This is an optimization exercise on Yosys and OpenROAD, whose aim is small area, a short achievable clock period and few clock cycles per item, not a production implementation.
RTL that was checked went through simulation tests only; none was proved equivalent to the original.
The series may have gaps, and a smaller design here may also do less where the tests do not look.
Function not checked in runs 2 to 4, 7 and 8: the RTL went through the layout flow alone.

===== constraint.sdc =====
create_clock -name core_clock -period 10.0 [get_ports {clk}]
set_input_delay 2.0000 -clock core_clock [delete_from_list [all_inputs] [get_ports {clk}]]
set_output_delay 2.0000 -clock core_clock [all_outputs]
set_load 0.01 [all_outputs]

===== design.v =====
`timescale 1ns / 1ps
module fetch(
    input  [31:0] instr,
    output        is_mpy,
    output        is_end,
    output [4:0]  ra,
    output [4:0]  rb,
    output        we,
    output [3:0]  wd,
    output        ld,
    output [7:0]  imm
);
    wire [5:0] op = instr[31:26];
    wire [4:0] rs = instr[25:21];
    wire [4:0] rt = instr[20:16];
    wire [4:0] rd = instr[15:11];
    wire op_ld  = (op == 6'd1);
    wire op_mpy = (op == 6'd2);
    wire op_add = (op == 6'd3);
    wire op_stl = (op == 6'd4);
    wire rs_ok = (rs >= 5'd1) && (rs <= 5'd9);
    wire rt_ok = (rt >= 5'd1) && (rt <= 5'd9);
    wire rd_ok = (rd >= 5'd1) && (rd <= 5'd9);
    assign is_mpy = op_mpy;
    assign is_end = (op == 6'd63);
    assign ra  = (op_mpy | op_add) ? rs : 5'd0;
    assign rb  = (op_mpy | op_add | op_stl) ? rt : 5'd0;
    assign we  = (op_ld & rs_ok) | ((op_mpy | op_add) & rd_ok) | (op_stl & rt_ok);
    assign wd  = op_ld ? (rs[3:0] - 4'd1) : op_stl ? 4'd4 : (rd[3:0] - 4'd1);
    assign ld  = op_ld;
    assign imm = instr[7:0];
endmodule
`timescale 1ns / 1ps
module control(
    input  [4:0]   sel,
    input  [8:0]   valid,
    input  [287:0] t,
    output [31:0]  q
);
    wire [3:0] idx = sel[3:0] - 4'd1;
    reg [31:0] acc;
    integer i;
    always @(*) begin
        acc = 32'd0;
        for (i = 0; i < 9; i = i + 1)
            if (sel == i + 1 && valid[i])
                acc = acc | t[32*i +: 32];
    end
    assign q = acc;
endmodule
module mul_cs(
  input [31:0] a,
  input [31:0] b,
  output [31:0] r0,
  output [31:0] r1
);
  wire s1;
  wire c2;
  wire s3;
  wire c4;
  wire s5;
  wire c6;
  wire s7;
  wire c8;
  wire s9;
  wire c10;
  wire s11;
  wire c12;
  wire s13;
  wire c14;
  wire s15;
  wire c16;
  wire s17;
  wire c18;
  wire s19;
  wire c20;
  wire s21;
  wire c22;
  wire s23;
  wire c24;
  wire s25;
  wire c26;
  wire s27;
  wire c28;
  wire s29;
  wire c30;
  wire s31;
  wire c32;
  wire s33;
  wire c34;
  wire s35;
  wire c36;
  wire s37;
  wire c38;
  wire s39;
  wire c40;
  wire s41;
  wire c42;
  wire s43;
  wire c44;
  wire s45;
  wire c46;
  wire s47;
  wire c48;
  wire s49;
  wire c50;
  wire s51;
  wire c52;
  wire s53;
  wire c54;
  wire s55;
  wire c56;
  wire s57;
  wire c58;
  wire s59;
  wire c60;
  wire s61;
  wire c62;
  wire s63;
  wire c64;
  wire s65;
  wire c66;
  wire s67;
  wire c68;
  wire s69;
  wire c70;
  wire s71;
  wire c72;
  wire s73;
  wire c74;
  wire s75;
  wire c76;
  wire s77;
  wire c78;
  wire s79;
  wire c80;
  wire s81;
  wire c82;
  wire s83;
  wire c84;
  wire s85;
  wire c86;
  wire s87;
  wire c88;
  wire s89;
  wire c90;
  wire s91;
  wire c92;
  wire s93;
  wire c94;
  wire s95;
  wire c96;
  wire s97;
  wire c98;
  wire s99;
  wire c100;
  wire s101;
  wire c102;
  wire s103;
  wire c104;
  wire s105;
  wire c106;
  wire s107;
  wire c108;
  wire s109;
  wire c110;
  wire s111;
  wire c112;
  wire s113;
  wire c114;
  wire s115;
  wire c116;
  wire s117;
  wire c118;
  wire s119;
  wire c120;
  wire s121;
  wire c122;
  wire s123;
  wire c124;
  wire s125;
  wire c126;
  wire s127;
  wire c128;
  wire s129;
  wire c130;
  wire s131;
  wire c132;
  wire s133;
  wire c134;
  wire s135;
  wire c136;
  wire s137;
  wire c138;
  wire s139;
  wire c140;
  wire s141;
  wire c142;
  wire s143;
  wire c144;
  wire s145;
  wire c146;
  wire s147;
  wire c148;
  wire s149;
  wire c150;
  wire s151;
  wire c152;
  wire s153;
  wire c154;
  wire s155;
  wire c156;
  wire s157;
  wire c158;
  wire s159;
  wire c160;
  wire s161;
  wire c162;
  wire s163;
  wire c164;
  wire s165;
  wire c166;
  wire s167;
  wire c168;
  wire s169;
  wire c170;
  wire s171;
  wire c172;
  wire s173;
  wire c174;
  wire s175;
  wire c176;
  wire s177;
  wire c178;
  wire s179;
  wire c180;
  wire s181;
  wire c182;
  wire s183;
  wire c184;
  wire s185;
  wire c186;
  wire s187;
  wire c188;
  wire s189;
  wire c190;
  wire s191;
  wire c192;
  wire s193;
  wire c194;
  wire s195;
  wire c196;
  wire s197;
  wire c198;
  wire s199;
  wire c200;
  wire s201;
  wire c202;
  wire s203;
  wire c204;
  wire s205;
  wire c206;
  wire s207;
  wire c208;
  wire s209;
  wire c210;
  wire s211;
  wire c212;
  wire s213;
  wire c214;
  wire s215;
  wire c216;
  wire s217;
  wire c218;
  wire s219;
  wire c220;
  wire s221;
  wire c222;
  wire s223;
  wire c224;
  wire s225;
  wire c226;
  wire s227;
  wire c228;
  wire s229;
  wire c230;
  wire s231;
  wire c232;
  wire s233;
  wire c234;
  wire s235;
  wire c236;
  wire s237;
  wire c238;
  wire s239;
  wire c240;
  wire s241;
  wire c242;
  wire s243;
  wire c244;
  wire s245;
  wire c246;
  wire s247;
  wire c248;
  wire s249;
  wire c250;
  wire s251;
  wire c252;
  wire s253;
  wire c254;
  wire s255;
  wire c256;
  wire s257;
  wire c258;
  wire s259;
  wire c260;
  wire s261;
  wire c262;
  wire s263;
  wire c264;
  wire s265;
  wire c266;
  wire s267;
  wire c268;
  wire s269;
  wire c270;
  wire s271;
  wire c272;
  wire s273;
  wire c274;
  wire s275;
  wire c276;
  wire s277;
  wire c278;
  wire s279;
  wire c280;
  wire s281;
  wire c282;
  wire s283;
  wire c284;
  wire s285;
  wire c286;
  wire s287;
  wire c288;
  wire s289;
  wire c290;
  wire s291;
  wire c292;
  wire s293;
  wire c294;
  wire s295;
  wire c296;
  wire s297;
  wire c298;
  wire s299;
  wire c300;
  wire s301;
  wire c302;
  wire s303;
  wire c304;
  wire s305;
  wire c306;
  wire s307;
  wire c308;
  wire s309;
  wire c310;
  wire s311;
  wire c312;
  wire s313;
  wire c314;
  wire s315;
  wire c316;
  wire s317;
  wire c318;
  wire s319;
  wire c320;
  wire s321;
  wire c322;
  wire s323;
  wire c324;
  wire s325;
  wire c326;
  wire s327;
  wire c328;
  wire s329;
  wire c330;
  wire s331;
  wire c332;
  wire s333;
  wire c334;
  wire s335;
  wire c336;
  wire s337;
  wire c338;
  wire s339;
  wire c340;
  wire s341;
  wire c342;
  wire s343;
  wire c344;
  wire s345;
  wire c346;
  wire s347;
  wire c348;
  wire s349;
  wire c350;
  wire s351;
  wire c352;
  wire s353;
  wire c354;
  wire s355;
  wire c356;
  wire s357;
  wire c358;
  wire s359;
  wire c360;
  wire s361;
  wire c362;
  wire s363;
  wire c364;
  wire s365;
  wire c366;
  wire s367;
  wire c368;
  wire s369;
  wire c370;
  wire s371;
  wire c372;
  wire s373;
  wire c374;
  wire s375;
  wire c376;
  wire s377;
  wire c378;
  wire s379;
  wire c380;
  wire s381;
  wire c382;
  wire s383;
  wire c384;
  wire s385;
  wire c386;
  wire s387;
  wire c388;
  wire s389;
  wire c390;
  wire s391;
  wire c392;
  wire s393;
  wire c394;
  wire s395;
  wire c396;
  wire s397;
  wire c398;
  wire s399;
  wire c400;
  wire s401;
  wire c402;
  wire s403;
  wire c404;
  wire s405;
  wire c406;
  wire s407;
  wire c408;
  wire s409;
  wire c410;
  wire s411;
  wire c412;
  wire s413;
  wire c414;
  wire s415;
  wire c416;
  wire s417;
  wire c418;
  wire s419;
  wire c420;
  wire s421;
  wire c422;
  wire s423;
  wire c424;
  wire s425;
  wire c426;
  wire s427;
  wire c428;
  wire s429;
  wire c430;
  wire s431;
  wire c432;
  wire s433;
  wire c434;
  wire s435;
  wire c436;
  wire s437;
  wire c438;
  wire s439;
  wire c440;
  wire s441;
  wire c442;
  wire s443;
  wire c444;
  wire s445;
  wire c446;
  wire s447;
  wire c448;
  wire s449;
  wire c450;
  wire s451;
  wire c452;
  wire s453;
  wire c454;
  wire s455;
  wire c456;
  wire s457;
  wire c458;
  wire s459;
  wire c460;
  wire s461;
  wire c462;
  wire s463;
  wire c464;
  wire s465;
  wire c466;
  wire s467;
  wire c468;
  wire s469;
  wire c470;
  wire s471;
  wire c472;
  wire s473;
  wire c474;
  wire s475;
  wire c476;
  wire s477;
  wire c478;
  wire s479;
  wire c480;
  wire neg0 = b[1];
  wire one0 = b[0] ^ 1'b0;
  wire two0 = (b[1] & ~b[0] & ~1'b0) | (~b[1] & b[0] & 1'b0);
  wire pp0_0 = (one0 & a[0]) ^ neg0;
  wire pp0_1 = ((one0 & a[1]) | (two0 & a[0])) ^ neg0;
  wire pp0_2 = ((one0 & a[2]) | (two0 & a[1])) ^ neg0;
  wire pp0_3 = ((one0 & a[3]) | (two0 & a[2])) ^ neg0;
  wire pp0_4 = ((one0 & a[4]) | (two0 & a[3])) ^ neg0;
  wire pp0_5 = ((one0 & a[5]) | (two0 & a[4])) ^ neg0;
  wire pp0_6 = ((one0 & a[6]) | (two0 & a[5])) ^ neg0;
  wire pp0_7 = ((one0 & a[7]) | (two0 & a[6])) ^ neg0;
  wire pp0_8 = ((one0 & a[8]) | (two0 & a[7])) ^ neg0;
  wire pp0_9 = ((one0 & a[9]) | (two0 & a[8])) ^ neg0;
  wire pp0_10 = ((one0 & a[10]) | (two0 & a[9])) ^ neg0;
  wire pp0_11 = ((one0 & a[11]) | (two0 & a[10])) ^ neg0;
  wire pp0_12 = ((one0 & a[12]) | (two0 & a[11])) ^ neg0;
  wire pp0_13 = ((one0 & a[13]) | (two0 & a[12])) ^ neg0;
  wire pp0_14 = ((one0 & a[14]) | (two0 & a[13])) ^ neg0;
  wire pp0_15 = ((one0 & a[15]) | (two0 & a[14])) ^ neg0;
  wire pp0_16 = ((one0 & a[16]) | (two0 & a[15])) ^ neg0;
  wire pp0_17 = ((one0 & a[17]) | (two0 & a[16])) ^ neg0;
  wire pp0_18 = ((one0 & a[18]) | (two0 & a[17])) ^ neg0;
  wire pp0_19 = ((one0 & a[19]) | (two0 & a[18])) ^ neg0;
  wire pp0_20 = ((one0 & a[20]) | (two0 & a[19])) ^ neg0;
  wire pp0_21 = ((one0 & a[21]) | (two0 & a[20])) ^ neg0;
  wire pp0_22 = ((one0 & a[22]) | (two0 & a[21])) ^ neg0;
  wire pp0_23 = ((one0 & a[23]) | (two0 & a[22])) ^ neg0;
  wire pp0_24 = ((one0 & a[24]) | (two0 & a[23])) ^ neg0;
  wire pp0_25 = ((one0 & a[25]) | (two0 & a[24])) ^ neg0;
  wire pp0_26 = ((one0 & a[26]) | (two0 & a[25])) ^ neg0;
  wire pp0_27 = ((one0 & a[27]) | (two0 & a[26])) ^ neg0;
  wire pp0_28 = ((one0 & a[28]) | (two0 & a[27])) ^ neg0;
  wire pp0_29 = ((one0 & a[29]) | (two0 & a[28])) ^ neg0;
  wire pp0_30 = ((one0 & a[30]) | (two0 & a[29])) ^ neg0;
  wire pp0_31 = ((one0 & a[31]) | (two0 & a[30])) ^ neg0;
  wire neg1 = b[3];
  wire one1 = b[2] ^ b[1];
  wire two1 = (b[3] & ~b[2] & ~b[1]) | (~b[3] & b[2] & b[1]);
  wire pp1_0 = (one1 & a[0]) ^ neg1;
  wire pp1_1 = ((one1 & a[1]) | (two1 & a[0])) ^ neg1;
  wire pp1_2 = ((one1 & a[2]) | (two1 & a[1])) ^ neg1;
  wire pp1_3 = ((one1 & a[3]) | (two1 & a[2])) ^ neg1;
  wire pp1_4 = ((one1 & a[4]) | (two1 & a[3])) ^ neg1;
  wire pp1_5 = ((one1 & a[5]) | (two1 & a[4])) ^ neg1;
  wire pp1_6 = ((one1 & a[6]) | (two1 & a[5])) ^ neg1;
  wire pp1_7 = ((one1 & a[7]) | (two1 & a[6])) ^ neg1;
  wire pp1_8 = ((one1 & a[8]) | (two1 & a[7])) ^ neg1;
  wire pp1_9 = ((one1 & a[9]) | (two1 & a[8])) ^ neg1;
  wire pp1_10 = ((one1 & a[10]) | (two1 & a[9])) ^ neg1;
  wire pp1_11 = ((one1 & a[11]) | (two1 & a[10])) ^ neg1;
  wire pp1_12 = ((one1 & a[12]) | (two1 & a[11])) ^ neg1;
  wire pp1_13 = ((one1 & a[13]) | (two1 & a[12])) ^ neg1;
  wire pp1_14 = ((one1 & a[14]) | (two1 & a[13])) ^ neg1;
  wire pp1_15 = ((one1 & a[15]) | (two1 & a[14])) ^ neg1;
  wire pp1_16 = ((one1 & a[16]) | (two1 & a[15])) ^ neg1;
  wire pp1_17 = ((one1 & a[17]) | (two1 & a[16])) ^ neg1;
  wire pp1_18 = ((one1 & a[18]) | (two1 & a[17])) ^ neg1;
  wire pp1_19 = ((one1 & a[19]) | (two1 & a[18])) ^ neg1;
  wire pp1_20 = ((one1 & a[20]) | (two1 & a[19])) ^ neg1;
  wire pp1_21 = ((one1 & a[21]) | (two1 & a[20])) ^ neg1;
  wire pp1_22 = ((one1 & a[22]) | (two1 & a[21])) ^ neg1;
  wire pp1_23 = ((one1 & a[23]) | (two1 & a[22])) ^ neg1;
  wire pp1_24 = ((one1 & a[24]) | (two1 & a[23])) ^ neg1;
  wire pp1_25 = ((one1 & a[25]) | (two1 & a[24])) ^ neg1;
  wire pp1_26 = ((one1 & a[26]) | (two1 & a[25])) ^ neg1;
  wire pp1_27 = ((one1 & a[27]) | (two1 & a[26])) ^ neg1;
  wire pp1_28 = ((one1 & a[28]) | (two1 & a[27])) ^ neg1;
  wire pp1_29 = ((one1 & a[29]) | (two1 & a[28])) ^ neg1;
  wire neg2 = b[5];
  wire one2 = b[4] ^ b[3];
  wire two2 = (b[5] & ~b[4] & ~b[3]) | (~b[5] & b[4] & b[3]);
  wire pp2_0 = (one2 & a[0]) ^ neg2;
  wire pp2_1 = ((one2 & a[1]) | (two2 & a[0])) ^ neg2;
  wire pp2_2 = ((one2 & a[2]) | (two2 & a[1])) ^ neg2;
  wire pp2_3 = ((one2 & a[3]) | (two2 & a[2])) ^ neg2;
  wire pp2_4 = ((one2 & a[4]) | (two2 & a[3])) ^ neg2;
  wire pp2_5 = ((one2 & a[5]) | (two2 & a[4])) ^ neg2;
  wire pp2_6 = ((one2 & a[6]) | (two2 & a[5])) ^ neg2;
  wire pp2_7 = ((one2 & a[7]) | (two2 & a[6])) ^ neg2;
  wire pp2_8 = ((one2 & a[8]) | (two2 & a[7])) ^ neg2;
  wire pp2_9 = ((one2 & a[9]) | (two2 & a[8])) ^ neg2;
  wire pp2_10 = ((one2 & a[10]) | (two2 & a[9])) ^ neg2;
  wire pp2_11 = ((one2 & a[11]) | (two2 & a[10])) ^ neg2;
  wire pp2_12 = ((one2 & a[12]) | (two2 & a[11])) ^ neg2;
  wire pp2_13 = ((one2 & a[13]) | (two2 & a[12])) ^ neg2;
  wire pp2_14 = ((one2 & a[14]) | (two2 & a[13])) ^ neg2;
  wire pp2_15 = ((one2 & a[15]) | (two2 & a[14])) ^ neg2;
  wire pp2_16 = ((one2 & a[16]) | (two2 & a[15])) ^ neg2;
  wire pp2_17 = ((one2 & a[17]) | (two2 & a[16])) ^ neg2;
  wire pp2_18 = ((one2 & a[18]) | (two2 & a[17])) ^ neg2;
  wire pp2_19 = ((one2 & a[19]) | (two2 & a[18])) ^ neg2;
  wire pp2_20 = ((one2 & a[20]) | (two2 & a[19])) ^ neg2;
  wire pp2_21 = ((one2 & a[21]) | (two2 & a[20])) ^ neg2;
  wire pp2_22 = ((one2 & a[22]) | (two2 & a[21])) ^ neg2;
  wire pp2_23 = ((one2 & a[23]) | (two2 & a[22])) ^ neg2;
  wire pp2_24 = ((one2 & a[24]) | (two2 & a[23])) ^ neg2;
  wire pp2_25 = ((one2 & a[25]) | (two2 & a[24])) ^ neg2;
  wire pp2_26 = ((one2 & a[26]) | (two2 & a[25])) ^ neg2;
  wire pp2_27 = ((one2 & a[27]) | (two2 & a[26])) ^ neg2;
  wire neg3 = b[7];
  wire one3 = b[6] ^ b[5];
  wire two3 = (b[7] & ~b[6] & ~b[5]) | (~b[7] & b[6] & b[5]);
  wire pp3_0 = (one3 & a[0]) ^ neg3;
  wire pp3_1 = ((one3 & a[1]) | (two3 & a[0])) ^ neg3;
  wire pp3_2 = ((one3 & a[2]) | (two3 & a[1])) ^ neg3;
  wire pp3_3 = ((one3 & a[3]) | (two3 & a[2])) ^ neg3;
  wire pp3_4 = ((one3 & a[4]) | (two3 & a[3])) ^ neg3;
  wire pp3_5 = ((one3 & a[5]) | (two3 & a[4])) ^ neg3;
  wire pp3_6 = ((one3 & a[6]) | (two3 & a[5])) ^ neg3;
  wire pp3_7 = ((one3 & a[7]) | (two3 & a[6])) ^ neg3;
  wire pp3_8 = ((one3 & a[8]) | (two3 & a[7])) ^ neg3;
  wire pp3_9 = ((one3 & a[9]) | (two3 & a[8])) ^ neg3;
  wire pp3_10 = ((one3 & a[10]) | (two3 & a[9])) ^ neg3;
  wire pp3_11 = ((one3 & a[11]) | (two3 & a[10])) ^ neg3;
  wire pp3_12 = ((one3 & a[12]) | (two3 & a[11])) ^ neg3;
  wire pp3_13 = ((one3 & a[13]) | (two3 & a[12])) ^ neg3;
  wire pp3_14 = ((one3 & a[14]) | (two3 & a[13])) ^ neg3;
  wire pp3_15 = ((one3 & a[15]) | (two3 & a[14])) ^ neg3;
  wire pp3_16 = ((one3 & a[16]) | (two3 & a[15])) ^ neg3;
  wire pp3_17 = ((one3 & a[17]) | (two3 & a[16])) ^ neg3;
  wire pp3_18 = ((one3 & a[18]) | (two3 & a[17])) ^ neg3;
  wire pp3_19 = ((one3 & a[19]) | (two3 & a[18])) ^ neg3;
  wire pp3_20 = ((one3 & a[20]) | (two3 & a[19])) ^ neg3;
  wire pp3_21 = ((one3 & a[21]) | (two3 & a[20])) ^ neg3;
  wire pp3_22 = ((one3 & a[22]) | (two3 & a[21])) ^ neg3;
  wire pp3_23 = ((one3 & a[23]) | (two3 & a[22])) ^ neg3;
  wire pp3_24 = ((one3 & a[24]) | (two3 & a[23])) ^ neg3;
  wire pp3_25 = ((one3 & a[25]) | (two3 & a[24])) ^ neg3;
  wire neg4 = b[9];
  wire one4 = b[8] ^ b[7];
  wire two4 = (b[9] & ~b[8] & ~b[7]) | (~b[9] & b[8] & b[7]);
  wire pp4_0 = (one4 & a[0]) ^ neg4;
  wire pp4_1 = ((one4 & a[1]) | (two4 & a[0])) ^ neg4;
  wire pp4_2 = ((one4 & a[2]) | (two4 & a[1])) ^ neg4;
  wire pp4_3 = ((one4 & a[3]) | (two4 & a[2])) ^ neg4;
  wire pp4_4 = ((one4 & a[4]) | (two4 & a[3])) ^ neg4;
  wire pp4_5 = ((one4 & a[5]) | (two4 & a[4])) ^ neg4;
  wire pp4_6 = ((one4 & a[6]) | (two4 & a[5])) ^ neg4;
  wire pp4_7 = ((one4 & a[7]) | (two4 & a[6])) ^ neg4;
  wire pp4_8 = ((one4 & a[8]) | (two4 & a[7])) ^ neg4;
  wire pp4_9 = ((one4 & a[9]) | (two4 & a[8])) ^ neg4;
  wire pp4_10 = ((one4 & a[10]) | (two4 & a[9])) ^ neg4;
  wire pp4_11 = ((one4 & a[11]) | (two4 & a[10])) ^ neg4;
  wire pp4_12 = ((one4 & a[12]) | (two4 & a[11])) ^ neg4;
  wire pp4_13 = ((one4 & a[13]) | (two4 & a[12])) ^ neg4;
  wire pp4_14 = ((one4 & a[14]) | (two4 & a[13])) ^ neg4;
  wire pp4_15 = ((one4 & a[15]) | (two4 & a[14])) ^ neg4;
  wire pp4_16 = ((one4 & a[16]) | (two4 & a[15])) ^ neg4;
  wire pp4_17 = ((one4 & a[17]) | (two4 & a[16])) ^ neg4;
  wire pp4_18 = ((one4 & a[18]) | (two4 & a[17])) ^ neg4;
  wire pp4_19 = ((one4 & a[19]) | (two4 & a[18])) ^ neg4;
  wire pp4_20 = ((one4 & a[20]) | (two4 & a[19])) ^ neg4;
  wire pp4_21 = ((one4 & a[21]) | (two4 & a[20])) ^ neg4;
  wire pp4_22 = ((one4 & a[22]) | (two4 & a[21])) ^ neg4;
  wire pp4_23 = ((one4 & a[23]) | (two4 & a[22])) ^ neg4;
  wire neg5 = b[11];
  wire one5 = b[10] ^ b[9];
  wire two5 = (b[11] & ~b[10] & ~b[9]) | (~b[11] & b[10] & b[9]);
  wire pp5_0 = (one5 & a[0]) ^ neg5;
  wire pp5_1 = ((one5 & a[1]) | (two5 & a[0])) ^ neg5;
  wire pp5_2 = ((one5 & a[2]) | (two5 & a[1])) ^ neg5;
  wire pp5_3 = ((one5 & a[3]) | (two5 & a[2])) ^ neg5;
  wire pp5_4 = ((one5 & a[4]) | (two5 & a[3])) ^ neg5;
  wire pp5_5 = ((one5 & a[5]) | (two5 & a[4])) ^ neg5;
  wire pp5_6 = ((one5 & a[6]) | (two5 & a[5])) ^ neg5;
  wire pp5_7 = ((one5 & a[7]) | (two5 & a[6])) ^ neg5;
  wire pp5_8 = ((one5 & a[8]) | (two5 & a[7])) ^ neg5;
  wire pp5_9 = ((one5 & a[9]) | (two5 & a[8])) ^ neg5;
  wire pp5_10 = ((one5 & a[10]) | (two5 & a[9])) ^ neg5;
  wire pp5_11 = ((one5 & a[11]) | (two5 & a[10])) ^ neg5;
  wire pp5_12 = ((one5 & a[12]) | (two5 & a[11])) ^ neg5;
  wire pp5_13 = ((one5 & a[13]) | (two5 & a[12])) ^ neg5;
  wire pp5_14 = ((one5 & a[14]) | (two5 & a[13])) ^ neg5;
  wire pp5_15 = ((one5 & a[15]) | (two5 & a[14])) ^ neg5;
  wire pp5_16 = ((one5 & a[16]) | (two5 & a[15])) ^ neg5;
  wire pp5_17 = ((one5 & a[17]) | (two5 & a[16])) ^ neg5;
  wire pp5_18 = ((one5 & a[18]) | (two5 & a[17])) ^ neg5;
  wire pp5_19 = ((one5 & a[19]) | (two5 & a[18])) ^ neg5;
  wire pp5_20 = ((one5 & a[20]) | (two5 & a[19])) ^ neg5;
  wire pp5_21 = ((one5 & a[21]) | (two5 & a[20])) ^ neg5;
  wire neg6 = b[13];
  wire one6 = b[12] ^ b[11];
  wire two6 = (b[13] & ~b[12] & ~b[11]) | (~b[13] & b[12] & b[11]);
  wire pp6_0 = (one6 & a[0]) ^ neg6;
  wire pp6_1 = ((one6 & a[1]) | (two6 & a[0])) ^ neg6;
  wire pp6_2 = ((one6 & a[2]) | (two6 & a[1])) ^ neg6;
  wire pp6_3 = ((one6 & a[3]) | (two6 & a[2])) ^ neg6;
  wire pp6_4 = ((one6 & a[4]) | (two6 & a[3])) ^ neg6;
  wire pp6_5 = ((one6 & a[5]) | (two6 & a[4])) ^ neg6;
  wire pp6_6 = ((one6 & a[6]) | (two6 & a[5])) ^ neg6;
  wire pp6_7 = ((one6 & a[7]) | (two6 & a[6])) ^ neg6;
  wire pp6_8 = ((one6 & a[8]) | (two6 & a[7])) ^ neg6;
  wire pp6_9 = ((one6 & a[9]) | (two6 & a[8])) ^ neg6;
  wire pp6_10 = ((one6 & a[10]) | (two6 & a[9])) ^ neg6;
  wire pp6_11 = ((one6 & a[11]) | (two6 & a[10])) ^ neg6;
  wire pp6_12 = ((one6 & a[12]) | (two6 & a[11])) ^ neg6;
  wire pp6_13 = ((one6 & a[13]) | (two6 & a[12])) ^ neg6;
  wire pp6_14 = ((one6 & a[14]) | (two6 & a[13])) ^ neg6;
  wire pp6_15 = ((one6 & a[15]) | (two6 & a[14])) ^ neg6;
  wire pp6_16 = ((one6 & a[16]) | (two6 & a[15])) ^ neg6;
  wire pp6_17 = ((one6 & a[17]) | (two6 & a[16])) ^ neg6;
  wire pp6_18 = ((one6 & a[18]) | (two6 & a[17])) ^ neg6;
  wire pp6_19 = ((one6 & a[19]) | (two6 & a[18])) ^ neg6;
  wire neg7 = b[15];
  wire one7 = b[14] ^ b[13];
  wire two7 = (b[15] & ~b[14] & ~b[13]) | (~b[15] & b[14] & b[13]);
  wire pp7_0 = (one7 & a[0]) ^ neg7;
  wire pp7_1 = ((one7 & a[1]) | (two7 & a[0])) ^ neg7;
  wire pp7_2 = ((one7 & a[2]) | (two7 & a[1])) ^ neg7;
  wire pp7_3 = ((one7 & a[3]) | (two7 & a[2])) ^ neg7;
  wire pp7_4 = ((one7 & a[4]) | (two7 & a[3])) ^ neg7;
  wire pp7_5 = ((one7 & a[5]) | (two7 & a[4])) ^ neg7;
  wire pp7_6 = ((one7 & a[6]) | (two7 & a[5])) ^ neg7;
  wire pp7_7 = ((one7 & a[7]) | (two7 & a[6])) ^ neg7;
  wire pp7_8 = ((one7 & a[8]) | (two7 & a[7])) ^ neg7;
  wire pp7_9 = ((one7 & a[9]) | (two7 & a[8])) ^ neg7;
  wire pp7_10 = ((one7 & a[10]) | (two7 & a[9])) ^ neg7;
  wire pp7_11 = ((one7 & a[11]) | (two7 & a[10])) ^ neg7;
  wire pp7_12 = ((one7 & a[12]) | (two7 & a[11])) ^ neg7;
  wire pp7_13 = ((one7 & a[13]) | (two7 & a[12])) ^ neg7;
  wire pp7_14 = ((one7 & a[14]) | (two7 & a[13])) ^ neg7;
  wire pp7_15 = ((one7 & a[15]) | (two7 & a[14])) ^ neg7;
  wire pp7_16 = ((one7 & a[16]) | (two7 & a[15])) ^ neg7;
  wire pp7_17 = ((one7 & a[17]) | (two7 & a[16])) ^ neg7;
  wire neg8 = b[17];
  wire one8 = b[16] ^ b[15];
  wire two8 = (b[17] & ~b[16] & ~b[15]) | (~b[17] & b[16] & b[15]);
  wire pp8_0 = (one8 & a[0]) ^ neg8;
  wire pp8_1 = ((one8 & a[1]) | (two8 & a[0])) ^ neg8;
  wire pp8_2 = ((one8 & a[2]) | (two8 & a[1])) ^ neg8;
  wire pp8_3 = ((one8 & a[3]) | (two8 & a[2])) ^ neg8;
  wire pp8_4 = ((one8 & a[4]) | (two8 & a[3])) ^ neg8;
  wire pp8_5 = ((one8 & a[5]) | (two8 & a[4])) ^ neg8;
  wire pp8_6 = ((one8 & a[6]) | (two8 & a[5])) ^ neg8;
  wire pp8_7 = ((one8 & a[7]) | (two8 & a[6])) ^ neg8;
  wire pp8_8 = ((one8 & a[8]) | (two8 & a[7])) ^ neg8;
  wire pp8_9 = ((one8 & a[9]) | (two8 & a[8])) ^ neg8;
  wire pp8_10 = ((one8 & a[10]) | (two8 & a[9])) ^ neg8;
  wire pp8_11 = ((one8 & a[11]) | (two8 & a[10])) ^ neg8;
  wire pp8_12 = ((one8 & a[12]) | (two8 & a[11])) ^ neg8;
  wire pp8_13 = ((one8 & a[13]) | (two8 & a[12])) ^ neg8;
  wire pp8_14 = ((one8 & a[14]) | (two8 & a[13])) ^ neg8;
  wire pp8_15 = ((one8 & a[15]) | (two8 & a[14])) ^ neg8;
  wire neg9 = b[19];
  wire one9 = b[18] ^ b[17];
  wire two9 = (b[19] & ~b[18] & ~b[17]) | (~b[19] & b[18] & b[17]);
  wire pp9_0 = (one9 & a[0]) ^ neg9;
  wire pp9_1 = ((one9 & a[1]) | (two9 & a[0])) ^ neg9;
  wire pp9_2 = ((one9 & a[2]) | (two9 & a[1])) ^ neg9;
  wire pp9_3 = ((one9 & a[3]) | (two9 & a[2])) ^ neg9;
  wire pp9_4 = ((one9 & a[4]) | (two9 & a[3])) ^ neg9;
  wire pp9_5 = ((one9 & a[5]) | (two9 & a[4])) ^ neg9;
  wire pp9_6 = ((one9 & a[6]) | (two9 & a[5])) ^ neg9;
  wire pp9_7 = ((one9 & a[7]) | (two9 & a[6])) ^ neg9;
  wire pp9_8 = ((one9 & a[8]) | (two9 & a[7])) ^ neg9;
  wire pp9_9 = ((one9 & a[9]) | (two9 & a[8])) ^ neg9;
  wire pp9_10 = ((one9 & a[10]) | (two9 & a[9])) ^ neg9;
  wire pp9_11 = ((one9 & a[11]) | (two9 & a[10])) ^ neg9;
  wire pp9_12 = ((one9 & a[12]) | (two9 & a[11])) ^ neg9;
  wire pp9_13 = ((one9 & a[13]) | (two9 & a[12])) ^ neg9;
  wire neg10 = b[21];
  wire one10 = b[20] ^ b[19];
  wire two10 = (b[21] & ~b[20] & ~b[19]) | (~b[21] & b[20] & b[19]);
  wire pp10_0 = (one10 & a[0]) ^ neg10;
  wire pp10_1 = ((one10 & a[1]) | (two10 & a[0])) ^ neg10;
  wire pp10_2 = ((one10 & a[2]) | (two10 & a[1])) ^ neg10;
  wire pp10_3 = ((one10 & a[3]) | (two10 & a[2])) ^ neg10;
  wire pp10_4 = ((one10 & a[4]) | (two10 & a[3])) ^ neg10;
  wire pp10_5 = ((one10 & a[5]) | (two10 & a[4])) ^ neg10;
  wire pp10_6 = ((one10 & a[6]) | (two10 & a[5])) ^ neg10;
  wire pp10_7 = ((one10 & a[7]) | (two10 & a[6])) ^ neg10;
  wire pp10_8 = ((one10 & a[8]) | (two10 & a[7])) ^ neg10;
  wire pp10_9 = ((one10 & a[9]) | (two10 & a[8])) ^ neg10;
  wire pp10_10 = ((one10 & a[10]) | (two10 & a[9])) ^ neg10;
  wire pp10_11 = ((one10 & a[11]) | (two10 & a[10])) ^ neg10;
  wire neg11 = b[23];
  wire one11 = b[22] ^ b[21];
  wire two11 = (b[23] & ~b[22] & ~b[21]) | (~b[23] & b[22] & b[21]);
  wire pp11_0 = (one11 & a[0]) ^ neg11;
  wire pp11_1 = ((one11 & a[1]) | (two11 & a[0])) ^ neg11;
  wire pp11_2 = ((one11 & a[2]) | (two11 & a[1])) ^ neg11;
  wire pp11_3 = ((one11 & a[3]) | (two11 & a[2])) ^ neg11;
  wire pp11_4 = ((one11 & a[4]) | (two11 & a[3])) ^ neg11;
  wire pp11_5 = ((one11 & a[5]) | (two11 & a[4])) ^ neg11;
  wire pp11_6 = ((one11 & a[6]) | (two11 & a[5])) ^ neg11;
  wire pp11_7 = ((one11 & a[7]) | (two11 & a[6])) ^ neg11;
  wire pp11_8 = ((one11 & a[8]) | (two11 & a[7])) ^ neg11;
  wire pp11_9 = ((one11 & a[9]) | (two11 & a[8])) ^ neg11;
  wire neg12 = b[25];
  wire one12 = b[24] ^ b[23];
  wire two12 = (b[25] & ~b[24] & ~b[23]) | (~b[25] & b[24] & b[23]);
  wire pp12_0 = (one12 & a[0]) ^ neg12;
  wire pp12_1 = ((one12 & a[1]) | (two12 & a[0])) ^ neg12;
  wire pp12_2 = ((one12 & a[2]) | (two12 & a[1])) ^ neg12;
  wire pp12_3 = ((one12 & a[3]) | (two12 & a[2])) ^ neg12;
  wire pp12_4 = ((one12 & a[4]) | (two12 & a[3])) ^ neg12;
  wire pp12_5 = ((one12 & a[5]) | (two12 & a[4])) ^ neg12;
  wire pp12_6 = ((one12 & a[6]) | (two12 & a[5])) ^ neg12;
  wire pp12_7 = ((one12 & a[7]) | (two12 & a[6])) ^ neg12;
  wire neg13 = b[27];
  wire one13 = b[26] ^ b[25];
  wire two13 = (b[27] & ~b[26] & ~b[25]) | (~b[27] & b[26] & b[25]);
  wire pp13_0 = (one13 & a[0]) ^ neg13;
  wire pp13_1 = ((one13 & a[1]) | (two13 & a[0])) ^ neg13;
  wire pp13_2 = ((one13 & a[2]) | (two13 & a[1])) ^ neg13;
  wire pp13_3 = ((one13 & a[3]) | (two13 & a[2])) ^ neg13;
  wire pp13_4 = ((one13 & a[4]) | (two13 & a[3])) ^ neg13;
  wire pp13_5 = ((one13 & a[5]) | (two13 & a[4])) ^ neg13;
  wire neg14 = b[29];
  wire one14 = b[28] ^ b[27];
  wire two14 = (b[29] & ~b[28] & ~b[27]) | (~b[29] & b[28] & b[27]);
  wire pp14_0 = (one14 & a[0]) ^ neg14;
  wire pp14_1 = ((one14 & a[1]) | (two14 & a[0])) ^ neg14;
  wire pp14_2 = ((one14 & a[2]) | (two14 & a[1])) ^ neg14;
  wire pp14_3 = ((one14 & a[3]) | (two14 & a[2])) ^ neg14;
  wire neg15 = b[31];
  wire one15 = b[30] ^ b[29];
  wire two15 = (b[31] & ~b[30] & ~b[29]) | (~b[31] & b[30] & b[29]);
  wire pp15_0 = (one15 & a[0]) ^ neg15;
  wire pp15_1 = ((one15 & a[1]) | (two15 & a[0])) ^ neg15;
  assign s1 = pp0_24 ^ pp1_22;
  assign c2 = pp0_24 & pp1_22;
  assign s3 = pp0_25 ^ pp1_23;
  assign c4 = pp0_25 & pp1_23;
  assign s5 = pp0_26 ^ pp1_24 ^ pp2_22;
  assign c6 = (pp0_26 & pp1_24) | (pp0_26 & pp2_22) | (pp1_24 & pp2_22);
  assign s7 = pp3_20 ^ pp4_18;
  assign c8 = pp3_20 & pp4_18;
  assign s9 = pp0_27 ^ pp1_25 ^ pp2_23;
  assign c10 = (pp0_27 & pp1_25) | (pp0_27 & pp2_23) | (pp1_25 & pp2_23);
  assign s11 = pp3_21 ^ pp4_19;
  assign c12 = pp3_21 & pp4_19;
  assign s13 = pp0_28 ^ pp1_26 ^ pp2_24;
  assign c14 = (pp0_28 & pp1_26) | (pp0_28 & pp2_24) | (pp1_26 & pp2_24);
  assign s15 = pp3_22 ^ pp4_20 ^ pp5_18;
  assign c16 = (pp3_22 & pp4_20) | (pp3_22 & pp5_18) | (pp4_20 & pp5_18);
  assign s17 = pp6_16 ^ pp7_14;
  assign c18 = pp6_16 & pp7_14;
  assign s19 = pp0_29 ^ pp1_27 ^ pp2_25;
  assign c20 = (pp0_29 & pp1_27) | (pp0_29 & pp2_25) | (pp1_27 & pp2_25);
  assign s21 = pp3_23 ^ pp4_21 ^ pp5_19;
  assign c22 = (pp3_23 & pp4_21) | (pp3_23 & pp5_19) | (pp4_21 & pp5_19);
  assign s23 = pp6_17 ^ pp7_15;
  assign c24 = pp6_17 & pp7_15;
  assign s25 = pp0_30 ^ pp1_28 ^ pp2_26;
  assign c26 = (pp0_30 & pp1_28) | (pp0_30 & pp2_26) | (pp1_28 & pp2_26);
  assign s27 = pp3_24 ^ pp4_22 ^ pp5_20;
  assign c28 = (pp3_24 & pp4_22) | (pp3_24 & pp5_20) | (pp4_22 & pp5_20);
  assign s29 = pp6_18 ^ pp7_16 ^ pp8_14;
  assign c30 = (pp6_18 & pp7_16) | (pp6_18 & pp8_14) | (pp7_16 & pp8_14);
  assign s31 = pp9_12 ^ pp10_10;
  assign c32 = pp9_12 & pp10_10;
  assign s33 = pp0_31 ^ pp1_29 ^ pp2_27;
  assign c34 = (pp0_31 & pp1_29) | (pp0_31 & pp2_27) | (pp1_29 & pp2_27);
  assign s35 = pp3_25 ^ pp4_23 ^ pp5_21;
  assign c36 = (pp3_25 & pp4_23) | (pp3_25 & pp5_21) | (pp4_23 & pp5_21);
  assign s37 = pp6_19 ^ pp7_17 ^ pp8_15;
  assign c38 = (pp6_19 & pp7_17) | (pp6_19 & pp8_15) | (pp7_17 & pp8_15);
  assign s39 = pp9_13 ^ pp10_11;
  assign c40 = pp9_13 & pp10_11;
  assign s41 = pp0_16 ^ pp1_14;
  assign c42 = pp0_16 & pp1_14;
  assign s43 = pp0_17 ^ pp1_15;
  assign c44 = pp0_17 & pp1_15;
  assign s45 = pp0_18 ^ pp1_16 ^ pp2_14;
  assign c46 = (pp0_18 & pp1_16) | (pp0_18 & pp2_14) | (pp1_16 & pp2_14);
  assign s47 = pp3_12 ^ pp4_10;
  assign c48 = pp3_12 & pp4_10;
  assign s49 = pp0_19 ^ pp1_17 ^ pp2_15;
  assign c50 = (pp0_19 & pp1_17) | (pp0_19 & pp2_15) | (pp1_17 & pp2_15);
  assign s51 = pp3_13 ^ pp4_11;
  assign c52 = pp3_13 & pp4_11;
  assign s53 = pp0_20 ^ pp1_18 ^ pp2_16;
  assign c54 = (pp0_20 & pp1_18) | (pp0_20 & pp2_16) | (pp1_18 & pp2_16);
  assign s55 = pp3_14 ^ pp4_12 ^ pp5_10;
  assign c56 = (pp3_14 & pp4_12) | (pp3_14 & pp5_10) | (pp4_12 & pp5_10);
  assign s57 = pp6_8 ^ pp7_6;
  assign c58 = pp6_8 & pp7_6;
  assign s59 = pp0_21 ^ pp1_19 ^ pp2_17;
  assign c60 = (pp0_21 & pp1_19) | (pp0_21 & pp2_17) | (pp1_19 & pp2_17);
  assign s61 = pp3_15 ^ pp4_13 ^ pp5_11;
  assign c62 = (pp3_15 & pp4_13) | (pp3_15 & pp5_11) | (pp4_13 & pp5_11);
  assign s63 = pp6_9 ^ pp7_7;
  assign c64 = pp6_9 & pp7_7;
  assign s65 = pp0_22 ^ pp1_20 ^ pp2_18;
  assign c66 = (pp0_22 & pp1_20) | (pp0_22 & pp2_18) | (pp1_20 & pp2_18);
  assign s67 = pp3_16 ^ pp4_14 ^ pp5_12;
  assign c68 = (pp3_16 & pp4_14) | (pp3_16 & pp5_12) | (pp4_14 & pp5_12);
  assign s69 = pp6_10 ^ pp7_8 ^ pp8_6;
  assign c70 = (pp6_10 & pp7_8) | (pp6_10 & pp8_6) | (pp7_8 & pp8_6);
  assign s71 = pp9_4 ^ pp10_2;
  assign c72 = pp9_4 & pp10_2;
  assign s73 = pp0_23 ^ pp1_21 ^ pp2_19;
  assign c74 = (pp0_23 & pp1_21) | (pp0_23 & pp2_19) | (pp1_21 & pp2_19);
  assign s75 = pp3_17 ^ pp4_15 ^ pp5_13;
  assign c76 = (pp3_17 & pp4_15) | (pp3_17 & pp5_13) | (pp4_15 & pp5_13);
  assign s77 = pp6_11 ^ pp7_9 ^ pp8_7;
  assign c78 = (pp6_11 & pp7_9) | (pp6_11 & pp8_7) | (pp7_9 & pp8_7);
  assign s79 = pp9_5 ^ pp10_3;
  assign c80 = pp9_5 & pp10_3;
  assign s81 = pp2_20 ^ pp3_18 ^ pp4_16;
  assign c82 = (pp2_20 & pp3_18) | (pp2_20 & pp4_16) | (pp3_18 & pp4_16);
  assign s83 = pp5_14 ^ pp6_12 ^ pp7_10;
  assign c84 = (pp5_14 & pp6_12) | (pp5_14 & pp7_10) | (pp6_12 & pp7_10);
  assign s85 = pp8_8 ^ pp9_6 ^ pp10_4;
  assign c86 = (pp8_8 & pp9_6) | (pp8_8 & pp10_4) | (pp9_6 & pp10_4);
  assign s87 = pp11_2 ^ pp12_0 ^ neg12;
  assign c88 = (pp11_2 & pp12_0) | (pp11_2 & neg12) | (pp12_0 & neg12);
  assign s89 = pp2_21 ^ pp3_19 ^ pp4_17;
  assign c90 = (pp2_21 & pp3_19) | (pp2_21 & pp4_17) | (pp3_19 & pp4_17);
  assign s91 = pp5_15 ^ pp6_13 ^ pp7_11;
  assign c92 = (pp5_15 & pp6_13) | (pp5_15 & pp7_11) | (pp6_13 & pp7_11);
  assign s93 = pp8_9 ^ pp9_7 ^ pp10_5;
  assign c94 = (pp8_9 & pp9_7) | (pp8_9 & pp10_5) | (pp9_7 & pp10_5);
  assign s95 = pp11_3 ^ pp12_1 ^ s3;
  assign c96 = (pp11_3 & pp12_1) | (pp11_3 & s3) | (pp12_1 & s3);
  assign s97 = pp5_16 ^ pp6_14 ^ pp7_12;
  assign c98 = (pp5_16 & pp6_14) | (pp5_16 & pp7_12) | (pp6_14 & pp7_12);
  assign s99 = pp8_10 ^ pp9_8 ^ pp10_6;
  assign c100 = (pp8_10 & pp9_8) | (pp8_10 & pp10_6) | (pp9_8 & pp10_6);
  assign s101 = pp11_4 ^ pp12_2 ^ pp13_0;
  assign c102 = (pp11_4 & pp12_2) | (pp11_4 & pp13_0) | (pp12_2 & pp13_0);
  assign s103 = neg13 ^ s5 ^ s7;
  assign c104 = (neg13 & s5) | (neg13 & s7) | (s5 & s7);
  assign s105 = pp5_17 ^ pp6_15 ^ pp7_13;
  assign c106 = (pp5_17 & pp6_15) | (pp5_17 & pp7_13) | (pp6_15 & pp7_13);
  assign s107 = pp8_11 ^ pp9_9 ^ pp10_7;
  assign c108 = (pp8_11 & pp9_9) | (pp8_11 & pp10_7) | (pp9_9 & pp10_7);
  assign s109 = pp11_5 ^ pp12_3 ^ pp13_1;
  assign c110 = (pp11_5 & pp12_3) | (pp11_5 & pp13_1) | (pp12_3 & pp13_1);
  assign s111 = s9 ^ s11 ^ c6;
  assign c112 = (s9 & s11) | (s9 & c6) | (s11 & c6);
  assign s113 = pp8_12 ^ pp9_10 ^ pp10_8;
  assign c114 = (pp8_12 & pp9_10) | (pp8_12 & pp10_8) | (pp9_10 & pp10_8);
  assign s115 = pp11_6 ^ pp12_4 ^ pp13_2;
  assign c116 = (pp11_6 & pp12_4) | (pp11_6 & pp13_2) | (pp12_4 & pp13_2);
  assign s117 = pp14_0 ^ neg14 ^ s13;
  assign c118 = (pp14_0 & neg14) | (pp14_0 & s13) | (neg14 & s13);
  assign s119 = s15 ^ s17 ^ c10;
  assign c120 = (s15 & s17) | (s15 & c10) | (s17 & c10);
  assign s121 = pp8_13 ^ pp9_11 ^ pp10_9;
  assign c122 = (pp8_13 & pp9_11) | (pp8_13 & pp10_9) | (pp9_11 & pp10_9);
  assign s123 = pp11_7 ^ pp12_5 ^ pp13_3;
  assign c124 = (pp11_7 & pp12_5) | (pp11_7 & pp13_3) | (pp12_5 & pp13_3);
  assign s125 = pp14_1 ^ s19 ^ s21;
  assign c126 = (pp14_1 & s19) | (pp14_1 & s21) | (s19 & s21);
  assign s127 = s23 ^ c14 ^ c16;
  assign c128 = (s23 & c14) | (s23 & c16) | (c14 & c16);
  assign s129 = pp11_8 ^ pp12_6 ^ pp13_4;
  assign c130 = (pp11_8 & pp12_6) | (pp11_8 & pp13_4) | (pp12_6 & pp13_4);
  assign s131 = pp14_2 ^ pp15_0 ^ neg15;
  assign c132 = (pp14_2 & pp15_0) | (pp14_2 & neg15) | (pp15_0 & neg15);
  assign s133 = s25 ^ s27 ^ s29;
  assign c134 = (s25 & s27) | (s25 & s29) | (s27 & s29);
  assign s135 = s31 ^ c20 ^ c22;
  assign c136 = (s31 & c20) | (s31 & c22) | (c20 & c22);
  assign s137 = pp11_9 ^ pp12_7 ^ pp13_5;
  assign c138 = (pp11_9 & pp12_7) | (pp11_9 & pp13_5) | (pp12_7 & pp13_5);
  assign s139 = pp14_3 ^ pp15_1 ^ s33;
  assign c140 = (pp14_3 & pp15_1) | (pp14_3 & s33) | (pp15_1 & s33);
  assign s141 = s35 ^ s37 ^ s39;
  assign c142 = (s35 & s37) | (s35 & s39) | (s37 & s39);
  assign s143 = c26 ^ c28 ^ c30;
  assign c144 = (c26 & c28) | (c26 & c30) | (c28 & c30);
  assign s145 = pp0_10 ^ pp1_8;
  assign c146 = pp0_10 & pp1_8;
  assign s147 = pp0_11 ^ pp1_9;
  assign c148 = pp0_11 & pp1_9;
  assign s149 = pp0_12 ^ pp1_10 ^ pp2_8;
  assign c150 = (pp0_12 & pp1_10) | (pp0_12 & pp2_8) | (pp1_10 & pp2_8);
  assign s151 = pp3_6 ^ pp4_4;
  assign c152 = pp3_6 & pp4_4;
  assign s153 = pp0_13 ^ pp1_11 ^ pp2_9;
  assign c154 = (pp0_13 & pp1_11) | (pp0_13 & pp2_9) | (pp1_11 & pp2_9);
  assign s155 = pp3_7 ^ pp4_5;
  assign c156 = pp3_7 & pp4_5;
  assign s157 = pp0_14 ^ pp1_12 ^ pp2_10;
  assign c158 = (pp0_14 & pp1_12) | (pp0_14 & pp2_10) | (pp1_12 & pp2_10);
  assign s159 = pp3_8 ^ pp4_6 ^ pp5_4;
  assign c160 = (pp3_8 & pp4_6) | (pp3_8 & pp5_4) | (pp4_6 & pp5_4);
  assign s161 = pp6_2 ^ pp7_0;
  assign c162 = pp6_2 & pp7_0;
  assign s163 = pp0_15 ^ pp1_13 ^ pp2_11;
  assign c164 = (pp0_15 & pp1_13) | (pp0_15 & pp2_11) | (pp1_13 & pp2_11);
  assign s165 = pp3_9 ^ pp4_7 ^ pp5_5;
  assign c166 = (pp3_9 & pp4_7) | (pp3_9 & pp5_5) | (pp4_7 & pp5_5);
  assign s167 = pp6_3 ^ pp7_1;
  assign c168 = pp6_3 & pp7_1;
  assign s169 = pp2_12 ^ pp3_10 ^ pp4_8;
  assign c170 = (pp2_12 & pp3_10) | (pp2_12 & pp4_8) | (pp3_10 & pp4_8);
  assign s171 = pp5_6 ^ pp6_4 ^ pp7_2;
  assign c172 = (pp5_6 & pp6_4) | (pp5_6 & pp7_2) | (pp6_4 & pp7_2);
  assign s173 = pp8_0 ^ neg8 ^ s41;
  assign c174 = (pp8_0 & neg8) | (pp8_0 & s41) | (neg8 & s41);
  assign s175 = pp2_13 ^ pp3_11 ^ pp4_9;
  assign c176 = (pp2_13 & pp3_11) | (pp2_13 & pp4_9) | (pp3_11 & pp4_9);
  assign s177 = pp5_7 ^ pp6_5 ^ pp7_3;
  assign c178 = (pp5_7 & pp6_5) | (pp5_7 & pp7_3) | (pp6_5 & pp7_3);
  assign s179 = pp8_1 ^ s43 ^ c42;
  assign c180 = (pp8_1 & s43) | (pp8_1 & c42) | (s43 & c42);
  assign s181 = pp5_8 ^ pp6_6 ^ pp7_4;
  assign c182 = (pp5_8 & pp6_6) | (pp5_8 & pp7_4) | (pp6_6 & pp7_4);
  assign s183 = pp8_2 ^ pp9_0 ^ neg9;
  assign c184 = (pp8_2 & pp9_0) | (pp8_2 & neg9) | (pp9_0 & neg9);
  assign s185 = s45 ^ s47 ^ c44;
  assign c186 = (s45 & s47) | (s45 & c44) | (s47 & c44);
  assign s187 = pp5_9 ^ pp6_7 ^ pp7_5;
  assign c188 = (pp5_9 & pp6_7) | (pp5_9 & pp7_5) | (pp6_7 & pp7_5);
  assign s189 = pp8_3 ^ pp9_1 ^ s49;
  assign c190 = (pp8_3 & pp9_1) | (pp8_3 & s49) | (pp9_1 & s49);
  assign s191 = s51 ^ c46 ^ c48;
  assign c192 = (s51 & c46) | (s51 & c48) | (c46 & c48);
  assign s193 = pp8_4 ^ pp9_2 ^ pp10_0;
  assign c194 = (pp8_4 & pp9_2) | (pp8_4 & pp10_0) | (pp9_2 & pp10_0);
  assign s195 = neg10 ^ s53 ^ s55;
  assign c196 = (neg10 & s53) | (neg10 & s55) | (s53 & s55);
  assign s197 = s57 ^ c50 ^ c52;
  assign c198 = (s57 & c50) | (s57 & c52) | (c50 & c52);
  assign s199 = pp8_5 ^ pp9_3 ^ pp10_1;
  assign c200 = (pp8_5 & pp9_3) | (pp8_5 & pp10_1) | (pp9_3 & pp10_1);
  assign s201 = s59 ^ s61 ^ s63;
  assign c202 = (s59 & s61) | (s59 & s63) | (s61 & s63);
  assign s203 = c54 ^ c56 ^ c58;
  assign c204 = (c54 & c56) | (c54 & c58) | (c56 & c58);
  assign s205 = pp11_0 ^ neg11 ^ s65;
  assign c206 = (pp11_0 & neg11) | (pp11_0 & s65) | (neg11 & s65);
  assign s207 = s67 ^ s69 ^ s71;
  assign c208 = (s67 & s69) | (s67 & s71) | (s69 & s71);
  assign s209 = c60 ^ c62 ^ c64;
  assign c210 = (c60 & c62) | (c60 & c64) | (c62 & c64);
  assign s211 = pp11_1 ^ s73 ^ s75;
  assign c212 = (pp11_1 & s73) | (pp11_1 & s75) | (s73 & s75);
  assign s213 = s77 ^ s79 ^ c66;
  assign c214 = (s77 & s79) | (s77 & c66) | (s79 & c66);
  assign s215 = c68 ^ c70 ^ c72;
  assign c216 = (c68 & c70) | (c68 & c72) | (c70 & c72);
  assign s217 = s1 ^ s81 ^ s83;
  assign c218 = (s1 & s81) | (s1 & s83) | (s81 & s83);
  assign s219 = s85 ^ s87 ^ c74;
  assign c220 = (s85 & s87) | (s85 & c74) | (s87 & c74);
  assign s221 = c76 ^ c78 ^ c80;
  assign c222 = (c76 & c78) | (c76 & c80) | (c78 & c80);
  assign s223 = c2 ^ s89 ^ s91;
  assign c224 = (c2 & s89) | (c2 & s91) | (s89 & s91);
  assign s225 = s93 ^ s95 ^ c82;
  assign c226 = (s93 & s95) | (s93 & c82) | (s95 & c82);
  assign s227 = c84 ^ c86 ^ c88;
  assign c228 = (c84 & c86) | (c84 & c88) | (c86 & c88);
  assign s229 = c4 ^ s97 ^ s99;
  assign c230 = (c4 & s97) | (c4 & s99) | (s97 & s99);
  assign s231 = s101 ^ s103 ^ c90;
  assign c232 = (s101 & s103) | (s101 & c90) | (s103 & c90);
  assign s233 = c92 ^ c94 ^ c96;
  assign c234 = (c92 & c94) | (c92 & c96) | (c94 & c96);
  assign s235 = c8 ^ s105 ^ s107;
  assign c236 = (c8 & s105) | (c8 & s107) | (s105 & s107);
  assign s237 = s109 ^ s111 ^ c98;
  assign c238 = (s109 & s111) | (s109 & c98) | (s111 & c98);
  assign s239 = c100 ^ c102 ^ c104;
  assign c240 = (c100 & c102) | (c100 & c104) | (c102 & c104);
  assign s241 = c12 ^ s113 ^ s115;
  assign c242 = (c12 & s113) | (c12 & s115) | (s113 & s115);
  assign s243 = s117 ^ s119 ^ c106;
  assign c244 = (s117 & s119) | (s117 & c106) | (s119 & c106);
  assign s245 = c108 ^ c110 ^ c112;
  assign c246 = (c108 & c110) | (c108 & c112) | (c110 & c112);
  assign s247 = c18 ^ s121 ^ s123;
  assign c248 = (c18 & s121) | (c18 & s123) | (s121 & s123);
  assign s249 = s125 ^ s127 ^ c114;
  assign c250 = (s125 & s127) | (s125 & c114) | (s127 & c114);
  assign s251 = c116 ^ c118 ^ c120;
  assign c252 = (c116 & c118) | (c116 & c120) | (c118 & c120);
  assign s253 = c24 ^ s129 ^ s131;
  assign c254 = (c24 & s129) | (c24 & s131) | (s129 & s131);
  assign s255 = s133 ^ s135 ^ c122;
  assign c256 = (s133 & s135) | (s133 & c122) | (s135 & c122);
  assign s257 = c124 ^ c126 ^ c128;
  assign c258 = (c124 & c126) | (c124 & c128) | (c126 & c128);
  assign s259 = c32 ^ s137 ^ s139;
  assign c260 = (c32 & s137) | (c32 & s139) | (s137 & s139);
  assign s261 = s141 ^ s143 ^ c130;
  assign c262 = (s141 & s143) | (s141 & c130) | (s143 & c130);
  assign s263 = c132 ^ c134 ^ c136;
  assign c264 = (c132 & c134) | (c132 & c136) | (c134 & c136);
  assign s265 = pp0_6 ^ pp1_4;
  assign c266 = pp0_6 & pp1_4;
  assign s267 = pp0_7 ^ pp1_5;
  assign c268 = pp0_7 & pp1_5;
  assign s269 = pp0_8 ^ pp1_6 ^ pp2_4;
  assign c270 = (pp0_8 & pp1_6) | (pp0_8 & pp2_4) | (pp1_6 & pp2_4);
  assign s271 = pp3_2 ^ pp4_0;
  assign c272 = pp3_2 & pp4_0;
  assign s273 = pp0_9 ^ pp1_7 ^ pp2_5;
  assign c274 = (pp0_9 & pp1_7) | (pp0_9 & pp2_5) | (pp1_7 & pp2_5);
  assign s275 = pp3_3 ^ pp4_1;
  assign c276 = pp3_3 & pp4_1;
  assign s277 = pp2_6 ^ pp3_4 ^ pp4_2;
  assign c278 = (pp2_6 & pp3_4) | (pp2_6 & pp4_2) | (pp3_4 & pp4_2);
  assign s279 = pp5_0 ^ neg5 ^ s145;
  assign c280 = (pp5_0 & neg5) | (pp5_0 & s145) | (neg5 & s145);
  assign s281 = pp2_7 ^ pp3_5 ^ pp4_3;
  assign c282 = (pp2_7 & pp3_5) | (pp2_7 & pp4_3) | (pp3_5 & pp4_3);
  assign s283 = pp5_1 ^ s147 ^ c146;
  assign c284 = (pp5_1 & s147) | (pp5_1 & c146) | (s147 & c146);
  assign s285 = pp5_2 ^ pp6_0 ^ neg6;
  assign c286 = (pp5_2 & pp6_0) | (pp5_2 & neg6) | (pp6_0 & neg6);
  assign s287 = s149 ^ s151 ^ c148;
  assign c288 = (s149 & s151) | (s149 & c148) | (s151 & c148);
  assign s289 = pp5_3 ^ pp6_1 ^ s153;
  assign c290 = (pp5_3 & pp6_1) | (pp5_3 & s153) | (pp6_1 & s153);
  assign s291 = s155 ^ c150 ^ c152;
  assign c292 = (s155 & c150) | (s155 & c152) | (c150 & c152);
  assign s293 = neg7 ^ s157 ^ s159;
  assign c294 = (neg7 & s157) | (neg7 & s159) | (s157 & s159);
  assign s295 = s161 ^ c154 ^ c156;
  assign c296 = (s161 & c154) | (s161 & c156) | (c154 & c156);
  assign s297 = s163 ^ s165 ^ s167;
  assign c298 = (s163 & s165) | (s163 & s167) | (s165 & s167);
  assign s299 = c158 ^ c160 ^ c162;
  assign c300 = (c158 & c160) | (c158 & c162) | (c160 & c162);
  assign s301 = s169 ^ s171 ^ s173;
  assign c302 = (s169 & s171) | (s169 & s173) | (s171 & s173);
  assign s303 = c164 ^ c166 ^ c168;
  assign c304 = (c164 & c166) | (c164 & c168) | (c166 & c168);
  assign s305 = s175 ^ s177 ^ s179;
  assign c306 = (s175 & s177) | (s175 & s179) | (s177 & s179);
  assign s307 = c170 ^ c172 ^ c174;
  assign c308 = (c170 & c172) | (c170 & c174) | (c172 & c174);
  assign s309 = s181 ^ s183 ^ s185;
  assign c310 = (s181 & s183) | (s181 & s185) | (s183 & s185);
  assign s311 = c176 ^ c178 ^ c180;
  assign c312 = (c176 & c178) | (c176 & c180) | (c178 & c180);
  assign s313 = s187 ^ s189 ^ s191;
  assign c314 = (s187 & s189) | (s187 & s191) | (s189 & s191);
  assign s315 = c182 ^ c184 ^ c186;
  assign c316 = (c182 & c184) | (c182 & c186) | (c184 & c186);
  assign s317 = s193 ^ s195 ^ s197;
  assign c318 = (s193 & s195) | (s193 & s197) | (s195 & s197);
  assign s319 = c188 ^ c190 ^ c192;
  assign c320 = (c188 & c190) | (c188 & c192) | (c190 & c192);
  assign s321 = s199 ^ s201 ^ s203;
  assign c322 = (s199 & s201) | (s199 & s203) | (s201 & s203);
  assign s323 = c194 ^ c196 ^ c198;
  assign c324 = (c194 & c196) | (c194 & c198) | (c196 & c198);
  assign s325 = s205 ^ s207 ^ s209;
  assign c326 = (s205 & s207) | (s205 & s209) | (s207 & s209);
  assign s327 = c200 ^ c202 ^ c204;
  assign c328 = (c200 & c202) | (c200 & c204) | (c202 & c204);
  assign s329 = s211 ^ s213 ^ s215;
  assign c330 = (s211 & s213) | (s211 & s215) | (s213 & s215);
  assign s331 = c206 ^ c208 ^ c210;
  assign c332 = (c206 & c208) | (c206 & c210) | (c208 & c210);
  assign s333 = s217 ^ s219 ^ s221;
  assign c334 = (s217 & s219) | (s217 & s221) | (s219 & s221);
  assign s335 = c212 ^ c214 ^ c216;
  assign c336 = (c212 & c214) | (c212 & c216) | (c214 & c216);
  assign s337 = s223 ^ s225 ^ s227;
  assign c338 = (s223 & s225) | (s223 & s227) | (s225 & s227);
  assign s339 = c218 ^ c220 ^ c222;
  assign c340 = (c218 & c220) | (c218 & c222) | (c220 & c222);
  assign s341 = s229 ^ s231 ^ s233;
  assign c342 = (s229 & s231) | (s229 & s233) | (s231 & s233);
  assign s343 = c224 ^ c226 ^ c228;
  assign c344 = (c224 & c226) | (c224 & c228) | (c226 & c228);
  assign s345 = s235 ^ s237 ^ s239;
  assign c346 = (s235 & s237) | (s235 & s239) | (s237 & s239);
  assign s347 = c230 ^ c232 ^ c234;
  assign c348 = (c230 & c232) | (c230 & c234) | (c232 & c234);
  assign s349 = s241 ^ s243 ^ s245;
  assign c350 = (s241 & s243) | (s241 & s245) | (s243 & s245);
  assign s351 = c236 ^ c238 ^ c240;
  assign c352 = (c236 & c238) | (c236 & c240) | (c238 & c240);
  assign s353 = s247 ^ s249 ^ s251;
  assign c354 = (s247 & s249) | (s247 & s251) | (s249 & s251);
  assign s355 = c242 ^ c244 ^ c246;
  assign c356 = (c242 & c244) | (c242 & c246) | (c244 & c246);
  assign s357 = s253 ^ s255 ^ s257;
  assign c358 = (s253 & s255) | (s253 & s257) | (s255 & s257);
  assign s359 = c248 ^ c250 ^ c252;
  assign c360 = (c248 & c250) | (c248 & c252) | (c250 & c252);
  assign s361 = s259 ^ s261 ^ s263;
  assign c362 = (s259 & s261) | (s259 & s263) | (s261 & s263);
  assign s363 = c254 ^ c256 ^ c258;
  assign c364 = (c254 & c256) | (c254 & c258) | (c256 & c258);
  assign s365 = pp0_4 ^ pp1_2;
  assign c366 = pp0_4 & pp1_2;
  assign s367 = pp0_5 ^ pp1_3;
  assign c368 = pp0_5 & pp1_3;
  assign s369 = pp2_2 ^ pp3_0 ^ neg3;
  assign c370 = (pp2_2 & pp3_0) | (pp2_2 & neg3) | (pp3_0 & neg3);
  assign s371 = pp2_3 ^ pp3_1 ^ s267;
  assign c372 = (pp2_3 & pp3_1) | (pp2_3 & s267) | (pp3_1 & s267);
  assign s373 = neg4 ^ s269 ^ s271;
  assign c374 = (neg4 & s269) | (neg4 & s271) | (s269 & s271);
  assign s375 = s273 ^ s275 ^ c270;
  assign c376 = (s273 & s275) | (s273 & c270) | (s275 & c270);
  assign s377 = s277 ^ s279 ^ c274;
  assign c378 = (s277 & s279) | (s277 & c274) | (s279 & c274);
  assign s379 = s281 ^ s283 ^ c278;
  assign c380 = (s281 & s283) | (s281 & c278) | (s283 & c278);
  assign s381 = s285 ^ s287 ^ c282;
  assign c382 = (s285 & s287) | (s285 & c282) | (s287 & c282);
  assign s383 = s289 ^ s291 ^ c286;
  assign c384 = (s289 & s291) | (s289 & c286) | (s291 & c286);
  assign s385 = s293 ^ s295 ^ c290;
  assign c386 = (s293 & s295) | (s293 & c290) | (s295 & c290);
  assign s387 = s297 ^ s299 ^ c294;
  assign c388 = (s297 & s299) | (s297 & c294) | (s299 & c294);
  assign s389 = s301 ^ s303 ^ c298;
  assign c390 = (s301 & s303) | (s301 & c298) | (s303 & c298);
  assign s391 = s305 ^ s307 ^ c302;
  assign c392 = (s305 & s307) | (s305 & c302) | (s307 & c302);
  assign s393 = s309 ^ s311 ^ c306;
  assign c394 = (s309 & s311) | (s309 & c306) | (s311 & c306);
  assign s395 = s313 ^ s315 ^ c310;
  assign c396 = (s313 & s315) | (s313 & c310) | (s315 & c310);
  assign s397 = s317 ^ s319 ^ c314;
  assign c398 = (s317 & s319) | (s317 & c314) | (s319 & c314);
  assign s399 = s321 ^ s323 ^ c318;
  assign c400 = (s321 & s323) | (s321 & c318) | (s323 & c318);
  assign s401 = s325 ^ s327 ^ c322;
  assign c402 = (s325 & s327) | (s325 & c322) | (s327 & c322);
  assign s403 = s329 ^ s331 ^ c326;
  assign c404 = (s329 & s331) | (s329 & c326) | (s331 & c326);
  assign s405 = s333 ^ s335 ^ c330;
  assign c406 = (s333 & s335) | (s333 & c330) | (s335 & c330);
  assign s407 = s337 ^ s339 ^ c334;
  assign c408 = (s337 & s339) | (s337 & c334) | (s339 & c334);
  assign s409 = s341 ^ s343 ^ c338;
  assign c410 = (s341 & s343) | (s341 & c338) | (s343 & c338);
  assign s411 = s345 ^ s347 ^ c342;
  assign c412 = (s345 & s347) | (s345 & c342) | (s347 & c342);
  assign s413 = s349 ^ s351 ^ c346;
  assign c414 = (s349 & s351) | (s349 & c346) | (s351 & c346);
  assign s415 = s353 ^ s355 ^ c350;
  assign c416 = (s353 & s355) | (s353 & c350) | (s355 & c350);
  assign s417 = s357 ^ s359 ^ c354;
  assign c418 = (s357 & s359) | (s357 & c354) | (s359 & c354);
  assign s419 = s361 ^ s363 ^ c358;
  assign c420 = (s361 & s363) | (s361 & c358) | (s363 & c358);
  assign s421 = pp0_2 ^ pp1_0;
  assign c422 = pp0_2 & pp1_0;
  assign s423 = pp0_3 ^ pp1_1;
  assign c424 = pp0_3 & pp1_1;
  assign s425 = pp2_0 ^ neg2 ^ s365;
  assign c426 = (pp2_0 & neg2) | (pp2_0 & s365) | (neg2 & s365);
  assign s427 = pp2_1 ^ s367 ^ c366;
  assign c428 = (pp2_1 & s367) | (pp2_1 & c366) | (s367 & c366);
  assign s429 = s265 ^ s369 ^ c368;
  assign c430 = (s265 & s369) | (s265 & c368) | (s369 & c368);
  assign s431 = c266 ^ s371 ^ c370;
  assign c432 = (c266 & s371) | (c266 & c370) | (s371 & c370);
  assign s433 = c268 ^ s373 ^ c372;
  assign c434 = (c268 & s373) | (c268 & c372) | (s373 & c372);
  assign s435 = c272 ^ s375 ^ c374;
  assign c436 = (c272 & s375) | (c272 & c374) | (s375 & c374);
  assign s437 = c276 ^ s377 ^ c376;
  assign c438 = (c276 & s377) | (c276 & c376) | (s377 & c376);
  assign s439 = c280 ^ s379 ^ c378;
  assign c440 = (c280 & s379) | (c280 & c378) | (s379 & c378);
  assign s441 = c284 ^ s381 ^ c380;
  assign c442 = (c284 & s381) | (c284 & c380) | (s381 & c380);
  assign s443 = c288 ^ s383 ^ c382;
  assign c444 = (c288 & s383) | (c288 & c382) | (s383 & c382);
  assign s445 = c292 ^ s385 ^ c384;
  assign c446 = (c292 & s385) | (c292 & c384) | (s385 & c384);
  assign s447 = c296 ^ s387 ^ c386;
  assign c448 = (c296 & s387) | (c296 & c386) | (s387 & c386);
  assign s449 = c300 ^ s389 ^ c388;
  assign c450 = (c300 & s389) | (c300 & c388) | (s389 & c388);
  assign s451 = c304 ^ s391 ^ c390;
  assign c452 = (c304 & s391) | (c304 & c390) | (s391 & c390);
  assign s453 = c308 ^ s393 ^ c392;
  assign c454 = (c308 & s393) | (c308 & c392) | (s393 & c392);
  assign s455 = c312 ^ s395 ^ c394;
  assign c456 = (c312 & s395) | (c312 & c394) | (s395 & c394);
  assign s457 = c316 ^ s397 ^ c396;
  assign c458 = (c316 & s397) | (c316 & c396) | (s397 & c396);
  assign s459 = c320 ^ s399 ^ c398;
  assign c460 = (c320 & s399) | (c320 & c398) | (s399 & c398);
  assign s461 = c324 ^ s401 ^ c400;
  assign c462 = (c324 & s401) | (c324 & c400) | (s401 & c400);
  assign s463 = c328 ^ s403 ^ c402;
  assign c464 = (c328 & s403) | (c328 & c402) | (s403 & c402);
  assign s465 = c332 ^ s405 ^ c404;
  assign c466 = (c332 & s405) | (c332 & c404) | (s405 & c404);
  assign s467 = c336 ^ s407 ^ c406;
  assign c468 = (c336 & s407) | (c336 & c406) | (s407 & c406);
  assign s469 = c340 ^ s409 ^ c408;
  assign c470 = (c340 & s409) | (c340 & c408) | (s409 & c408);
  assign s471 = c344 ^ s411 ^ c410;
  assign c472 = (c344 & s411) | (c344 & c410) | (s411 & c410);
  assign s473 = c348 ^ s413 ^ c412;
  assign c474 = (c348 & s413) | (c348 & c412) | (s413 & c412);
  assign s475 = c352 ^ s415 ^ c414;
  assign c476 = (c352 & s415) | (c352 & c414) | (s415 & c414);
  assign s477 = c356 ^ s417 ^ c416;
  assign c478 = (c356 & s417) | (c356 & c416) | (s417 & c416);
  assign s479 = c360 ^ s419 ^ c418;
  assign c480 = (c360 & s419) | (c360 & c418) | (s419 & c418);
  assign r0 = {s479, s477, s475, s473, s471, s469, s467, s465, s463, s461, s459, s457, s455, s453, s451, s449, s447, s445, s443, s441, s439, s437, s435, s433, s431, s429, s427, s425, s423, neg1, pp0_1, pp0_0};
  assign r1 = {c478, c476, c474, c472, c470, c468, c466, c464, c462, c460, c458, c456, c454, c452, c450, c448, c446, c444, c442, c440, c438, c436, c434, c432, c430, c428, c426, c424, c422, s421, 1'b0, neg0};
endmodule
`timescale 1ns / 1ps
module dsp_processor(
    input         clk,
    input         nrst,
    input         instr_valid,
    input  [31:0] instr,
    output        instr_ready,
    output        out_valid,
    output [31:0] v1,
    output [31:0] v2,
    output [31:0] v3
);
reg [31:0] t0s, t1s, t2s, t3s, t4s, t5s, t6s, t7s, t8s;
reg [8:0]  tv;
wire [287:0] tall = {t8s, t7s, t6s, t5s, t4s, t3s, t2s, t1s, t0s};
reg        d_v, d_mpy, d_end, d_we, d_ld;
reg [4:0]  d_ra, d_rb;
reg [3:0]  d_wd;
reg [7:0]  d_imm;
reg        x_mpy, x_end, x_we;
reg [3:0]  x_wd;
reg [31:0] x_a, x_b;
reg        w_end, w_we;
reg [3:0]  w_wd;
reg [31:0] w_s, w_c;
reg stall;
assign instr_ready = ~stall;
assign out_valid   = w_end;
assign v1 = t4s & {32{tv[4]}};
assign v2 = t8s & {32{tv[8]}};
assign v3 = t7s & {32{tv[7]}};
wire       i_mpy, i_end, i_we, i_ld;
wire [4:0] i_ra, i_rb;
wire [3:0] i_wd;
wire [7:0] i_imm;
fetch dec(.instr(instr), .is_mpy(i_mpy), .is_end(i_end), .ra(i_ra), .rb(i_rb),
          .we(i_we), .wd(i_wd), .ld(i_ld), .imm(i_imm));
wire accept = instr_valid & ~stall;
wire [31:0] x_sum = x_a + x_b;
wire [31:0] m_s, m_c;
mul_cs mul(.a(x_a), .b(x_b), .r0(m_s), .r1(m_c));
wire [31:0] w_res = w_s + w_c;
wire [31:0] rf_a, rf_b;
control rpa(.sel(d_ra), .valid(tv), .t(tall), .q(rf_a));
control rpb(.sel(d_rb), .valid(tv), .t(tall), .q(rf_b));
wire fx_a = x_we & ({1'b0, x_wd} + 5'd1 == d_ra);
wire fw_a = w_we & ({1'b0, w_wd} + 5'd1 == d_ra);
wire fx_b = x_we & ({1'b0, x_wd} + 5'd1 == d_rb);
wire fw_b = w_we & ({1'b0, w_wd} + 5'd1 == d_rb);
wire [31:0] op_a = (fx_a ? x_sum : fw_a ? w_res : rf_a) | {24'd0, d_ld ? d_imm : 8'd0};
wire [31:0] op_b = fx_b ? x_sum : fw_b ? w_res : rf_b;
wire [4:0] d_code = {1'b0, d_wd} + 5'd1;
wire stall_next = accept & d_v & d_mpy & d_we &
                  ((i_ra == d_code) | (i_rb == d_code));
always @(posedge clk) begin
    if (~nrst) begin
        stall <= 1'b0;
        d_v <= 1'b0; d_mpy <= 1'b0; d_end <= 1'b0; d_we <= 1'b0;
        x_mpy <= 1'b0; x_end <= 1'b0; x_we <= 1'b0;
        w_end <= 1'b0; w_we <= 1'b0;
    end else begin
        stall <= stall_next;
        w_end <= x_end;
        w_we  <= x_we;
        if (stall) begin
            x_mpy <= 1'b0; x_end <= 1'b0; x_we <= 1'b0;
        end else begin
            x_mpy <= d_v & d_mpy; x_end <= d_v & d_end; x_we <= d_v & d_we;
        end
        if (~stall) begin
            d_v <= instr_valid;
            d_mpy <= instr_valid & i_mpy;
            d_end <= instr_valid & i_end;
            d_we  <= instr_valid & i_we;
        end
    end
end
always @(posedge clk) begin
    w_wd <= x_wd;
    w_s  <= x_mpy ? m_s : x_sum;
    w_c  <= x_mpy ? m_c : 32'd0;
    if (~stall) begin
        x_wd <= d_wd;
        x_a  <= op_a;
        x_b  <= op_b;
        d_ra <= i_ra; d_rb <= i_rb; d_wd <= i_wd; d_ld <= i_ld; d_imm <= i_imm;
    end
end
always @(posedge clk) begin
    if (~nrst)
        tv <= 9'd0;
    else if (w_we)
        tv[w_wd] <= 1'b1;
end
always @(posedge clk) begin
    if (w_we) begin
        case (w_wd)
            4'd0: t0s <= w_res;
            4'd1: t1s <= w_res;
            4'd2: t2s <= w_res;
            4'd3: t3s <= w_res;
            4'd4: t4s <= w_res;
            4'd5: t5s <= w_res;
            4'd6: t6s <= w_res;
            4'd7: t7s <= w_res;
            4'd8: t8s <= w_res;
            default: ;
        endcase
    end
end
endmodule

===== config.mk =====
export PLATFORM = sky130hd
export DESIGN_NAME = dsp_processor
export DESIGN_NICKNAME = dsp_processor
export VERILOG_FILES = /design/flow/design.v
export SDC_FILE = /design/flow/constraint.sdc
export NUM_CORES = 4
export LEC_CHECK = 0
export CAP_MARGIN = 20
export CORE_MARGIN = 2
export CORE_UTILIZATION = 40
export PLACE_DENSITY = 0.6
export SLEW_MARGIN = 20

===== run.sh =====
#!/bin/bash
# synth_recipe.tcl (not shown) runs the flow's synth.tcl, then flattens the netlist and writes it again
# the make line also repeats each setting of config.mk as NAME=value (left out here)
make -C /OpenROAD-flow-scripts/flow DESIGN_CONFIG=/design/flow/config.mk WORK_HOME=/design/flow/orfs CLKGATE_MAP_FILE= SYNTH_SCRIPT=/design/flow/synth_recipe.tcl finish

run_1/layers.png
(1 px per um) Two of the layers only.
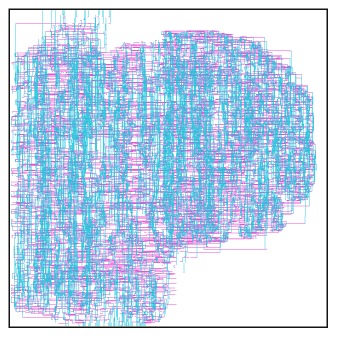
Cyan is M2, wire length 64.6 mm. Magenta is M1, wire length 58.8 mm.
vias: 35.2k
routed wire length: 142 mm
gr usage total: 27.8%
Routed WL per cell: 26.2 um

run_1/sizing.png
(2 px per um)
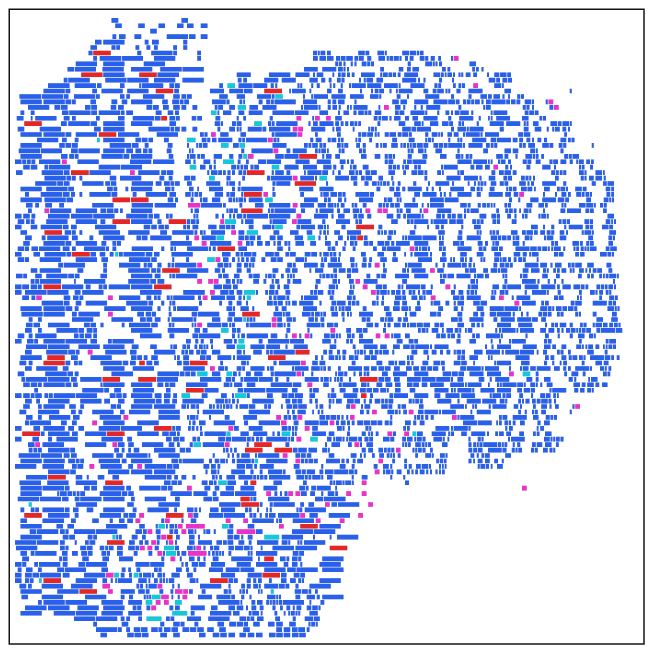
Blue is x1 and smaller, cells 3896, share 94%. Cyan is x2, cells 57, share 1.4%. Red is x6 and larger, cells 60, share 1.4%. Magenta is x3 and x4, cells 143, share 3.4%.
final instance area: 0.0428 sq mm
Layout area overhead: 9.46%
PnR worst setup slack: 3.92 ns

==> run notes, run 1 <==
met2 track demand over resource 44.1%; TNS Setup 0 ns; row cnt around 110; Iter 0 DRT Violations a little under 5k; CP required 10.43 ns; worst setup path startpoint x_b[5]$_DFFE_PN_; Netlist Area Pre-Place about 0.04 sq mm; CTS sink count 465; Distinct cells, synth just over 80; Final Slew Violations 0; sequential share of the synthesized area 33.5%; Max-Cap Viols 0; RSZ-0062 raised after global routing false; Ys Warns 2; crit path max fanout slightly below 80; crit start category register; commonest non-fill, non-tap cell in the layout a21oi_1; synthesized flop and latch total 465; drt first pass iters 9; layer carrying the most global-route usage met2; Avg Synthesized Cell Area around 9 sq um; GRT Residual Overflow 0; initial antenna violation count 2; status timing/DRC/antenna clean; layout cells sized above 1 6.26%; cell count after synthesis 4291; worst r2r src x_b[5]$_DFFE_PN_; fin util 44.2%; Initial Util 40.4%; Setup Fix Bufs, Post-CTS 0; ys flop type edfxtp_1; gpl congestion 0.900; Slew headroom approximately a fifth; fmax 164 MHz; first-pass GRT wire length ~210 mm; Die H about 320 um; ANT cells 0; Tmin final 6.08 ns; max incr delay on CP between 0.7 and 0.8 ns; largest net degree at the start of global routing 128; hold_sp x_end$_SDFF_PP0_; number of global-route vias before repair 32.9k; fillers 9332; Hold Path Class register to register; Clock Skew 0.0293 ns; die area approximately 0.1 sq mm; Top cell by count, worst path xnor2_1; CTS root buffer clkbuf_16; H-tree depth 2; Slew @ Worst Pin 1.18 ns; CP Class register to register; post-DP HPWL 95.0 mm; Critical Path AT 6.51 ns; GR Util met3 3.87%; EDFF count, synth about 380; CTS Buffer Depth 3; core region area 0.0967 sq mm; # hold bufs at CTS 0; fin crit share about three fifths; Via density ~6.5; crit path cell chain buf_4 -> buf_4 -> nand2_1 -> o221ai_1 -> fa_1 -> fa_1 -> fa_1 -> fa_1 -> fa_1 -> xnor2_1 -> xnor2_1 -> xnor2_1 -> xnor2_1 -> xnor2_1 -> xnor2_1 -> mux2i_1; DRT antenna net count 0; async set or reset register ratio after synthesis 0%; post-CTS resize count 0; Hold Fails Final Rpt 0; Reg clk slew, reported paths approximately 0.070 ns; Slowest-stage cell, CP edfxtp_1; Top Family by Delay on Critical Path adder cells; Synth Net Count approximately 4.6k; WP buf/inv 2; die width about 320 um; CTS tree built; clock insertion delay at the later pin of the skew report 0.60 ns; CP endpoint kind register; fin nets 4442; most frequent cells in the layout 404 x a21oi_1, 379 x edfxtp_1, 288 x nand2_1; # DRC 0; Final Setup Violations 0; Inserted Clock Buffers 46; GR Layer Usage met1 39.0%
Testbench counts for the RTL of run 1, summed over its fixed seeds: cycles 6,663, instrs 6,427.
run_1/port_trees.png
(1.5 px per um)
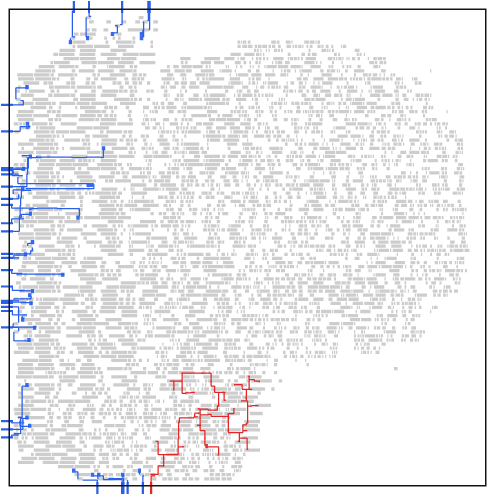
Red is instr_ready, bits 1, direction output, edge bottom, end cells 1, buffers 1, wire 414 um. Blue is v3, bits 32, direction output, edge 22 left, 5 top, 5 bottom, end cells 32, buffers 32, wire 913 um.
number of port buffers: 129
IO Count: 133

run 1: sequential cells by signal (all words and copies together), names as in the netlist, 8 cells and up:
register and cells:
t0s 32, t1s 32, t2s 32, t3s 32
t4s 32, t5s 32, t6s 32, t7s 32
t8s 32, w_s 32, x_a 32, x_b 32
w_c 31, tv 9, d_imm 8
run 1: cell usage after synthesis (8+ instances only):
cell type | count | area share, %
a21oi_1 | 404 | 5.2
edfxtp_1 | 379 | 29
clkbuf_1 | 343 | 3.3
nand2_1 | 288 | 2.8
nor2_1 | 252 | 2.4
inv_1 | 196 | 1.9
fa_1 | 187 | 9.6
o22ai_1 | 182 | 2.9
o21ai_0 | 158 | 2.0
and2_1 | 153 | 2.4
a22oi_1 | 136 | 2.6
a211oi_1 | 115 | 2.2
buf_1 | 108 | 1.0
ha_1 | 101 | 3.2
o311a_1 | 98 | 2.5
xnor2_1 | 97 | 2.2
xor2_1 | 93 | 2.1
a221oi_1 | 91 | 2.0
nor2b_1 | 87 | 1.4
dfxtp_1 | 86 | 4.4
maj3_1 | 74 | 1.9
a222oi_1 | 64 | 1.6
nand4_1 | 56 | 0.90
a22o_1 | 55 | 1.2
nor3_1 | 52 | 0.67
nand3_1 | 48 | 0.61
o211ai_1 | 33 | 0.63
nand2b_1 | 32 | 0.51
and3_1 | 31 | 0.50
o31ai_1 | 31 | 0.60
a21o_1 | 27 | 0.52
buf_2 | 24 | 0.31
mux2i_1 | 24 | 0.61
o221ai_1 | 23 | 0.52
o21a_1 | 15 | 0.29
mux2_2 | 14 | 0.40
a31oi_1 | 8 | 0.13
clkinv_1 | 8 | 0.077
run 1: metal layers:
layer,vias to the layer above,part of all wire [%]
met1,17183,41
met5,-,0
met3,289,9.9
li1,15719,-
met4,0,3.3
met2,1974,45
run 1: cells by family (layout without fill, tap and decap cells):
family	count (synthesis)	count (layout)	synth area share, %
xor gates and xnor gates	190	190	4.26
buffers and inverters	680	545	6.63
AOI/OAI and AO/OA	1520	1520	26.9
adders and majority gates	362	362	14.7
and+or+nand+nor	1036	1036	13.0
DFF	465	465	33.5
muxes	38	38	1.02
run 1: through the flow:
step	cell area [sq um]	worst slack (ns)	instances	hold WS [ns]
floorplan	39100	4.83	4291	0.346
global placement	41200	4.15	5347	0.432
detailed placement	41300	4.07	5347	0.423
CTS	42800	4.04	5432	0.424
global route	42800	3.64	5432	0.457
finish	42800	3.92	5432	0.412
run 1: final timing paths:
check                           cells past startpoint                to  slack [ns]
worst max-delay path                               16   w_s[31]$_DFF_P_        3.92
worst max register to register                     16   w_s[31]$_DFF_P_        3.92
worst min register to register                      1  w_end$_SDFF_PN0_        0.41
worst min-delay path                                1  w_end$_SDFF_PN0_        0.41
run 1: layout make-up:
type                    count  area [sq um]  area share [%]
multi-input cells        3146         23500            55.0
flip-flops and latches    465         13100            30.6
repair buffers            256          2260            5.28
well taps                1276          1600            3.73
clock buffers              55          1230            2.87
inverters                 204           767            1.79
clock inverters            30           293           0.684
==> run 2: a larger rewrite; changed files in full <==
==> design.v <==
`timescale 1ns / 1ps
module fetch(
    input  [31:0] instr,
    output        is_mpy,
    output        is_end,
    output [4:0]  ra,
    output [4:0]  rb,
    output        we,
    output [3:0]  wd,
    output        ld,
    output [7:0]  imm
);
    wire [5:0] op = instr[31:26];
    wire [4:0] rs = instr[25:21];
    wire [4:0] rt = instr[20:16];
    wire [4:0] rd = instr[15:11];
    wire op_ld  = (op == 6'd1);
    wire op_mpy = (op == 6'd2);
    wire op_add = (op == 6'd3);
    wire op_stl = (op == 6'd4);
    wire rs_ok = (rs >= 5'd1) && (rs <= 5'd9);
    wire rt_ok = (rt >= 5'd1) && (rt <= 5'd9);
    wire rd_ok = (rd >= 5'd1) && (rd <= 5'd9);
    assign is_mpy = op_mpy;
    assign is_end = (op == 6'd63);
    assign ra  = (op_mpy | op_add) ? rs : 5'd0;
    assign rb  = (op_mpy | op_add | op_stl) ? rt : 5'd0;
    assign we  = (op_ld & rs_ok) | ((op_mpy | op_add) & rd_ok) | (op_stl & rt_ok);
    assign wd  = op_ld ? (rs[3:0] - 4'd1) : op_stl ? 4'd4 : (rd[3:0] - 4'd1);
    assign ld  = op_ld;
    assign imm = instr[7:0];
endmodule
`timescale 1ns / 1ps
module control(
    input  [4:0]   sel,
    input  [8:0]   valid,
    input  [287:0] t,
    output [31:0]  q
);
    wire [3:0] idx = sel[3:0] - 4'd1;
    reg [31:0] acc;
    integer i;
    always @(*) begin
        acc = 32'd0;
        for (i = 0; i < 9; i = i + 1)
            if (sel == i + 1 && valid[i])
                acc = acc | t[32*i +: 32];
    end
    assign q = acc;
endmodule
module mul_cs(
  input en,
  input [31:0] a,
  input [31:0] b,
  output [31:0] r0,
  output [31:0] r1,
  output [31:0] r2,
  output [31:0] r3
);
  wire s1;
  wire c2;
  wire s3;
  wire c4;
  wire s5;
  wire c6;
  wire s7;
  wire c8;
  wire s9;
  wire c10;
  wire s11;
  wire c12;
  wire s13;
  wire c14;
  wire s15;
  wire c16;
  wire s17;
  wire c18;
  wire s19;
  wire c20;
  wire s21;
  wire c22;
  wire s23;
  wire c24;
  wire s25;
  wire c26;
  wire s27;
  wire c28;
  wire s29;
  wire c30;
  wire s31;
  wire c32;
  wire s33;
  wire c34;
  wire s35;
  wire c36;
  wire s37;
  wire c38;
  wire s39;
  wire c40;
  wire s41;
  wire c42;
  wire s43;
  wire c44;
  wire s45;
  wire c46;
  wire s47;
  wire c48;
  wire s49;
  wire c50;
  wire s51;
  wire c52;
  wire s53;
  wire c54;
  wire s55;
  wire c56;
  wire s57;
  wire c58;
  wire s59;
  wire c60;
  wire s61;
  wire c62;
  wire s63;
  wire c64;
  wire s65;
  wire c66;
  wire s67;
  wire c68;
  wire s69;
  wire c70;
  wire s71;
  wire c72;
  wire s73;
  wire c74;
  wire s75;
  wire c76;
  wire s77;
  wire c78;
  wire s79;
  wire c80;
  wire s81;
  wire c82;
  wire s83;
  wire c84;
  wire s85;
  wire c86;
  wire s87;
  wire c88;
  wire s89;
  wire c90;
  wire s91;
  wire c92;
  wire s93;
  wire c94;
  wire s95;
  wire c96;
  wire s97;
  wire c98;
  wire s99;
  wire c100;
  wire s101;
  wire c102;
  wire s103;
  wire c104;
  wire s105;
  wire c106;
  wire s107;
  wire c108;
  wire s109;
  wire c110;
  wire s111;
  wire c112;
  wire s113;
  wire c114;
  wire s115;
  wire c116;
  wire s117;
  wire c118;
  wire s119;
  wire c120;
  wire s121;
  wire c122;
  wire s123;
  wire c124;
  wire s125;
  wire c126;
  wire s127;
  wire c128;
  wire s129;
  wire c130;
  wire s131;
  wire c132;
  wire s133;
  wire c134;
  wire s135;
  wire c136;
  wire s137;
  wire c138;
  wire s139;
  wire c140;
  wire s141;
  wire c142;
  wire s143;
  wire c144;
  wire s145;
  wire c146;
  wire s147;
  wire c148;
  wire s149;
  wire c150;
  wire s151;
  wire c152;
  wire s153;
  wire c154;
  wire s155;
  wire c156;
  wire s157;
  wire c158;
  wire s159;
  wire c160;
  wire s161;
  wire c162;
  wire s163;
  wire c164;
  wire s165;
  wire c166;
  wire s167;
  wire c168;
  wire s169;
  wire c170;
  wire s171;
  wire c172;
  wire s173;
  wire c174;
  wire s175;
  wire c176;
  wire s177;
  wire c178;
  wire s179;
  wire c180;
  wire s181;
  wire c182;
  wire s183;
  wire c184;
  wire s185;
  wire c186;
  wire s187;
  wire c188;
  wire s189;
  wire c190;
  wire s191;
  wire c192;
  wire s193;
  wire c194;
  wire s195;
  wire c196;
  wire s197;
  wire c198;
  wire s199;
  wire c200;
  wire s201;
  wire c202;
  wire s203;
  wire c204;
  wire s205;
  wire c206;
  wire s207;
  wire c208;
  wire s209;
  wire c210;
  wire s211;
  wire c212;
  wire s213;
  wire c214;
  wire s215;
  wire c216;
  wire s217;
  wire c218;
  wire s219;
  wire c220;
  wire s221;
  wire c222;
  wire s223;
  wire c224;
  wire s225;
  wire c226;
  wire s227;
  wire c228;
  wire s229;
  wire c230;
  wire s231;
  wire c232;
  wire s233;
  wire c234;
  wire s235;
  wire c236;
  wire s237;
  wire c238;
  wire s239;
  wire c240;
  wire s241;
  wire c242;
  wire s243;
  wire c244;
  wire s245;
  wire c246;
  wire s247;
  wire c248;
  wire s249;
  wire c250;
  wire s251;
  wire c252;
  wire s253;
  wire c254;
  wire s255;
  wire c256;
  wire s257;
  wire c258;
  wire s259;
  wire c260;
  wire s261;
  wire c262;
  wire s263;
  wire c264;
  wire s265;
  wire c266;
  wire s267;
  wire c268;
  wire s269;
  wire c270;
  wire s271;
  wire c272;
  wire s273;
  wire c274;
  wire s275;
  wire c276;
  wire s277;
  wire c278;
  wire s279;
  wire c280;
  wire s281;
  wire c282;
  wire s283;
  wire c284;
  wire s285;
  wire c286;
  wire s287;
  wire c288;
  wire s289;
  wire c290;
  wire s291;
  wire c292;
  wire s293;
  wire c294;
  wire s295;
  wire c296;
  wire s297;
  wire c298;
  wire s299;
  wire c300;
  wire s301;
  wire c302;
  wire s303;
  wire c304;
  wire s305;
  wire c306;
  wire s307;
  wire c308;
  wire s309;
  wire c310;
  wire s311;
  wire c312;
  wire s313;
  wire c314;
  wire s315;
  wire c316;
  wire s317;
  wire c318;
  wire s319;
  wire c320;
  wire s321;
  wire c322;
  wire s323;
  wire c324;
  wire s325;
  wire c326;
  wire s327;
  wire c328;
  wire s329;
  wire c330;
  wire s331;
  wire c332;
  wire s333;
  wire c334;
  wire s335;
  wire c336;
  wire s337;
  wire c338;
  wire s339;
  wire s340;
  wire s341;
  wire s342;
  wire s343;
  wire s344;
  wire s345;
  wire s346;
  wire s347;
  wire s348;
  wire s349;
  wire s350;
  wire s351;
  wire s352;
  wire s353;
  wire s354;
  wire s355;
  wire s356;
  wire s357;
  wire s358;
  wire s359;
  wire s360;
  wire s361;
  wire s362;
  wire s363;
  wire neg0 = en & b[1];
  wire one0 = en & (b[0] ^ 1'b0);
  wire two0 = en & ((b[1] & ~b[0] & ~1'b0) | (~b[1] & b[0] & 1'b0));
  wire pp0_0 = (one0 & a[0]) ^ neg0;
  wire pp0_1 = ((one0 & a[1]) | (two0 & a[0])) ^ neg0;
  wire pp0_2 = ((one0 & a[2]) | (two0 & a[1])) ^ neg0;
  wire pp0_3 = ((one0 & a[3]) | (two0 & a[2])) ^ neg0;
  wire pp0_4 = ((one0 & a[4]) | (two0 & a[3])) ^ neg0;
  wire pp0_5 = ((one0 & a[5]) | (two0 & a[4])) ^ neg0;
  wire pp0_6 = ((one0 & a[6]) | (two0 & a[5])) ^ neg0;
  wire pp0_7 = ((one0 & a[7]) | (two0 & a[6])) ^ neg0;
  wire pp0_8 = ((one0 & a[8]) | (two0 & a[7])) ^ neg0;
  wire pp0_9 = ((one0 & a[9]) | (two0 & a[8])) ^ neg0;
  wire pp0_10 = ((one0 & a[10]) | (two0 & a[9])) ^ neg0;
  wire pp0_11 = ((one0 & a[11]) | (two0 & a[10])) ^ neg0;
  wire pp0_12 = ((one0 & a[12]) | (two0 & a[11])) ^ neg0;
  wire pp0_13 = ((one0 & a[13]) | (two0 & a[12])) ^ neg0;
  wire pp0_14 = ((one0 & a[14]) | (two0 & a[13])) ^ neg0;
  wire pp0_15 = ((one0 & a[15]) | (two0 & a[14])) ^ neg0;
  wire pp0_16 = ((one0 & a[16]) | (two0 & a[15])) ^ neg0;
  wire pp0_17 = ((one0 & a[17]) | (two0 & a[16])) ^ neg0;
  wire pp0_18 = ((one0 & a[18]) | (two0 & a[17])) ^ neg0;
  wire pp0_19 = ((one0 & a[19]) | (two0 & a[18])) ^ neg0;
  wire pp0_20 = ((one0 & a[20]) | (two0 & a[19])) ^ neg0;
  wire pp0_21 = ((one0 & a[21]) | (two0 & a[20])) ^ neg0;
  wire pp0_22 = ((one0 & a[22]) | (two0 & a[21])) ^ neg0;
  wire pp0_23 = ((one0 & a[23]) | (two0 & a[22])) ^ neg0;
  wire pp0_24 = ((one0 & a[24]) | (two0 & a[23])) ^ neg0;
  wire pp0_25 = ((one0 & a[25]) | (two0 & a[24])) ^ neg0;
  wire pp0_26 = ((one0 & a[26]) | (two0 & a[25])) ^ neg0;
  wire pp0_27 = ((one0 & a[27]) | (two0 & a[26])) ^ neg0;
  wire pp0_28 = ((one0 & a[28]) | (two0 & a[27])) ^ neg0;
  wire pp0_29 = ((one0 & a[29]) | (two0 & a[28])) ^ neg0;
  wire pp0_30 = ((one0 & a[30]) | (two0 & a[29])) ^ neg0;
  wire pp0_31 = ((one0 & a[31]) | (two0 & a[30])) ^ neg0;
  wire neg1 = en & b[3];
  wire one1 = en & (b[2] ^ b[1]);
  wire two1 = en & ((b[3] & ~b[2] & ~b[1]) | (~b[3] & b[2] & b[1]));
  wire pp1_0 = (one1 & a[0]) ^ neg1;
  wire pp1_1 = ((one1 & a[1]) | (two1 & a[0])) ^ neg1;
  wire pp1_2 = ((one1 & a[2]) | (two1 & a[1])) ^ neg1;
  wire pp1_3 = ((one1 & a[3]) | (two1 & a[2])) ^ neg1;
  wire pp1_4 = ((one1 & a[4]) | (two1 & a[3])) ^ neg1;
  wire pp1_5 = ((one1 & a[5]) | (two1 & a[4])) ^ neg1;
  wire pp1_6 = ((one1 & a[6]) | (two1 & a[5])) ^ neg1;
  wire pp1_7 = ((one1 & a[7]) | (two1 & a[6])) ^ neg1;
  wire pp1_8 = ((one1 & a[8]) | (two1 & a[7])) ^ neg1;
  wire pp1_9 = ((one1 & a[9]) | (two1 & a[8])) ^ neg1;
  wire pp1_10 = ((one1 & a[10]) | (two1 & a[9])) ^ neg1;
  wire pp1_11 = ((one1 & a[11]) | (two1 & a[10])) ^ neg1;
  wire pp1_12 = ((one1 & a[12]) | (two1 & a[11])) ^ neg1;
  wire pp1_13 = ((one1 & a[13]) | (two1 & a[12])) ^ neg1;
  wire pp1_14 = ((one1 & a[14]) | (two1 & a[13])) ^ neg1;
  wire pp1_15 = ((one1 & a[15]) | (two1 & a[14])) ^ neg1;
  wire pp1_16 = ((one1 & a[16]) | (two1 & a[15])) ^ neg1;
  wire pp1_17 = ((one1 & a[17]) | (two1 & a[16])) ^ neg1;
  wire pp1_18 = ((one1 & a[18]) | (two1 & a[17])) ^ neg1;
  wire pp1_19 = ((one1 & a[19]) | (two1 & a[18])) ^ neg1;
  wire pp1_20 = ((one1 & a[20]) | (two1 & a[19])) ^ neg1;
  wire pp1_21 = ((one1 & a[21]) | (two1 & a[20])) ^ neg1;
  wire pp1_22 = ((one1 & a[22]) | (two1 & a[21])) ^ neg1;
  wire pp1_23 = ((one1 & a[23]) | (two1 & a[22])) ^ neg1;
  wire pp1_24 = ((one1 & a[24]) | (two1 & a[23])) ^ neg1;
  wire pp1_25 = ((one1 & a[25]) | (two1 & a[24])) ^ neg1;
  wire pp1_26 = ((one1 & a[26]) | (two1 & a[25])) ^ neg1;
  wire pp1_27 = ((one1 & a[27]) | (two1 & a[26])) ^ neg1;
  wire pp1_28 = ((one1 & a[28]) | (two1 & a[27])) ^ neg1;
  wire pp1_29 = ((one1 & a[29]) | (two1 & a[28])) ^ neg1;
  wire neg2 = en & b[5];
  wire one2 = en & (b[4] ^ b[3]);
  wire two2 = en & ((b[5] & ~b[4] & ~b[3]) | (~b[5] & b[4] & b[3]));
  wire pp2_0 = (one2 & a[0]) ^ neg2;
  wire pp2_1 = ((one2 & a[1]) | (two2 & a[0])) ^ neg2;
  wire pp2_2 = ((one2 & a[2]) | (two2 & a[1])) ^ neg2;
  wire pp2_3 = ((one2 & a[3]) | (two2 & a[2])) ^ neg2;
  wire pp2_4 = ((one2 & a[4]) | (two2 & a[3])) ^ neg2;
  wire pp2_5 = ((one2 & a[5]) | (two2 & a[4])) ^ neg2;
  wire pp2_6 = ((one2 & a[6]) | (two2 & a[5])) ^ neg2;
  wire pp2_7 = ((one2 & a[7]) | (two2 & a[6])) ^ neg2;
  wire pp2_8 = ((one2 & a[8]) | (two2 & a[7])) ^ neg2;
  wire pp2_9 = ((one2 & a[9]) | (two2 & a[8])) ^ neg2;
  wire pp2_10 = ((one2 & a[10]) | (two2 & a[9])) ^ neg2;
  wire pp2_11 = ((one2 & a[11]) | (two2 & a[10])) ^ neg2;
  wire pp2_12 = ((one2 & a[12]) | (two2 & a[11])) ^ neg2;
  wire pp2_13 = ((one2 & a[13]) | (two2 & a[12])) ^ neg2;
  wire pp2_14 = ((one2 & a[14]) | (two2 & a[13])) ^ neg2;
  wire pp2_15 = ((one2 & a[15]) | (two2 & a[14])) ^ neg2;
  wire pp2_16 = ((one2 & a[16]) | (two2 & a[15])) ^ neg2;
  wire pp2_17 = ((one2 & a[17]) | (two2 & a[16])) ^ neg2;
  wire pp2_18 = ((one2 & a[18]) | (two2 & a[17])) ^ neg2;
  wire pp2_19 = ((one2 & a[19]) | (two2 & a[18])) ^ neg2;
  wire pp2_20 = ((one2 & a[20]) | (two2 & a[19])) ^ neg2;
  wire pp2_21 = ((one2 & a[21]) | (two2 & a[20])) ^ neg2;
  wire pp2_22 = ((one2 & a[22]) | (two2 & a[21])) ^ neg2;
  wire pp2_23 = ((one2 & a[23]) | (two2 & a[22])) ^ neg2;
  wire pp2_24 = ((one2 & a[24]) | (two2 & a[23])) ^ neg2;
  wire pp2_25 = ((one2 & a[25]) | (two2 & a[24])) ^ neg2;
  wire pp2_26 = ((one2 & a[26]) | (two2 & a[25])) ^ neg2;
  wire pp2_27 = ((one2 & a[27]) | (two2 & a[26])) ^ neg2;
  wire neg3 = en & b[7];
  wire one3 = en & (b[6] ^ b[5]);
  wire two3 = en & ((b[7] & ~b[6] & ~b[5]) | (~b[7] & b[6] & b[5]));
  wire pp3_0 = (one3 & a[0]) ^ neg3;
  wire pp3_1 = ((one3 & a[1]) | (two3 & a[0])) ^ neg3;
  wire pp3_2 = ((one3 & a[2]) | (two3 & a[1])) ^ neg3;
  wire pp3_3 = ((one3 & a[3]) | (two3 & a[2])) ^ neg3;
  wire pp3_4 = ((one3 & a[4]) | (two3 & a[3])) ^ neg3;
  wire pp3_5 = ((one3 & a[5]) | (two3 & a[4])) ^ neg3;
  wire pp3_6 = ((one3 & a[6]) | (two3 & a[5])) ^ neg3;
  wire pp3_7 = ((one3 & a[7]) | (two3 & a[6])) ^ neg3;
  wire pp3_8 = ((one3 & a[8]) | (two3 & a[7])) ^ neg3;
  wire pp3_9 = ((one3 & a[9]) | (two3 & a[8])) ^ neg3;
  wire pp3_10 = ((one3 & a[10]) | (two3 & a[9])) ^ neg3;
  wire pp3_11 = ((one3 & a[11]) | (two3 & a[10])) ^ neg3;
  wire pp3_12 = ((one3 & a[12]) | (two3 & a[11])) ^ neg3;
  wire pp3_13 = ((one3 & a[13]) | (two3 & a[12])) ^ neg3;
  wire pp3_14 = ((one3 & a[14]) | (two3 & a[13])) ^ neg3;
  wire pp3_15 = ((one3 & a[15]) | (two3 & a[14])) ^ neg3;
  wire pp3_16 = ((one3 & a[16]) | (two3 & a[15])) ^ neg3;
  wire pp3_17 = ((one3 & a[17]) | (two3 & a[16])) ^ neg3;
  wire pp3_18 = ((one3 & a[18]) | (two3 & a[17])) ^ neg3;
  wire pp3_19 = ((one3 & a[19]) | (two3 & a[18])) ^ neg3;
  wire pp3_20 = ((one3 & a[20]) | (two3 & a[19])) ^ neg3;
  wire pp3_21 = ((one3 & a[21]) | (two3 & a[20])) ^ neg3;
  wire pp3_22 = ((one3 & a[22]) | (two3 & a[21])) ^ neg3;
  wire pp3_23 = ((one3 & a[23]) | (two3 & a[22])) ^ neg3;
  wire pp3_24 = ((one3 & a[24]) | (two3 & a[23])) ^ neg3;
  wire pp3_25 = ((one3 & a[25]) | (two3 & a[24])) ^ neg3;
  wire neg4 = en & b[9];
  wire one4 = en & (b[8] ^ b[7]);
  wire two4 = en & ((b[9] & ~b[8] & ~b[7]) | (~b[9] & b[8] & b[7]));
  wire pp4_0 = (one4 & a[0]) ^ neg4;
  wire pp4_1 = ((one4 & a[1]) | (two4 & a[0])) ^ neg4;
  wire pp4_2 = ((one4 & a[2]) | (two4 & a[1])) ^ neg4;
  wire pp4_3 = ((one4 & a[3]) | (two4 & a[2])) ^ neg4;
  wire pp4_4 = ((one4 & a[4]) | (two4 & a[3])) ^ neg4;
  wire pp4_5 = ((one4 & a[5]) | (two4 & a[4])) ^ neg4;
  wire pp4_6 = ((one4 & a[6]) | (two4 & a[5])) ^ neg4;
  wire pp4_7 = ((one4 & a[7]) | (two4 & a[6])) ^ neg4;
  wire pp4_8 = ((one4 & a[8]) | (two4 & a[7])) ^ neg4;
  wire pp4_9 = ((one4 & a[9]) | (two4 & a[8])) ^ neg4;
  wire pp4_10 = ((one4 & a[10]) | (two4 & a[9])) ^ neg4;
  wire pp4_11 = ((one4 & a[11]) | (two4 & a[10])) ^ neg4;
  wire pp4_12 = ((one4 & a[12]) | (two4 & a[11])) ^ neg4;
  wire pp4_13 = ((one4 & a[13]) | (two4 & a[12])) ^ neg4;
  wire pp4_14 = ((one4 & a[14]) | (two4 & a[13])) ^ neg4;
  wire pp4_15 = ((one4 & a[15]) | (two4 & a[14])) ^ neg4;
  wire pp4_16 = ((one4 & a[16]) | (two4 & a[15])) ^ neg4;
  wire pp4_17 = ((one4 & a[17]) | (two4 & a[16])) ^ neg4;
  wire pp4_18 = ((one4 & a[18]) | (two4 & a[17])) ^ neg4;
  wire pp4_19 = ((one4 & a[19]) | (two4 & a[18])) ^ neg4;
  wire pp4_20 = ((one4 & a[20]) | (two4 & a[19])) ^ neg4;
  wire pp4_21 = ((one4 & a[21]) | (two4 & a[20])) ^ neg4;
  wire pp4_22 = ((one4 & a[22]) | (two4 & a[21])) ^ neg4;
  wire pp4_23 = ((one4 & a[23]) | (two4 & a[22])) ^ neg4;
  wire neg5 = en & b[11];
  wire one5 = en & (b[10] ^ b[9]);
  wire two5 = en & ((b[11] & ~b[10] & ~b[9]) | (~b[11] & b[10] & b[9]));
  wire pp5_0 = (one5 & a[0]) ^ neg5;
  wire pp5_1 = ((one5 & a[1]) | (two5 & a[0])) ^ neg5;
  wire pp5_2 = ((one5 & a[2]) | (two5 & a[1])) ^ neg5;
  wire pp5_3 = ((one5 & a[3]) | (two5 & a[2])) ^ neg5;
  wire pp5_4 = ((one5 & a[4]) | (two5 & a[3])) ^ neg5;
  wire pp5_5 = ((one5 & a[5]) | (two5 & a[4])) ^ neg5;
  wire pp5_6 = ((one5 & a[6]) | (two5 & a[5])) ^ neg5;
  wire pp5_7 = ((one5 & a[7]) | (two5 & a[6])) ^ neg5;
  wire pp5_8 = ((one5 & a[8]) | (two5 & a[7])) ^ neg5;
  wire pp5_9 = ((one5 & a[9]) | (two5 & a[8])) ^ neg5;
  wire pp5_10 = ((one5 & a[10]) | (two5 & a[9])) ^ neg5;
  wire pp5_11 = ((one5 & a[11]) | (two5 & a[10])) ^ neg5;
  wire pp5_12 = ((one5 & a[12]) | (two5 & a[11])) ^ neg5;
  wire pp5_13 = ((one5 & a[13]) | (two5 & a[12])) ^ neg5;
  wire pp5_14 = ((one5 & a[14]) | (two5 & a[13])) ^ neg5;
  wire pp5_15 = ((one5 & a[15]) | (two5 & a[14])) ^ neg5;
  wire pp5_16 = ((one5 & a[16]) | (two5 & a[15])) ^ neg5;
  wire pp5_17 = ((one5 & a[17]) | (two5 & a[16])) ^ neg5;
  wire pp5_18 = ((one5 & a[18]) | (two5 & a[17])) ^ neg5;
  wire pp5_19 = ((one5 & a[19]) | (two5 & a[18])) ^ neg5;
  wire pp5_20 = ((one5 & a[20]) | (two5 & a[19])) ^ neg5;
  wire pp5_21 = ((one5 & a[21]) | (two5 & a[20])) ^ neg5;
  wire neg6 = en & b[13];
  wire one6 = en & (b[12] ^ b[11]);
  wire two6 = en & ((b[13] & ~b[12] & ~b[11]) | (~b[13] & b[12] & b[11]));
  wire pp6_0 = (one6 & a[0]) ^ neg6;
  wire pp6_1 = ((one6 & a[1]) | (two6 & a[0])) ^ neg6;
  wire pp6_2 = ((one6 & a[2]) | (two6 & a[1])) ^ neg6;
  wire pp6_3 = ((one6 & a[3]) | (two6 & a[2])) ^ neg6;
  wire pp6_4 = ((one6 & a[4]) | (two6 & a[3])) ^ neg6;
  wire pp6_5 = ((one6 & a[5]) | (two6 & a[4])) ^ neg6;
  wire pp6_6 = ((one6 & a[6]) | (two6 & a[5])) ^ neg6;
  wire pp6_7 = ((one6 & a[7]) | (two6 & a[6])) ^ neg6;
  wire pp6_8 = ((one6 & a[8]) | (two6 & a[7])) ^ neg6;
  wire pp6_9 = ((one6 & a[9]) | (two6 & a[8])) ^ neg6;
  wire pp6_10 = ((one6 & a[10]) | (two6 & a[9])) ^ neg6;
  wire pp6_11 = ((one6 & a[11]) | (two6 & a[10])) ^ neg6;
  wire pp6_12 = ((one6 & a[12]) | (two6 & a[11])) ^ neg6;
  wire pp6_13 = ((one6 & a[13]) | (two6 & a[12])) ^ neg6;
  wire pp6_14 = ((one6 & a[14]) | (two6 & a[13])) ^ neg6;
  wire pp6_15 = ((one6 & a[15]) | (two6 & a[14])) ^ neg6;
  wire pp6_16 = ((one6 & a[16]) | (two6 & a[15])) ^ neg6;
  wire pp6_17 = ((one6 & a[17]) | (two6 & a[16])) ^ neg6;
  wire pp6_18 = ((one6 & a[18]) | (two6 & a[17])) ^ neg6;
  wire pp6_19 = ((one6 & a[19]) | (two6 & a[18])) ^ neg6;
  wire neg7 = en & b[15];
  wire one7 = en & (b[14] ^ b[13]);
  wire two7 = en & ((b[15] & ~b[14] & ~b[13]) | (~b[15] & b[14] & b[13]));
  wire pp7_0 = (one7 & a[0]) ^ neg7;
  wire pp7_1 = ((one7 & a[1]) | (two7 & a[0])) ^ neg7;
  wire pp7_2 = ((one7 & a[2]) | (two7 & a[1])) ^ neg7;
  wire pp7_3 = ((one7 & a[3]) | (two7 & a[2])) ^ neg7;
  wire pp7_4 = ((one7 & a[4]) | (two7 & a[3])) ^ neg7;
  wire pp7_5 = ((one7 & a[5]) | (two7 & a[4])) ^ neg7;
  wire pp7_6 = ((one7 & a[6]) | (two7 & a[5])) ^ neg7;
  wire pp7_7 = ((one7 & a[7]) | (two7 & a[6])) ^ neg7;
  wire pp7_8 = ((one7 & a[8]) | (two7 & a[7])) ^ neg7;
  wire pp7_9 = ((one7 & a[9]) | (two7 & a[8])) ^ neg7;
  wire pp7_10 = ((one7 & a[10]) | (two7 & a[9])) ^ neg7;
  wire pp7_11 = ((one7 & a[11]) | (two7 & a[10])) ^ neg7;
  wire pp7_12 = ((one7 & a[12]) | (two7 & a[11])) ^ neg7;
  wire pp7_13 = ((one7 & a[13]) | (two7 & a[12])) ^ neg7;
  wire pp7_14 = ((one7 & a[14]) | (two7 & a[13])) ^ neg7;
  wire pp7_15 = ((one7 & a[15]) | (two7 & a[14])) ^ neg7;
  wire pp7_16 = ((one7 & a[16]) | (two7 & a[15])) ^ neg7;
  wire pp7_17 = ((one7 & a[17]) | (two7 & a[16])) ^ neg7;
  wire neg8 = en & b[17];
  wire one8 = en & (b[16] ^ b[15]);
  wire two8 = en & ((b[17] & ~b[16] & ~b[15]) | (~b[17] & b[16] & b[15]));
  wire pp8_0 = (one8 & a[0]) ^ neg8;
  wire pp8_1 = ((one8 & a[1]) | (two8 & a[0])) ^ neg8;
  wire pp8_2 = ((one8 & a[2]) | (two8 & a[1])) ^ neg8;
  wire pp8_3 = ((one8 & a[3]) | (two8 & a[2])) ^ neg8;
  wire pp8_4 = ((one8 & a[4]) | (two8 & a[3])) ^ neg8;
  wire pp8_5 = ((one8 & a[5]) | (two8 & a[4])) ^ neg8;
  wire pp8_6 = ((one8 & a[6]) | (two8 & a[5])) ^ neg8;
  wire pp8_7 = ((one8 & a[7]) | (two8 & a[6])) ^ neg8;
  wire pp8_8 = ((one8 & a[8]) | (two8 & a[7])) ^ neg8;
  wire pp8_9 = ((one8 & a[9]) | (two8 & a[8])) ^ neg8;
  wire pp8_10 = ((one8 & a[10]) | (two8 & a[9])) ^ neg8;
  wire pp8_11 = ((one8 & a[11]) | (two8 & a[10])) ^ neg8;
  wire pp8_12 = ((one8 & a[12]) | (two8 & a[11])) ^ neg8;
  wire pp8_13 = ((one8 & a[13]) | (two8 & a[12])) ^ neg8;
  wire pp8_14 = ((one8 & a[14]) | (two8 & a[13])) ^ neg8;
  wire pp8_15 = ((one8 & a[15]) | (two8 & a[14])) ^ neg8;
  wire neg9 = en & b[19];
  wire one9 = en & (b[18] ^ b[17]);
  wire two9 = en & ((b[19] & ~b[18] & ~b[17]) | (~b[19] & b[18] & b[17]));
  wire pp9_0 = (one9 & a[0]) ^ neg9;
  wire pp9_1 = ((one9 & a[1]) | (two9 & a[0])) ^ neg9;
  wire pp9_2 = ((one9 & a[2]) | (two9 & a[1])) ^ neg9;
  wire pp9_3 = ((one9 & a[3]) | (two9 & a[2])) ^ neg9;
  wire pp9_4 = ((one9 & a[4]) | (two9 & a[3])) ^ neg9;
  wire pp9_5 = ((one9 & a[5]) | (two9 & a[4])) ^ neg9;
  wire pp9_6 = ((one9 & a[6]) | (two9 & a[5])) ^ neg9;
  wire pp9_7 = ((one9 & a[7]) | (two9 & a[6])) ^ neg9;
  wire pp9_8 = ((one9 & a[8]) | (two9 & a[7])) ^ neg9;
  wire pp9_9 = ((one9 & a[9]) | (two9 & a[8])) ^ neg9;
  wire pp9_10 = ((one9 & a[10]) | (two9 & a[9])) ^ neg9;
  wire pp9_11 = ((one9 & a[11]) | (two9 & a[10])) ^ neg9;
  wire pp9_12 = ((one9 & a[12]) | (two9 & a[11])) ^ neg9;
  wire pp9_13 = ((one9 & a[13]) | (two9 & a[12])) ^ neg9;
  wire neg10 = en & b[21];
  wire one10 = en & (b[20] ^ b[19]);
  wire two10 = en & ((b[21] & ~b[20] & ~b[19]) | (~b[21] & b[20] & b[19]));
  wire pp10_0 = (one10 & a[0]) ^ neg10;
  wire pp10_1 = ((one10 & a[1]) | (two10 & a[0])) ^ neg10;
  wire pp10_2 = ((one10 & a[2]) | (two10 & a[1])) ^ neg10;
  wire pp10_3 = ((one10 & a[3]) | (two10 & a[2])) ^ neg10;
  wire pp10_4 = ((one10 & a[4]) | (two10 & a[3])) ^ neg10;
  wire pp10_5 = ((one10 & a[5]) | (two10 & a[4])) ^ neg10;
  wire pp10_6 = ((one10 & a[6]) | (two10 & a[5])) ^ neg10;
  wire pp10_7 = ((one10 & a[7]) | (two10 & a[6])) ^ neg10;
  wire pp10_8 = ((one10 & a[8]) | (two10 & a[7])) ^ neg10;
  wire pp10_9 = ((one10 & a[9]) | (two10 & a[8])) ^ neg10;
  wire pp10_10 = ((one10 & a[10]) | (two10 & a[9])) ^ neg10;
  wire pp10_11 = ((one10 & a[11]) | (two10 & a[10])) ^ neg10;
  wire neg11 = en & b[23];
  wire one11 = en & (b[22] ^ b[21]);
  wire two11 = en & ((b[23] & ~b[22] & ~b[21]) | (~b[23] & b[22] & b[21]));
  wire pp11_0 = (one11 & a[0]) ^ neg11;
  wire pp11_1 = ((one11 & a[1]) | (two11 & a[0])) ^ neg11;
  wire pp11_2 = ((one11 & a[2]) | (two11 & a[1])) ^ neg11;
  wire pp11_3 = ((one11 & a[3]) | (two11 & a[2])) ^ neg11;
  wire pp11_4 = ((one11 & a[4]) | (two11 & a[3])) ^ neg11;
  wire pp11_5 = ((one11 & a[5]) | (two11 & a[4])) ^ neg11;
  wire pp11_6 = ((one11 & a[6]) | (two11 & a[5])) ^ neg11;
  wire pp11_7 = ((one11 & a[7]) | (two11 & a[6])) ^ neg11;
  wire pp11_8 = ((one11 & a[8]) | (two11 & a[7])) ^ neg11;
  wire pp11_9 = ((one11 & a[9]) | (two11 & a[8])) ^ neg11;
  wire neg12 = en & b[25];
  wire one12 = en & (b[24] ^ b[23]);
  wire two12 = en & ((b[25] & ~b[24] & ~b[23]) | (~b[25] & b[24] & b[23]));
  wire pp12_0 = (one12 & a[0]) ^ neg12;
  wire pp12_1 = ((one12 & a[1]) | (two12 & a[0])) ^ neg12;
  wire pp12_2 = ((one12 & a[2]) | (two12 & a[1])) ^ neg12;
  wire pp12_3 = ((one12 & a[3]) | (two12 & a[2])) ^ neg12;
  wire pp12_4 = ((one12 & a[4]) | (two12 & a[3])) ^ neg12;
  wire pp12_5 = ((one12 & a[5]) | (two12 & a[4])) ^ neg12;
  wire pp12_6 = ((one12 & a[6]) | (two12 & a[5])) ^ neg12;
  wire pp12_7 = ((one12 & a[7]) | (two12 & a[6])) ^ neg12;
  wire neg13 = en & b[27];
  wire one13 = en & (b[26] ^ b[25]);
  wire two13 = en & ((b[27] & ~b[26] & ~b[25]) | (~b[27] & b[26] & b[25]));
  wire pp13_0 = (one13 & a[0]) ^ neg13;
  wire pp13_1 = ((one13 & a[1]) | (two13 & a[0])) ^ neg13;
  wire pp13_2 = ((one13 & a[2]) | (two13 & a[1])) ^ neg13;
  wire pp13_3 = ((one13 & a[3]) | (two13 & a[2])) ^ neg13;
  wire pp13_4 = ((one13 & a[4]) | (two13 & a[3])) ^ neg13;
  wire pp13_5 = ((one13 & a[5]) | (two13 & a[4])) ^ neg13;
  wire neg14 = en & b[29];
  wire one14 = en & (b[28] ^ b[27]);
  wire two14 = en & ((b[29] & ~b[28] & ~b[27]) | (~b[29] & b[28] & b[27]));
  wire pp14_0 = (one14 & a[0]) ^ neg14;
  wire pp14_1 = ((one14 & a[1]) | (two14 & a[0])) ^ neg14;
  wire pp14_2 = ((one14 & a[2]) | (two14 & a[1])) ^ neg14;
  wire pp14_3 = ((one14 & a[3]) | (two14 & a[2])) ^ neg14;
  wire neg15 = en & b[31];
  wire one15 = en & (b[30] ^ b[29]);
  wire two15 = en & ((b[31] & ~b[30] & ~b[29]) | (~b[31] & b[30] & b[29]));
  wire pp15_0 = (one15 & a[0]) ^ neg15;
  wire pp15_1 = ((one15 & a[1]) | (two15 & a[0])) ^ neg15;
  assign s1 = neg3 ^ pp0_6;
  assign c2 = neg3 & pp0_6;
  assign s3 = pp0_7 ^ pp1_5;
  assign c4 = pp0_7 & pp1_5;
  assign s5 = neg4 ^ pp0_8 ^ pp1_6;
  assign c6 = (neg4 & pp0_8) | (neg4 & pp1_6) | (pp0_8 & pp1_6);
  assign s7 = pp2_4 ^ pp3_2;
  assign c8 = pp2_4 & pp3_2;
  assign s9 = pp0_9 ^ pp1_7 ^ pp2_5;
  assign c10 = (pp0_9 & pp1_7) | (pp0_9 & pp2_5) | (pp1_7 & pp2_5);
  assign s11 = pp3_3 ^ pp4_1;
  assign c12 = pp3_3 & pp4_1;
  assign s13 = neg5 ^ pp0_10 ^ pp1_8;
  assign c14 = (neg5 & pp0_10) | (neg5 & pp1_8) | (pp0_10 & pp1_8);
  assign s15 = pp2_6 ^ pp3_4 ^ pp4_2;
  assign c16 = (pp2_6 & pp3_4) | (pp2_6 & pp4_2) | (pp3_4 & pp4_2);
  assign s17 = pp5_0 ^ c12;
  assign c18 = pp5_0 & c12;
  assign s19 = pp0_11 ^ pp1_9 ^ pp2_7;
  assign c20 = (pp0_11 & pp1_9) | (pp0_11 & pp2_7) | (pp1_9 & pp2_7);
  assign s21 = pp3_5 ^ pp4_3 ^ pp5_1;
  assign c22 = (pp3_5 & pp4_3) | (pp3_5 & pp5_1) | (pp4_3 & pp5_1);
  assign s23 = c14 ^ c16;
  assign c24 = c14 & c16;
  assign s25 = neg6 ^ pp0_12 ^ pp1_10;
  assign c26 = (neg6 & pp0_12) | (neg6 & pp1_10) | (pp0_12 & pp1_10);
  assign s27 = pp2_8 ^ pp3_6 ^ pp4_4;
  assign c28 = (pp2_8 & pp3_6) | (pp2_8 & pp4_4) | (pp3_6 & pp4_4);
  assign s29 = pp5_2 ^ pp6_0 ^ c20;
  assign c30 = (pp5_2 & pp6_0) | (pp5_2 & c20) | (pp6_0 & c20);
  assign s31 = c22 ^ s25;
  assign c32 = c22 & s25;
  assign s33 = pp0_13 ^ pp1_11 ^ pp2_9;
  assign c34 = (pp0_13 & pp1_11) | (pp0_13 & pp2_9) | (pp1_11 & pp2_9);
  assign s35 = pp3_7 ^ pp4_5 ^ pp5_3;
  assign c36 = (pp3_7 & pp4_5) | (pp3_7 & pp5_3) | (pp4_5 & pp5_3);
  assign s37 = pp6_1 ^ c26 ^ c28;
  assign c38 = (pp6_1 & c26) | (pp6_1 & c28) | (c26 & c28);
  assign s39 = s33 ^ s35;
  assign c40 = s33 & s35;
  assign s41 = neg7 ^ pp0_14 ^ pp1_12;
  assign c42 = (neg7 & pp0_14) | (neg7 & pp1_12) | (pp0_14 & pp1_12);
  assign s43 = pp2_10 ^ pp3_8 ^ pp4_6;
  assign c44 = (pp2_10 & pp3_8) | (pp2_10 & pp4_6) | (pp3_8 & pp4_6);
  assign s45 = pp5_4 ^ pp6_2 ^ pp7_0;
  assign c46 = (pp5_4 & pp6_2) | (pp5_4 & pp7_0) | (pp6_2 & pp7_0);
  assign s47 = c34 ^ c36 ^ s41;
  assign c48 = (c34 & c36) | (c34 & s41) | (c36 & s41);
  assign s49 = s43 ^ s45;
  assign c50 = s43 & s45;
  assign s51 = pp0_15 ^ pp1_13 ^ pp2_11;
  assign c52 = (pp0_15 & pp1_13) | (pp0_15 & pp2_11) | (pp1_13 & pp2_11);
  assign s53 = pp3_9 ^ pp4_7 ^ pp5_5;
  assign c54 = (pp3_9 & pp4_7) | (pp3_9 & pp5_5) | (pp4_7 & pp5_5);
  assign s55 = pp6_3 ^ pp7_1 ^ c42;
  assign c56 = (pp6_3 & pp7_1) | (pp6_3 & c42) | (pp7_1 & c42);
  assign s57 = c44 ^ c46 ^ s51;
  assign c58 = (c44 & c46) | (c44 & s51) | (c46 & s51);
  assign s59 = s53 ^ c50;
  assign c60 = s53 & c50;
  assign s61 = neg8 ^ pp0_16 ^ pp1_14;
  assign c62 = (neg8 & pp0_16) | (neg8 & pp1_14) | (pp0_16 & pp1_14);
  assign s63 = pp2_12 ^ pp3_10 ^ pp4_8;
  assign c64 = (pp2_12 & pp3_10) | (pp2_12 & pp4_8) | (pp3_10 & pp4_8);
  assign s65 = pp5_6 ^ pp6_4 ^ pp7_2;
  assign c66 = (pp5_6 & pp6_4) | (pp5_6 & pp7_2) | (pp6_4 & pp7_2);
  assign s67 = pp8_0 ^ c52 ^ c54;
  assign c68 = (pp8_0 & c52) | (pp8_0 & c54) | (c52 & c54);
  assign s69 = s61 ^ s63 ^ s65;
  assign c70 = (s61 & s63) | (s61 & s65) | (s63 & s65);
  assign s71 = c56 ^ c58;
  assign c72 = c56 & c58;
  assign s73 = pp0_17 ^ pp1_15 ^ pp2_13;
  assign c74 = (pp0_17 & pp1_15) | (pp0_17 & pp2_13) | (pp1_15 & pp2_13);
  assign s75 = pp3_11 ^ pp4_9 ^ pp5_7;
  assign c76 = (pp3_11 & pp4_9) | (pp3_11 & pp5_7) | (pp4_9 & pp5_7);
  assign s77 = pp6_5 ^ pp7_3 ^ pp8_1;
  assign c78 = (pp6_5 & pp7_3) | (pp6_5 & pp8_1) | (pp7_3 & pp8_1);
  assign s79 = c62 ^ c64 ^ c66;
  assign c80 = (c62 & c64) | (c62 & c66) | (c64 & c66);
  assign s81 = s73 ^ s75 ^ s77;
  assign c82 = (s73 & s75) | (s73 & s77) | (s75 & s77);
  assign s83 = c68 ^ c70;
  assign c84 = c68 & c70;
  assign s85 = neg9 ^ pp0_18 ^ pp1_16;
  assign c86 = (neg9 & pp0_18) | (neg9 & pp1_16) | (pp0_18 & pp1_16);
  assign s87 = pp2_14 ^ pp3_12 ^ pp4_10;
  assign c88 = (pp2_14 & pp3_12) | (pp2_14 & pp4_10) | (pp3_12 & pp4_10);
  assign s89 = pp5_8 ^ pp6_6 ^ pp7_4;
  assign c90 = (pp5_8 & pp6_6) | (pp5_8 & pp7_4) | (pp6_6 & pp7_4);
  assign s91 = pp8_2 ^ pp9_0 ^ c74;
  assign c92 = (pp8_2 & pp9_0) | (pp8_2 & c74) | (pp9_0 & c74);
  assign s93 = c76 ^ c78 ^ s85;
  assign c94 = (c76 & c78) | (c76 & s85) | (c78 & s85);
  assign s95 = s87 ^ s89 ^ c80;
  assign c96 = (s87 & s89) | (s87 & c80) | (s89 & c80);
  assign s97 = c82 ^ s91;
  assign c98 = c82 & s91;
  assign s99 = pp0_19 ^ pp1_17 ^ pp2_15;
  assign c100 = (pp0_19 & pp1_17) | (pp0_19 & pp2_15) | (pp1_17 & pp2_15);
  assign s101 = pp3_13 ^ pp4_11 ^ pp5_9;
  assign c102 = (pp3_13 & pp4_11) | (pp3_13 & pp5_9) | (pp4_11 & pp5_9);
  assign s103 = pp6_7 ^ pp7_5 ^ pp8_3;
  assign c104 = (pp6_7 & pp7_5) | (pp6_7 & pp8_3) | (pp7_5 & pp8_3);
  assign s105 = pp9_1 ^ c86 ^ c88;
  assign c106 = (pp9_1 & c86) | (pp9_1 & c88) | (c86 & c88);
  assign s107 = c90 ^ s101 ^ s103;
  assign c108 = (c90 & s101) | (c90 & s103) | (s101 & s103);
  assign s109 = s99 ^ c92 ^ c94;
  assign c110 = (s99 & c92) | (s99 & c94) | (c92 & c94);
  assign s111 = s105 ^ s107;
  assign c112 = s105 & s107;
  assign s113 = neg10 ^ pp0_20 ^ pp10_0;
  assign c114 = (neg10 & pp0_20) | (neg10 & pp10_0) | (pp0_20 & pp10_0);
  assign s115 = pp1_18 ^ pp2_16 ^ pp3_14;
  assign c116 = (pp1_18 & pp2_16) | (pp1_18 & pp3_14) | (pp2_16 & pp3_14);
  assign s117 = pp4_12 ^ pp5_10 ^ pp6_8;
  assign c118 = (pp4_12 & pp5_10) | (pp4_12 & pp6_8) | (pp5_10 & pp6_8);
  assign s119 = pp7_6 ^ pp8_4 ^ pp9_2;
  assign c120 = (pp7_6 & pp8_4) | (pp7_6 & pp9_2) | (pp8_4 & pp9_2);
  assign s121 = c100 ^ c102 ^ c104;
  assign c122 = (c100 & c102) | (c100 & c104) | (c102 & c104);
  assign s123 = s113 ^ s115 ^ s117;
  assign c124 = (s113 & s115) | (s113 & s117) | (s115 & s117);
  assign s125 = s119 ^ c106 ^ c108;
  assign c126 = (s119 & c106) | (s119 & c108) | (c106 & c108);
  assign s127 = s121 ^ s123;
  assign c128 = s121 & s123;
  assign s129 = pp0_21 ^ pp10_1 ^ pp1_19;
  assign c130 = (pp0_21 & pp10_1) | (pp0_21 & pp1_19) | (pp10_1 & pp1_19);
  assign s131 = pp2_17 ^ pp3_15 ^ pp4_13;
  assign c132 = (pp2_17 & pp3_15) | (pp2_17 & pp4_13) | (pp3_15 & pp4_13);
  assign s133 = pp5_11 ^ pp6_9 ^ pp7_7;
  assign c134 = (pp5_11 & pp6_9) | (pp5_11 & pp7_7) | (pp6_9 & pp7_7);
  assign s135 = pp8_5 ^ pp9_3 ^ c114;
  assign c136 = (pp8_5 & pp9_3) | (pp8_5 & c114) | (pp9_3 & c114);
  assign s137 = c116 ^ c118 ^ c120;
  assign c138 = (c116 & c118) | (c116 & c120) | (c118 & c120);
  assign s139 = s129 ^ s131 ^ s133;
  assign c140 = (s129 & s131) | (s129 & s133) | (s131 & s133);
  assign s141 = c122 ^ c124 ^ s135;
  assign c142 = (c122 & c124) | (c122 & s135) | (c124 & s135);
  assign s143 = s137 ^ s139;
  assign c144 = s137 & s139;
  assign s145 = neg11 ^ pp0_22 ^ pp10_2;
  assign c146 = (neg11 & pp0_22) | (neg11 & pp10_2) | (pp0_22 & pp10_2);
  assign s147 = pp11_0 ^ pp1_20 ^ pp2_18;
  assign c148 = (pp11_0 & pp1_20) | (pp11_0 & pp2_18) | (pp1_20 & pp2_18);
  assign s149 = pp3_16 ^ pp4_14 ^ pp5_12;
  assign c150 = (pp3_16 & pp4_14) | (pp3_16 & pp5_12) | (pp4_14 & pp5_12);
  assign s151 = pp6_10 ^ pp7_8 ^ pp8_6;
  assign c152 = (pp6_10 & pp7_8) | (pp6_10 & pp8_6) | (pp7_8 & pp8_6);
  assign s153 = pp9_4 ^ c130 ^ c132;
  assign c154 = (pp9_4 & c130) | (pp9_4 & c132) | (c130 & c132);
  assign s155 = c134 ^ s145 ^ s147;
  assign c156 = (c134 & s145) | (c134 & s147) | (s145 & s147);
  assign s157 = s149 ^ s151 ^ c136;
  assign c158 = (s149 & s151) | (s149 & c136) | (s151 & c136);
  assign s159 = c138 ^ c140 ^ s153;
  assign c160 = (c138 & c140) | (c138 & s153) | (c140 & s153);
  assign s161 = s155 ^ c144;
  assign c162 = s155 & c144;
  assign s163 = pp0_23 ^ pp10_3 ^ pp11_1;
  assign c164 = (pp0_23 & pp10_3) | (pp0_23 & pp11_1) | (pp10_3 & pp11_1);
  assign s165 = pp1_21 ^ pp2_19 ^ pp3_17;
  assign c166 = (pp1_21 & pp2_19) | (pp1_21 & pp3_17) | (pp2_19 & pp3_17);
  assign s167 = pp4_15 ^ pp5_13 ^ pp6_11;
  assign c168 = (pp4_15 & pp5_13) | (pp4_15 & pp6_11) | (pp5_13 & pp6_11);
  assign s169 = pp7_9 ^ pp8_7 ^ pp9_5;
  assign c170 = (pp7_9 & pp8_7) | (pp7_9 & pp9_5) | (pp8_7 & pp9_5);
  assign s171 = c146 ^ c148 ^ c150;
  assign c172 = (c146 & c148) | (c146 & c150) | (c148 & c150);
  assign s173 = c152 ^ s163 ^ s165;
  assign c174 = (c152 & s163) | (c152 & s165) | (s163 & s165);
  assign s175 = s167 ^ s169 ^ c154;
  assign c176 = (s167 & s169) | (s167 & c154) | (s169 & c154);
  assign s177 = c156 ^ s171 ^ s173;
  assign c178 = (c156 & s171) | (c156 & s173) | (s171 & s173);
  assign s179 = c158 ^ c160;
  assign c180 = c158 & c160;
  assign s181 = neg12 ^ pp0_24 ^ pp10_4;
  assign c182 = (neg12 & pp0_24) | (neg12 & pp10_4) | (pp0_24 & pp10_4);
  assign s183 = pp11_2 ^ pp12_0 ^ pp1_22;
  assign c184 = (pp11_2 & pp12_0) | (pp11_2 & pp1_22) | (pp12_0 & pp1_22);
  assign s185 = pp2_20 ^ pp3_18 ^ pp4_16;
  assign c186 = (pp2_20 & pp3_18) | (pp2_20 & pp4_16) | (pp3_18 & pp4_16);
  assign s187 = pp5_14 ^ pp6_12 ^ pp7_10;
  assign c188 = (pp5_14 & pp6_12) | (pp5_14 & pp7_10) | (pp6_12 & pp7_10);
  assign s189 = pp8_8 ^ pp9_6 ^ c164;
  assign c190 = (pp8_8 & pp9_6) | (pp8_8 & c164) | (pp9_6 & c164);
  assign s191 = c166 ^ c168 ^ c170;
  assign c192 = (c166 & c168) | (c166 & c170) | (c168 & c170);
  assign s193 = s181 ^ s183 ^ s185;
  assign c194 = (s181 & s183) | (s181 & s185) | (s183 & s185);
  assign s195 = s187 ^ c172 ^ c174;
  assign c196 = (s187 & c172) | (s187 & c174) | (c172 & c174);
  assign s197 = s189 ^ s191 ^ s193;
  assign c198 = (s189 & s191) | (s189 & s193) | (s191 & s193);
  assign s199 = c176 ^ c178;
  assign c200 = c176 & c178;
  assign s201 = pp0_25 ^ pp10_5 ^ pp11_3;
  assign c202 = (pp0_25 & pp10_5) | (pp0_25 & pp11_3) | (pp10_5 & pp11_3);
  assign s203 = pp12_1 ^ pp1_23 ^ pp2_21;
  assign c204 = (pp12_1 & pp1_23) | (pp12_1 & pp2_21) | (pp1_23 & pp2_21);
  assign s205 = pp3_19 ^ pp4_17 ^ pp5_15;
  assign c206 = (pp3_19 & pp4_17) | (pp3_19 & pp5_15) | (pp4_17 & pp5_15);
  assign s207 = pp6_13 ^ pp7_11 ^ pp8_9;
  assign c208 = (pp6_13 & pp7_11) | (pp6_13 & pp8_9) | (pp7_11 & pp8_9);
  assign s209 = pp9_7 ^ c182 ^ c184;
  assign c210 = (pp9_7 & c182) | (pp9_7 & c184) | (c182 & c184);
  assign s211 = c186 ^ c188 ^ s201;
  assign c212 = (c186 & c188) | (c186 & s201) | (c188 & s201);
  assign s213 = s203 ^ s205 ^ s207;
  assign c214 = (s203 & s205) | (s203 & s207) | (s205 & s207);
  assign s215 = c190 ^ c192 ^ c194;
  assign c216 = (c190 & c192) | (c190 & c194) | (c192 & c194);
  assign s217 = s209 ^ s211 ^ s213;
  assign c218 = (s209 & s211) | (s209 & s213) | (s211 & s213);
  assign s219 = c196 ^ c198;
  assign c220 = c196 & c198;
  assign s221 = neg13 ^ pp0_26 ^ pp10_6;
  assign c222 = (neg13 & pp0_26) | (neg13 & pp10_6) | (pp0_26 & pp10_6);
  assign s223 = pp11_4 ^ pp12_2 ^ pp13_0;
  assign c224 = (pp11_4 & pp12_2) | (pp11_4 & pp13_0) | (pp12_2 & pp13_0);
  assign s225 = pp1_24 ^ pp2_22 ^ pp3_20;
  assign c226 = (pp1_24 & pp2_22) | (pp1_24 & pp3_20) | (pp2_22 & pp3_20);
  assign s227 = pp4_18 ^ pp5_16 ^ pp6_14;
  assign c228 = (pp4_18 & pp5_16) | (pp4_18 & pp6_14) | (pp5_16 & pp6_14);
  assign s229 = pp7_12 ^ pp8_10 ^ pp9_8;
  assign c230 = (pp7_12 & pp8_10) | (pp7_12 & pp9_8) | (pp8_10 & pp9_8);
  assign s231 = c202 ^ c204 ^ c206;
  assign c232 = (c202 & c204) | (c202 & c206) | (c204 & c206);
  assign s233 = c208 ^ s221 ^ s223;
  assign c234 = (c208 & s221) | (c208 & s223) | (s221 & s223);
  assign s235 = s225 ^ s227 ^ s229;
  assign c236 = (s225 & s227) | (s225 & s229) | (s227 & s229);
  assign s237 = c210 ^ c212 ^ c214;
  assign c238 = (c210 & c212) | (c210 & c214) | (c212 & c214);
  assign s239 = s231 ^ s233 ^ s235;
  assign c240 = (s231 & s233) | (s231 & s235) | (s233 & s235);
  assign s241 = c216 ^ c218;
  assign c242 = c216 & c218;
  assign s243 = pp0_27 ^ pp10_7 ^ pp11_5;
  assign c244 = (pp0_27 & pp10_7) | (pp0_27 & pp11_5) | (pp10_7 & pp11_5);
  assign s245 = pp12_3 ^ pp13_1 ^ pp1_25;
  assign c246 = (pp12_3 & pp13_1) | (pp12_3 & pp1_25) | (pp13_1 & pp1_25);
  assign s247 = pp2_23 ^ pp3_21 ^ pp4_19;
  assign c248 = (pp2_23 & pp3_21) | (pp2_23 & pp4_19) | (pp3_21 & pp4_19);
  assign s249 = pp5_17 ^ pp6_15 ^ pp7_13;
  assign c250 = (pp5_17 & pp6_15) | (pp5_17 & pp7_13) | (pp6_15 & pp7_13);
  assign s251 = pp8_11 ^ pp9_9 ^ c222;
  assign c252 = (pp8_11 & pp9_9) | (pp8_11 & c222) | (pp9_9 & c222);
  assign s253 = c224 ^ c226 ^ c228;
  assign c254 = (c224 & c226) | (c224 & c228) | (c226 & c228);
  assign s255 = c230 ^ s243 ^ s245;
  assign c256 = (c230 & s243) | (c230 & s245) | (s243 & s245);
  assign s257 = s247 ^ s249 ^ c232;
  assign c258 = (s247 & s249) | (s247 & c232) | (s249 & c232);
  assign s259 = c234 ^ c236 ^ s251;
  assign c260 = (c234 & c236) | (c234 & s251) | (c236 & s251);
  assign s261 = s253 ^ s255 ^ c238;
  assign c262 = (s253 & s255) | (s253 & c238) | (s255 & c238);
  assign s263 = s257 ^ c240;
  assign c264 = s257 & c240;
  assign s265 = neg14 ^ pp0_28 ^ pp10_8;
  assign c266 = (neg14 & pp0_28) | (neg14 & pp10_8) | (pp0_28 & pp10_8);
  assign s267 = pp11_6 ^ pp12_4 ^ pp13_2;
  assign c268 = (pp11_6 & pp12_4) | (pp11_6 & pp13_2) | (pp12_4 & pp13_2);
  assign s269 = pp14_0 ^ pp1_26 ^ pp2_24;
  assign c270 = (pp14_0 & pp1_26) | (pp14_0 & pp2_24) | (pp1_26 & pp2_24);
  assign s271 = pp3_22 ^ pp4_20 ^ pp5_18;
  assign c272 = (pp3_22 & pp4_20) | (pp3_22 & pp5_18) | (pp4_20 & pp5_18);
  assign s273 = pp6_16 ^ pp7_14 ^ pp8_12;
  assign c274 = (pp6_16 & pp7_14) | (pp6_16 & pp8_12) | (pp7_14 & pp8_12);
  assign s275 = pp9_10 ^ c244 ^ c246;
  assign c276 = (pp9_10 & c244) | (pp9_10 & c246) | (c244 & c246);
  assign s277 = c248 ^ c250 ^ s265;
  assign c278 = (c248 & c250) | (c248 & s265) | (c250 & s265);
  assign s279 = s267 ^ s269 ^ s271;
  assign c280 = (s267 & s269) | (s267 & s271) | (s269 & s271);
  assign s281 = s273 ^ c252 ^ c254;
  assign c282 = (s273 & c252) | (s273 & c254) | (c252 & c254);
  assign s283 = c256 ^ s275 ^ s277;
  assign c284 = (c256 & s275) | (c256 & s277) | (s275 & s277);
  assign s285 = s279 ^ c258 ^ c260;
  assign c286 = (s279 & c258) | (s279 & c260) | (c258 & c260);
  assign s287 = s281 ^ s283;
  assign c288 = s281 & s283;
  assign s289 = pp0_29 ^ pp10_9 ^ pp11_7;
  assign c290 = (pp0_29 & pp10_9) | (pp0_29 & pp11_7) | (pp10_9 & pp11_7);
  assign s291 = pp12_5 ^ pp13_3 ^ pp14_1;
  assign c292 = (pp12_5 & pp13_3) | (pp12_5 & pp14_1) | (pp13_3 & pp14_1);
  assign s293 = pp1_27 ^ pp2_25 ^ pp3_23;
  assign c294 = (pp1_27 & pp2_25) | (pp1_27 & pp3_23) | (pp2_25 & pp3_23);
  assign s295 = pp4_21 ^ pp5_19 ^ pp6_17;
  assign c296 = (pp4_21 & pp5_19) | (pp4_21 & pp6_17) | (pp5_19 & pp6_17);
  assign s297 = pp7_15 ^ pp8_13 ^ pp9_11;
  assign c298 = (pp7_15 & pp8_13) | (pp7_15 & pp9_11) | (pp8_13 & pp9_11);
  assign s299 = c266 ^ c268 ^ c270;
  assign c300 = (c266 & c268) | (c266 & c270) | (c268 & c270);
  assign s301 = c272 ^ c274 ^ s289;
  assign c302 = (c272 & c274) | (c272 & s289) | (c274 & s289);
  assign s303 = s291 ^ s293 ^ s295;
  assign c304 = (s291 & s293) | (s291 & s295) | (s293 & s295);
  assign s305 = s297 ^ c276 ^ c278;
  assign c306 = (s297 & c276) | (s297 & c278) | (c276 & c278);
  assign s307 = c280 ^ s299 ^ s301;
  assign c308 = (c280 & s299) | (c280 & s301) | (s299 & s301);
  assign s309 = s303 ^ c282 ^ c284;
  assign c310 = (s303 & c282) | (s303 & c284) | (c282 & c284);
  assign s311 = s305 ^ s307;
  assign c312 = s305 & s307;
  assign s313 = neg15 ^ pp0_30 ^ pp10_10;
  assign c314 = (neg15 & pp0_30) | (neg15 & pp10_10) | (pp0_30 & pp10_10);
  assign s315 = pp11_8 ^ pp12_6 ^ pp13_4;
  assign c316 = (pp11_8 & pp12_6) | (pp11_8 & pp13_4) | (pp12_6 & pp13_4);
  assign s317 = pp14_2 ^ pp15_0 ^ pp1_28;
  assign c318 = (pp14_2 & pp15_0) | (pp14_2 & pp1_28) | (pp15_0 & pp1_28);
  assign s319 = pp2_26 ^ pp3_24 ^ pp4_22;
  assign c320 = (pp2_26 & pp3_24) | (pp2_26 & pp4_22) | (pp3_24 & pp4_22);
  assign s321 = pp5_20 ^ pp6_18 ^ pp7_16;
  assign c322 = (pp5_20 & pp6_18) | (pp5_20 & pp7_16) | (pp6_18 & pp7_16);
  assign s323 = pp8_14 ^ pp9_12 ^ c290;
  assign c324 = (pp8_14 & pp9_12) | (pp8_14 & c290) | (pp9_12 & c290);
  assign s325 = c292 ^ c294 ^ c296;
  assign c326 = (c292 & c294) | (c292 & c296) | (c294 & c296);
  assign s327 = c298 ^ s313 ^ s315;
  assign c328 = (c298 & s313) | (c298 & s315) | (s313 & s315);
  assign s329 = s317 ^ s319 ^ s321;
  assign c330 = (s317 & s319) | (s317 & s321) | (s319 & s321);
  assign s331 = c300 ^ c302 ^ c304;
  assign c332 = (c300 & c302) | (c300 & c304) | (c302 & c304);
  assign s333 = s323 ^ s325 ^ s327;
  assign c334 = (s323 & s325) | (s323 & s327) | (s325 & s327);
  assign s335 = s329 ^ c306 ^ c308;
  assign c336 = (s329 & c306) | (s329 & c308) | (c306 & c308);
  assign s337 = s331 ^ s333;
  assign c338 = s331 & s333;
  assign s339 = pp0_31 ^ pp10_11;
  assign s340 = pp11_9 ^ pp12_7;
  assign s341 = pp13_5 ^ pp14_3;
  assign s342 = pp15_1 ^ pp1_29;
  assign s343 = pp2_27 ^ pp3_25;
  assign s344 = pp4_23 ^ pp5_21;
  assign s345 = pp6_19 ^ pp7_17;
  assign s346 = pp8_15 ^ pp9_13;
  assign s347 = s339 ^ s340;
  assign s348 = s341 ^ s342;
  assign s349 = s343 ^ s344;
  assign s350 = s345 ^ s346;
  assign s351 = c314 ^ c316;
  assign s352 = c318 ^ c320;
  assign s353 = c322 ^ s347;
  assign s354 = s348 ^ s349;
  assign s355 = s350 ^ s351;
  assign s356 = s352 ^ s353;
  assign s357 = s354 ^ c324;
  assign s358 = c326 ^ s355;
  assign s359 = s356 ^ c328;
  assign s360 = c330 ^ s357;
  assign s361 = s358 ^ s359;
  assign s362 = s360 ^ c332;
  assign s363 = s361 ^ c334;
  assign r0 = {s362, c312, c288, c264, s259, s237, s215, s195, s175, c142, c128, c112, c98, s93, s79, s67, c48, c40, c32, s27, c18, c10, c8, pp4_0, pp2_3, pp1_4, pp0_5, neg2, pp0_3, neg1, pp0_1, neg0};
  assign r1 = {s363, s337, c286, c262, c242, s239, s217, s197, c162, s157, s143, s127, c96, c84, s81, c60, s55, s49, s39, c24, s19, s13, s11, c4, pp3_1, pp2_2, pp1_3, pp0_4, pp1_1, pp0_2, 1'b0, pp0_0};
  assign r2 = {c338, c310, s311, s287, s263, c220, c200, c180, s177, s159, c126, c110, s111, s97, c72, s69, s57, c38, c30, s31, s21, s15, c6, s7, c2, pp3_0, pp2_1, pp1_2, 1'b0, pp1_0, 1'b0, 1'b0};
  assign r3 = {c336, s335, s309, s285, s261, s241, s219, s199, s179, s161, s141, s125, s109, s95, s83, s71, s59, s47, s37, s29, s23, s17, s9, s5, s3, s1, 1'b0, pp2_0, 1'b0, 1'b0, 1'b0, 1'b0};
endmodule
`timescale 1ns / 1ps
module dsp_processor(
    input         clk,
    input         nrst,
    input         instr_valid,
    input  [31:0] instr,
    output        instr_ready,
    output        out_valid,
    output [31:0] v1,
    output [31:0] v2,
    output [31:0] v3
);
reg [31:0] t0s, t1s, t2s, t3s, t4s, t5s, t6s, t7s, t8s;
reg [8:0]  tv;
wire [287:0] tall = {t8s, t7s, t6s, t5s, t4s, t3s, t2s, t1s, t0s};
reg        d_v, d_mpy, d_end, d_we, d_ld;
reg [4:0]  d_ra, d_rb;
reg [3:0]  d_wd;
reg [7:0]  d_imm;
reg        x_mpy, x_end, x_we;
reg [3:0]  x_wd;
reg [31:0] x_a, x_b;
reg        w_end, w_we;
reg [3:0]  w_wd;
reg [31:0] w_r0, w_r1, w_r2, w_r3;
reg stall;
assign instr_ready = ~stall;
assign out_valid   = w_end;
assign v1 = t4s & {32{tv[4]}};
assign v2 = t8s & {32{tv[8]}};
assign v3 = t7s & {32{tv[7]}};
wire       i_mpy, i_end, i_we, i_ld;
wire [4:0] i_ra, i_rb;
wire [3:0] i_wd;
wire [7:0] i_imm;
fetch dec(.instr(instr), .is_mpy(i_mpy), .is_end(i_end), .ra(i_ra), .rb(i_rb),
          .we(i_we), .wd(i_wd), .ld(i_ld), .imm(i_imm));
wire accept = instr_valid & ~stall;
wire [31:0] x_sum = x_a + x_b;
wire [31:0] m_r0, m_r1, m_r2, m_r3;
mul_cs mul(.en(x_mpy), .a(x_a), .b(x_b), .r0(m_r0), .r1(m_r1), .r2(m_r2), .r3(m_r3));
wire [31:0] w_s1 = w_r0 ^ w_r1 ^ w_r2;
wire [31:0] w_c1 = {(w_r0[30:0] & w_r1[30:0]) | (w_r0[30:0] & w_r2[30:0]) | (w_r1[30:0] & w_r2[30:0]), 1'b0};
wire [31:0] w_s2 = w_s1 ^ w_c1 ^ w_r3;
wire [31:0] w_c2 = {(w_s1[30:0] & w_c1[30:0]) | (w_s1[30:0] & w_r3[30:0]) | (w_c1[30:0] & w_r3[30:0]), 1'b0};
wire [31:0] w_res = w_s2 + w_c2;
wire [31:0] rf_a, rf_b;
control rpa(.sel(d_ra), .valid(tv), .t(tall), .q(rf_a));
control rpb(.sel(d_rb), .valid(tv), .t(tall), .q(rf_b));
wire fx_a = x_we & ({1'b0, x_wd} + 5'd1 == d_ra);
wire fw_a = w_we & ({1'b0, w_wd} + 5'd1 == d_ra);
wire fx_b = x_we & ({1'b0, x_wd} + 5'd1 == d_rb);
wire fw_b = w_we & ({1'b0, w_wd} + 5'd1 == d_rb);
wire [31:0] op_a = (fx_a ? x_sum : fw_a ? w_res : rf_a) | {24'd0, d_ld ? d_imm : 8'd0};
wire [31:0] op_b = fx_b ? x_sum : fw_b ? w_res : rf_b;
wire [4:0] d_code = {1'b0, d_wd} + 5'd1;
wire stall_next = accept & d_v & d_mpy & d_we &
                  ((i_ra == d_code) | (i_rb == d_code));
always @(posedge clk) begin
    if (~nrst) begin
        stall <= 1'b0;
        d_v <= 1'b0; d_mpy <= 1'b0; d_end <= 1'b0; d_we <= 1'b0;
        x_mpy <= 1'b0; x_end <= 1'b0; x_we <= 1'b0;
        w_end <= 1'b0; w_we <= 1'b0;
    end else begin
        stall <= stall_next;
        w_end <= x_end;
        w_we  <= x_we;
        x_mpy <= ~stall & d_v & d_mpy;
        x_end <= ~stall & d_v & d_end;
        x_we  <= ~stall & d_v & d_we;
        if (~stall) begin
            d_v <= instr_valid;
            d_mpy <= instr_valid & i_mpy;
            d_end <= instr_valid & i_end;
            d_we  <= instr_valid & i_we;
        end
    end
end
always @(posedge clk) begin
    w_wd <= x_wd;
    w_r0 <= x_mpy ? m_r0 : x_sum;
    w_r1 <= m_r1;
    w_r2 <= m_r2;
    w_r3 <= m_r3;
    x_wd <= d_wd;
    x_a  <= op_a;
    x_b  <= op_b;
    if (~stall) begin
        d_ra <= i_ra; d_rb <= i_rb; d_wd <= i_wd; d_ld <= i_ld; d_imm <= i_imm;
    end
end
always @(posedge clk) begin
    if (~nrst)
        tv <= 9'd0;
    else if (w_we)
        tv[w_wd] <= 1'b1;
end
always @(posedge clk) begin
    if (w_we) begin
        case (w_wd)
            4'd0: t0s <= w_res;
            4'd1: t1s <= w_res;
            4'd2: t2s <= w_res;
            4'd3: t3s <= w_res;
            4'd4: t4s <= w_res;
            4'd5: t5s <= w_res;
            4'd6: t6s <= w_res;
            4'd7: t7s <= w_res;
            4'd8: t8s <= w_res;
            default: ;
        endcase
    end
end
endmodule
run_2/layers.png
(1 px per um) Two of the layers only.
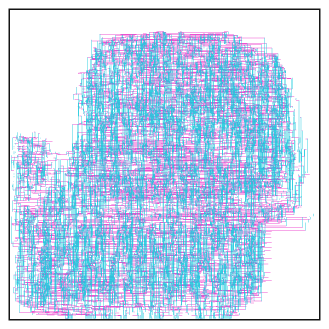
Cyan is M2, wire length 60.0 mm. Magenta is M1, wire length 55.9 mm.

run_2/sizing.png
(2 px per um)
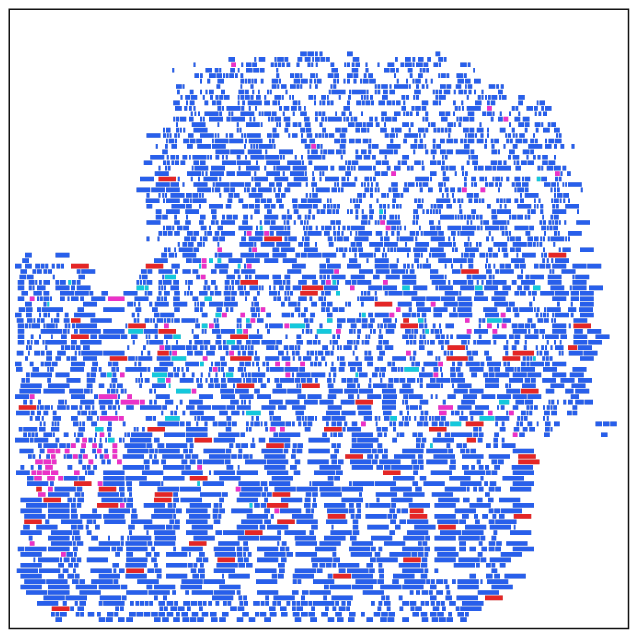
Cyan is x2, cells 54, share 1.4%. Magenta is x3 and x4, cells 111, share 2.9%. Red is x6 and larger, cells 67, share 1.7%. Blue is x1 and smaller, cells 3631, share 94%.

==> run notes, run 2 <==
async set or reset register ratio after synthesis 0%; Slowest-stage cell, CP o31ai_1; first-pass GRT wire length 201 mm; row cnt 111; worst reg-to-reg path cell count 15; fin util 44.9%; Initial Util 40.4%; # DRC 0; CTS tree built; top cells by area, synth edfxtp_1 25%, dfxtp_1 11%, fa_1 11%, a22oi_1 5.0%, xnor2_1 3.5%; Avg Synthesized Cell Area 9.48 sq um; Synth Net Count 4258; die width 309 um; vias 32.0k; fin crit share between 50 and 60%; Slew @ Worst Pin 1.13 ns; Tmin final 5.08 ns; RSZ-0062 raised after global routing false; Reg clk slew, reported paths 0.06 ns; Layout area overhead 10.9%; die area 0.0954 sq mm; ys flop type edfxtp_1; synthesized flop and latch total 521; core region area just over 0.09 sq mm; most frequent cells in the layout 311 x edfxtp_1, 279 x nand2_1, 257 x nor2_1; layout cells sized above 1 6.01%; Final Slew Violations 0; Routed WL per cell 26.6 um; post-DP HPWL 90.9 mm; worst setup path startpoint w_r0[4]$_DFF_P_; Clock Skew between 0.015 and 0.02 ns; hold_sp x_wd[1]$_DFF_P_; worst r2r src w_r0[4]$_DFF_P_; Slew headroom 24.8%; Hold Path Class register to register; Distinct cells, synth 83; r2r setup slk slightly below 5 ns; Via density 6.27; Setup Fix Bufs, Post-CTS 0; Ys Warns 2; sequential share of the synthesized area 36.4%; crit path cell chain fa_1 -> inv_1 -> fa_1 -> inv_1 -> ha_1 -> a21o_1 -> nand4_1 -> a21bo_2 -> a21oi_1 -> nor3_1 -> o31ai_1 -> a21boi_1 -> xor2_1 -> clkinv_1 -> a221o_1; fmax 197 MHz; GRT Residual Overflow 0; number of global-route vias before repair 30.5k; IO Count 133; CTS sink count between 500 and 600; # hold bufs at CTS 0; max incr delay on CP ~0.87 ns; gpl congestion 0.911; routed wire length ~140 mm; drt first pass iters 8; Hold Fails Final Rpt 0; Netlist Area Pre-Place 0.0372 sq mm; TNS Setup 0 ns; Inserted Clock Buffers 53; DRT antenna net count 0; Synth area leader edfxtp_1; CP Class register to register; hold slack between 0.3 and 0.4 ns; Non-Filler Instances 5108; largest net degree at the start of global routing slightly above 80; R2R Path End x_a[30]$_DFF_P_; Iter 0 DRT Violations 4780; most frequent cells after synthesis 328 x clkbuf_1, 311 x edfxtp_1, 280 x nand2_1; EDFF count, synth 311; CTS Buffer Depth 3; Max-Cap Viols 0; post-synth top area share 25.1%; Inst Count DP 5012; gr usage total 28.0%; most frequent cell after synthesis clkbuf_1; clock insertion delay at the later pin of the skew report 0.64 ns; CTS root buffer clkbuf_16; fin nets between 4k and 5k; commonest non-fill, non-tap cell in the layout edfxtp_1; number of port buffers 129; H-tree depth 2; cell count after synthesis 3925; initial antenna violation count 0; crit path max fanout 10; crit start category register; Worst Setup EP x_a[30]$_DFF_P_; status timing/DRC/antenna clean; post-CTS resize count 0; CP required 10.52 ns; Critical Path AT approximately 5.6 ns; Final Setup Violations 0; fillers 8817
run_2/port_trees.png
(1.5 px per um)
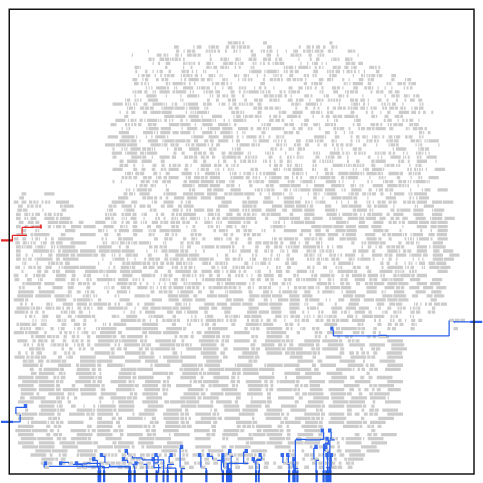
Blue is v3, bits 32, direction output, edge 30 bottom, 1 right, 1 left, end cells 32, buffers 32, wire 731 um. Red is instr_ready, bits 1, direction output, edge left, end cells 1, buffers 1, wire 32.5 um.

## run 2: cell types whose count changed in the layout (fill, tap and decap cells not counted), moves of 98 or more
cell,delta
o311a_1,-98
dfxtp_1,+115
o22ai_1,-175
a21oi_1,-206
a22oi_1,+110
## run 2: per-layer routing
| metal | GRT usage (%) | wire (um) |
|---|---|---|
| met3 | 5.16 | 14400 |
| met4 | 11.2 | 5480 |
| met1 | 39.3 | 55900 |
| met2 | 42.6 | 60000 |
| met5 | 0.101 | 0 |
## run 2: kinds of logic (layout without fill, tap and decap cells)
| family | Yosys count | after routing | synth area share, % |
|---|---|---|---|
| AOI/OAI and AO/OA | 1222 | 1222 | 22.7 |
| and+or+nand+nor | 956 | 956 | 12.3 |
| buffers and inverters | 575 | 513 | 5.81 |
| DFF | 521 | 521 | 36.4 |
| adders and majority gates | 353 | 353 | 15.5 |
| xor gates and xnor gates | 258 | 258 | 6.10 |
| muxes | 40 | 40 | 1.10 |
| other | 0 | 2 | 0 |
## run 2: cell type report
| type | instances | area [sq um] | area share, % |
|---|---|---|---|
| Antenna cell | 2 | 5.00 | 0.0121 |
| Clock buffer | 64 | 1400 | 3.39 |
| Clock inverter | 30 | 355 | 0.861 |
| Inverter | 196 | 736 | 1.78 |
| Multi-Input combinational cell | 2829 | 21600 | 52.5 |
| Sequential cell | 521 | 13600 | 32.9 |
| Tap cell | 1243 | 1560 | 3.77 |
| Timing Repair Buffer | 223 | 2000 | 4.84 |
## run 2: worst min-delay path by stage
stage,cells after the start,slack [ns],endpoint
floorplan,0,0.33,w_wd[2]$_DFF_P_
global placement,0,0.37,w_wd[1]$_DFF_P_
detailed placement,0,0.37,w_wd[1]$_DFF_P_
CTS,0,0.38,w_wd[1]$_DFF_P_
global route,0,0.39,w_wd[1]$_DFF_P_
finish,0,0.38,w_wd[1]$_DFF_P_
## run 2: critical path: cells and delay by family (launching register included)
family          cells  cell delay [ns]
buf+inv             3             0.42
compound gates      6             2.25
xor+xnor            1             0.25
fa+ha+maj           3             1.33
simple gates        2             0.38
flops               1             0.33
## run 2: through the flow
stage | area (sq um) | setup slack, ns
2_1_floorplan | 37200 | 5.76
3_3_place_gp | 39500 | 5.11
3_5_place_dp | 39500 | 5.13
4_1_cts | 41200 | 5.07
5_1_grt | 41300 | 4.74
6_report | 41300 | 4.92
==> inputs of run 3 (changes only) <==
--- a/config.mk
+++ b/config.mk
@@ -5,6 +5,7 @@
 export SDC_FILE = /design/flow/constraint.sdc
 export NUM_CORES = 4
 export LEC_CHECK = 0
+export ABC_AREA = 1
 export CAP_MARGIN = 20
 export CORE_MARGIN = 2
 export CORE_UTILIZATION = 40
run_3/port_trees.png
(1.5 px per um)
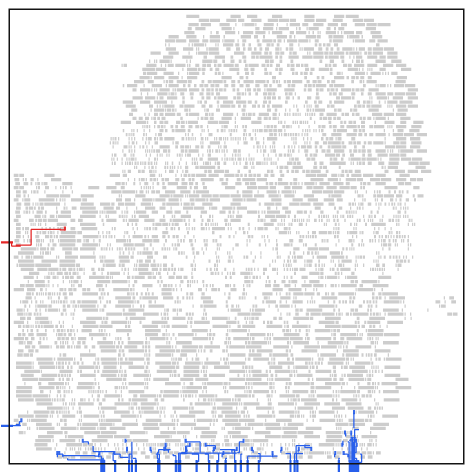
Blue is v3, bits 32, direction output, edge 31 bottom, 1 left, end cells 32, buffers 32, wire 603 um. Red is instr_ready, bits 1, direction output, edge left, end cells 1, buffers 1, wire 53.3 um.

run_3/clock_nets.png
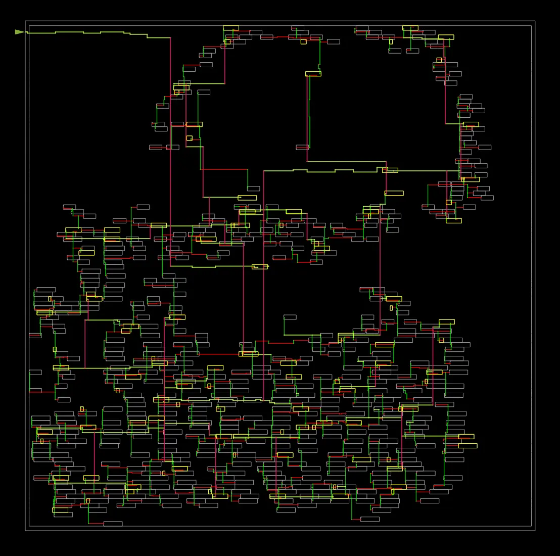
Clock Skew: 0.0597 ns
Inserted Clock Buffers: 58

==> run notes, run 3 <==
status timing/DRC/antenna clean; CP Class register to register; most frequent cells in the layout 798 x nand2_1, 598 x inv_1, 329 x o22ai_1; largest net degree at the start of global routing 58; async set or reset register ratio after synthesis 0%; Final Setup Violations 0; Avg Synthesized Cell Area 8.58 sq um; RSZ-0062 raised after global routing false; GRT Residual Overflow 0; Die H 302 um; fin nets 4539; first-pass GRT wire length 192 mm; CP required 10.57 ns; number of port buffers 129; Routed WL per cell 24.2 um; max incr delay on CP 0.75 ns; Critical Path AT 6.16 ns; Slowest-stage cell, CP dfxtp_2; DRT antenna net count 0; Netlist Area Pre-Place 0.0355 sq mm; Iter 0 DRT Violations 3555; Via density 5.74; Layout area overhead 12.8%; Slew @ Worst Pin 1.14 ns; synthesized flop and latch total 521; EDFF count, synth 311; CTS Buffer Depth 3; sequential share of the synthesized area a little under two fifths; commonest non-fill, non-tap cell in the layout nand2_1; final instance area 0.0401 sq mm; post-DP HPWL 96.4 mm; IO Count around 130; post-CTS resize count 0; WP buf/inv 8; Distinct cells, synth 60; crit path max fanout 25; top cells by area, synth edfxtp_1 26%, dfxtp_1 12%, fa_1 11%, nand2_1 8.4%, xor2_1 7.3%; drt first pass iters 9; # DRC 0; CTS tree built; post-synth top area share 26.3%; number of global-route vias before repair approximately 30k; Setup Fix Bufs, Post-CTS 0; CTS sink count approximately 520; CTS root buffer clkbuf_16; routed wire length 131 mm; ANT cells 0; vias 31.1k; die area a little over 0.09 sq mm; row cnt 109; Slew headroom 23.6%; core region area 0.0882 sq mm; Final Slew Violations 0; Top cell by count, worst path nand2_1; CP endpoint kind register; Placed Area 0.0381 sq mm; Hold Path Class register to register; Synth Net Count roughly 4.5k; layout cells sized above 1 5.52%; most frequent cell after synthesis nand2_1; Top Family by Delay on Critical Path buffers and inverters; clock insertion delay at the later pin of the skew report between 0.6 and 0.7 ns; crit start category register; initial antenna violation count 1; most frequent cells after synthesis 799 x nand2_1, 598 x inv_1, 329 x o22ai_1; fillers 8531; fin util 45.4%; Max-Cap Viols 0; TNS Setup 0 ns; Reg clk slew, reported paths 0.07 ns; cell count after synthesis 4140; gpl congestion ~0.96; die width approximately 300 um; fmax 179 MHz; Synth area leader edfxtp_1; Initial Util 40.3%; ys flop type edfxtp_1; fin crit share a little under three fifths; Tmin final 5.59 ns; Hold Fails Final Rpt 0; H-tree depth 2; # hold bufs at CTS 0; hold slack 0.391 ns; Ys Warns 2; gr usage total 28.3%
run_3/closeup.png
Region (63, 63) to (88, 88) um. Cells in gray, sequential cells in the stronger gray; small squares are vias.
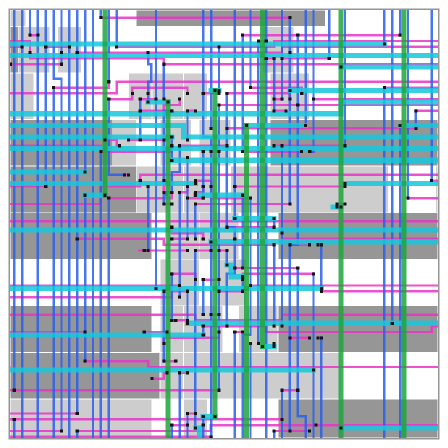
Green is M4. Magenta is M1. Cyan is M3. Blue is M2.
Most frequent: edfxtp_1 (9), nand2_1 (4), a21oi_1 (4). Sequential cells in the window: 9. Netlist names of flops here include t0s (2), t2s (2), t3s (2). 34 logic cells have their middle in the window.

==> run 3: cell types whose count changed after synthesis, moves of 180 or more <==
cell | before | now
nand2_1 | 280 | 799
a22oi_1 | 246 | 1
clkbuf_1 | 328 | 112
inv_1 | 185 | 598
xor2_1 | 109 | 296
o22ai_1 | 7 | 329
nand3_1 | 43 | 223
==> run 3: final timing paths <==
check | start | to | slack (ns) | cells after the start
setup reg to reg | x_mpy$_SDFF_PN0_ | w_r0[31]$_DFF_P_ | 4.41 | 26
setup / recovery | x_mpy$_SDFF_PN0_ | w_r0[31]$_DFF_P_ | 4.41 | 26
hold / removal | x_wd[1]$_DFF_P_ | w_wd[1]$_DFF_P_ | 0.39 | 0
hold reg to reg | x_wd[1]$_DFF_P_ | w_wd[1]$_DFF_P_ | 0.39 | 0
==> run 3: per-layer routing <==
| metal | track usage [%] | wire [um] | vias up |
|---|---|---|---|
| met4 | 11.6 | 5860 | 2 |
| met5 | 0 | 14 | - |
| met3 | 6.02 | 13300 | 317 |
| li1 | - | - | 13970 |
| met1 | 38.4 | 53300 | 15100 |
| met2 | 44.2 | 58700 | 1701 |
==> run 3: through the flow <==
step / setup WS, ns / cells
2_1_floorplan: 6.15 / 4140
3_3_place_gp: 4.54 / 5311
3_5_place_dp: 4.47 / 5311
4_1_cts: 4.47 / 5421
5_1_grt: 3.98 / 5421
6_report: 4.41 / 5421
==> run 3: logic make-up (layout without fill, tap and decap cells) <==
| logic type | count (synthesis) | after routing | synth area share (%) |
|---|---|---|---|
| adders and majority gates | 298 | 298 | 14.7 |
| xor gates and xnor gates | 329 | 329 | 8.15 |
| buffers and inverters | 814 | 930 | 8.94 |
| DFF | 521 | 521 | 38.1 |
| muxes | 1 | 1 | 0.0282 |
| AOI/OAI and AO/OA | 795 | 795 | 13.5 |
| and+or+nand+nor | 1382 | 1382 | 16.6 |
==> run 3: final cells by class <==
class	instances	area [sq um]	share of cell area [%]
Multi-Input combinational cell	2805	19000	47.3
Sequential cell	521	13500	33.8
Inverter	628	2360	5.90
Timing Repair Buffer	192	1760	4.40
Clock buffer	79	1680	4.19
Tap cell	1165	1460	3.64
Clock inverter	31	324	0.808
==> inputs of run 4 (changes only) <==
==> config.mk (replaced) <==
export PLATFORM = sky130hd
export DESIGN_NAME = dsp_processor
export DESIGN_NICKNAME = dsp_processor
export VERILOG_FILES = /design/flow/design.v
export SDC_FILE = /design/flow/constraint.sdc
export NUM_CORES = 4
export LEC_CHECK = 0
export CAP_MARGIN = 20
export CORE_MARGIN = 2
export CORE_UTILIZATION = 60
export PLACE_DENSITY = 0.7
export SLEW_MARGIN = 60
run_4/clock_nets.png
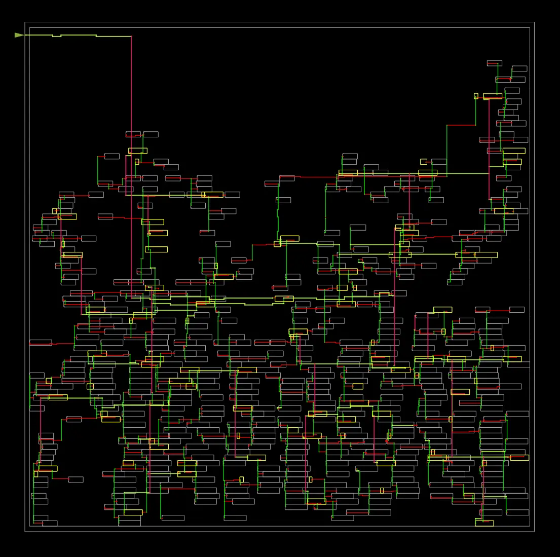
Inserted Clock Buffers: 53
Seq Cell Count: 521
CTS sink count: 521
Clock Skew: 0.0585 ns
clock insertion delay at the later pin of the skew report: 0.65 ns

run_4/port_trees.png
(2 px per um)
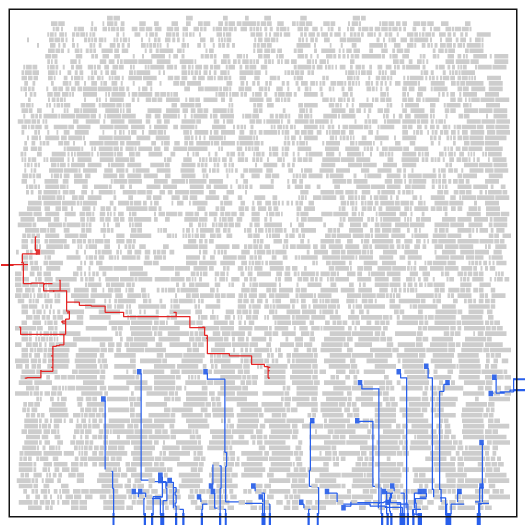

==> run notes, run 4 <==
die width between 200 and 300 um; ys flop type edfxtp_1; WHS Path Cells 0; Via density 7.14; fin crit share roughly 49%; worst r2r src x_a[9]$_DFF_P_; TNS Setup 0 ns; r2r setup slk 5.13 ns; Inst Count DP 4566; DRT antenna net count 0; RSZ-0062 raised after global routing false; top cells by area, synth edfxtp_1 25%, dfxtp_1 11%, fa_1 11%, a22oi_1 5.0%, xnor2_1 3.5%; synthesized flop and latch total around 520; drt first pass iters 12; CTS root buffer clkbuf_16; GRT Residual Overflow 0; post-CTS resize count 0; commonest non-fill, non-tap cell in the layout edfxtp_1; CTS tree built; fin nets 4169; R2R Path End w_r0[31]$_DFF_P_; DRT met1 WL 50.6 mm; core region area 0.0615 sq mm; first-pass GRT wire length 201 mm; EDFF count, synth about 310; Final Slew Violations 0; # hold bufs at CTS 0; Critical Path AT 5.40 ns; hold_sp x_wd[1]$_DFF_P_; CP Class register to register; Die H 253 um; CP endpoint kind register; Final Setup Violations 0; die area 0.0640 sq mm; CP required between 10 and 15 ns; post-DP HPWL 89.9 mm; routed wire length 136 mm; number of global-route vias before repair 32.4k; Setup Fix Bufs, Post-CTS 0; gpl congestion 1.00; Layout area overhead 10.9%; fmax between 200 and 250 MHz; Slew headroom 57.3%; Non-Filler Instances between 4k and 5k; initial antenna violation count 3; status timing/DRC/antenna clean; layout cells sized above 1 7.84%; most frequent cells after synthesis 328 x clkbuf_1, 311 x edfxtp_1, 280 x nand2_1; post-synth top area share 25.1%; WL met2 around 60 mm; Reg clk slew, reported paths 0.06 ns; Slew @ Worst Pin 0.641 ns; Hold Path Class register to register; Routed WL per cell 29.2 um; Netlist Area Pre-Place approximately 0.037 sq mm; Ys Warns 2; Synth Net Count 4258; Initial Util 60.5%; async set or reset register ratio after synthesis 0%; CTS Buffer Depth 3; H-tree depth 2; Max-Cap Viols 0; gr usage total 41.9%; crit start category register; row cnt 91; ANT cells 0; largest net degree at the start of global routing 86; Distinct cells, synth 83
run_4/sizing.png
(2 px per um)
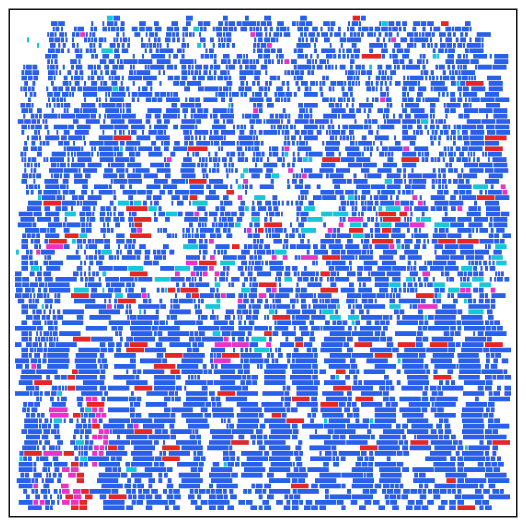
Blue is x1 and smaller, cells 3576, share 92%. Red is x6 and larger, cells 99, share 2.6%. Magenta is x3 and x4, cells 93, share 2.4%. Cyan is x2, cells 112, share 2.9%.

[run 4: cell count changes after synthesis, sizes merged, moves of 160 or more]
cell    previous run  this run
a22oi              1       246
clkbuf           113       329
inv              614       188
nand2            810       280
nand3            224        43
o21ai            143       303
o22ai            329         7
xor2             297       109
[run 4: per-stage QoR]
stage                     util [%]  instance area, sq um  hold slack, ns  setup WS, ns
after floorplan                  -                 37200           0.329          5.76
after global placement        63.3                 38900           0.383          5.16
after detailed placement      63.9                 39300           0.382          5.25
after CTS                     66.8                 41100           0.388          5.20
after global routing          67.1                 41300           0.390          4.95
final                         67.1                 41300           0.385          5.13
[run 4: routing by layer]
layer,GRT usage (%),vias to the layer above
met4,20.3,6
met1,56.2,16072
met5,0,-
li1,-,14108
met3,11.0,492
met2,63.3,2654
[run 4: layout make-up]
class	instances	area (sq um)
Sequential cell	521	13600
Timing Repair Buffer	235	2220
Inverter	196	738
Multi-Input combinational cell	2829	21900
Clock inverter	26	295
Fill cell	4825	20200
Clock buffer	73	1510
Tap cell	790	988
[run 4: cell families (layout without fill, tap and decap cells)]
kind of cell | count (synthesis) | after routing | share of synthesized area, %
compound gates | 1222 | 1222 | 22.7
simple gates | 956 | 956 | 12.3
buf+inv | 575 | 530 | 5.81
flops | 521 | 521 | 36.4
fa+ha+maj | 353 | 353 | 15.5
xor+xnor | 258 | 258 | 6.10
mux | 40 | 40 | 1.10
[run 4: how the worst max path moves through the flow]
stage,slack [ns],startpoint,cells past startpoint,end
3_5_place_dp,5.25,x_mpy$_SDFF_PN0_,20,w_r0[31]$_DFF_P_
5_1_grt,4.95,x_a[9]$_DFF_P_,17,w_r0[31]$_DFF_P_
4_1_cts,5.20,x_mpy$_SDFF_PN0_,20,w_r0[31]$_DFF_P_
3_3_place_gp,5.16,w_r0[4]$_DFF_P_,15,x_a[30]$_DFF_P_
6_report,5.13,x_a[9]$_DFF_P_,17,w_r0[31]$_DFF_P_
2_1_floorplan,5.76,x_b[19]$_DFF_P_,18,w_r0[31]$_DFF_P_
[run 4: critical path, stage by stage, from the launching register on]
cell	delay, ns
dfxtp_1	0.32
buf_4	0.46
clkinv_1	0.58
nor3_1	0.39
a21oi_1	0.10
a21oi_1	0.16
o21ai_0	0.15
fa_1	0.56
fa_1	0.49
fa_1	0.43
xnor2_1	0.15
xnor2_1	0.21
xnor2_1	0.16
xnor2_1	0.16
xnor2_1	0.18
xnor2_1	0.15
nand2_1	0.06
o21ai_1	0.09
==> inputs of run 5 (changes only) <==
--- a/design.v
+++ b/design.v
@@ -30,6 +30,24 @@
     assign ld  = op_ld;
     assign imm = instr[7:0];
 endmodule
+module booth_enc(
+    input         en,
+    input  [31:0] b,
+    output [15:0] one,
+    output [15:0] two,
+    output [15:0] neg
+);
+    wire [32:0] bx = {b, 1'b0};
+    genvar j;
+    generate
+        for (j = 0; j < 16; j = j + 1) begin : dig
+            wire b1 = bx[2*j+2], b0 = bx[2*j+1], bm = bx[2*j];
+            assign neg[j] = en & b1;
+            assign one[j] = en & (b0 ^ bm);
+            assign two[j] = en & ((b1 & ~b0 & ~bm) | (~b1 & b0 & bm));
+        end
+    endgenerate
+endmodule
 `timescale 1ns / 1ps
 module control(
     input  [4:0]   sel,
@@ -49,9 +67,10 @@
     assign q = acc;
 endmodule
 module mul_cs(
-  input en,
   input [31:0] a,
-  input [31:0] b,
+  input [15:0] one,
+  input [15:0] two,
+  input [15:0] neg,
   output [31:0] r0,
   output [31:0] r1,
   output [31:0] r2,
@@ -420,9 +439,9 @@
   wire s361;
   wire s362;
   wire s363;
-  wire neg0 = en & b[1];
-  wire one0 = en & (b[0] ^ 1'b0);
-  wire two0 = en & ((b[1] & ~b[0] & ~1'b0) | (~b[1] & b[0] & 1'b0));
+  wire neg0 = neg[0];
+  wire one0 = one[0];
+  wire two0 = two[0];
   wire pp0_0 = (one0 & a[0]) ^ neg0;
   wire pp0_1 = ((one0 & a[1]) | (two0 & a[0])) ^ neg0;
   wire pp0_2 = ((one0 & a[2]) | (two0 & a[1])) ^ neg0;
@@ -455,9 +474,9 @@
   wire pp0_29 = ((one0 & a[29]) | (two0 & a[28])) ^ neg0;
   wire pp0_30 = ((one0 & a[30]) | (two0 & a[29])) ^ neg0;
   wire pp0_31 = ((one0 & a[31]) | (two0 & a[30])) ^ neg0;
-  wire neg1 = en & b[3];
-  wire one1 = en & (b[2] ^ b[1]);
-  wire two1 = en & ((b[3] & ~b[2] & ~b[1]) | (~b[3] & b[2] & b[1]));
+  wire neg1 = neg[1];
+  wire one1 = one[1];
+  wire two1 = two[1];
   wire pp1_0 = (one1 & a[0]) ^ neg1;
   wire pp1_1 = ((one1 & a[1]) | (two1 & a[0])) ^ neg1;
   wire pp1_2 = ((one1 & a[2]) | (two1 & a[1])) ^ neg1;
@@ -488,9 +507,9 @@
   wire pp1_27 = ((one1 & a[27]) | (two1 & a[26])) ^ neg1;
   wire pp1_28 = ((one1 & a[28]) | (two1 & a[27])) ^ neg1;
   wire pp1_29 = ((one1 & a[29]) | (two1 & a[28])) ^ neg1;
-  wire neg2 = en & b[5];
-  wire one2 = en & (b[4] ^ b[3]);
-  wire two2 = en & ((b[5] & ~b[4] & ~b[3]) | (~b[5] & b[4] & b[3]));
+  wire neg2 = neg[2];
+  wire one2 = one[2];
+  wire two2 = two[2];
   wire pp2_0 = (one2 & a[0]) ^ neg2;
   wire pp2_1 = ((one2 & a[1]) | (two2 & a[0])) ^ neg2;
   wire pp2_2 = ((one2 & a[2]) | (two2 & a[1])) ^ neg2;
@@ -519,9 +538,9 @@
   wire pp2_25 = ((one2 & a[25]) | (two2 & a[24])) ^ neg2;
   wire pp2_26 = ((one2 & a[26]) | (two2 & a[25])) ^ neg2;
   wire pp2_27 = ((one2 & a[27]) | (two2 & a[26])) ^ neg2;
-  wire neg3 = en & b[7];
-  wire one3 = en & (b[6] ^ b[5]);
-  wire two3 = en & ((b[7] & ~b[6] & ~b[5]) | (~b[7] & b[6] & b[5]));
+  wire neg3 = neg[3];
+  wire one3 = one[3];
+  wire two3 = two[3];
   wire pp3_0 = (one3 & a[0]) ^ neg3;
   wire pp3_1 = ((one3 & a[1]) | (two3 & a[0])) ^ neg3;
   wire pp3_2 = ((one3 & a[2]) | (two3 & a[1])) ^ neg3;
@@ -548,9 +567,9 @@
   wire pp3_23 = ((one3 & a[23]) | (two3 & a[22])) ^ neg3;
   wire pp3_24 = ((one3 & a[24]) | (two3 & a[23])) ^ neg3;
   wire pp3_25 = ((one3 & a[25]) | (two3 & a[24])) ^ neg3;
-  wire neg4 = en & b[9];
-  wire one4 = en & (b[8] ^ b[7]);
-  wire two4 = en & ((b[9] & ~b[8] & ~b[7]) | (~b[9] & b[8] & b[7]));
+  wire neg4 = neg[4];
+  wire one4 = one[4];
+  wire two4 = two[4];
   wire pp4_0 = (one4 & a[0]) ^ neg4;
   wire pp4_1 = ((one4 & a[1]) | (two4 & a[0])) ^ neg4;
   wire pp4_2 = ((one4 & a[2]) | (two4 & a[1])) ^ neg4;
@@ -575,9 +594,9 @@
   wire pp4_21 = ((one4 & a[21]) | (two4 & a[20])) ^ neg4;
   wire pp4_22 = ((one4 & a[22]) | (two4 & a[21])) ^ neg4;
   wire pp4_23 = ((one4 & a[23]) | (two4 & a[22])) ^ neg4;
-  wire neg5 = en & b[11];
-  wire one5 = en & (b[10] ^ b[9]);
-  wire two5 = en & ((b[11] & ~b[10] & ~b[9]) | (~b[11] & b[10] & b[9]));
+  wire neg5 = neg[5];
+  wire one5 = one[5];
+  wire two5 = two[5];
   wire pp5_0 = (one5 & a[0]) ^ neg5;
   wire pp5_1 = ((one5 & a[1]) | (two5 & a[0])) ^ neg5;
   wire pp5_2 = ((one5 & a[2]) | (two5 & a[1])) ^ neg5;
@@ -600,9 +619,9 @@
   wire pp5_19 = ((one5 & a[19]) | (two5 & a[18])) ^ neg5;
   wire pp5_20 = ((one5 & a[20]) | (two5 & a[19])) ^ neg5;
   wire pp5_21 = ((one5 & a[21]) | (two5 & a[20])) ^ neg5;
-  wire neg6 = en & b[13];
-  wire one6 = en & (b[12] ^ b[11]);
-  wire two6 = en & ((b[13] & ~b[12] & ~b[11]) | (~b[13] & b[12] & b[11]));
+  wire neg6 = neg[6];
+  wire one6 = one[6];
+  wire two6 = two[6];
   wire pp6_0 = (one6 & a[0]) ^ neg6;
   wire pp6_1 = ((one6 & a[1]) | (two6 & a[0])) ^ neg6;
   wire pp6_2 = ((one6 & a[2]) | (two6 & a[1])) ^ neg6;
@@ -623,9 +642,9 @@
   wire pp6_17 = ((one6 & a[17]) | (two6 & a[16])) ^ neg6;
   wire pp6_18 = ((one6 & a[18]) | (two6 & a[17])) ^ neg6;
   wire pp6_19 = ((one6 & a[19]) | (two6 & a[18])) ^ neg6;
-  wire neg7 = en & b[15];
-  wire one7 = en & (b[14] ^ b[13]);
-  wire two7 = en & ((b[15] & ~b[14] & ~b[13]) | (~b[15] & b[14] & b[13]));
+  wire neg7 = neg[7];
+  wire one7 = one[7];
+  wire two7 = two[7];
   wire pp7_0 = (one7 & a[0]) ^ neg7;
   wire pp7_1 = ((one7 & a[1]) | (two7 & a[0])) ^ neg7;
   wire pp7_2 = ((one7 & a[2]) | (two7 & a[1])) ^ neg7;
@@ -644,9 +663,9 @@
   wire pp7_15 = ((one7 & a[15]) | (two7 & a[14])) ^ neg7;
   wire pp7_16 = ((one7 & a[16]) | (two7 & a[15])) ^ neg7;
   wire pp7_17 = ((one7 & a[17]) | (two7 & a[16])) ^ neg7;
-  wire neg8 = en & b[17];
-  wire one8 = en & (b[16] ^ b[15]);
-  wire two8 = en & ((b[17] & ~b[16] & ~b[15]) | (~b[17] & b[16] & b[15]));
+  wire neg8 = neg[8];
+  wire one8 = one[8];
+  wire two8 = two[8];
   wire pp8_0 = (one8 & a[0]) ^ neg8;
   wire pp8_1 = ((one8 & a[1]) | (two8 & a[0])) ^ neg8;
   wire pp8_2 = ((one8 & a[2]) | (two8 & a[1])) ^ neg8;
@@ -663,9 +682,9 @@
   wire pp8_13 = ((one8 & a[13]) | (two8 & a[12])) ^ neg8;
   wire pp8_14 = ((one8 & a[14]) | (two8 & a[13])) ^ neg8;
   wire pp8_15 = ((one8 & a[15]) | (two8 & a[14])) ^ neg8;
-  wire neg9 = en & b[19];
-  wire one9 = en & (b[18] ^ b[17]);
-  wire two9 = en & ((b[19] & ~b[18] & ~b[17]) | (~b[19] & b[18] & b[17]));
+  wire neg9 = neg[9];
+  wire one9 = one[9];
+  wire two9 = two[9];
   wire pp9_0 = (one9 & a[0]) ^ neg9;
   wire pp9_1 = ((one9 & a[1]) | (two9 & a[0])) ^ neg9;
   wire pp9_2 = ((one9 & a[2]) | (two9 & a[1])) ^ neg9;
@@ -680,9 +699,9 @@
   wire pp9_11 = ((one9 & a[11]) | (two9 & a[10])) ^ neg9;
   wire pp9_12 = ((one9 & a[12]) | (two9 & a[11])) ^ neg9;
   wire pp9_13 = ((one9 & a[13]) | (two9 & a[12])) ^ neg9;
-  wire neg10 = en & b[21];
-  wire one10 = en & (b[20] ^ b[19]);
-  wire two10 = en & ((b[21] & ~b[20] & ~b[19]) | (~b[21] & b[20] & b[19]));
+  wire neg10 = neg[10];
+  wire one10 = one[10];
+  wire two10 = two[10];
   wire pp10_0 = (one10 & a[0]) ^ neg10;
   wire pp10_1 = ((one10 & a[1]) | (two10 & a[0])) ^ neg10;
   wire pp10_2 = ((one10 & a[2]) | (two10 & a[1])) ^ neg10;
@@ -695,9 +714,9 @@
   wire pp10_9 = ((one10 & a[9]) | (two10 & a[8])) ^ neg10;
   wire pp10_10 = ((one10 & a[10]) | (two10 & a[9])) ^ neg10;
   wire pp10_11 = ((one10 & a[11]) | (two10 & a[10])) ^ neg10;
-  wire neg11 = en & b[23];
-  wire one11 = en & (b[22] ^ b[21]);
-  wire two11 = en & ((b[23] & ~b[22] & ~b[21]) | (~b[23] & b[22] & b[21]));
+  wire neg11 = neg[11];
+  wire one11 = one[11];
+  wire two11 = two[11];
   wire pp11_0 = (one11 & a[0]) ^ neg11;
   wire pp11_1 = ((one11 & a[1]) | (two11 & a[0])) ^ neg11;
   wire pp11_2 = ((one11 & a[2]) | (two11 & a[1])) ^ neg11;
@@ -708,9 +727,9 @@
   wire pp11_7 = ((one11 & a[7]) | (two11 & a[6])) ^ neg11;
   wire pp11_8 = ((one11 & a[8]) | (two11 & a[7])) ^ neg11;
   wire pp11_9 = ((one11 & a[9]) | (two11 & a[8])) ^ neg11;
-  wire neg12 = en & b[25];
-  wire one12 = en & (b[24] ^ b[23]);
-  wire two12 = en & ((b[25] & ~b[24] & ~b[23]) | (~b[25] & b[24] & b[23]));
+  wire neg12 = neg[12];
+  wire one12 = one[12];
+  wire two12 = two[12];
   wire pp12_0 = (one12 & a[0]) ^ neg12;
   wire pp12_1 = ((one12 & a[1]) | (two12 & a[0])) ^ neg12;
   wire pp12_2 = ((one12 & a[2]) | (two12 & a[1])) ^ neg12;
@@ -719,25 +738,25 @@
   wire pp12_5 = ((one12 & a[5]) | (two12 & a[4])) ^ neg12;
   wire pp12_6 = ((one12 & a[6]) | (two12 & a[5])) ^ neg12;
   wire pp12_7 = ((one12 & a[7]) | (two12 & a[6])) ^ neg12;
-  wire neg13 = en & b[27];
-  wire one13 = en & (b[26] ^ b[25]);
-  wire two13 = en & ((b[27] & ~b[26] & ~b[25]) | (~b[27] & b[26] & b[25]));
+  wire neg13 = neg[13];
+  wire one13 = one[13];
+  wire two13 = two[13];
   wire pp13_0 = (one13 & a[0]) ^ neg13;
   wire pp13_1 = ((one13 & a[1]) | (two13 & a[0])) ^ neg13;
   wire pp13_2 = ((one13 & a[2]) | (two13 & a[1])) ^ neg13;
   wire pp13_3 = ((one13 & a[3]) | (two13 & a[2])) ^ neg13;
   wire pp13_4 = ((one13 & a[4]) | (two13 & a[3])) ^ neg13;
   wire pp13_5 = ((one13 & a[5]) | (two13 & a[4])) ^ neg13;
-  wire neg14 = en & b[29];
-  wire one14 = en & (b[28] ^ b[27]);
-  wire two14 = en & ((b[29] & ~b[28] & ~b[27]) | (~b[29] & b[28] & b[27]));
+  wire neg14 = neg[14];
+  wire one14 = one[14];
+  wire two14 = two[14];
   wire pp14_0 = (one14 & a[0]) ^ neg14;
   wire pp14_1 = ((one14 & a[1]) | (two14 & a[0])) ^ neg14;
   wire pp14_2 = ((one14 & a[2]) | (two14 & a[1])) ^ neg14;
   wire pp14_3 = ((one14 & a[3]) | (two14 & a[2])) ^ neg14;
-  wire neg15 = en & b[31];
-  wire one15 = en & (b[30] ^ b[29]);
-  wire two15 = en & ((b[31] & ~b[30] & ~b[29]) | (~b[31] & b[30] & b[29]));
+  wire neg15 = neg[15];
+  wire one15 = one[15];
+  wire two15 = two[15];
   wire pp15_0 = (one15 & a[0]) ^ neg15;
   wire pp15_1 = ((one15 & a[1]) | (two15 & a[0])) ^ neg15;
   assign s1 = neg3 ^ pp0_6;
@@ -1130,6 +1149,7 @@
 reg        x_mpy, x_end, x_we;
 reg [3:0]  x_wd;
 reg [31:0] x_a, x_b;
+reg [15:0] x_one, x_two, x_neg;
 reg        w_end, w_we;
 reg [3:0]  w_wd;
 reg [31:0] w_r0, w_r1, w_r2, w_r3;
@@ -1148,7 +1168,8 @@
 wire accept = instr_valid & ~stall;
 wire [31:0] x_sum = x_a + x_b;
 wire [31:0] m_r0, m_r1, m_r2, m_r3;
-mul_cs mul(.en(x_mpy), .a(x_a), .b(x_b), .r0(m_r0), .r1(m_r1), .r2(m_r2), .r3(m_r3));
+mul_cs mul(.a(x_a), .one(x_one), .two(x_two), .neg(x_neg),
+           .r0(m_r0), .r1(m_r1), .r2(m_r2), .r3(m_r3));
 wire [31:0] w_s1 = w_r0 ^ w_r1 ^ w_r2;
 wire [31:0] w_c1 = {(w_r0[30:0] & w_r1[30:0]) | (w_r0[30:0] & w_r2[30:0]) | (w_r1[30:0] & w_r2[30:0]), 1'b0};
 wire [31:0] w_s2 = w_s1 ^ w_c1 ^ w_r3;
@@ -1163,9 +1184,16 @@
 wire fw_b = w_we & ({1'b0, w_wd} + 5'd1 == d_rb);
 wire [31:0] op_a = (fx_a ? x_sum : fw_a ? w_res : rf_a) | {24'd0, d_ld ? d_imm : 8'd0};
 wire [31:0] op_b = fx_b ? x_sum : fw_b ? w_res : rf_b;
+wire [15:0] op_one, op_two, op_neg;
+booth_enc benc(.en(d_mpy), .b(op_b), .one(op_one), .two(op_two), .neg(op_neg));
 wire [4:0] d_code = {1'b0, d_wd} + 5'd1;
-wire stall_next = accept & d_v & d_mpy & d_we &
-                  ((i_ra == d_code) | (i_rb == d_code));
+wire [5:0] i_op = instr[31:26];
+wire hit_rs = (instr[25:21] == d_code);
+wire hit_rt = (instr[20:16] == d_code);
+wire i_rd_s = (i_op == 6'd2) | (i_op == 6'd3);
+wire i_rd_t = i_rd_s | (i_op == 6'd4);
+wire stall_next = instr_valid & ~stall & d_v & d_mpy & d_we &
+                  ((hit_rs & i_rd_s) | (hit_rt & i_rd_t));
 always @(posedge clk) begin
     if (~nrst) begin
         stall <= 1'b0;
@@ -1196,6 +1224,9 @@
     x_wd <= d_wd;
     x_a  <= op_a;
     x_b  <= op_b;
+    x_one <= op_one;
+    x_two <= op_two;
+    x_neg <= op_neg;
     if (~stall) begin
         d_ra <= i_ra; d_rb <= i_rb; d_wd <= i_wd; d_ld <= i_ld; d_imm <= i_imm;
     end
--- a/config.mk
+++ b/config.mk
@@ -5,8 +5,9 @@
 export SDC_FILE = /design/flow/constraint.sdc
 export NUM_CORES = 4
 export LEC_CHECK = 0
+export ABC_AREA = 1
 export CAP_MARGIN = 20
 export CORE_MARGIN = 2
-export CORE_UTILIZATION = 60
-export PLACE_DENSITY = 0.7
-export SLEW_MARGIN = 60
+export CORE_UTILIZATION = 40
+export PLACE_DENSITY = 0.6
+export SLEW_MARGIN = 20
run_5/port_trees.png
(1.5 px per um)
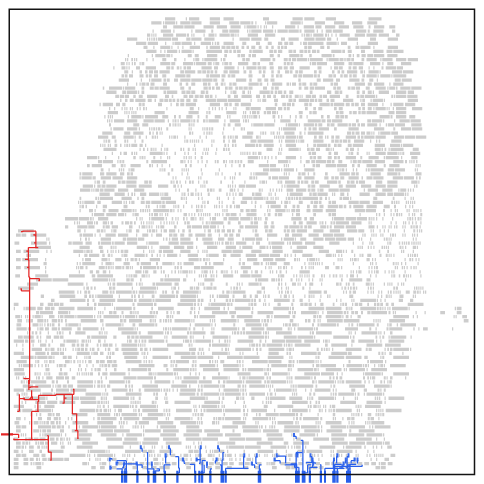
Red is instr_ready, bits 1, direction output, edge left, end cells 1, buffers 2, wire 350 um. Blue is v3, bits 32, direction output, edge bottom, end cells 32, buffers 32, wire 491 um.

run_5/layers.png
(1 px per um) Two of the layers only.
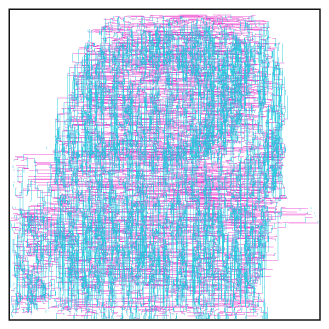
Cyan is M2, wire length 60.0 mm. Magenta is M1, wire length 54.7 mm.

==> run notes, run 5 <==
Critical Path AT about 5 ns; final instance area roughly 0.042 sq mm; # DRC 0; Via density 5.57; most frequent cells after synthesis 990 x nand2_1, 644 x inv_1, 330 x o22ai_1; Avg Synthesized Cell Area 8.41 sq um; GRT Residual Overflow 0; total area of sequential cells 0.0145 sq mm; DRT antenna net count 0; async set or reset register ratio after synthesis 0%; Hold Path Class register to register; post-DP HPWL slightly below 100 mm; post-synthesis adder-cell area fraction 14.0%; CTS Buffer Depth 3; most frequent cell after synthesis nand2_1; Synth Area in Simple Gates 18.2%; status timing/DRC/antenna clean; crit path cell chain fa_1 -> inv_1 -> fa_1 -> inv_1 -> ha_1 -> nand3_1 -> nand2_1 -> nand2_1 -> nand2_1 -> nand2_1 -> nand2_1 -> nand2_1 -> nand3_1 -> nand2_1 -> o211ai_1 -> o21ai_0; Synth Net Count 4763; largest net degree at the start of global routing 50; CTS tree built; number of port buffers about 130; cell count after synthesis about 4.4k; die area 0.0956 sq mm; Final Slew Violations 0; mux cell area share after synthesis less than 1%; Initial Util around two fifths; Setup Fix Bufs, Post-CTS 0; H-tree depth 3; Iter 0 DRT Violations 3664; Inserted Clock Buffers 67; post-synth top area share approximately a quarter; Ys Warns 2; fillers 8999; drt first pass iters 9; Clock Skew ~0.050 ns; max incr delay on CP 0.75 ns; # hold bufs at CTS 0; CP Class register to register; Synth area leader edfxtp_1; Routed WL per cell between 20 and 25 um; CP required 10.43 ns; row cnt 111; Inst Count DP about 5.7k; layout cells sized above 1 under 10%; post-CTS resize count 0; Reg clk slew, reported paths 0.06 ns; TNS Setup 0 ns; CTS root buffer clkbuf_16; RSZ-0062 raised after global routing false; hold slack approximately 0.41 ns
Testbench counts for the RTL of run 5, summed over its fixed seeds: cycles 6,663, instrs 6,427.
run_5/clock_nets.png
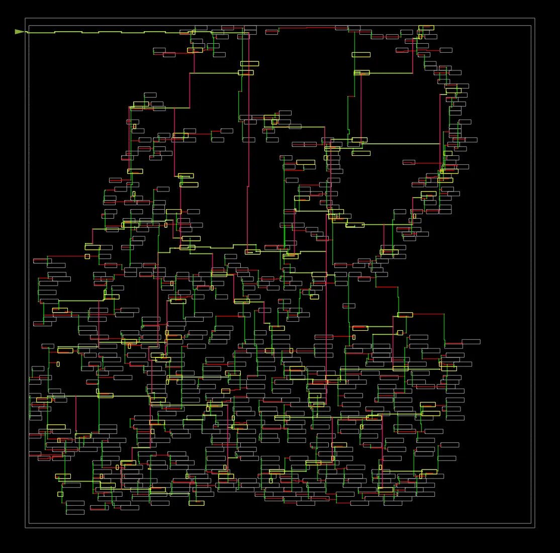
clock insertion delay at the later pin of the skew report: 0.66 ns

-- run 5: changes by cell type in the layout (fill, tap and decap cells not counted), sizes merged, moves of 201 or more --
cell,previous run,this run
a22oi,246,0
inv,192,680
nand2,280,1007
nand3,43,252
o22ai,7,332
xor2,109,310
-- run 5: path summary, 6_finish.rpt --
kind | slack (ns) | depth (start not counted) | startpoint | end
max | 5.43 | 16 | w_r0[4]$_DFF_P_ | x_a[27]$_DFF_P_
min | 0.41 | 0 | x_wd[1]$_DFF_P_ | w_wd[1]$_DFF_P_
max reg2reg | 5.43 | 16 | w_r0[4]$_DFF_P_ | x_a[27]$_DFF_P_
min reg2reg | 0.41 | 0 | x_wd[1]$_DFF_P_ | w_wd[1]$_DFF_P_
-- run 5: metal layers --
layer,global-route usage [%],wire length (um),vias to the layer above
met1,38.0,54700,15356
met5,0,26,-
met2,44.0,60000,1935
met3,6.53,15000,382
met4,13.8,7450,4
li1,-,-,14558
-- run 5: kinds of logic (layout without fill, tap and decap cells) --
group / Yosys count / in the layout
compound gates: 675 / 675
xor+xnor: 354 / 354
fa+ha+maj: 298 / 298
buf+inv: 901 / 1016
flops: 569 / 569
mux: 2 / 2
simple gates: 1631 / 1631
-- run 5: final cells by class --
type	count	area share, %
clock buffer	86	4.27
tap	1243	3.70
multi-input combinational	2960	45.9
timing repair buffer	195	4.32
inverter	699	6.24
clock inverter	36	1.09
sequential	569	34.5
-- run 5: critical path, delay by kind of cell, from the launching register on --
kind            cells  cell delay [ns]
flops               1             0.31
fa+ha+maj           3             1.43
buf+inv             2             0.10
simple gates        9             1.53
compound gates      2             1.00
==> inputs of run 6 (changes only) <==
==> flow/run.sh (new file) <==
#!/bin/bash
set -euo pipefail
export SETUP_SLACK_MARGIN=6
bash standard.sh > standard.log 2>&1
==> standard.sh (new file) <==
#!/bin/bash
# synth_recipe.tcl (not shown) runs the flow's synth.tcl, then flattens the netlist and writes it again
# the make line also repeats each setting of config.mk as NAME=value (left out here)
make -C /OpenROAD-flow-scripts/flow DESIGN_CONFIG=/design/flow/config.mk WORK_HOME=/design/flow/orfs CLKGATE_MAP_FILE= SYNTH_SCRIPT=/design/flow/synth_recipe.tcl "${@:-finish}"
removed: run.sh
run_6/sizing.png
(2 px per um)
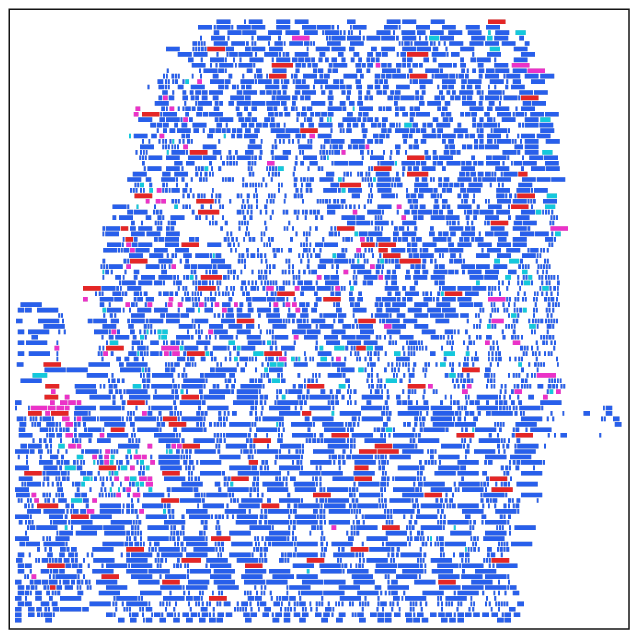
Blue is x1 and smaller, cells 4217, share 92%. Cyan is x2, cells 130, share 2.9%. Red is x6 and larger, cells 94, share 2.1%. Magenta is x3 and x4, cells 118, share 2.6%.
non-clock buffer total of the final layout: 208
PnR worst setup slack: 6.00 ns

run_6/closeup.png
Region (65, 65) to (90, 90) um. Cells in gray, sequential cells in the stronger gray; small squares are vias.
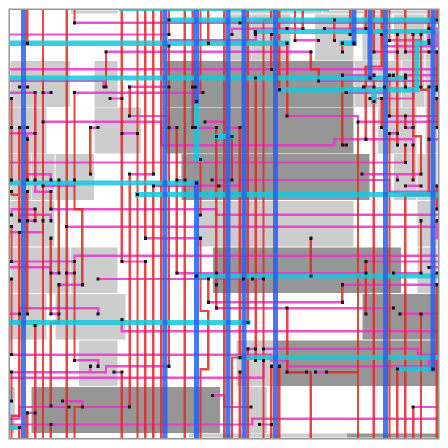
Magenta is M1. Red is M2. Blue is M4. Cyan is M3.
Sequential cells in the window: 6. Netlist names of flops here include t0s (2). 36 logic cells have their middle in the window. Most frequent: edfxtp_1 (6), nand2_1 (5), inv_1 (4).

==> run notes, run 6 <==
# DRC 0; Avg Synthesized Cell Area 8.41 sq um; worst reg-to-reg path cell count 13; Iter 0 DRT Violations 3758; CTS root buffer clkbuf_16; initial antenna violation count 2; sequential share of the synthesized area 38.9%; worst r2r src w_r1[28]$_DFF_P_; Critical Path AT 4.46 ns; Worst Setup EP x_a[30]$_DFF_P_; Ys Warns 2; largest net degree at the start of global routing 50; Slew headroom 30.3%; Via density 5.59; Die H 309 um; first-pass GRT wire length 202 mm; mux cell area share after synthesis 0.0571%; Final Slew Violations 0; fmax roughly 250 MHz; Layout area overhead 14.4%; fin crit share 40.0%; CTS sink count approximately 570; fin nets approximately 4.8k; synthesized flop and latch total 569; status timing/DRC/antenna clean; number of port buffers between 100 and 150; post-DP HPWL ~98 mm; post-synthesis adder-cell area fraction 14.0%; commonest non-fill, non-tap cell in the layout nand2_1; core region area about 0.09 sq mm; cell count after synthesis 4430; Synth Area in Simple Gates 18.2%; Hold Path Class register to register; EDFF count, synth 311; CP endpoint kind register; Max-Cap Viols 0; row cnt around 110; layout cells sized above 1 7.50%; Hold Fails Final Rpt 0; post-synthesis compound-gate area fraction around 11%; gpl congestion 0.980; Synth Net Count between 4k and 5k; post-synth top area share 25.1%; most frequent cell after synthesis nand2_1; die area 0.0956 sq mm; r2r setup slk 6.00 ns; async set or reset register ratio after synthesis 0%; drt first pass iters 6; Initial Util 40.5%; Netlist Area Pre-Place roughly 0.037 sq mm; H-tree depth 3; most frequent cells after synthesis 990 x nand2_1, 644 x inv_1, 330 x o22ai_1; Inserted Clock Buffers 67; most frequent cells in the layout 970 x nand2_1, 638 x inv_1, 330 x o22ai_1; IO Count roughly 130; GRT Residual Overflow 0; top cells by area, synth edfxtp_1 25%, dfxtp_1 14%, fa_1 11%, nand2_1 10%, xor2_1 7.3%; crit start category register; ys flop type edfxtp_1; Distinct cells, synth 58; worst setup path startpoint w_r1[28]$_DFF_P_; # hold bufs at CTS 0; TNS Setup 0 ns; CP Class register to register; R2R Path End x_a[30]$_DFF_P_; CTS tree built; crit path max fanout 10; Reg clk slew, reported paths ~0.070 ns; Final Setup Violations 0; post-synthesis xor/xnor area fraction 8.36%; die width 309 um; CP required 10.46 ns; Clock Skew about 0.058 ns; RSZ-0062 raised after global routing true; Synth area leader edfxtp_1; Slew @ Worst Pin roughly 1.0 ns; Tmin final 4.00 ns; number of global-route vias before repair 31.2k; clock insertion delay at the later pin of the skew report 0.66 ns; DRT antenna net count 0; CTS Buffer Depth 3; largest family of logic cells by synthesized area simple AND/OR/NAND/NOR gates
run_6/layers.png
(1 px per um) Two of the layers only.
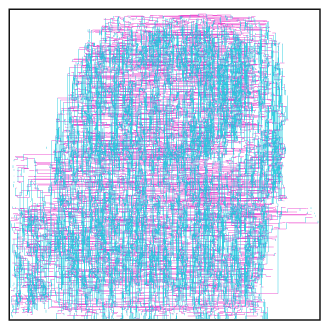
Routed WL per cell: 23.8 um
routed wire length: 138 mm
vias: 32.4k
gr usage total: 28.7%

run 6: final cells by class:
cell class,count,area [sq um]
timing repair inverter,1,5.00
multi-input combinational,2960,19600
antenna,1,2.50
inverter,699,2680
timing repair buffer,208,1990
tap,1243,1560
clock inverter,36,459
fill,8947,49300
clock buffer,86,1800
sequential,569,14500
run 6: through the flow:
stage | setup slack, ns | hold slack [ns] | utilization [%] | instance area [sq um] | cells
5_1_grt | 5.96 | 0.431 | 46.3 | 42600 | 5802
3_5_place_dp | 5.60 | 0.401 | 43.2 | 39800 | 5664
4_1_cts | 5.88 | 0.409 | 45.9 | 42200 | 5791
2_1_floorplan | 6.30 | 0.364 | - | 37200 | 4430
6_report | 6.00 | 0.405 | 46.3 | 42600 | 5803
3_3_place_gp | 5.61 | 0.410 | 43.2 | 39800 | 5664
run 6: how the worst min path moves through the flow:
| stage | start | end | slack [ns] | depth (start not counted) |
|---|---|---|---|---|
| final | x_wd[1]$_DFF_P_ | w_wd[1]$_DFF_P_ | 0.40 | 0 |
| after detailed placement | x_wd[1]$_DFF_P_ | w_wd[1]$_DFF_P_ | 0.40 | 0 |
| after global placement | x_wd[1]$_DFF_P_ | w_wd[1]$_DFF_P_ | 0.41 | 0 |
| after CTS | x_wd[1]$_DFF_P_ | w_wd[1]$_DFF_P_ | 0.41 | 0 |
| after global routing | x_wd[1]$_DFF_P_ | w_wd[1]$_DFF_P_ | 0.43 | 0 |
| after floorplan | x_wd[3]$_DFF_P_ | w_wd[3]$_DFF_P_ | 0.36 | 0 |
run 6: layer usage:
layer	share of wire, %	GRT usage (%)	wire [um]	vias up
met5	0	0	0	-
met4	5.1	13.7	7110	0
met3	11	6.49	14900	364
met2	44	44.2	61000	1940
met1	40	38.1	55300	15552
li1	-	-	-	14583
run 6: critical path, cell delays in order (launching register included):
cell	delay (ns)
dfxtp_1	0.32
fa_1	0.61
fa_1	0.49
ha_2	0.41
nand2_1	0.16
a21oi_1	0.06
nor2_1	0.27
nand2_1	0.09
a21oi_1	0.18
nand2_1	0.07
nand2_1	0.29
nand2_2	0.26
o211ai_1	0.40
o21ai_0	0.18
run 6: kinds of logic (layout without fill, tap and decap cells):
kind of cell / count (synthesis) / in the layout
XOR/XNOR: 354 / 354
AO/OA/AOI/OAI: 675 / 675
other: 0 / 1
flip-flops: 569 / 569
AND/OR/NAND/NOR: 1631 / 1631
buffers and inverters: 901 / 1030
multiplexers: 2 / 2
adder cells (fa/ha/maj): 298 / 298
run 6: timing repair:
action	CTS	global route
setup endpoints to repair	110	84
hold endpoints to repair	0	0
cloned	2	0
setup buffers	3	10
resized for setup	32	74
pin swaps	6	12
==> inputs of run 7 (changes only) <==
--- a/design.v
+++ b/design.v
@@ -1148,13 +1148,15 @@
 reg [7:0]  d_imm;
 reg        x_mpy, x_end, x_we;
 reg [3:0]  x_wd;
-reg [31:0] x_a, x_b;
+reg [31:0] x_a;           
+reg [31:0] x_sa, x_sb;    
 reg [15:0] x_one, x_two, x_neg;
-reg        w_end, w_we;
-reg [3:0]  w_wd;
+reg        w_end;
+reg [8:0]  w_wen;          
 reg [31:0] w_r0, w_r1, w_r2, w_r3;
 reg stall;
-assign instr_ready = ~stall;
+reg ready;
+assign instr_ready = ready;
 assign out_valid   = w_end;
 assign v1 = t4s & {32{tv[4]}};
 assign v2 = t8s & {32{tv[8]}};
@@ -1166,7 +1168,7 @@
 fetch dec(.instr(instr), .is_mpy(i_mpy), .is_end(i_end), .ra(i_ra), .rb(i_rb),
           .we(i_we), .wd(i_wd), .ld(i_ld), .imm(i_imm));
 wire accept = instr_valid & ~stall;
-wire [31:0] x_sum = x_a + x_b;
+wire [31:0] x_sum = x_sa + x_sb;
 wire [31:0] m_r0, m_r1, m_r2, m_r3;
 mul_cs mul(.a(x_a), .one(x_one), .two(x_two), .neg(x_neg),
            .r0(m_r0), .r1(m_r1), .r2(m_r2), .r3(m_r3));
@@ -1179,9 +1181,10 @@
 control rpa(.sel(d_ra), .valid(tv), .t(tall), .q(rf_a));
 control rpb(.sel(d_rb), .valid(tv), .t(tall), .q(rf_b));
 wire fx_a = x_we & ({1'b0, x_wd} + 5'd1 == d_ra);
-wire fw_a = w_we & ({1'b0, w_wd} + 5'd1 == d_ra);
+wire [15:0] w_wen16 = {6'd0, w_wen, 1'b0};
+wire fw_a = w_wen16[d_ra[3:0]] & ~d_ra[4];
 wire fx_b = x_we & ({1'b0, x_wd} + 5'd1 == d_rb);
-wire fw_b = w_we & ({1'b0, w_wd} + 5'd1 == d_rb);
+wire fw_b = w_wen16[d_rb[3:0]] & ~d_rb[4];
 wire [31:0] op_a = (fx_a ? x_sum : fw_a ? w_res : rf_a) | {24'd0, d_ld ? d_imm : 8'd0};
 wire [31:0] op_b = fx_b ? x_sum : fw_b ? w_res : rf_b;
 wire [15:0] op_one, op_two, op_neg;
@@ -1197,13 +1200,15 @@
 always @(posedge clk) begin
     if (~nrst) begin
         stall <= 1'b0;
+        ready <= 1'b1;
         d_v <= 1'b0; d_mpy <= 1'b0; d_end <= 1'b0; d_we <= 1'b0;
         x_mpy <= 1'b0; x_end <= 1'b0; x_we <= 1'b0;
-        w_end <= 1'b0; w_we <= 1'b0;
+        w_end <= 1'b0; w_wen <= 9'd0;
     end else begin
         stall <= stall_next;
+        ready <= ~stall_next;
         w_end <= x_end;
-        w_we  <= x_we;
+        w_wen <= (x_we ? 9'd1 : 9'd0) << x_wd;
         x_mpy <= ~stall & d_v & d_mpy;
         x_end <= ~stall & d_v & d_end;
         x_we  <= ~stall & d_v & d_we;
@@ -1216,14 +1221,14 @@
     end
 end
 always @(posedge clk) begin
-    w_wd <= x_wd;
     w_r0 <= x_mpy ? m_r0 : x_sum;
     w_r1 <= m_r1;
     w_r2 <= m_r2;
     w_r3 <= m_r3;
     x_wd <= d_wd;
     x_a  <= op_a;
-    x_b  <= op_b;
+    x_sa <= d_mpy ? 32'd0 : op_a;
+    x_sb <= d_mpy ? 32'd0 : op_b;
     x_one <= op_one;
     x_two <= op_two;
     x_neg <= op_neg;
@@ -1234,23 +1239,18 @@
 always @(posedge clk) begin
     if (~nrst)
         tv <= 9'd0;
-    else if (w_we)
-        tv[w_wd] <= 1'b1;
+    else
+        tv <= tv | w_wen;
 end
 always @(posedge clk) begin
-    if (w_we) begin
-        case (w_wd)
-            4'd0: t0s <= w_res;
-            4'd1: t1s <= w_res;
-            4'd2: t2s <= w_res;
-            4'd3: t3s <= w_res;
-            4'd4: t4s <= w_res;
-            4'd5: t5s <= w_res;
-            4'd6: t6s <= w_res;
-            4'd7: t7s <= w_res;
-            4'd8: t8s <= w_res;
-            default: ;
-        endcase
-    end
+    if (w_wen[0]) t0s <= w_res;
+    if (w_wen[1]) t1s <= w_res;
+    if (w_wen[2]) t2s <= w_res;
+    if (w_wen[3]) t3s <= w_res;
+    if (w_wen[4]) t4s <= w_res;
+    if (w_wen[5]) t5s <= w_res;
+    if (w_wen[6]) t6s <= w_res;
+    if (w_wen[7]) t7s <= w_res;
+    if (w_wen[8]) t8s <= w_res;
 end
 endmodule
==> run.sh (new file) <==
#!/bin/bash
# synth_recipe.tcl (not shown) runs the flow's synth.tcl, then flattens the netlist and writes it again
# the make line also repeats each setting of config.mk as NAME=value (left out here)
make -C /OpenROAD-flow-scripts/flow DESIGN_CONFIG=/design/flow/config.mk WORK_HOME=/design/flow/orfs CLKGATE_MAP_FILE= SYNTH_SCRIPT=/design/flow/synth_recipe.tcl finish
--- a/config.mk
+++ b/config.mk
@@ -5,7 +5,6 @@
 export SDC_FILE = /design/flow/constraint.sdc
 export NUM_CORES = 4
 export LEC_CHECK = 0
-export ABC_AREA = 1
 export CAP_MARGIN = 20
 export CORE_MARGIN = 2
 export CORE_UTILIZATION = 40
removed: flow/run.sh
removed: standard.sh
run_7/closeup.png
Region (64, 64) to (89, 89) um. Cells in gray, sequential cells in the stronger gray; small squares are vias.
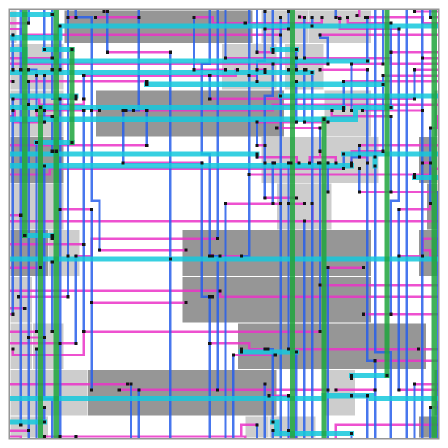

run_7/clock_nets.png
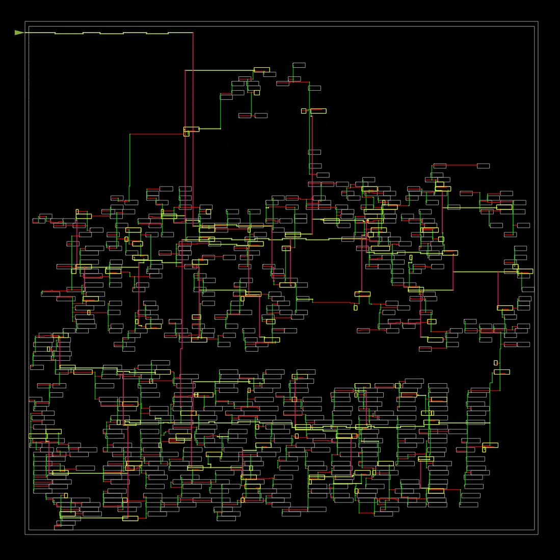
CTS sink count: 606
clock buffers: 84

==> run notes, run 7 <==
Final Setup Violations 0; async set or reset register ratio after synthesis 0%; Hold Fails Final Rpt 0; layout cells sized above 1 7.81%; fmax 184 MHz; Inserted Clock Buffers 68; TNS Setup 0 ns; post-synth top area share 25.8%; routed wire length 130 mm; Critical Path AT 5.94 ns; RSZ-0062 raised after global routing false; most frequent cells in the layout 338 x a22oi_1, 311 x edfxtp_1, 280 x dfxtp_1; Placed Area between 0.03 and 0.04 sq mm; Die H 305 um; largest net degree at the start of global routing 77; most frequent cells after synthesis 338 x a22oi_1, 311 x edfxtp_1, 295 x dfxtp_1; commonest non-fill, non-tap cell in the layout a22oi_1; clock insertion delay at the later pin of the skew report 0.64 ns; Netlist Area Pre-Place 0.0362 sq mm; CTS root buffer clkbuf_16; Hold Path Class register to register; crit start category register; gr usage total between 20% and 30%; initial antenna violation count 1; number of port buffers roughly 130; die width 305 um; # hold bufs at CTS 0; die area 0.0929 sq mm; number of global-route vias before repair approximately 29k; worst reg-to-reg path cell count 13; Routed WL per cell 28.4 um; CTS Buffer Depth 3; r2r setup slk ~4.6 ns; Slowest-stage cell, CP xnor2_1; vias 28.7k; gpl congestion ~0.94; Initial Util between 40% and 50%; Hold Path End x_wd[1]$_DFF_P_; WHS Path Cells 0; Synth area leader edfxtp_1; max incr delay on CP 0.83 ns; Slew @ Worst Pin 1.21 ns; top cells by area, synth edfxtp_1 26%, dfxtp_1 16%, fa_1 11%, a22oi_1 7.0%, xnor2_1 4.8%; ANT cells 0; crit path max fanout 11; EDFF count, synth between 300 and 400; synthesized flop and latch total 606; post-DP HPWL 83.9 mm; core region area 0.0899 sq mm; Layout area overhead 12.7%; crit path cell chain fa_1 -> fa_1 -> ha_1 -> nand2_1 -> a21oi_1 -> a41oi_2 -> o21ai_2 -> a21oi_1 -> xnor2_1 -> o21ai_0 -> mux2_2 -> xor2_1 -> nor2_1; Distinct cells, synth 86; R2R Path End x_one[14]$_DFF_P_; Slew headroom 18.1%; CP required approximately 10 ns; hold_sp d_wd[1]$_DFFE_PN_; Avg Synthesized Cell Area 10.9 sq um; Reg clk slew, reported paths 0.06 ns; ys flop type edfxtp_1; drt first pass iters 8; status timing/DRC/antenna clean; Ys Warns 2; row cnt 110; fin crit share 54.5%; sequential share of the synthesized area between 40% and 50%; WP buf/inv 0; H-tree depth 3; Clock Skew ~0.041 ns; CP endpoint kind register; Via density 6.29; cell count after synthesis 3335; # DRC 0
run_7/layers.png
(1 px per um) Two of the layers only.
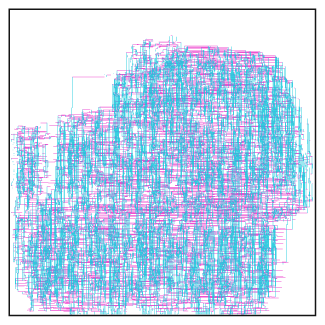
Cyan is M2, wire length 58.4 mm. Magenta is M1, wire length 51.3 mm.

## run 7: final cells by class
type / instances / area [sq um]
fillers: 8351 / 49100
multi-input cells: 2273 / 19300
flip-flops and latches: 606 / 15300
repair buffers: 222 / 1990
clock buffers: 84 / 1840
well taps: 1176 / 1470
inverters: 169 / 634
clock inverters: 38 / 345
## run 7: cells by family (layout without fill, tap and decap cells)
family,after synthesis,count (layout),share of synthesized area [%]
compound gates,908,908,18.8
xor+xnor,384,384,9.29
fa+ha+maj,294,294,14.3
buf+inv,456,513,4.86
flops,606,606,42.1
mux,34,34,1.06
simple gates,653,653,9.57
## run 7: layer usage
layer	global-route usage (%)	vias up	share of wire (%)
met5	0.724	-	0.075
met4	11.9	2	4.5
met3	6.04	321	11
met2	42.2	1840	45
met1	36.8	14353	40
li1	-	12215	-
## run 7: worst max path at each step
stage | slack (ns) | endpoint | start | cells after the start
floorplan | 6.07 | x_two[11]$_DFF_P_ | w_r0[4]$_DFF_P_ | 14
detailed placement | 4.90 | x_one[14]$_DFF_P_ | w_r0[11]$_DFF_P_ | 13
CTS | 4.87 | x_one[14]$_DFF_P_ | w_r0[9]$_DFF_P_ | 13
global placement | 4.89 | x_one[14]$_DFF_P_ | w_r0[4]$_DFF_P_ | 15
global route | 4.51 | x_one[14]$_DFF_P_ | w_r0[11]$_DFF_P_ | 13
finish | 4.55 | x_one[14]$_DFF_P_ | w_r0[11]$_DFF_P_ | 13
## run 7: worst register-to-register path: stages (launching register included)
cell and delay, ns:
dfxtp_1 0.32, fa_1 0.72, fa_1 0.48, ha_1 0.42
nand2_1 0.07, a21oi_1 0.53, a41oi_2 0.30, o21ai_2 0.44
a21oi_1 0.15, xnor2_1 0.83, o21ai_0 0.44, mux2_2 0.41
xor2_1 0.14, nor2_1 0.05
## run 7: per-stage QoR
stage,hold slack [ns],cells,worst slack [ns],utilization (%)
2_1_floorplan,0.375,3335,6.07,-
3_3_place_gp,0.428,4446,4.89,43.0
3_5_place_dp,0.433,4446,4.90,43.0
4_1_cts,0.413,4568,4.87,45.4
5_1_grt,0.450,4568,4.51,45.4
6_report,0.412,4568,4.55,45.4
==> inputs of run 8 (changes only) <==
==> flow/run.sh (new file) <==
#!/bin/bash
set -euo pipefail
export SETUP_SLACK_MARGIN=6
bash standard.sh > standard.log 2>&1
==> standard.sh (new file) <==
#!/bin/bash
# synth_recipe.tcl (not shown) runs the flow's synth.tcl, then flattens the netlist and writes it again
# the make line also repeats each setting of config.mk as NAME=value (left out here)
make -C /OpenROAD-flow-scripts/flow DESIGN_CONFIG=/design/flow/config.mk WORK_HOME=/design/flow/orfs CLKGATE_MAP_FILE= SYNTH_SCRIPT=/design/flow/synth_recipe.tcl "${@:-finish}"
removed: run.sh
run_8/sizing.png
(2 px per um)
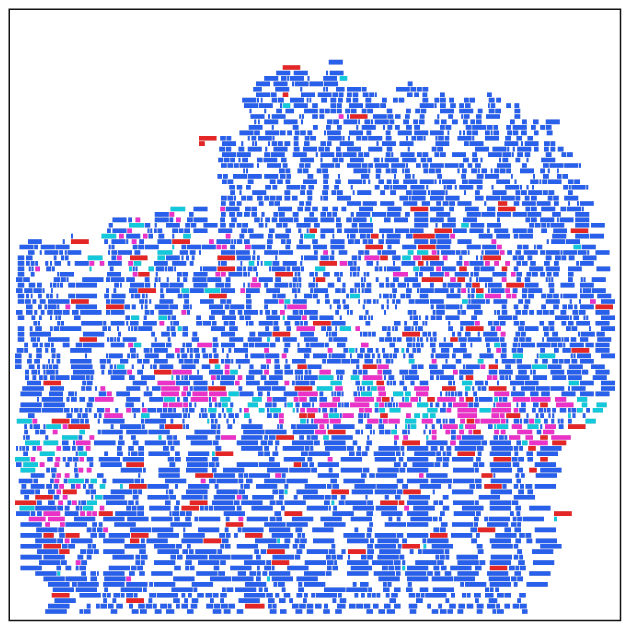
Red is x6 and larger, cells 121, share 3.5%. Blue is x1 and smaller, cells 2991, share 86%. Magenta is x3 and x4, cells 231, share 6.6%. Cyan is x2, cells 138, share 4.0%.

run_8/closeup.png
Region (64, 64) to (89, 89) um. Cells in gray, sequential cells in the stronger gray; small squares are vias.
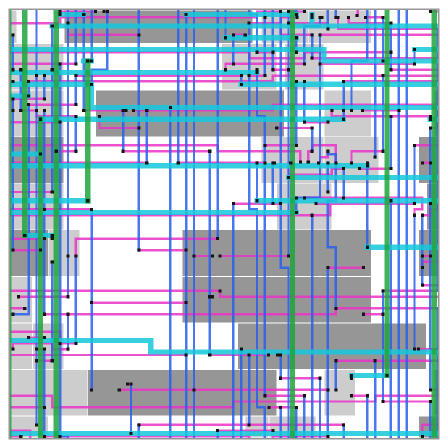
Cyan is M3. Magenta is M1. Blue is M2. Green is M4.
Most frequent: edfxtp_1 (6), a22o_1 (3). Sequential cells in the window: 6. 20 logic cells have their middle in the window.

==> run notes, run 8 <==
gr usage total approximately 28%; Slew headroom 28.3%; CP endpoint kind register; # DRC 0; top cells by area, synth edfxtp_1 26%, dfxtp_1 16%, fa_1 11%, a22oi_1 7.0%, xnor2_1 4.8%; die width 305 um; Clock Skew approximately 0.044 ns; ys flop type edfxtp_1; async set or reset register ratio after synthesis 0%; Critical Path AT 4.85 ns; Die H 305 um; routed wire length 133 mm; fmax 229 MHz; Final Setup Violations 0; die area 0.0929 sq mm; number of port buffers roughly 130; Avg Synthesized Cell Area 10.9 sq um; most frequent cells in the layout 338 x a22oi_1, 311 x edfxtp_1, 276 x dfxtp_1; largest net degree at the start of global routing 77; RSZ-0062 raised after global routing true; layer carrying the most global-route usage met2; GR Layer Usage met1 between 30 and 40%; Layout area overhead 18.2%; Slew @ Worst Pin 1.07 ns; fin crit share 43.6%; Netlist Area Pre-Place 0.0362 sq mm; Inserted Clock Buffers 68; number of global-route vias before repair ~29k; Tmin final 4.36 ns; crit start category register; commonest non-fill, non-tap cell in the layout a22oi_1; most frequent cell after synthesis a22oi_1; DRT antenna net count 0; sequential share of the synthesized area 42.1%; clock insertion delay at the later pin of the skew report between 0.6 and 0.7 ns; TNS Setup 0 ns; GR Util met3 between 5 and 6%; Hold Path Class register to register; EDFF count, synth 311; H-tree depth 3; final instance area 0.0428 sq mm; synthesized flop and latch total 606; crit path cell chain fa_1 -> inv_2 -> fa_1 -> inv_2 -> ha_4 -> a311oi_4 -> nor4_4 -> or3_4 -> a31oi_4 -> o311ai_4 -> buf_12 -> nor4_4 -> a2111o_1 -> o2bb2ai_4 -> or3_1 -> a21oi_2; Synth Net Count 3664; Initial Util 40.3%; Hold Fails Final Rpt 0; Slowest-stage cell, CP fa_1; first-pass GRT wire length 192 mm; drt first pass iters 10; post-synth top area share between 20% and 30%; CTS root buffer clkbuf_16; CTS sink count about 610; CP required about 10 ns; Synth area leader edfxtp_1; met2 track demand over resource 43.2%; Ys Warns 2; Distinct cells, synth 86; IO Count 133; Max-Cap Viols 0; max incr delay on CP 0.56 ns; fin nets 3758; Final Slew Violations 0; Iter 0 DRT Violations 4176; gpl congestion 0.935; layout cells sized above 1 between 10% and 20%; core region area 0.0899 sq mm; row cnt 110; Via density 6.30; post-DP HPWL 83.9 mm; GRT Residual Overflow 0; Placed Area 0.0386 sq mm; initial antenna violation count 2; crit path max fanout 5; CTS tree built; Reg clk slew, reported paths about 0.06 ns; most frequent cells after synthesis 338 x a22oi_1, 311 x edfxtp_1, 295 x dfxtp_1; CTS Buffer Depth 3; vias 29.4k; cell count after synthesis ~3.3k; Routed WL per cell 28.6 um; status timing/DRC/antenna clean; # hold bufs at CTS 0; CP Class register to register
run_8/port_trees.png
(1.5 px per um)
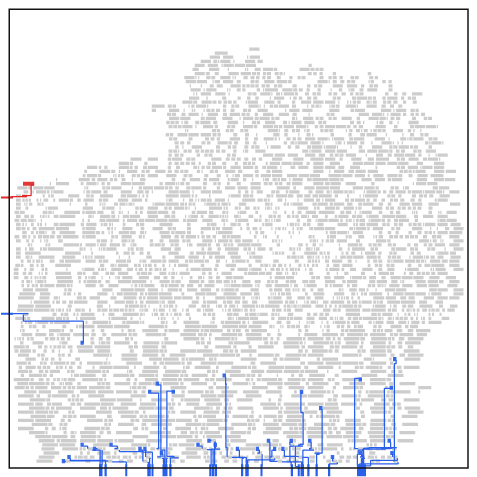

run 8: cell counts after synthesis:
No cell type changed its count.
run 8: through the flow:
| step | utilization, % | worst slack, ns | instances | hold WS [ns] |
|---|---|---|---|---|
| final | 47.6 | 5.64 | 4658 | 0.409 |
| after global routing | 47.6 | 5.54 | 4657 | 0.450 |
| after CTS | 46.7 | 5.69 | 4619 | 0.413 |
| after detailed placement | 43.0 | 4.90 | 4446 | 0.433 |
| after global placement | 43.0 | 4.89 | 4446 | 0.428 |
| after floorplan | - | 6.07 | 3335 | 0.375 |
run 8: worst max-delay path: cells and delay by family (launching register included):
| family | cells | cell delay (ns) |
|---|---|---|
| AOI/OAI and AO/OA | 6 | 1.25 |
| adders and majority gates | 3 | 1.41 |
| buffers and inverters | 3 | 0.29 |
| DFF | 1 | 0.32 |
| and+or+nand+nor | 4 | 0.92 |
run 8: kinds of logic after synthesis:
logic type	share of synthesized area [%]
adder cells (fa/ha/maj)	14.3
flip-flops	42.1
buffers and inverters	4.86
XOR/XNOR	9.29
AO/OA/AOI/OAI	18.8
multiplexers	1.06
AND/OR/NAND/NOR	9.57
run 8: area by class of cell:
| type | count | area [sq um] |
|---|---|---|
| Antenna cell | 1 | 2.50 |
| Clock buffer | 84 | 1840 |
| Clock inverter | 38 | 345 |
| Fill cell | 8209 | 47100 |
| Inverter | 169 | 637 |
| Multi-Input combinational cell | 2273 | 20300 |
| Sequential cell | 606 | 15300 |
| Tap cell | 1176 | 1470 |
| Timing Repair Buffer | 310 | 2890 |
| Timing Repair inverter | 1 | 7.51 |
run 8: metal layers:
layer  up-vias  wire (um)  share of wire (%)
met2      1927      60300                 45
met3       350      14700                 11
li1      12388          -                  -
met1     14699      52000                 39
met4         2       5850                4.4
met5         -         97              0.073
run 8: timing repair:
item | in CTS | in global routing
gates resized for setup | 168 | 108
setup buffers | 50 | 34
setup endpoints to repair | 341 | 172
cloned | 1 | 4
pin swaps | 57 | 46
run 8: final timing paths:
| kind | startpoint | end | slack, ns | cells after the start |
|---|---|---|---|---|
| setup / recovery | w_r0[4]$_DFF_P_ | x_two[15]$_DFF_P_ | 5.64 | 16 |
| hold / removal | d_wd[1]$_DFFE_PN_ | x_wd[1]$_DFF_P_ | 0.41 | 0 |
| setup reg to reg | w_r0[4]$_DFF_P_ | x_two[15]$_DFF_P_ | 5.64 | 16 |
| hold reg to reg | d_wd[1]$_DFFE_PN_ | x_wd[1]$_DFF_P_ | 0.41 | 0 |
==> inputs of run 9 (changes only) <==
--- a/design.v
+++ b/design.v
@@ -1140,7 +1140,8 @@
     output [31:0] v3
 );
 reg [31:0] t0s, t1s, t2s, t3s, t4s, t5s, t6s, t7s, t8s;
-reg [8:0]  tv;
+reg [5:0]  tvr;            
+wire [8:0] tv = {2'b11, tvr[5:4], 1'b1, tvr[3:0]};
 wire [287:0] tall = {t8s, t7s, t6s, t5s, t4s, t3s, t2s, t1s, t0s};
 reg        d_v, d_mpy, d_end, d_we, d_ld;
 reg [4:0]  d_ra, d_rb;
@@ -1148,8 +1149,7 @@
 reg [7:0]  d_imm;
 reg        x_mpy, x_end, x_we;
 reg [3:0]  x_wd;
-reg [31:0] x_a;           
-reg [31:0] x_sa, x_sb;    
+reg [31:0] x_a, x_b;
 reg [15:0] x_one, x_two, x_neg;
 reg        w_end;
 reg [8:0]  w_wen;          
@@ -1158,9 +1158,9 @@
 reg ready;
 assign instr_ready = ready;
 assign out_valid   = w_end;
-assign v1 = t4s & {32{tv[4]}};
-assign v2 = t8s & {32{tv[8]}};
-assign v3 = t7s & {32{tv[7]}};
+assign v1 = t4s;
+assign v2 = t8s;
+assign v3 = t7s;
 wire       i_mpy, i_end, i_we, i_ld;
 wire [4:0] i_ra, i_rb;
 wire [3:0] i_wd;
@@ -1168,7 +1168,7 @@
 fetch dec(.instr(instr), .is_mpy(i_mpy), .is_end(i_end), .ra(i_ra), .rb(i_rb),
           .we(i_we), .wd(i_wd), .ld(i_ld), .imm(i_imm));
 wire accept = instr_valid & ~stall;
-wire [31:0] x_sum = x_sa + x_sb;
+wire [31:0] x_sum = x_a + x_b;
 wire [31:0] m_r0, m_r1, m_r2, m_r3;
 mul_cs mul(.a(x_a), .one(x_one), .two(x_two), .neg(x_neg),
            .r0(m_r0), .r1(m_r1), .r2(m_r2), .r3(m_r3));
@@ -1227,8 +1227,7 @@
     w_r3 <= m_r3;
     x_wd <= d_wd;
     x_a  <= op_a;
-    x_sa <= d_mpy ? 32'd0 : op_a;
-    x_sb <= d_mpy ? 32'd0 : op_b;
+    x_b  <= op_b;
     x_one <= op_one;
     x_two <= op_two;
     x_neg <= op_neg;
@@ -1238,19 +1237,27 @@
 end
 always @(posedge clk) begin
     if (~nrst)
-        tv <= 9'd0;
+        tvr <= 6'd0;
     else
-        tv <= tv | w_wen;
+        tvr <= tvr | {w_wen[6:5], w_wen[3:0]};
 end
 always @(posedge clk) begin
     if (w_wen[0]) t0s <= w_res;
     if (w_wen[1]) t1s <= w_res;
     if (w_wen[2]) t2s <= w_res;
     if (w_wen[3]) t3s <= w_res;
-    if (w_wen[4]) t4s <= w_res;
     if (w_wen[5]) t5s <= w_res;
     if (w_wen[6]) t6s <= w_res;
-    if (w_wen[7]) t7s <= w_res;
-    if (w_wen[8]) t8s <= w_res;
+end
+always @(posedge clk) begin
+    if (~nrst) begin
+        t4s <= 32'd0;
+        t7s <= 32'd0;
+        t8s <= 32'd0;
+    end else begin
+        if (w_wen[4]) t4s <= w_res;
+        if (w_wen[7]) t7s <= w_res;
+        if (w_wen[8]) t8s <= w_res;
+    end
 end
 endmodule
==> flow/run.sh (replaced) <==
#!/bin/bash
set -euo pipefail
export SETUP_SLACK_MARGIN=6.5
export BUFFER_PORTS_ARGS="-buffer_cell sky130_fd_sc_hd__buf_2"
bash standard.sh > standard.log 2>&1
--- a/config.mk
+++ b/config.mk
@@ -5,8 +5,10 @@
 export SDC_FILE = /design/flow/constraint.sdc
 export NUM_CORES = 4
 export LEC_CHECK = 0
+export ABC_AREA = 1
 export CAP_MARGIN = 20
 export CORE_MARGIN = 2
 export CORE_UTILIZATION = 40
+export CTS_BUF_LIST = sky130_fd_sc_hd__clkbuf_4 sky130_fd_sc_hd__clkbuf_8
 export PLACE_DENSITY = 0.6
 export SLEW_MARGIN = 20
run_9/sizing.png
(2 px per um)
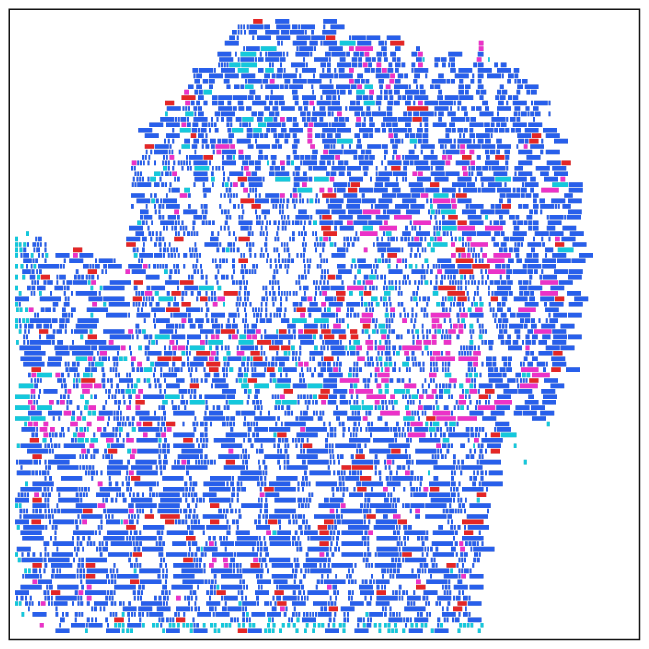
Layout area overhead: 14.4%
final instance area: 0.0441 sq mm
PnR worst setup slack: 6.36 ns

run_9/clock_nets.png
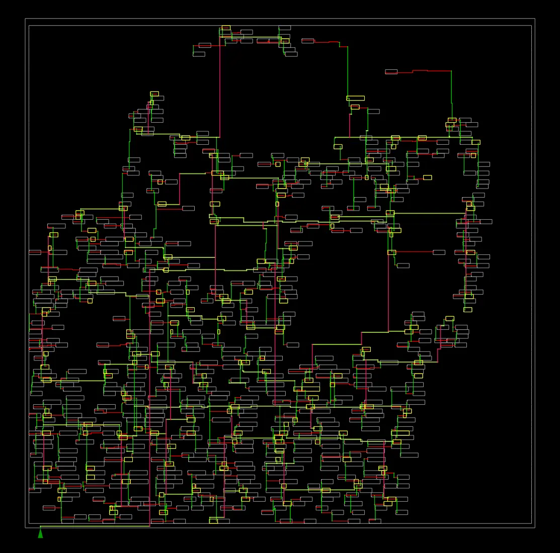
clock buffers: 149
CTS sink count: 571
clock insertion delay at the later pin of the skew report: 0.78 ns
Seq Cell Count: 571
Clock Skew: 0.0640 ns

==> run notes, run 9 <==
status timing/DRC/antenna clean; number of port buffers 129; Slew @ Worst Pin roughly 1 ns; sequential share of the synthesized area roughly a third; worst r2r src w_r0[26]$_DFF_P_; core region area roughly 0.095 sq mm; ys flop type dfxtp_1; Hold Path Class register to register; gr usage total just under 30%; WHS Path Cells 0; Inserted Clock Buffers around 100; most frequent cells in the layout 987 x nand2_1, 639 x inv_1, 355 x nor2_1; die width 314 um; hold slack 0.409 ns; Hold Fails Final Rpt 0; DRT antenna net count 0; # DRC 0; CTS root buffer clkbuf_8; R2R Path End x_a[31]$_DFF_P_; routed wire length 153 mm; largest net degree at the start of global routing 67; drt first pass iters 7; most frequent cell after synthesis nand2_1; initial antenna violation count 7; Tmin final 3.64 ns; hold_sp d_wd[1]$_DFFE_PN_; r2r setup slk approximately 6.4 ns; vias 35.2k; # hold bufs at CTS 0; RSZ-0062 raised after global routing true; Slowest-stage cell, CP o211ai_1; Via density roughly 5.6; post-synth top area share a little under a fifth; worst setup path startpoint w_r0[26]$_DFF_P_; fmax around 280 MHz; Max-Cap Viols 0; gpl congestion 1.00; Reg clk slew, reported paths 0.07 ns; most frequent cells after synthesis 1044 x nand2_1, 665 x inv_1, 375 x nor2_1; Non-Filler Instances 6300; Die H 314 um; die area about 0.099 sq mm; total area of sequential cells 0.0136 sq mm; row cnt ~110; number of global-route vias before repair roughly 34k; CP endpoint kind register; Routed WL per cell between 20 and 25 um; pre-CTS setup slack 5.60 ns; Iter 0 DRT Violations 4241; Final Setup Violations 0; Initial Util 40.5%; Netlist Area Pre-Place 0.0385 sq mm; Distinct cells, synth 59; EDFF count, synth ~220; fin crit share 36.4%; worst reg-to-reg path cell count 15; fin util 46.3%; layout cells sized above 1 16.6%; async set or reset register ratio after synthesis 0%; post-DP HPWL 103 mm; max incr delay on CP 0.59 ns; Avg Synthesized Cell Area between 7 and 8 sq um; CTS Buffer Depth 3; CTS tree built; Critical Path AT about 4.2 ns; crit path cell chain fa_1 -> fa_1 -> ha_4 -> nand2_1 -> inv_1 -> nand2_2 -> nor3_4 -> buf_6 -> a21oi_4 -> buf_4 -> nand3_2 -> and2_4 -> clkinvlp_4 -> o211ai_1 -> nand2_1; CP required 10.59 ns; fin nets around 5.3k; top cells by area, synth dfxtp_1 18%, edfxtp_1 17%, fa_1 10%, nand2_1 10%, xor2_1 6.6%; synthesized flop and latch total ~570; first-pass GRT wire length 217 mm; Inst Count DP ~6.0k; Final Slew Violations 0; Ys Warns 2; Slew headroom 32.9%; crit start category register; cell count after synthesis 4860; Synth Net Count 5189; TNS Setup 0 ns; CP Class register to register; Hold Path End x_wd[1]$_DFF_P_; H-tree depth 3; Synth area leader dfxtp_1; IO Count 133; GRT Residual Overflow 0; crit path max fanout 4; area occupied by multi-input gates 0.0216 sq mm; fillers 9387; commonest non-fill, non-tap cell in the layout nand2_1
Testbench counts for the RTL of run 9, summed over its fixed seeds: cycles 6,663, instrs 6,427.
run_9/closeup.png
Region (66, 66) to (91, 91) um. Cells in gray, sequential cells in the stronger gray; small squares are vias.
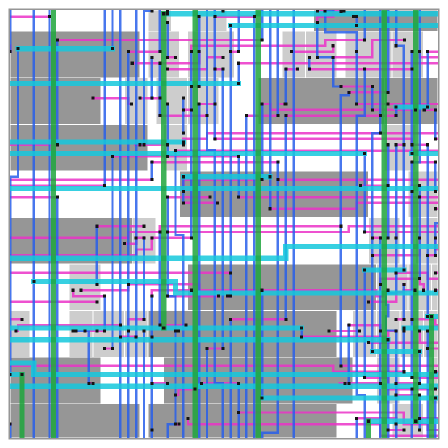
Green is M4. Blue is M2. Magenta is M1. Cyan is M3.
Sequential cells in the window: 10. 38 logic cells have their middle in the window. Netlist names of flops here include t5s (3), t3s (2). Most frequent: edfxtp_1 (9), o21ai_0 (7).

run 9: cell count changes after synthesis, moves of 96 or more:
cell      previous run  this run
o22ai_1              2       317
nand3_1             41       286
buf_4                2       101
edfxtp_1           311       215
xor2_1             184       290
nand2_1            114      1044
a22oi_1            338         4
nor2_1             135       375
inv_1              167       665
o21ai_0             95       197
xnor2_1            200        47
and2_1             153        12
run 9: per-stage QoR:
stage / cell area, sq um
final: 44100
after global routing: 44100
after CTS: 42900
after detailed placement: 39600
after global placement: 39600
after floorplan: 38500
run 9: cell type report:
class | count | area share [%]
flip-flops and latches | 571 | 30.9
inverters | 716 | 6.41
repair buffers | 304 | 5.15
repair inverters | 1 | 0.0113
clock inverters | 31 | 0.669
diodes | 5 | 0.0284
clock buffers | 149 | 4.19
well taps | 1265 | 3.59
multi-input cells | 3258 | 49.1
run 9: layer usage:
metal	track usage, %	part of all wire, %	vias to the layer above
li1	-	-	15797
met3	7.12	11	486
met1	38.6	39	16787
met2	45.6	44	2118
met4	17.2	6.0	6
met5	0	0.018	-
run 9: worst max-delay path: cells and delay by family, from the launching register on:
kind	cells	cell delay, ns
compound gates	2	0.65
fa+ha+maj	3	1.32
buf+inv	4	0.45
flops	1	0.32
simple gates	6	0.70
run 9: worst max path at each step:
stage               cells past startpoint                to  slack, ns
floorplan                              15  w_r0[31]$_DFF_P_       6.50
global placement                       14   x_a[31]$_DFF_P_       5.64
detailed placement                     14   x_a[31]$_DFF_P_       5.60
CTS                                    14   x_a[31]$_DFF_P_       6.32
global route                           16   x_a[31]$_DFF_P_       6.34
finish                                 15   x_a[31]$_DFF_P_       6.36
run 9: repair_timing:
item | in CTS | in global routing
pin swaps | 35 | 64
buffers inserted | 49 | 50
endpoints found under the setup margin | 212 | 116
resized for setup | 167 | 194
gates cloned | 0 | 7
run 9: cells by family after synthesis:
family	synth area share, %
xor gates and xnor gates	7.87
muxes	0.0292
buffers and inverters	11.5
and+or+nand+nor	20.3
DFF	35.2
adders and majority gates	13.4
AOI/OAI and AO/OA	11.6
==> inputs of run 10 (changes only) <==
==> flow/run.sh (replaced) <==
#!/bin/bash
set -euo pipefail
export SETUP_SLACK_MARGIN=6.5
export BUFFER_PORTS_ARGS="-buffer_cell sky130_fd_sc_hd__buf_2"
export CTS_ARGS="-sink_clustering_enable -repair_clock_nets -dont_use_dummy_load -sink_clustering_size 24 -sink_clustering_max_diameter 120 -buf_list sky130_fd_sc_hd__clkbuf_16"
bash standard.sh > standard.log 2>&1
--- a/config.mk
+++ b/config.mk
@@ -9,6 +9,5 @@
 export CAP_MARGIN = 20
 export CORE_MARGIN = 2
 export CORE_UTILIZATION = 40
-export CTS_BUF_LIST = sky130_fd_sc_hd__clkbuf_4 sky130_fd_sc_hd__clkbuf_8
 export PLACE_DENSITY = 0.6
 export SLEW_MARGIN = 20
run_10/closeup.png
Region (66, 66) to (91, 91) um. Cells in gray, sequential cells in the stronger gray; small squares are vias.
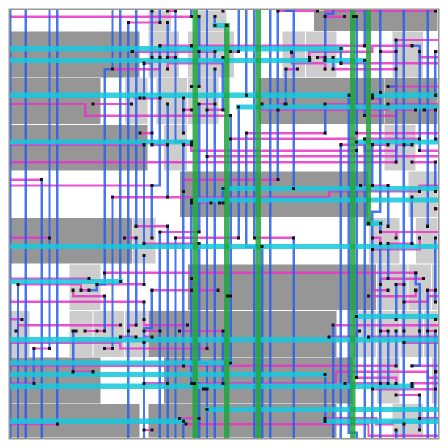
Cyan is M3. Green is M4. Blue is M2. Magenta is M1.
37 logic cells have their middle in the window. Sequential cells in the window: 10. Netlist names of flops here include t5s (3), t3s (2). Most frequent: edfxtp_1 (9), o21ai_0 (7).

run_10/port_trees.png
(1.5 px per um)
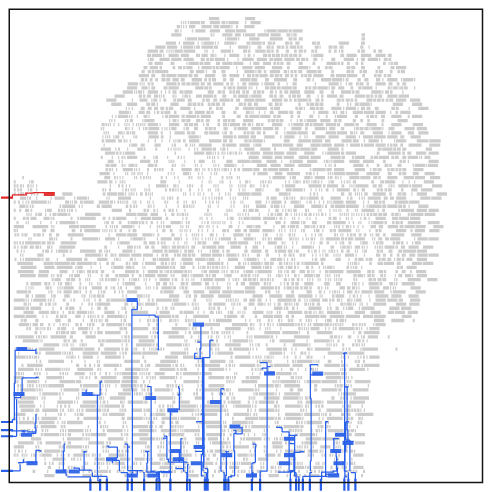

==> run notes, run 10 <==
status timing/DRC/antenna clean; Hold Path End x_wd[2]$_DFF_P_; Synth Net Count 5189; async set or reset register ratio after synthesis 0%; top cells by area, synth dfxtp_1 18%, edfxtp_1 17%, fa_1 10%, nand2_1 10%, xor2_1 6.6%; Layout area overhead 12.1%; Slowest-stage cell, CP o211ai_1; gpl congestion 1.00; die area a little under 0.1 sq mm; synthesized flop and latch total 571; GRT Residual Overflow 0; R2R Path End x_a[31]$_DFF_P_; IO Count 133; CTS root buffer clkbuf_16; fin nets about 5.2k; fmax around 270 MHz; layout cells sized above 1 between 10% and 20%; crit path max fanout 3; Reg clk slew, reported paths 0.10 ns; CP Class register to register; initial antenna violation count 4; Netlist Area Pre-Place roughly 0.039 sq mm; Tmin final 3.73 ns; fin crit share around 37%; Slew @ Worst Pin ~1 ns; H-tree depth 1; worst reg-to-reg path cell count 16; CTS sink count about 570; clock insertion delay at the later pin of the skew report 0.71 ns; Final Slew Violations 0; DRT antenna net count 0; commonest non-fill, non-tap cell in the layout nand2_1; CP required 10.46 ns; Die H 314 um; hold slack 0.350 ns; largest net degree at the start of global routing 67; Avg Synthesized Cell Area 7.93 sq um; first-pass GRT wire length 217 mm; gr usage total slightly below 30%; die width 314 um; Top Family by Delay on Critical Path adder cells; Slew headroom 32.1%; Final Setup Violations 0; Synth area leader dfxtp_1; worst r2r src w_r0[30]$_DFF_P_; post-DP HPWL 103 mm; Initial Util between 40 and 50%; vias around 35k; Critical Path AT 4.20 ns; Hold Path Class register to register; most frequent cells after synthesis 1044 x nand2_1, 665 x inv_1, 375 x nor2_1; cell count after synthesis 4860; EDFF count, synth approximately 220; Iter 0 DRT Violations roughly 4.4k; Hold Fails Final Rpt 0; WHS Path Cells 0; most frequent cell after synthesis nand2_1; fin util 45.4%; RSZ-0062 raised after global routing true; routed wire length 153 mm; crit path cell chain fa_1 -> inv_1 -> fa_1 -> inv_1 -> ha_4 -> inv_1 -> o21bai_1 -> nor2_1 -> nand2_1 -> a21oi_4 -> nand2_2 -> nand2_1 -> and2_4 -> clkinvlp_4 -> o211ai_1 -> nand2_1; CTS tree built; most frequent cells in the layout 964 x nand2_1, 631 x inv_1, 350 x nor2_1; CTS Buffer Depth 3; Routed WL per cell 24.8 um; Max-Cap Viols 0; crit start category register; Via density 5.68; ys flop type dfxtp_1; post-synth top area share 18.5%; WP buf/inv 4; hold_sp d_wd[2]$_DFFE_PN_; # hold bufs at CTS 0; CP Depth 16; r2r setup slk 6.27 ns; CP endpoint kind register; row cnt 113; max incr delay on CP about 0.6 ns; Ys Warns 2; number of port buffers 129; sequential share of the synthesized area between 30% and 40%
run_10/clock_nets.png
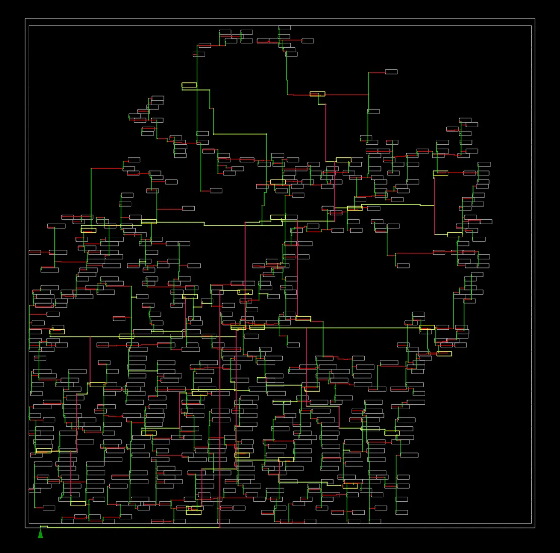
clock buffers: 30
Inserted Clock Buffers: 30

## run 10: cell counts after synthesis
No cell type changed its count.
## run 10: timing repair
item | 4_1_cts | 5_1_grt
cloned | 1 | 7
pin swaps | 75 | 75
setup buffers | 74 | 34
resized for setup | 242 | 210
setup endpoints to repair | 201 | 87
## run 10: worst max-delay path by stage
stage | end | slack (ns) | startpoint
2_1_floorplan | w_r0[31]$_DFF_P_ | 6.50 | x_neg[0]$_DFF_P_
3_3_place_gp | x_a[31]$_DFF_P_ | 5.64 | w_r0[15]$_DFF_P_
3_5_place_dp | x_a[31]$_DFF_P_ | 5.60 | w_r0[15]$_DFF_P_
4_1_cts | x_a[31]$_DFF_P_ | 6.38 | w_r1[16]$_DFF_P_
5_1_grt | x_a[27]$_DFF_P_ | 6.26 | w_r0[4]$_DFF_P_
6_report | x_a[31]$_DFF_P_ | 6.27 | w_r0[30]$_DFF_P_
## run 10: final cells by class
cell class / count / area [sq um]
flip-flops and latches: 571 / 13600
repair buffers: 315 / 2410
inverters: 716 / 2840
well taps: 1265 / 1580
fillers: 9427 / 52100
clock buffers: 30 / 751
multi-input cells: 3258 / 22000
diodes: 3 / 7.51
## run 10: stage by stage
stage | setup slack [ns] | cell area (sq um) | std cells
3_5_place_dp | 5.60 | 39600 | 6008
6_report | 6.27 | 43200 | 6158
5_1_grt | 6.26 | 43200 | 6155
4_1_cts | 6.38 | 42000 | 6113
2_1_floorplan | 6.50 | 38500 | 4860
3_3_place_gp | 5.64 | 39600 | 6007
## run 10: cells by family (layout without fill, tap and decap cells)
logic type / after synthesis / after routing / share of synthesized area, %
muxes: 1 / 1 / 0.0292
AOI/OAI and AO/OA: 759 / 759 / 11.6
xor gates and xnor gates: 342 / 342 / 7.87
other: 0 / 3 / 0
and+or+nand+nor: 1860 / 1862 / 20.3
buffers and inverters: 1033 / 1061 / 11.5
DFF: 571 / 571 / 35.2
adders and majority gates: 294 / 294 / 13.4
## run 10: metal layers
metal | wire [um] | part of all wire (%) | global-route usage, % | up-vias
li1 | - | - | - | 15572
met4 | 9490 | 6.2 | 15.9 | 6
met5 | 26 | 0.017 | 0 | -
met1 | 59500 | 39 | 39.2 | 16766
met3 | 16800 | 11 | 6.16 | 490
met2 | 67100 | 44 | 46.0 | 2121
==> inputs of run 11 (changes only) <==
==> flow/run.sh (replaced) <==
#!/bin/bash
set -euo pipefail
export SETUP_SLACK_MARGIN=7
export BUFFER_PORTS_ARGS="-buffer_cell sky130_fd_sc_hd__buf_2"
export CTS_ARGS="-sink_clustering_enable -repair_clock_nets -dont_use_dummy_load -sink_clustering_size 24 -sink_clustering_max_diameter 120 -buf_list sky130_fd_sc_hd__clkbuf_16"
bash standard.sh > standard.log 2>&1
--- a/config.mk
+++ b/config.mk
@@ -11,3 +11,4 @@
 export CORE_UTILIZATION = 40
 export PLACE_DENSITY = 0.6
 export SLEW_MARGIN = 20
+export TNS_END_PERCENT = 10
run_11/closeup.png
Region (66, 66) to (91, 91) um. Cells in gray, sequential cells in the stronger gray; small squares are vias.
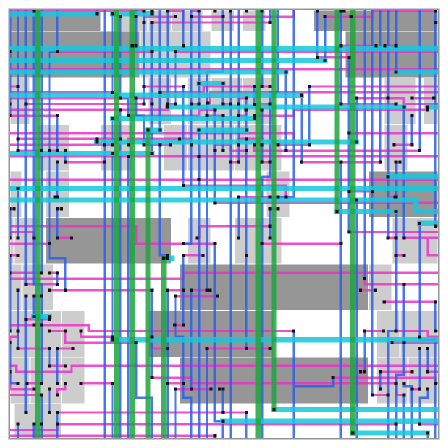
Magenta is M1. Green is M4. Cyan is M3. Blue is M2.
41 logic cells have their middle in the window. Sequential cells in the window: 6. Most frequent: nand2_1 (9), inv_1 (7), nand3_1 (6). Netlist names of flops here include t8s (2).

run_11/layers.png
(1 px per um) Two of the layers only.
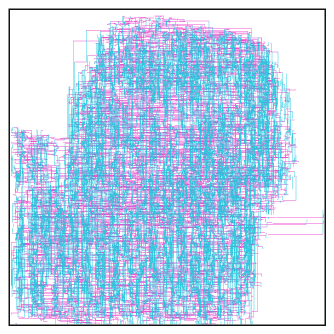
Magenta is M1, wire length 60.7 mm. Cyan is M2, wire length 68.4 mm.
vias: 36.0k
routed wire length: 159 mm

==> run notes, run 11 <==
RSZ-0062 raised after global routing true; Tmin final 3.61 ns; row cnt 113; Critical Path AT between 4 and 5 ns; Ys Warns 2; Initial Util approximately 40%; CTS sink count 571; Final Setup Violations 0; Synth area leader dfxtp_1; Layout area overhead 18.6%; hold slack about 0.41 ns; commonest non-fill, non-tap cell in the layout nand2_1; Avg Synthesized Cell Area 7.93 sq um; pre-CTS setup slack around 5.8 ns; Inst Count DP around 6k; Slew @ Worst Pin 1.02 ns; TNS Setup 0 ns; Die H 314 um; fillers 9122; GRT Residual Overflow 0; crit start category register; ys flop type dfxtp_1; Hold Path Class register to register; CP Class register to register; Iter 0 DRT Violations 4587; Slew headroom 31.7%; die area 0.0989 sq mm; GR Layer Usage met1 40.8%; Routed WL per cell 25.4 um; gpl congestion 1.01; synthesized flop and latch total between 500 and 600; Distinct cells, synth 59; largest net degree at the start of global routing 67; die width ~310 um; IO Count approximately 130; EDFF count, synth about 220; first-pass GRT wire length 225 mm; DRT antenna net count 0; final instance area 0.0457 sq mm; r2r setup slk ~6.4 ns; Reg clk slew, reported paths 0.10 ns; hold_sp d_wd[2]$_DFFE_PN_; Inserted Clock Buffers 31; worst setup path startpoint w_r0[22]$_DFF_P_; Via density 5.75; most frequent cells after synthesis 1044 x nand2_1, 665 x inv_1, 375 x nor2_1; H-tree depth 1; initial antenna violation count 7; core region area 0.0953 sq mm; crit path cell chain fa_1 -> fa_1 -> ha_2 -> nand2_1 -> nor2_2 -> inv_1 -> nor2_4 -> and2_4 -> nand2_4 -> nand3_2 -> and2_4 -> inv_4 -> o211ai_1 -> nand2_1; CP endpoint kind register; post-DP HPWL 103 mm; CTS tree built; Max-Cap Viols 0; CTS Buffer Depth 3; max incr delay on CP 0.58 ns; # DRC 0; GR Util met3 7.31%; Final Slew Violations 0; CP required 10.51 ns; number of global-route vias before repair between 30k and 40k; fin nets ~5.3k; gr usage total 31.0%; worst r2r src w_r0[22]$_DFF_P_; fmax 277 MHz; sequential share of the synthesized area 35.2%; most frequent cell after synthesis nand2_1; most frequent cells in the layout 864 x nand2_1, 594 x inv_1, 327 x nor2_1; CTS root buffer clkbuf_16; cell count after synthesis 4860; layout cells sized above 1 22.1%; async set or reset register ratio after synthesis 0%; number of port buffers 129; WP buf/inv 2; area occupied by multi-input gates 0.0233 sq mm; status timing/DRC/antenna clean; fin crit share 36.1%; Synth Net Count 5189; total area of sequential cells between 0.01 and 0.015 sq mm; post-synth top area share between 10% and 20%; Top Family by Delay on Critical Path adder cells; drt first pass iters 9; Slowest-stage cell, CP o211ai_1; crit path max fanout 5; Netlist Area Pre-Place 0.0385 sq mm; met2 track demand over resource a little under half; PnR worst setup slack 6.39 ns; Non-Filler Instances 6260; Hold Fails Final Rpt 0; Clock Skew 0.106 ns; clock insertion delay at the later pin of the skew report between 0.7 and 0.8 ns; Placed Area 0.0396 sq mm; top cells by area, synth dfxtp_1 18%, edfxtp_1 17%, fa_1 10%, nand2_1 10%, xor2_1 6.6%; layer carrying the most global-route usage met2
run_11/port_trees.png
(1.5 px per um)
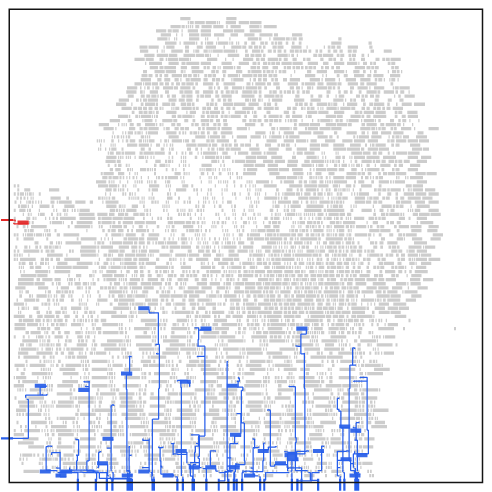
Red is instr_ready, bits 1, direction output, edge left, end cells 1, buffers 1, wire 14.2 um. Blue is v3, bits 32, direction output, edge 31 bottom, 1 left, end cells 32, buffers 32, wire 2170 um.

## run 11: cell counts after synthesis
Identical to the previous run, type by type.
## run 11: through the flow
stage | utilization (%)
3_5_place_dp | 41.6
4_1_cts | 46.3
6_report | 48.0
3_3_place_gp | 41.6
2_1_floorplan | -
5_1_grt | 48.0
## run 11: repair_timing
action | in CTS | in global routing
buffers inserted | 146 | 67
cloned | 11 | 2
endpoints found under the setup margin | 502 | 453
pin swaps | 208 | 139
resized for setup | 606 | 301
hold buffers | 0 | 0
## run 11: worst paths after layout
check | to | cells after the start
worst max-delay path | x_a[31]$_DFF_P_ | 14
worst min-delay path | x_wd[2]$_DFF_P_ | 0
worst max register to register | x_a[31]$_DFF_P_ | 14
worst min register to register | x_wd[2]$_DFF_P_ | 0
## run 11: cells by family after synthesis
logic type	after synthesis	synth area share, %
DFF	571	35.2
AOI/OAI and AO/OA	759	11.6
xor gates and xnor gates	342	7.87
buffers and inverters	1033	11.5
muxes	1	0.0292
adders and majority gates	294	13.4
and+or+nand+nor	1860	20.3
## run 11: routing by layer
layer	up-vias	wire [um]
li1	15830	-
met1	17195	60700
met2	2360	68400
met3	614	18900
met4	12	11000
met5	-	146
## run 11: area by class of cell
cell class | count | share of cell area, %
clock buffer | 31 | 1.70
antenna | 1 | 0.00547
timing repair inverter | 1 | 0.0192
tap | 1265 | 3.46
inverter | 716 | 6.47
multi-input combinational | 3262 | 50.9
sequential | 571 | 29.9
timing repair buffer | 413 | 7.51
==> inputs of run 12 (changes only) <==
==> flow/run.sh (replaced) <==
#!/bin/bash
set -euo pipefail
export SETUP_SLACK_MARGIN=6
export BUFFER_PORTS_ARGS="-buffer_cell sky130_fd_sc_hd__buf_2"
export CTS_ARGS="-sink_clustering_enable -repair_clock_nets -dont_use_dummy_load -sink_clustering_size 24 -sink_clustering_max_diameter 120 -buf_list sky130_fd_sc_hd__clkbuf_16"
bash standard.sh > standard.log 2>&1
--- a/config.mk
+++ b/config.mk
@@ -11,4 +11,3 @@
 export CORE_UTILIZATION = 40
 export PLACE_DENSITY = 0.6
 export SLEW_MARGIN = 20
-export TNS_END_PERCENT = 10
run_12/sizing.png
(2 px per um)
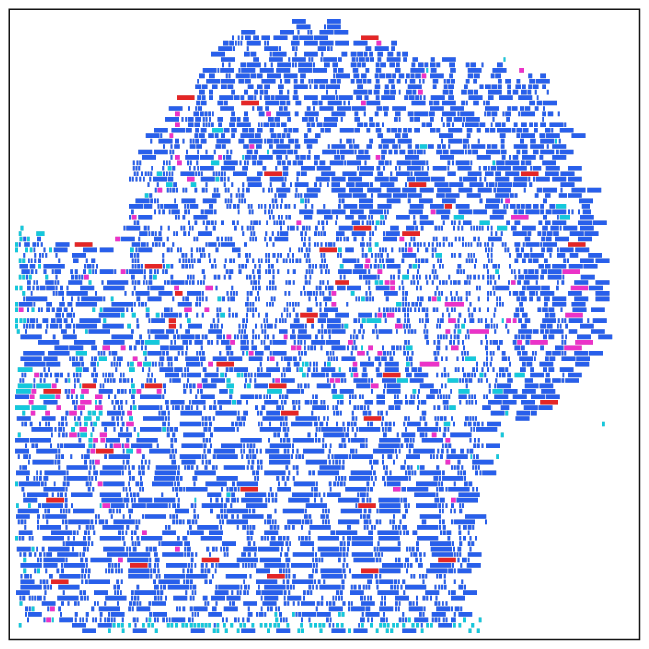
Blue is x1 and smaller, cells 4360, share 91%. Magenta is x3 and x4, cells 124, share 2.6%. Red is x6 and larger, cells 38, share 0.79%. Cyan is x2, cells 263, share 5.5%.
Layout area overhead: 5.87%
PnR worst setup slack: 5.95 ns
non-clock buffer total of the final layout: 210
final instance area: 0.0408 sq mm

run_12/clock_nets.png
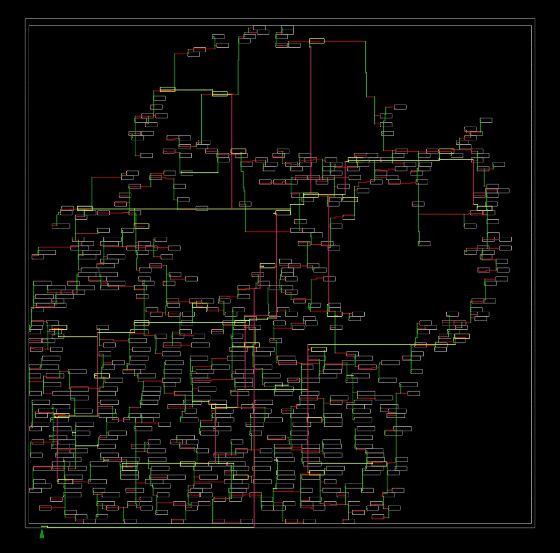
clock buffers: 31
clock insertion delay at the later pin of the skew report: 0.67 ns
Clock Skew: 0.110 ns

==> run notes, run 12 <==
vias 33.9k; Slew @ Worst Pin 1.20 ns; CTS sink count around 570; post-DP HPWL 104 mm; fin crit share 40.5%; routed wire length about 150 mm; Die H 314 um; crit path max fanout 8; post-synth top area share 18.5%; Top Family by Delay on Critical Path adder cells; mux cell area share after synthesis 0.0292%; Hold Fails Final Rpt 0; Reg clk slew, reported paths approximately 0.1 ns; Synth area leader dfxtp_1; post-synthesis xor/xnor area fraction slightly below 8%; IO Count about 130; CTS root buffer clkbuf_16; cell count after synthesis 4860; most frequent cells after synthesis 1044 x nand2_1, 665 x inv_1, 375 x nor2_1; core region area 0.0953 sq mm; Max-Cap Viols 0; fin nets 5116; Slew headroom 19.9%; fin util 42.8%; pre-CTS setup slack 5.60 ns; Inst Count DP 6003; # DRC 0; Ys Warns 2; fmax approximately 250 MHz; first-pass GRT wire length 214 mm; Avg Synthesized Cell Area 7.93 sq um; CP required 10.46 ns; Initial Util 40.5%; Final Slew Violations 0; layout cells sized above 1 8.88%; CTS Buffer Depth 3; RSZ-0062 raised after global routing true; status timing/DRC/antenna clean; synthesized flop and latch total 571; Placed Area between 0.03 and 0.04 sq mm; Synth Area in Simple Gates 20.3%; CP endpoint kind register; TNS Setup 0 ns; crit start category register; largest net degree at the start of global routing 67; Tmin final 4.05 ns; post-synthesis compound-gate area fraction 11.6%; CTS tree built; gr usage total 29.2%; top cells by area, synth dfxtp_1 18%, edfxtp_1 17%, fa_1 10%, nand2_1 10%, xor2_1 6.6%; max incr delay on CP 0.62 ns; fillers a little under 10k; most frequent cell after synthesis nand2_1; async set or reset register ratio after synthesis 0%; Final Setup Violations 0; initial antenna violation count 7; WP buf/inv 2; number of port buffers 129; CP Class register to register; gpl congestion 1.03; Iter 0 DRT Violations 4135; hold slack 0.395 ns; Via density 5.60; crit path cell chain fa_1 -> fa_1 -> ha_2 -> nand2_1 -> nor2_4 -> inv_1 -> nor2_1 -> and2_1 -> nand2_4 -> nand3_1 -> and2_2 -> inv_1 -> o211ai_1 -> nand2_1; Hold Path Class register to register; most frequent cells in the layout 1034 x nand2_1, 658 x inv_1, 367 x nor2_1; largest family of logic cells by synthesized area simple AND/OR/NAND/NOR gates; EDFF count, synth between 200 and 250; drt first pass iters 7; Netlist Area Pre-Place about 0.039 sq mm; GRT Residual Overflow 0; post-synthesis adder-cell area fraction 13.4%; Slowest-stage cell, CP o211ai_1; ys flop type dfxtp_1; Critical Path AT 4.51 ns; DRT antenna net count 0; sequential share of the synthesized area 35.2%; Inserted Clock Buffers 31; H-tree depth 1; number of global-route vias before repair 32.3k; Routed WL per cell 24.4 um; Non-Filler Instances 6053; die area 0.0989 sq mm; row cnt 113; Synth Net Count 5189; Distinct cells, synth 59; commonest non-fill, non-tap cell in the layout nand2_1; die width about 310 um
run_12/layers.png
(1 px per um) Two of the layers only.
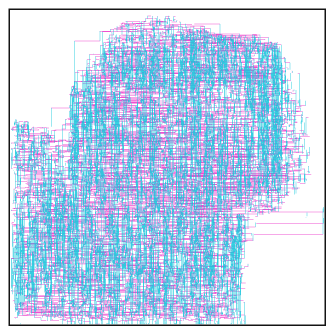
Cyan is M2, wire length 64.2 mm. Magenta is M1, wire length 59.2 mm.

## run 12: changes by cell type in the layout (fill, tap and decap cells not counted), sizes merged, moves of 2 or more
cell | before | now
buf | 406 | 210
bufbuf | 6 | 0
clkinv | 26 | 18
clkinvlp | 17 | 12
diode | 1 | 3
inv | 674 | 687
nor2 | 413 | 409
## run 12: final timing paths
check / depth (start not counted) / slack [ns] / from / to
hold reg to reg: 0 / 0.40 / d_wd[3]$_DFFE_PN_ / x_wd[3]$_DFF_P_
setup reg to reg: 14 / 5.95 / w_r0[17]$_DFF_P_ / x_a[31]$_DFF_P_
setup / recovery: 14 / 5.95 / w_r0[17]$_DFF_P_ / x_a[31]$_DFF_P_
hold / removal: 0 / 0.40 / d_wd[3]$_DFFE_PN_ / x_wd[3]$_DFF_P_
## run 12: kinds of logic after synthesis
kind of cell / Yosys count
and+or+nand+nor: 1860
buffers and inverters: 1033
muxes: 1
xor gates and xnor gates: 342
AOI/OAI and AO/OA: 759
DFF: 571
adders and majority gates: 294
## run 12: area by class of cell
type	count	area, sq um	area share (%)
inverter	716	2740	6.72
timing repair inverter	1	5.00	0.0123
antenna	3	7.51	0.0184
timing repair buffer	210	1280	3.15
sequential	571	13600	33.3
tap	1265	1580	3.88
multi-input combinational	3256	20800	51.0
clock buffer	31	776	1.90
## run 12: what timing repair did
action                     in CTS  in global routing
buffers inserted                3                 12
gates cloned                    0                  1
hold endpoints to repair        0                  0
setup endpoints to repair      12                 34
resized for setup              16                 65
pin swaps                       2                  3
hold buffers                    0                  0
## run 12: worst register-to-register path: stages, from the launching register on
cell	delay [ns]
dfxtp_1	0.33
fa_1	0.55
fa_1	0.44
ha_2	0.44
nand2_1	0.17
nor2_4	0.18
inv_1	0.05
nor2_1	0.17
and2_1	0.20
nand2_4	0.08
nand3_1	0.11
and2_2	0.25
inv_1	0.18
o211ai_1	0.62
nand2_1	0.11
## run 12: metal layers
| metal | part of all wire, % | routed length [um] | global-route usage [%] | vias up |
|---|---|---|---|---|
| li1 | - | - | - | 15384 |
| met3 | 11 | 15700 | 5.77 | 384 |
| met4 | 5.8 | 8570 | 15.5 | 8 |
| met5 | 0.035 | 52 | 0 | - |
| met2 | 43 | 64200 | 44.5 | 1916 |
| met1 | 40 | 59200 | 39.2 | 16208 |

==> gallery <==
Clock routing.
shot_01.png
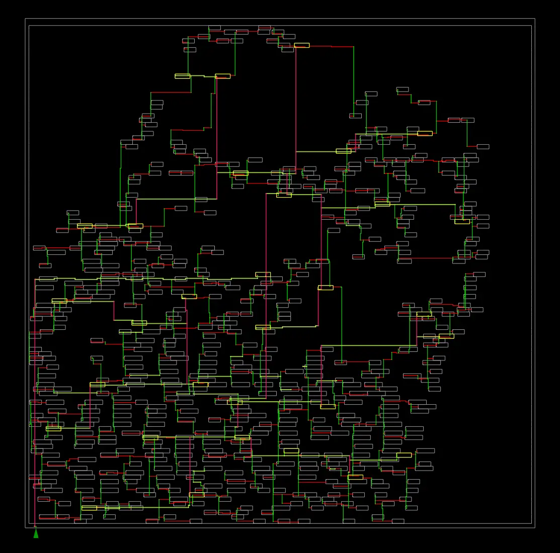
shot_02.png
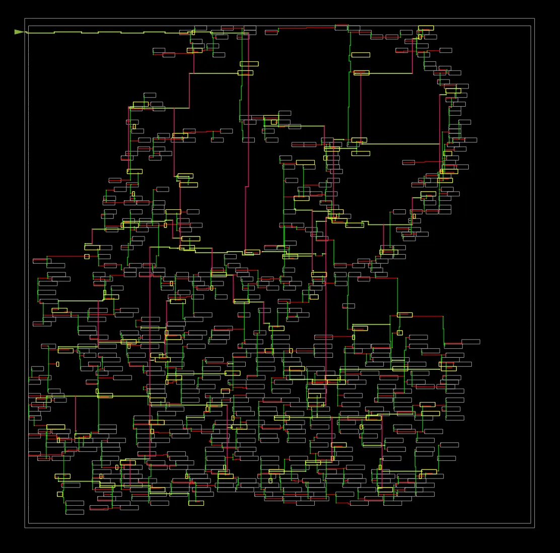
shot_03.png
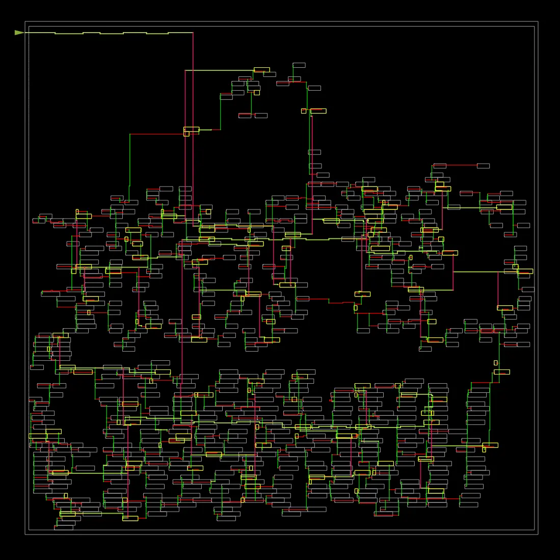
shot_04.png
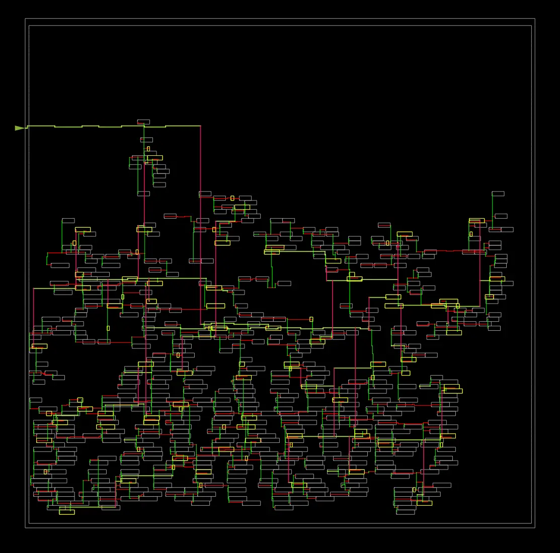
shot_05.png
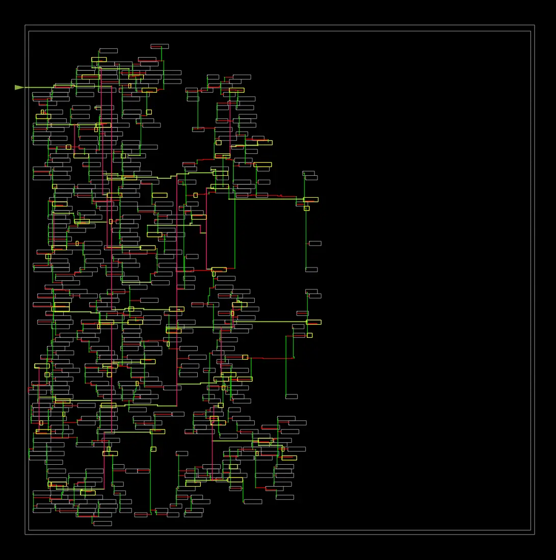
- run 2 = shot_04.png
- run 1 = shot_05.png
- run 11 = shot_01.png
- run 8 = shot_03.png
- run 6 = shot_02.png
- fewest clock buffers: shot_01.png


==> layout pictures side by side <==
Cell sizes after repair.
(2 px per um)
image #1
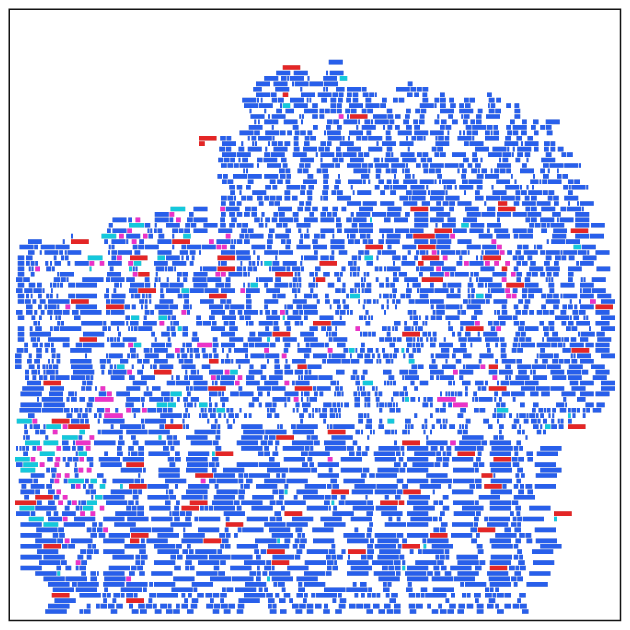
image #2
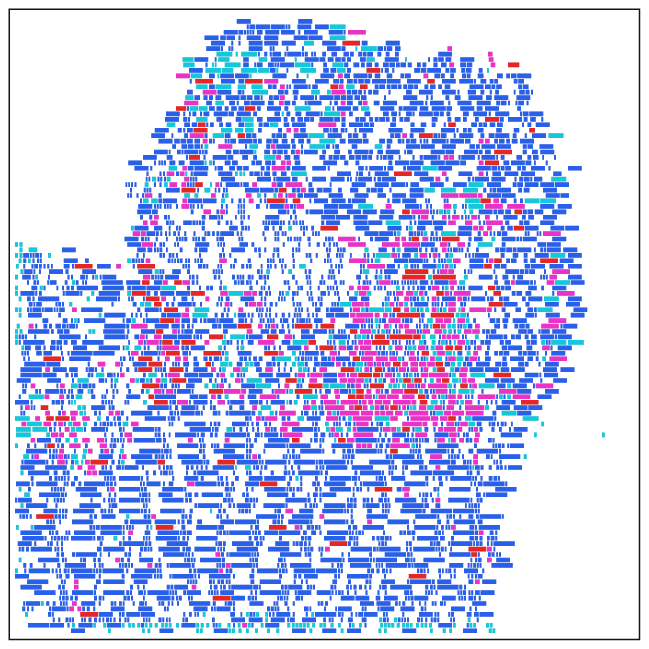
image #3
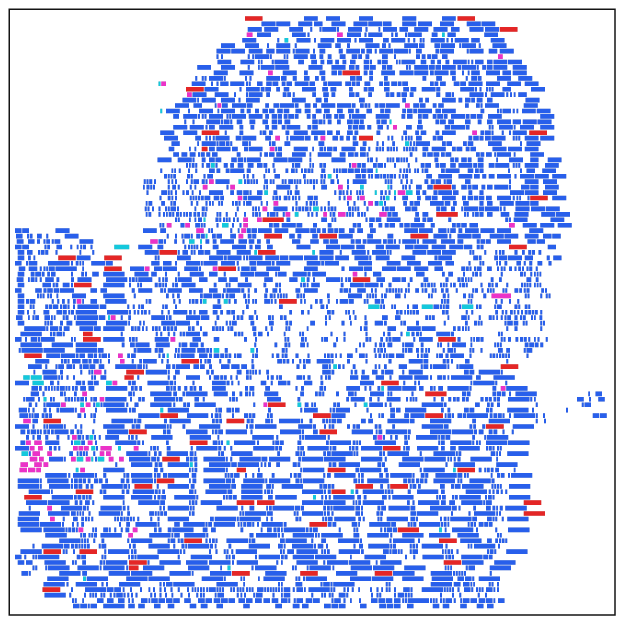
The one with the fewest cells is image #1.
The one with the most cells is image #2.
run 3 -> image #3
run 11 -> image #2
run 7 -> image #1

## what the ideal ports hide
The results above use ideal ports. As a check the final layouts listed here were re-extracted and re-timed, cells and wires unchanged. Step 1 assumes that a clkbuf_16 drives the clock port and a buf_2 every other input. Step 2 adds t to the input delays and takes it off the output delays; t is the mean of the earliest and latest rising clock arrival at the registers after step 1. Input paths then give back, and output paths get back, about the clock's delay inside the block. Three values: ideal ports, drivers, drivers and shift; two values: the first two.
run	t, ns	slack for setup (ns)	worst setup path at the end	latest minus earliest clock arrival (ns)
run 1	0.646	3.919 / 3.919 / 3.919	register to register	0.030 / 0.030
run 2	0.700	4.920 / 4.920 / 4.920	register to register	0.019 / 0.019
run 3	0.722	4.409 / 4.409 / 4.409	register to register	0.061 / 0.061
run 4	0.693	5.127 / 5.127 / 5.127	register to register	0.061 / 0.062
run 5	0.698	5.433 / 5.433 / 5.433	register to register	0.050 / 0.050
run 6	0.700	5.998 / 5.975 / 5.998	register to register	0.058 / 0.059
run 7	0.683	4.551 / 4.551 / 4.551	register to register	0.041 / 0.042
run 8	0.685	5.635 / 5.635 / 5.548	input to register	0.045 / 0.044
run 9	0.816	6.364 / 6.364 / 6.162	input to register	0.064 / 0.064
run 10	0.693	6.265 / 6.265 / 6.142	input to register	0.158 / 0.158
run 11	0.731	6.386 / 6.386 / 6.207	input to register	0.106 / 0.106
run 12	0.689	5.951 / 5.951 / 5.951	register to register	0.110 / 0.110
After both steps setup and hold are still met in every run listed. For run 9, which loses most, drivers alone change the setup slack by 0.000 ns; drivers and shift together by -0.202 ns.
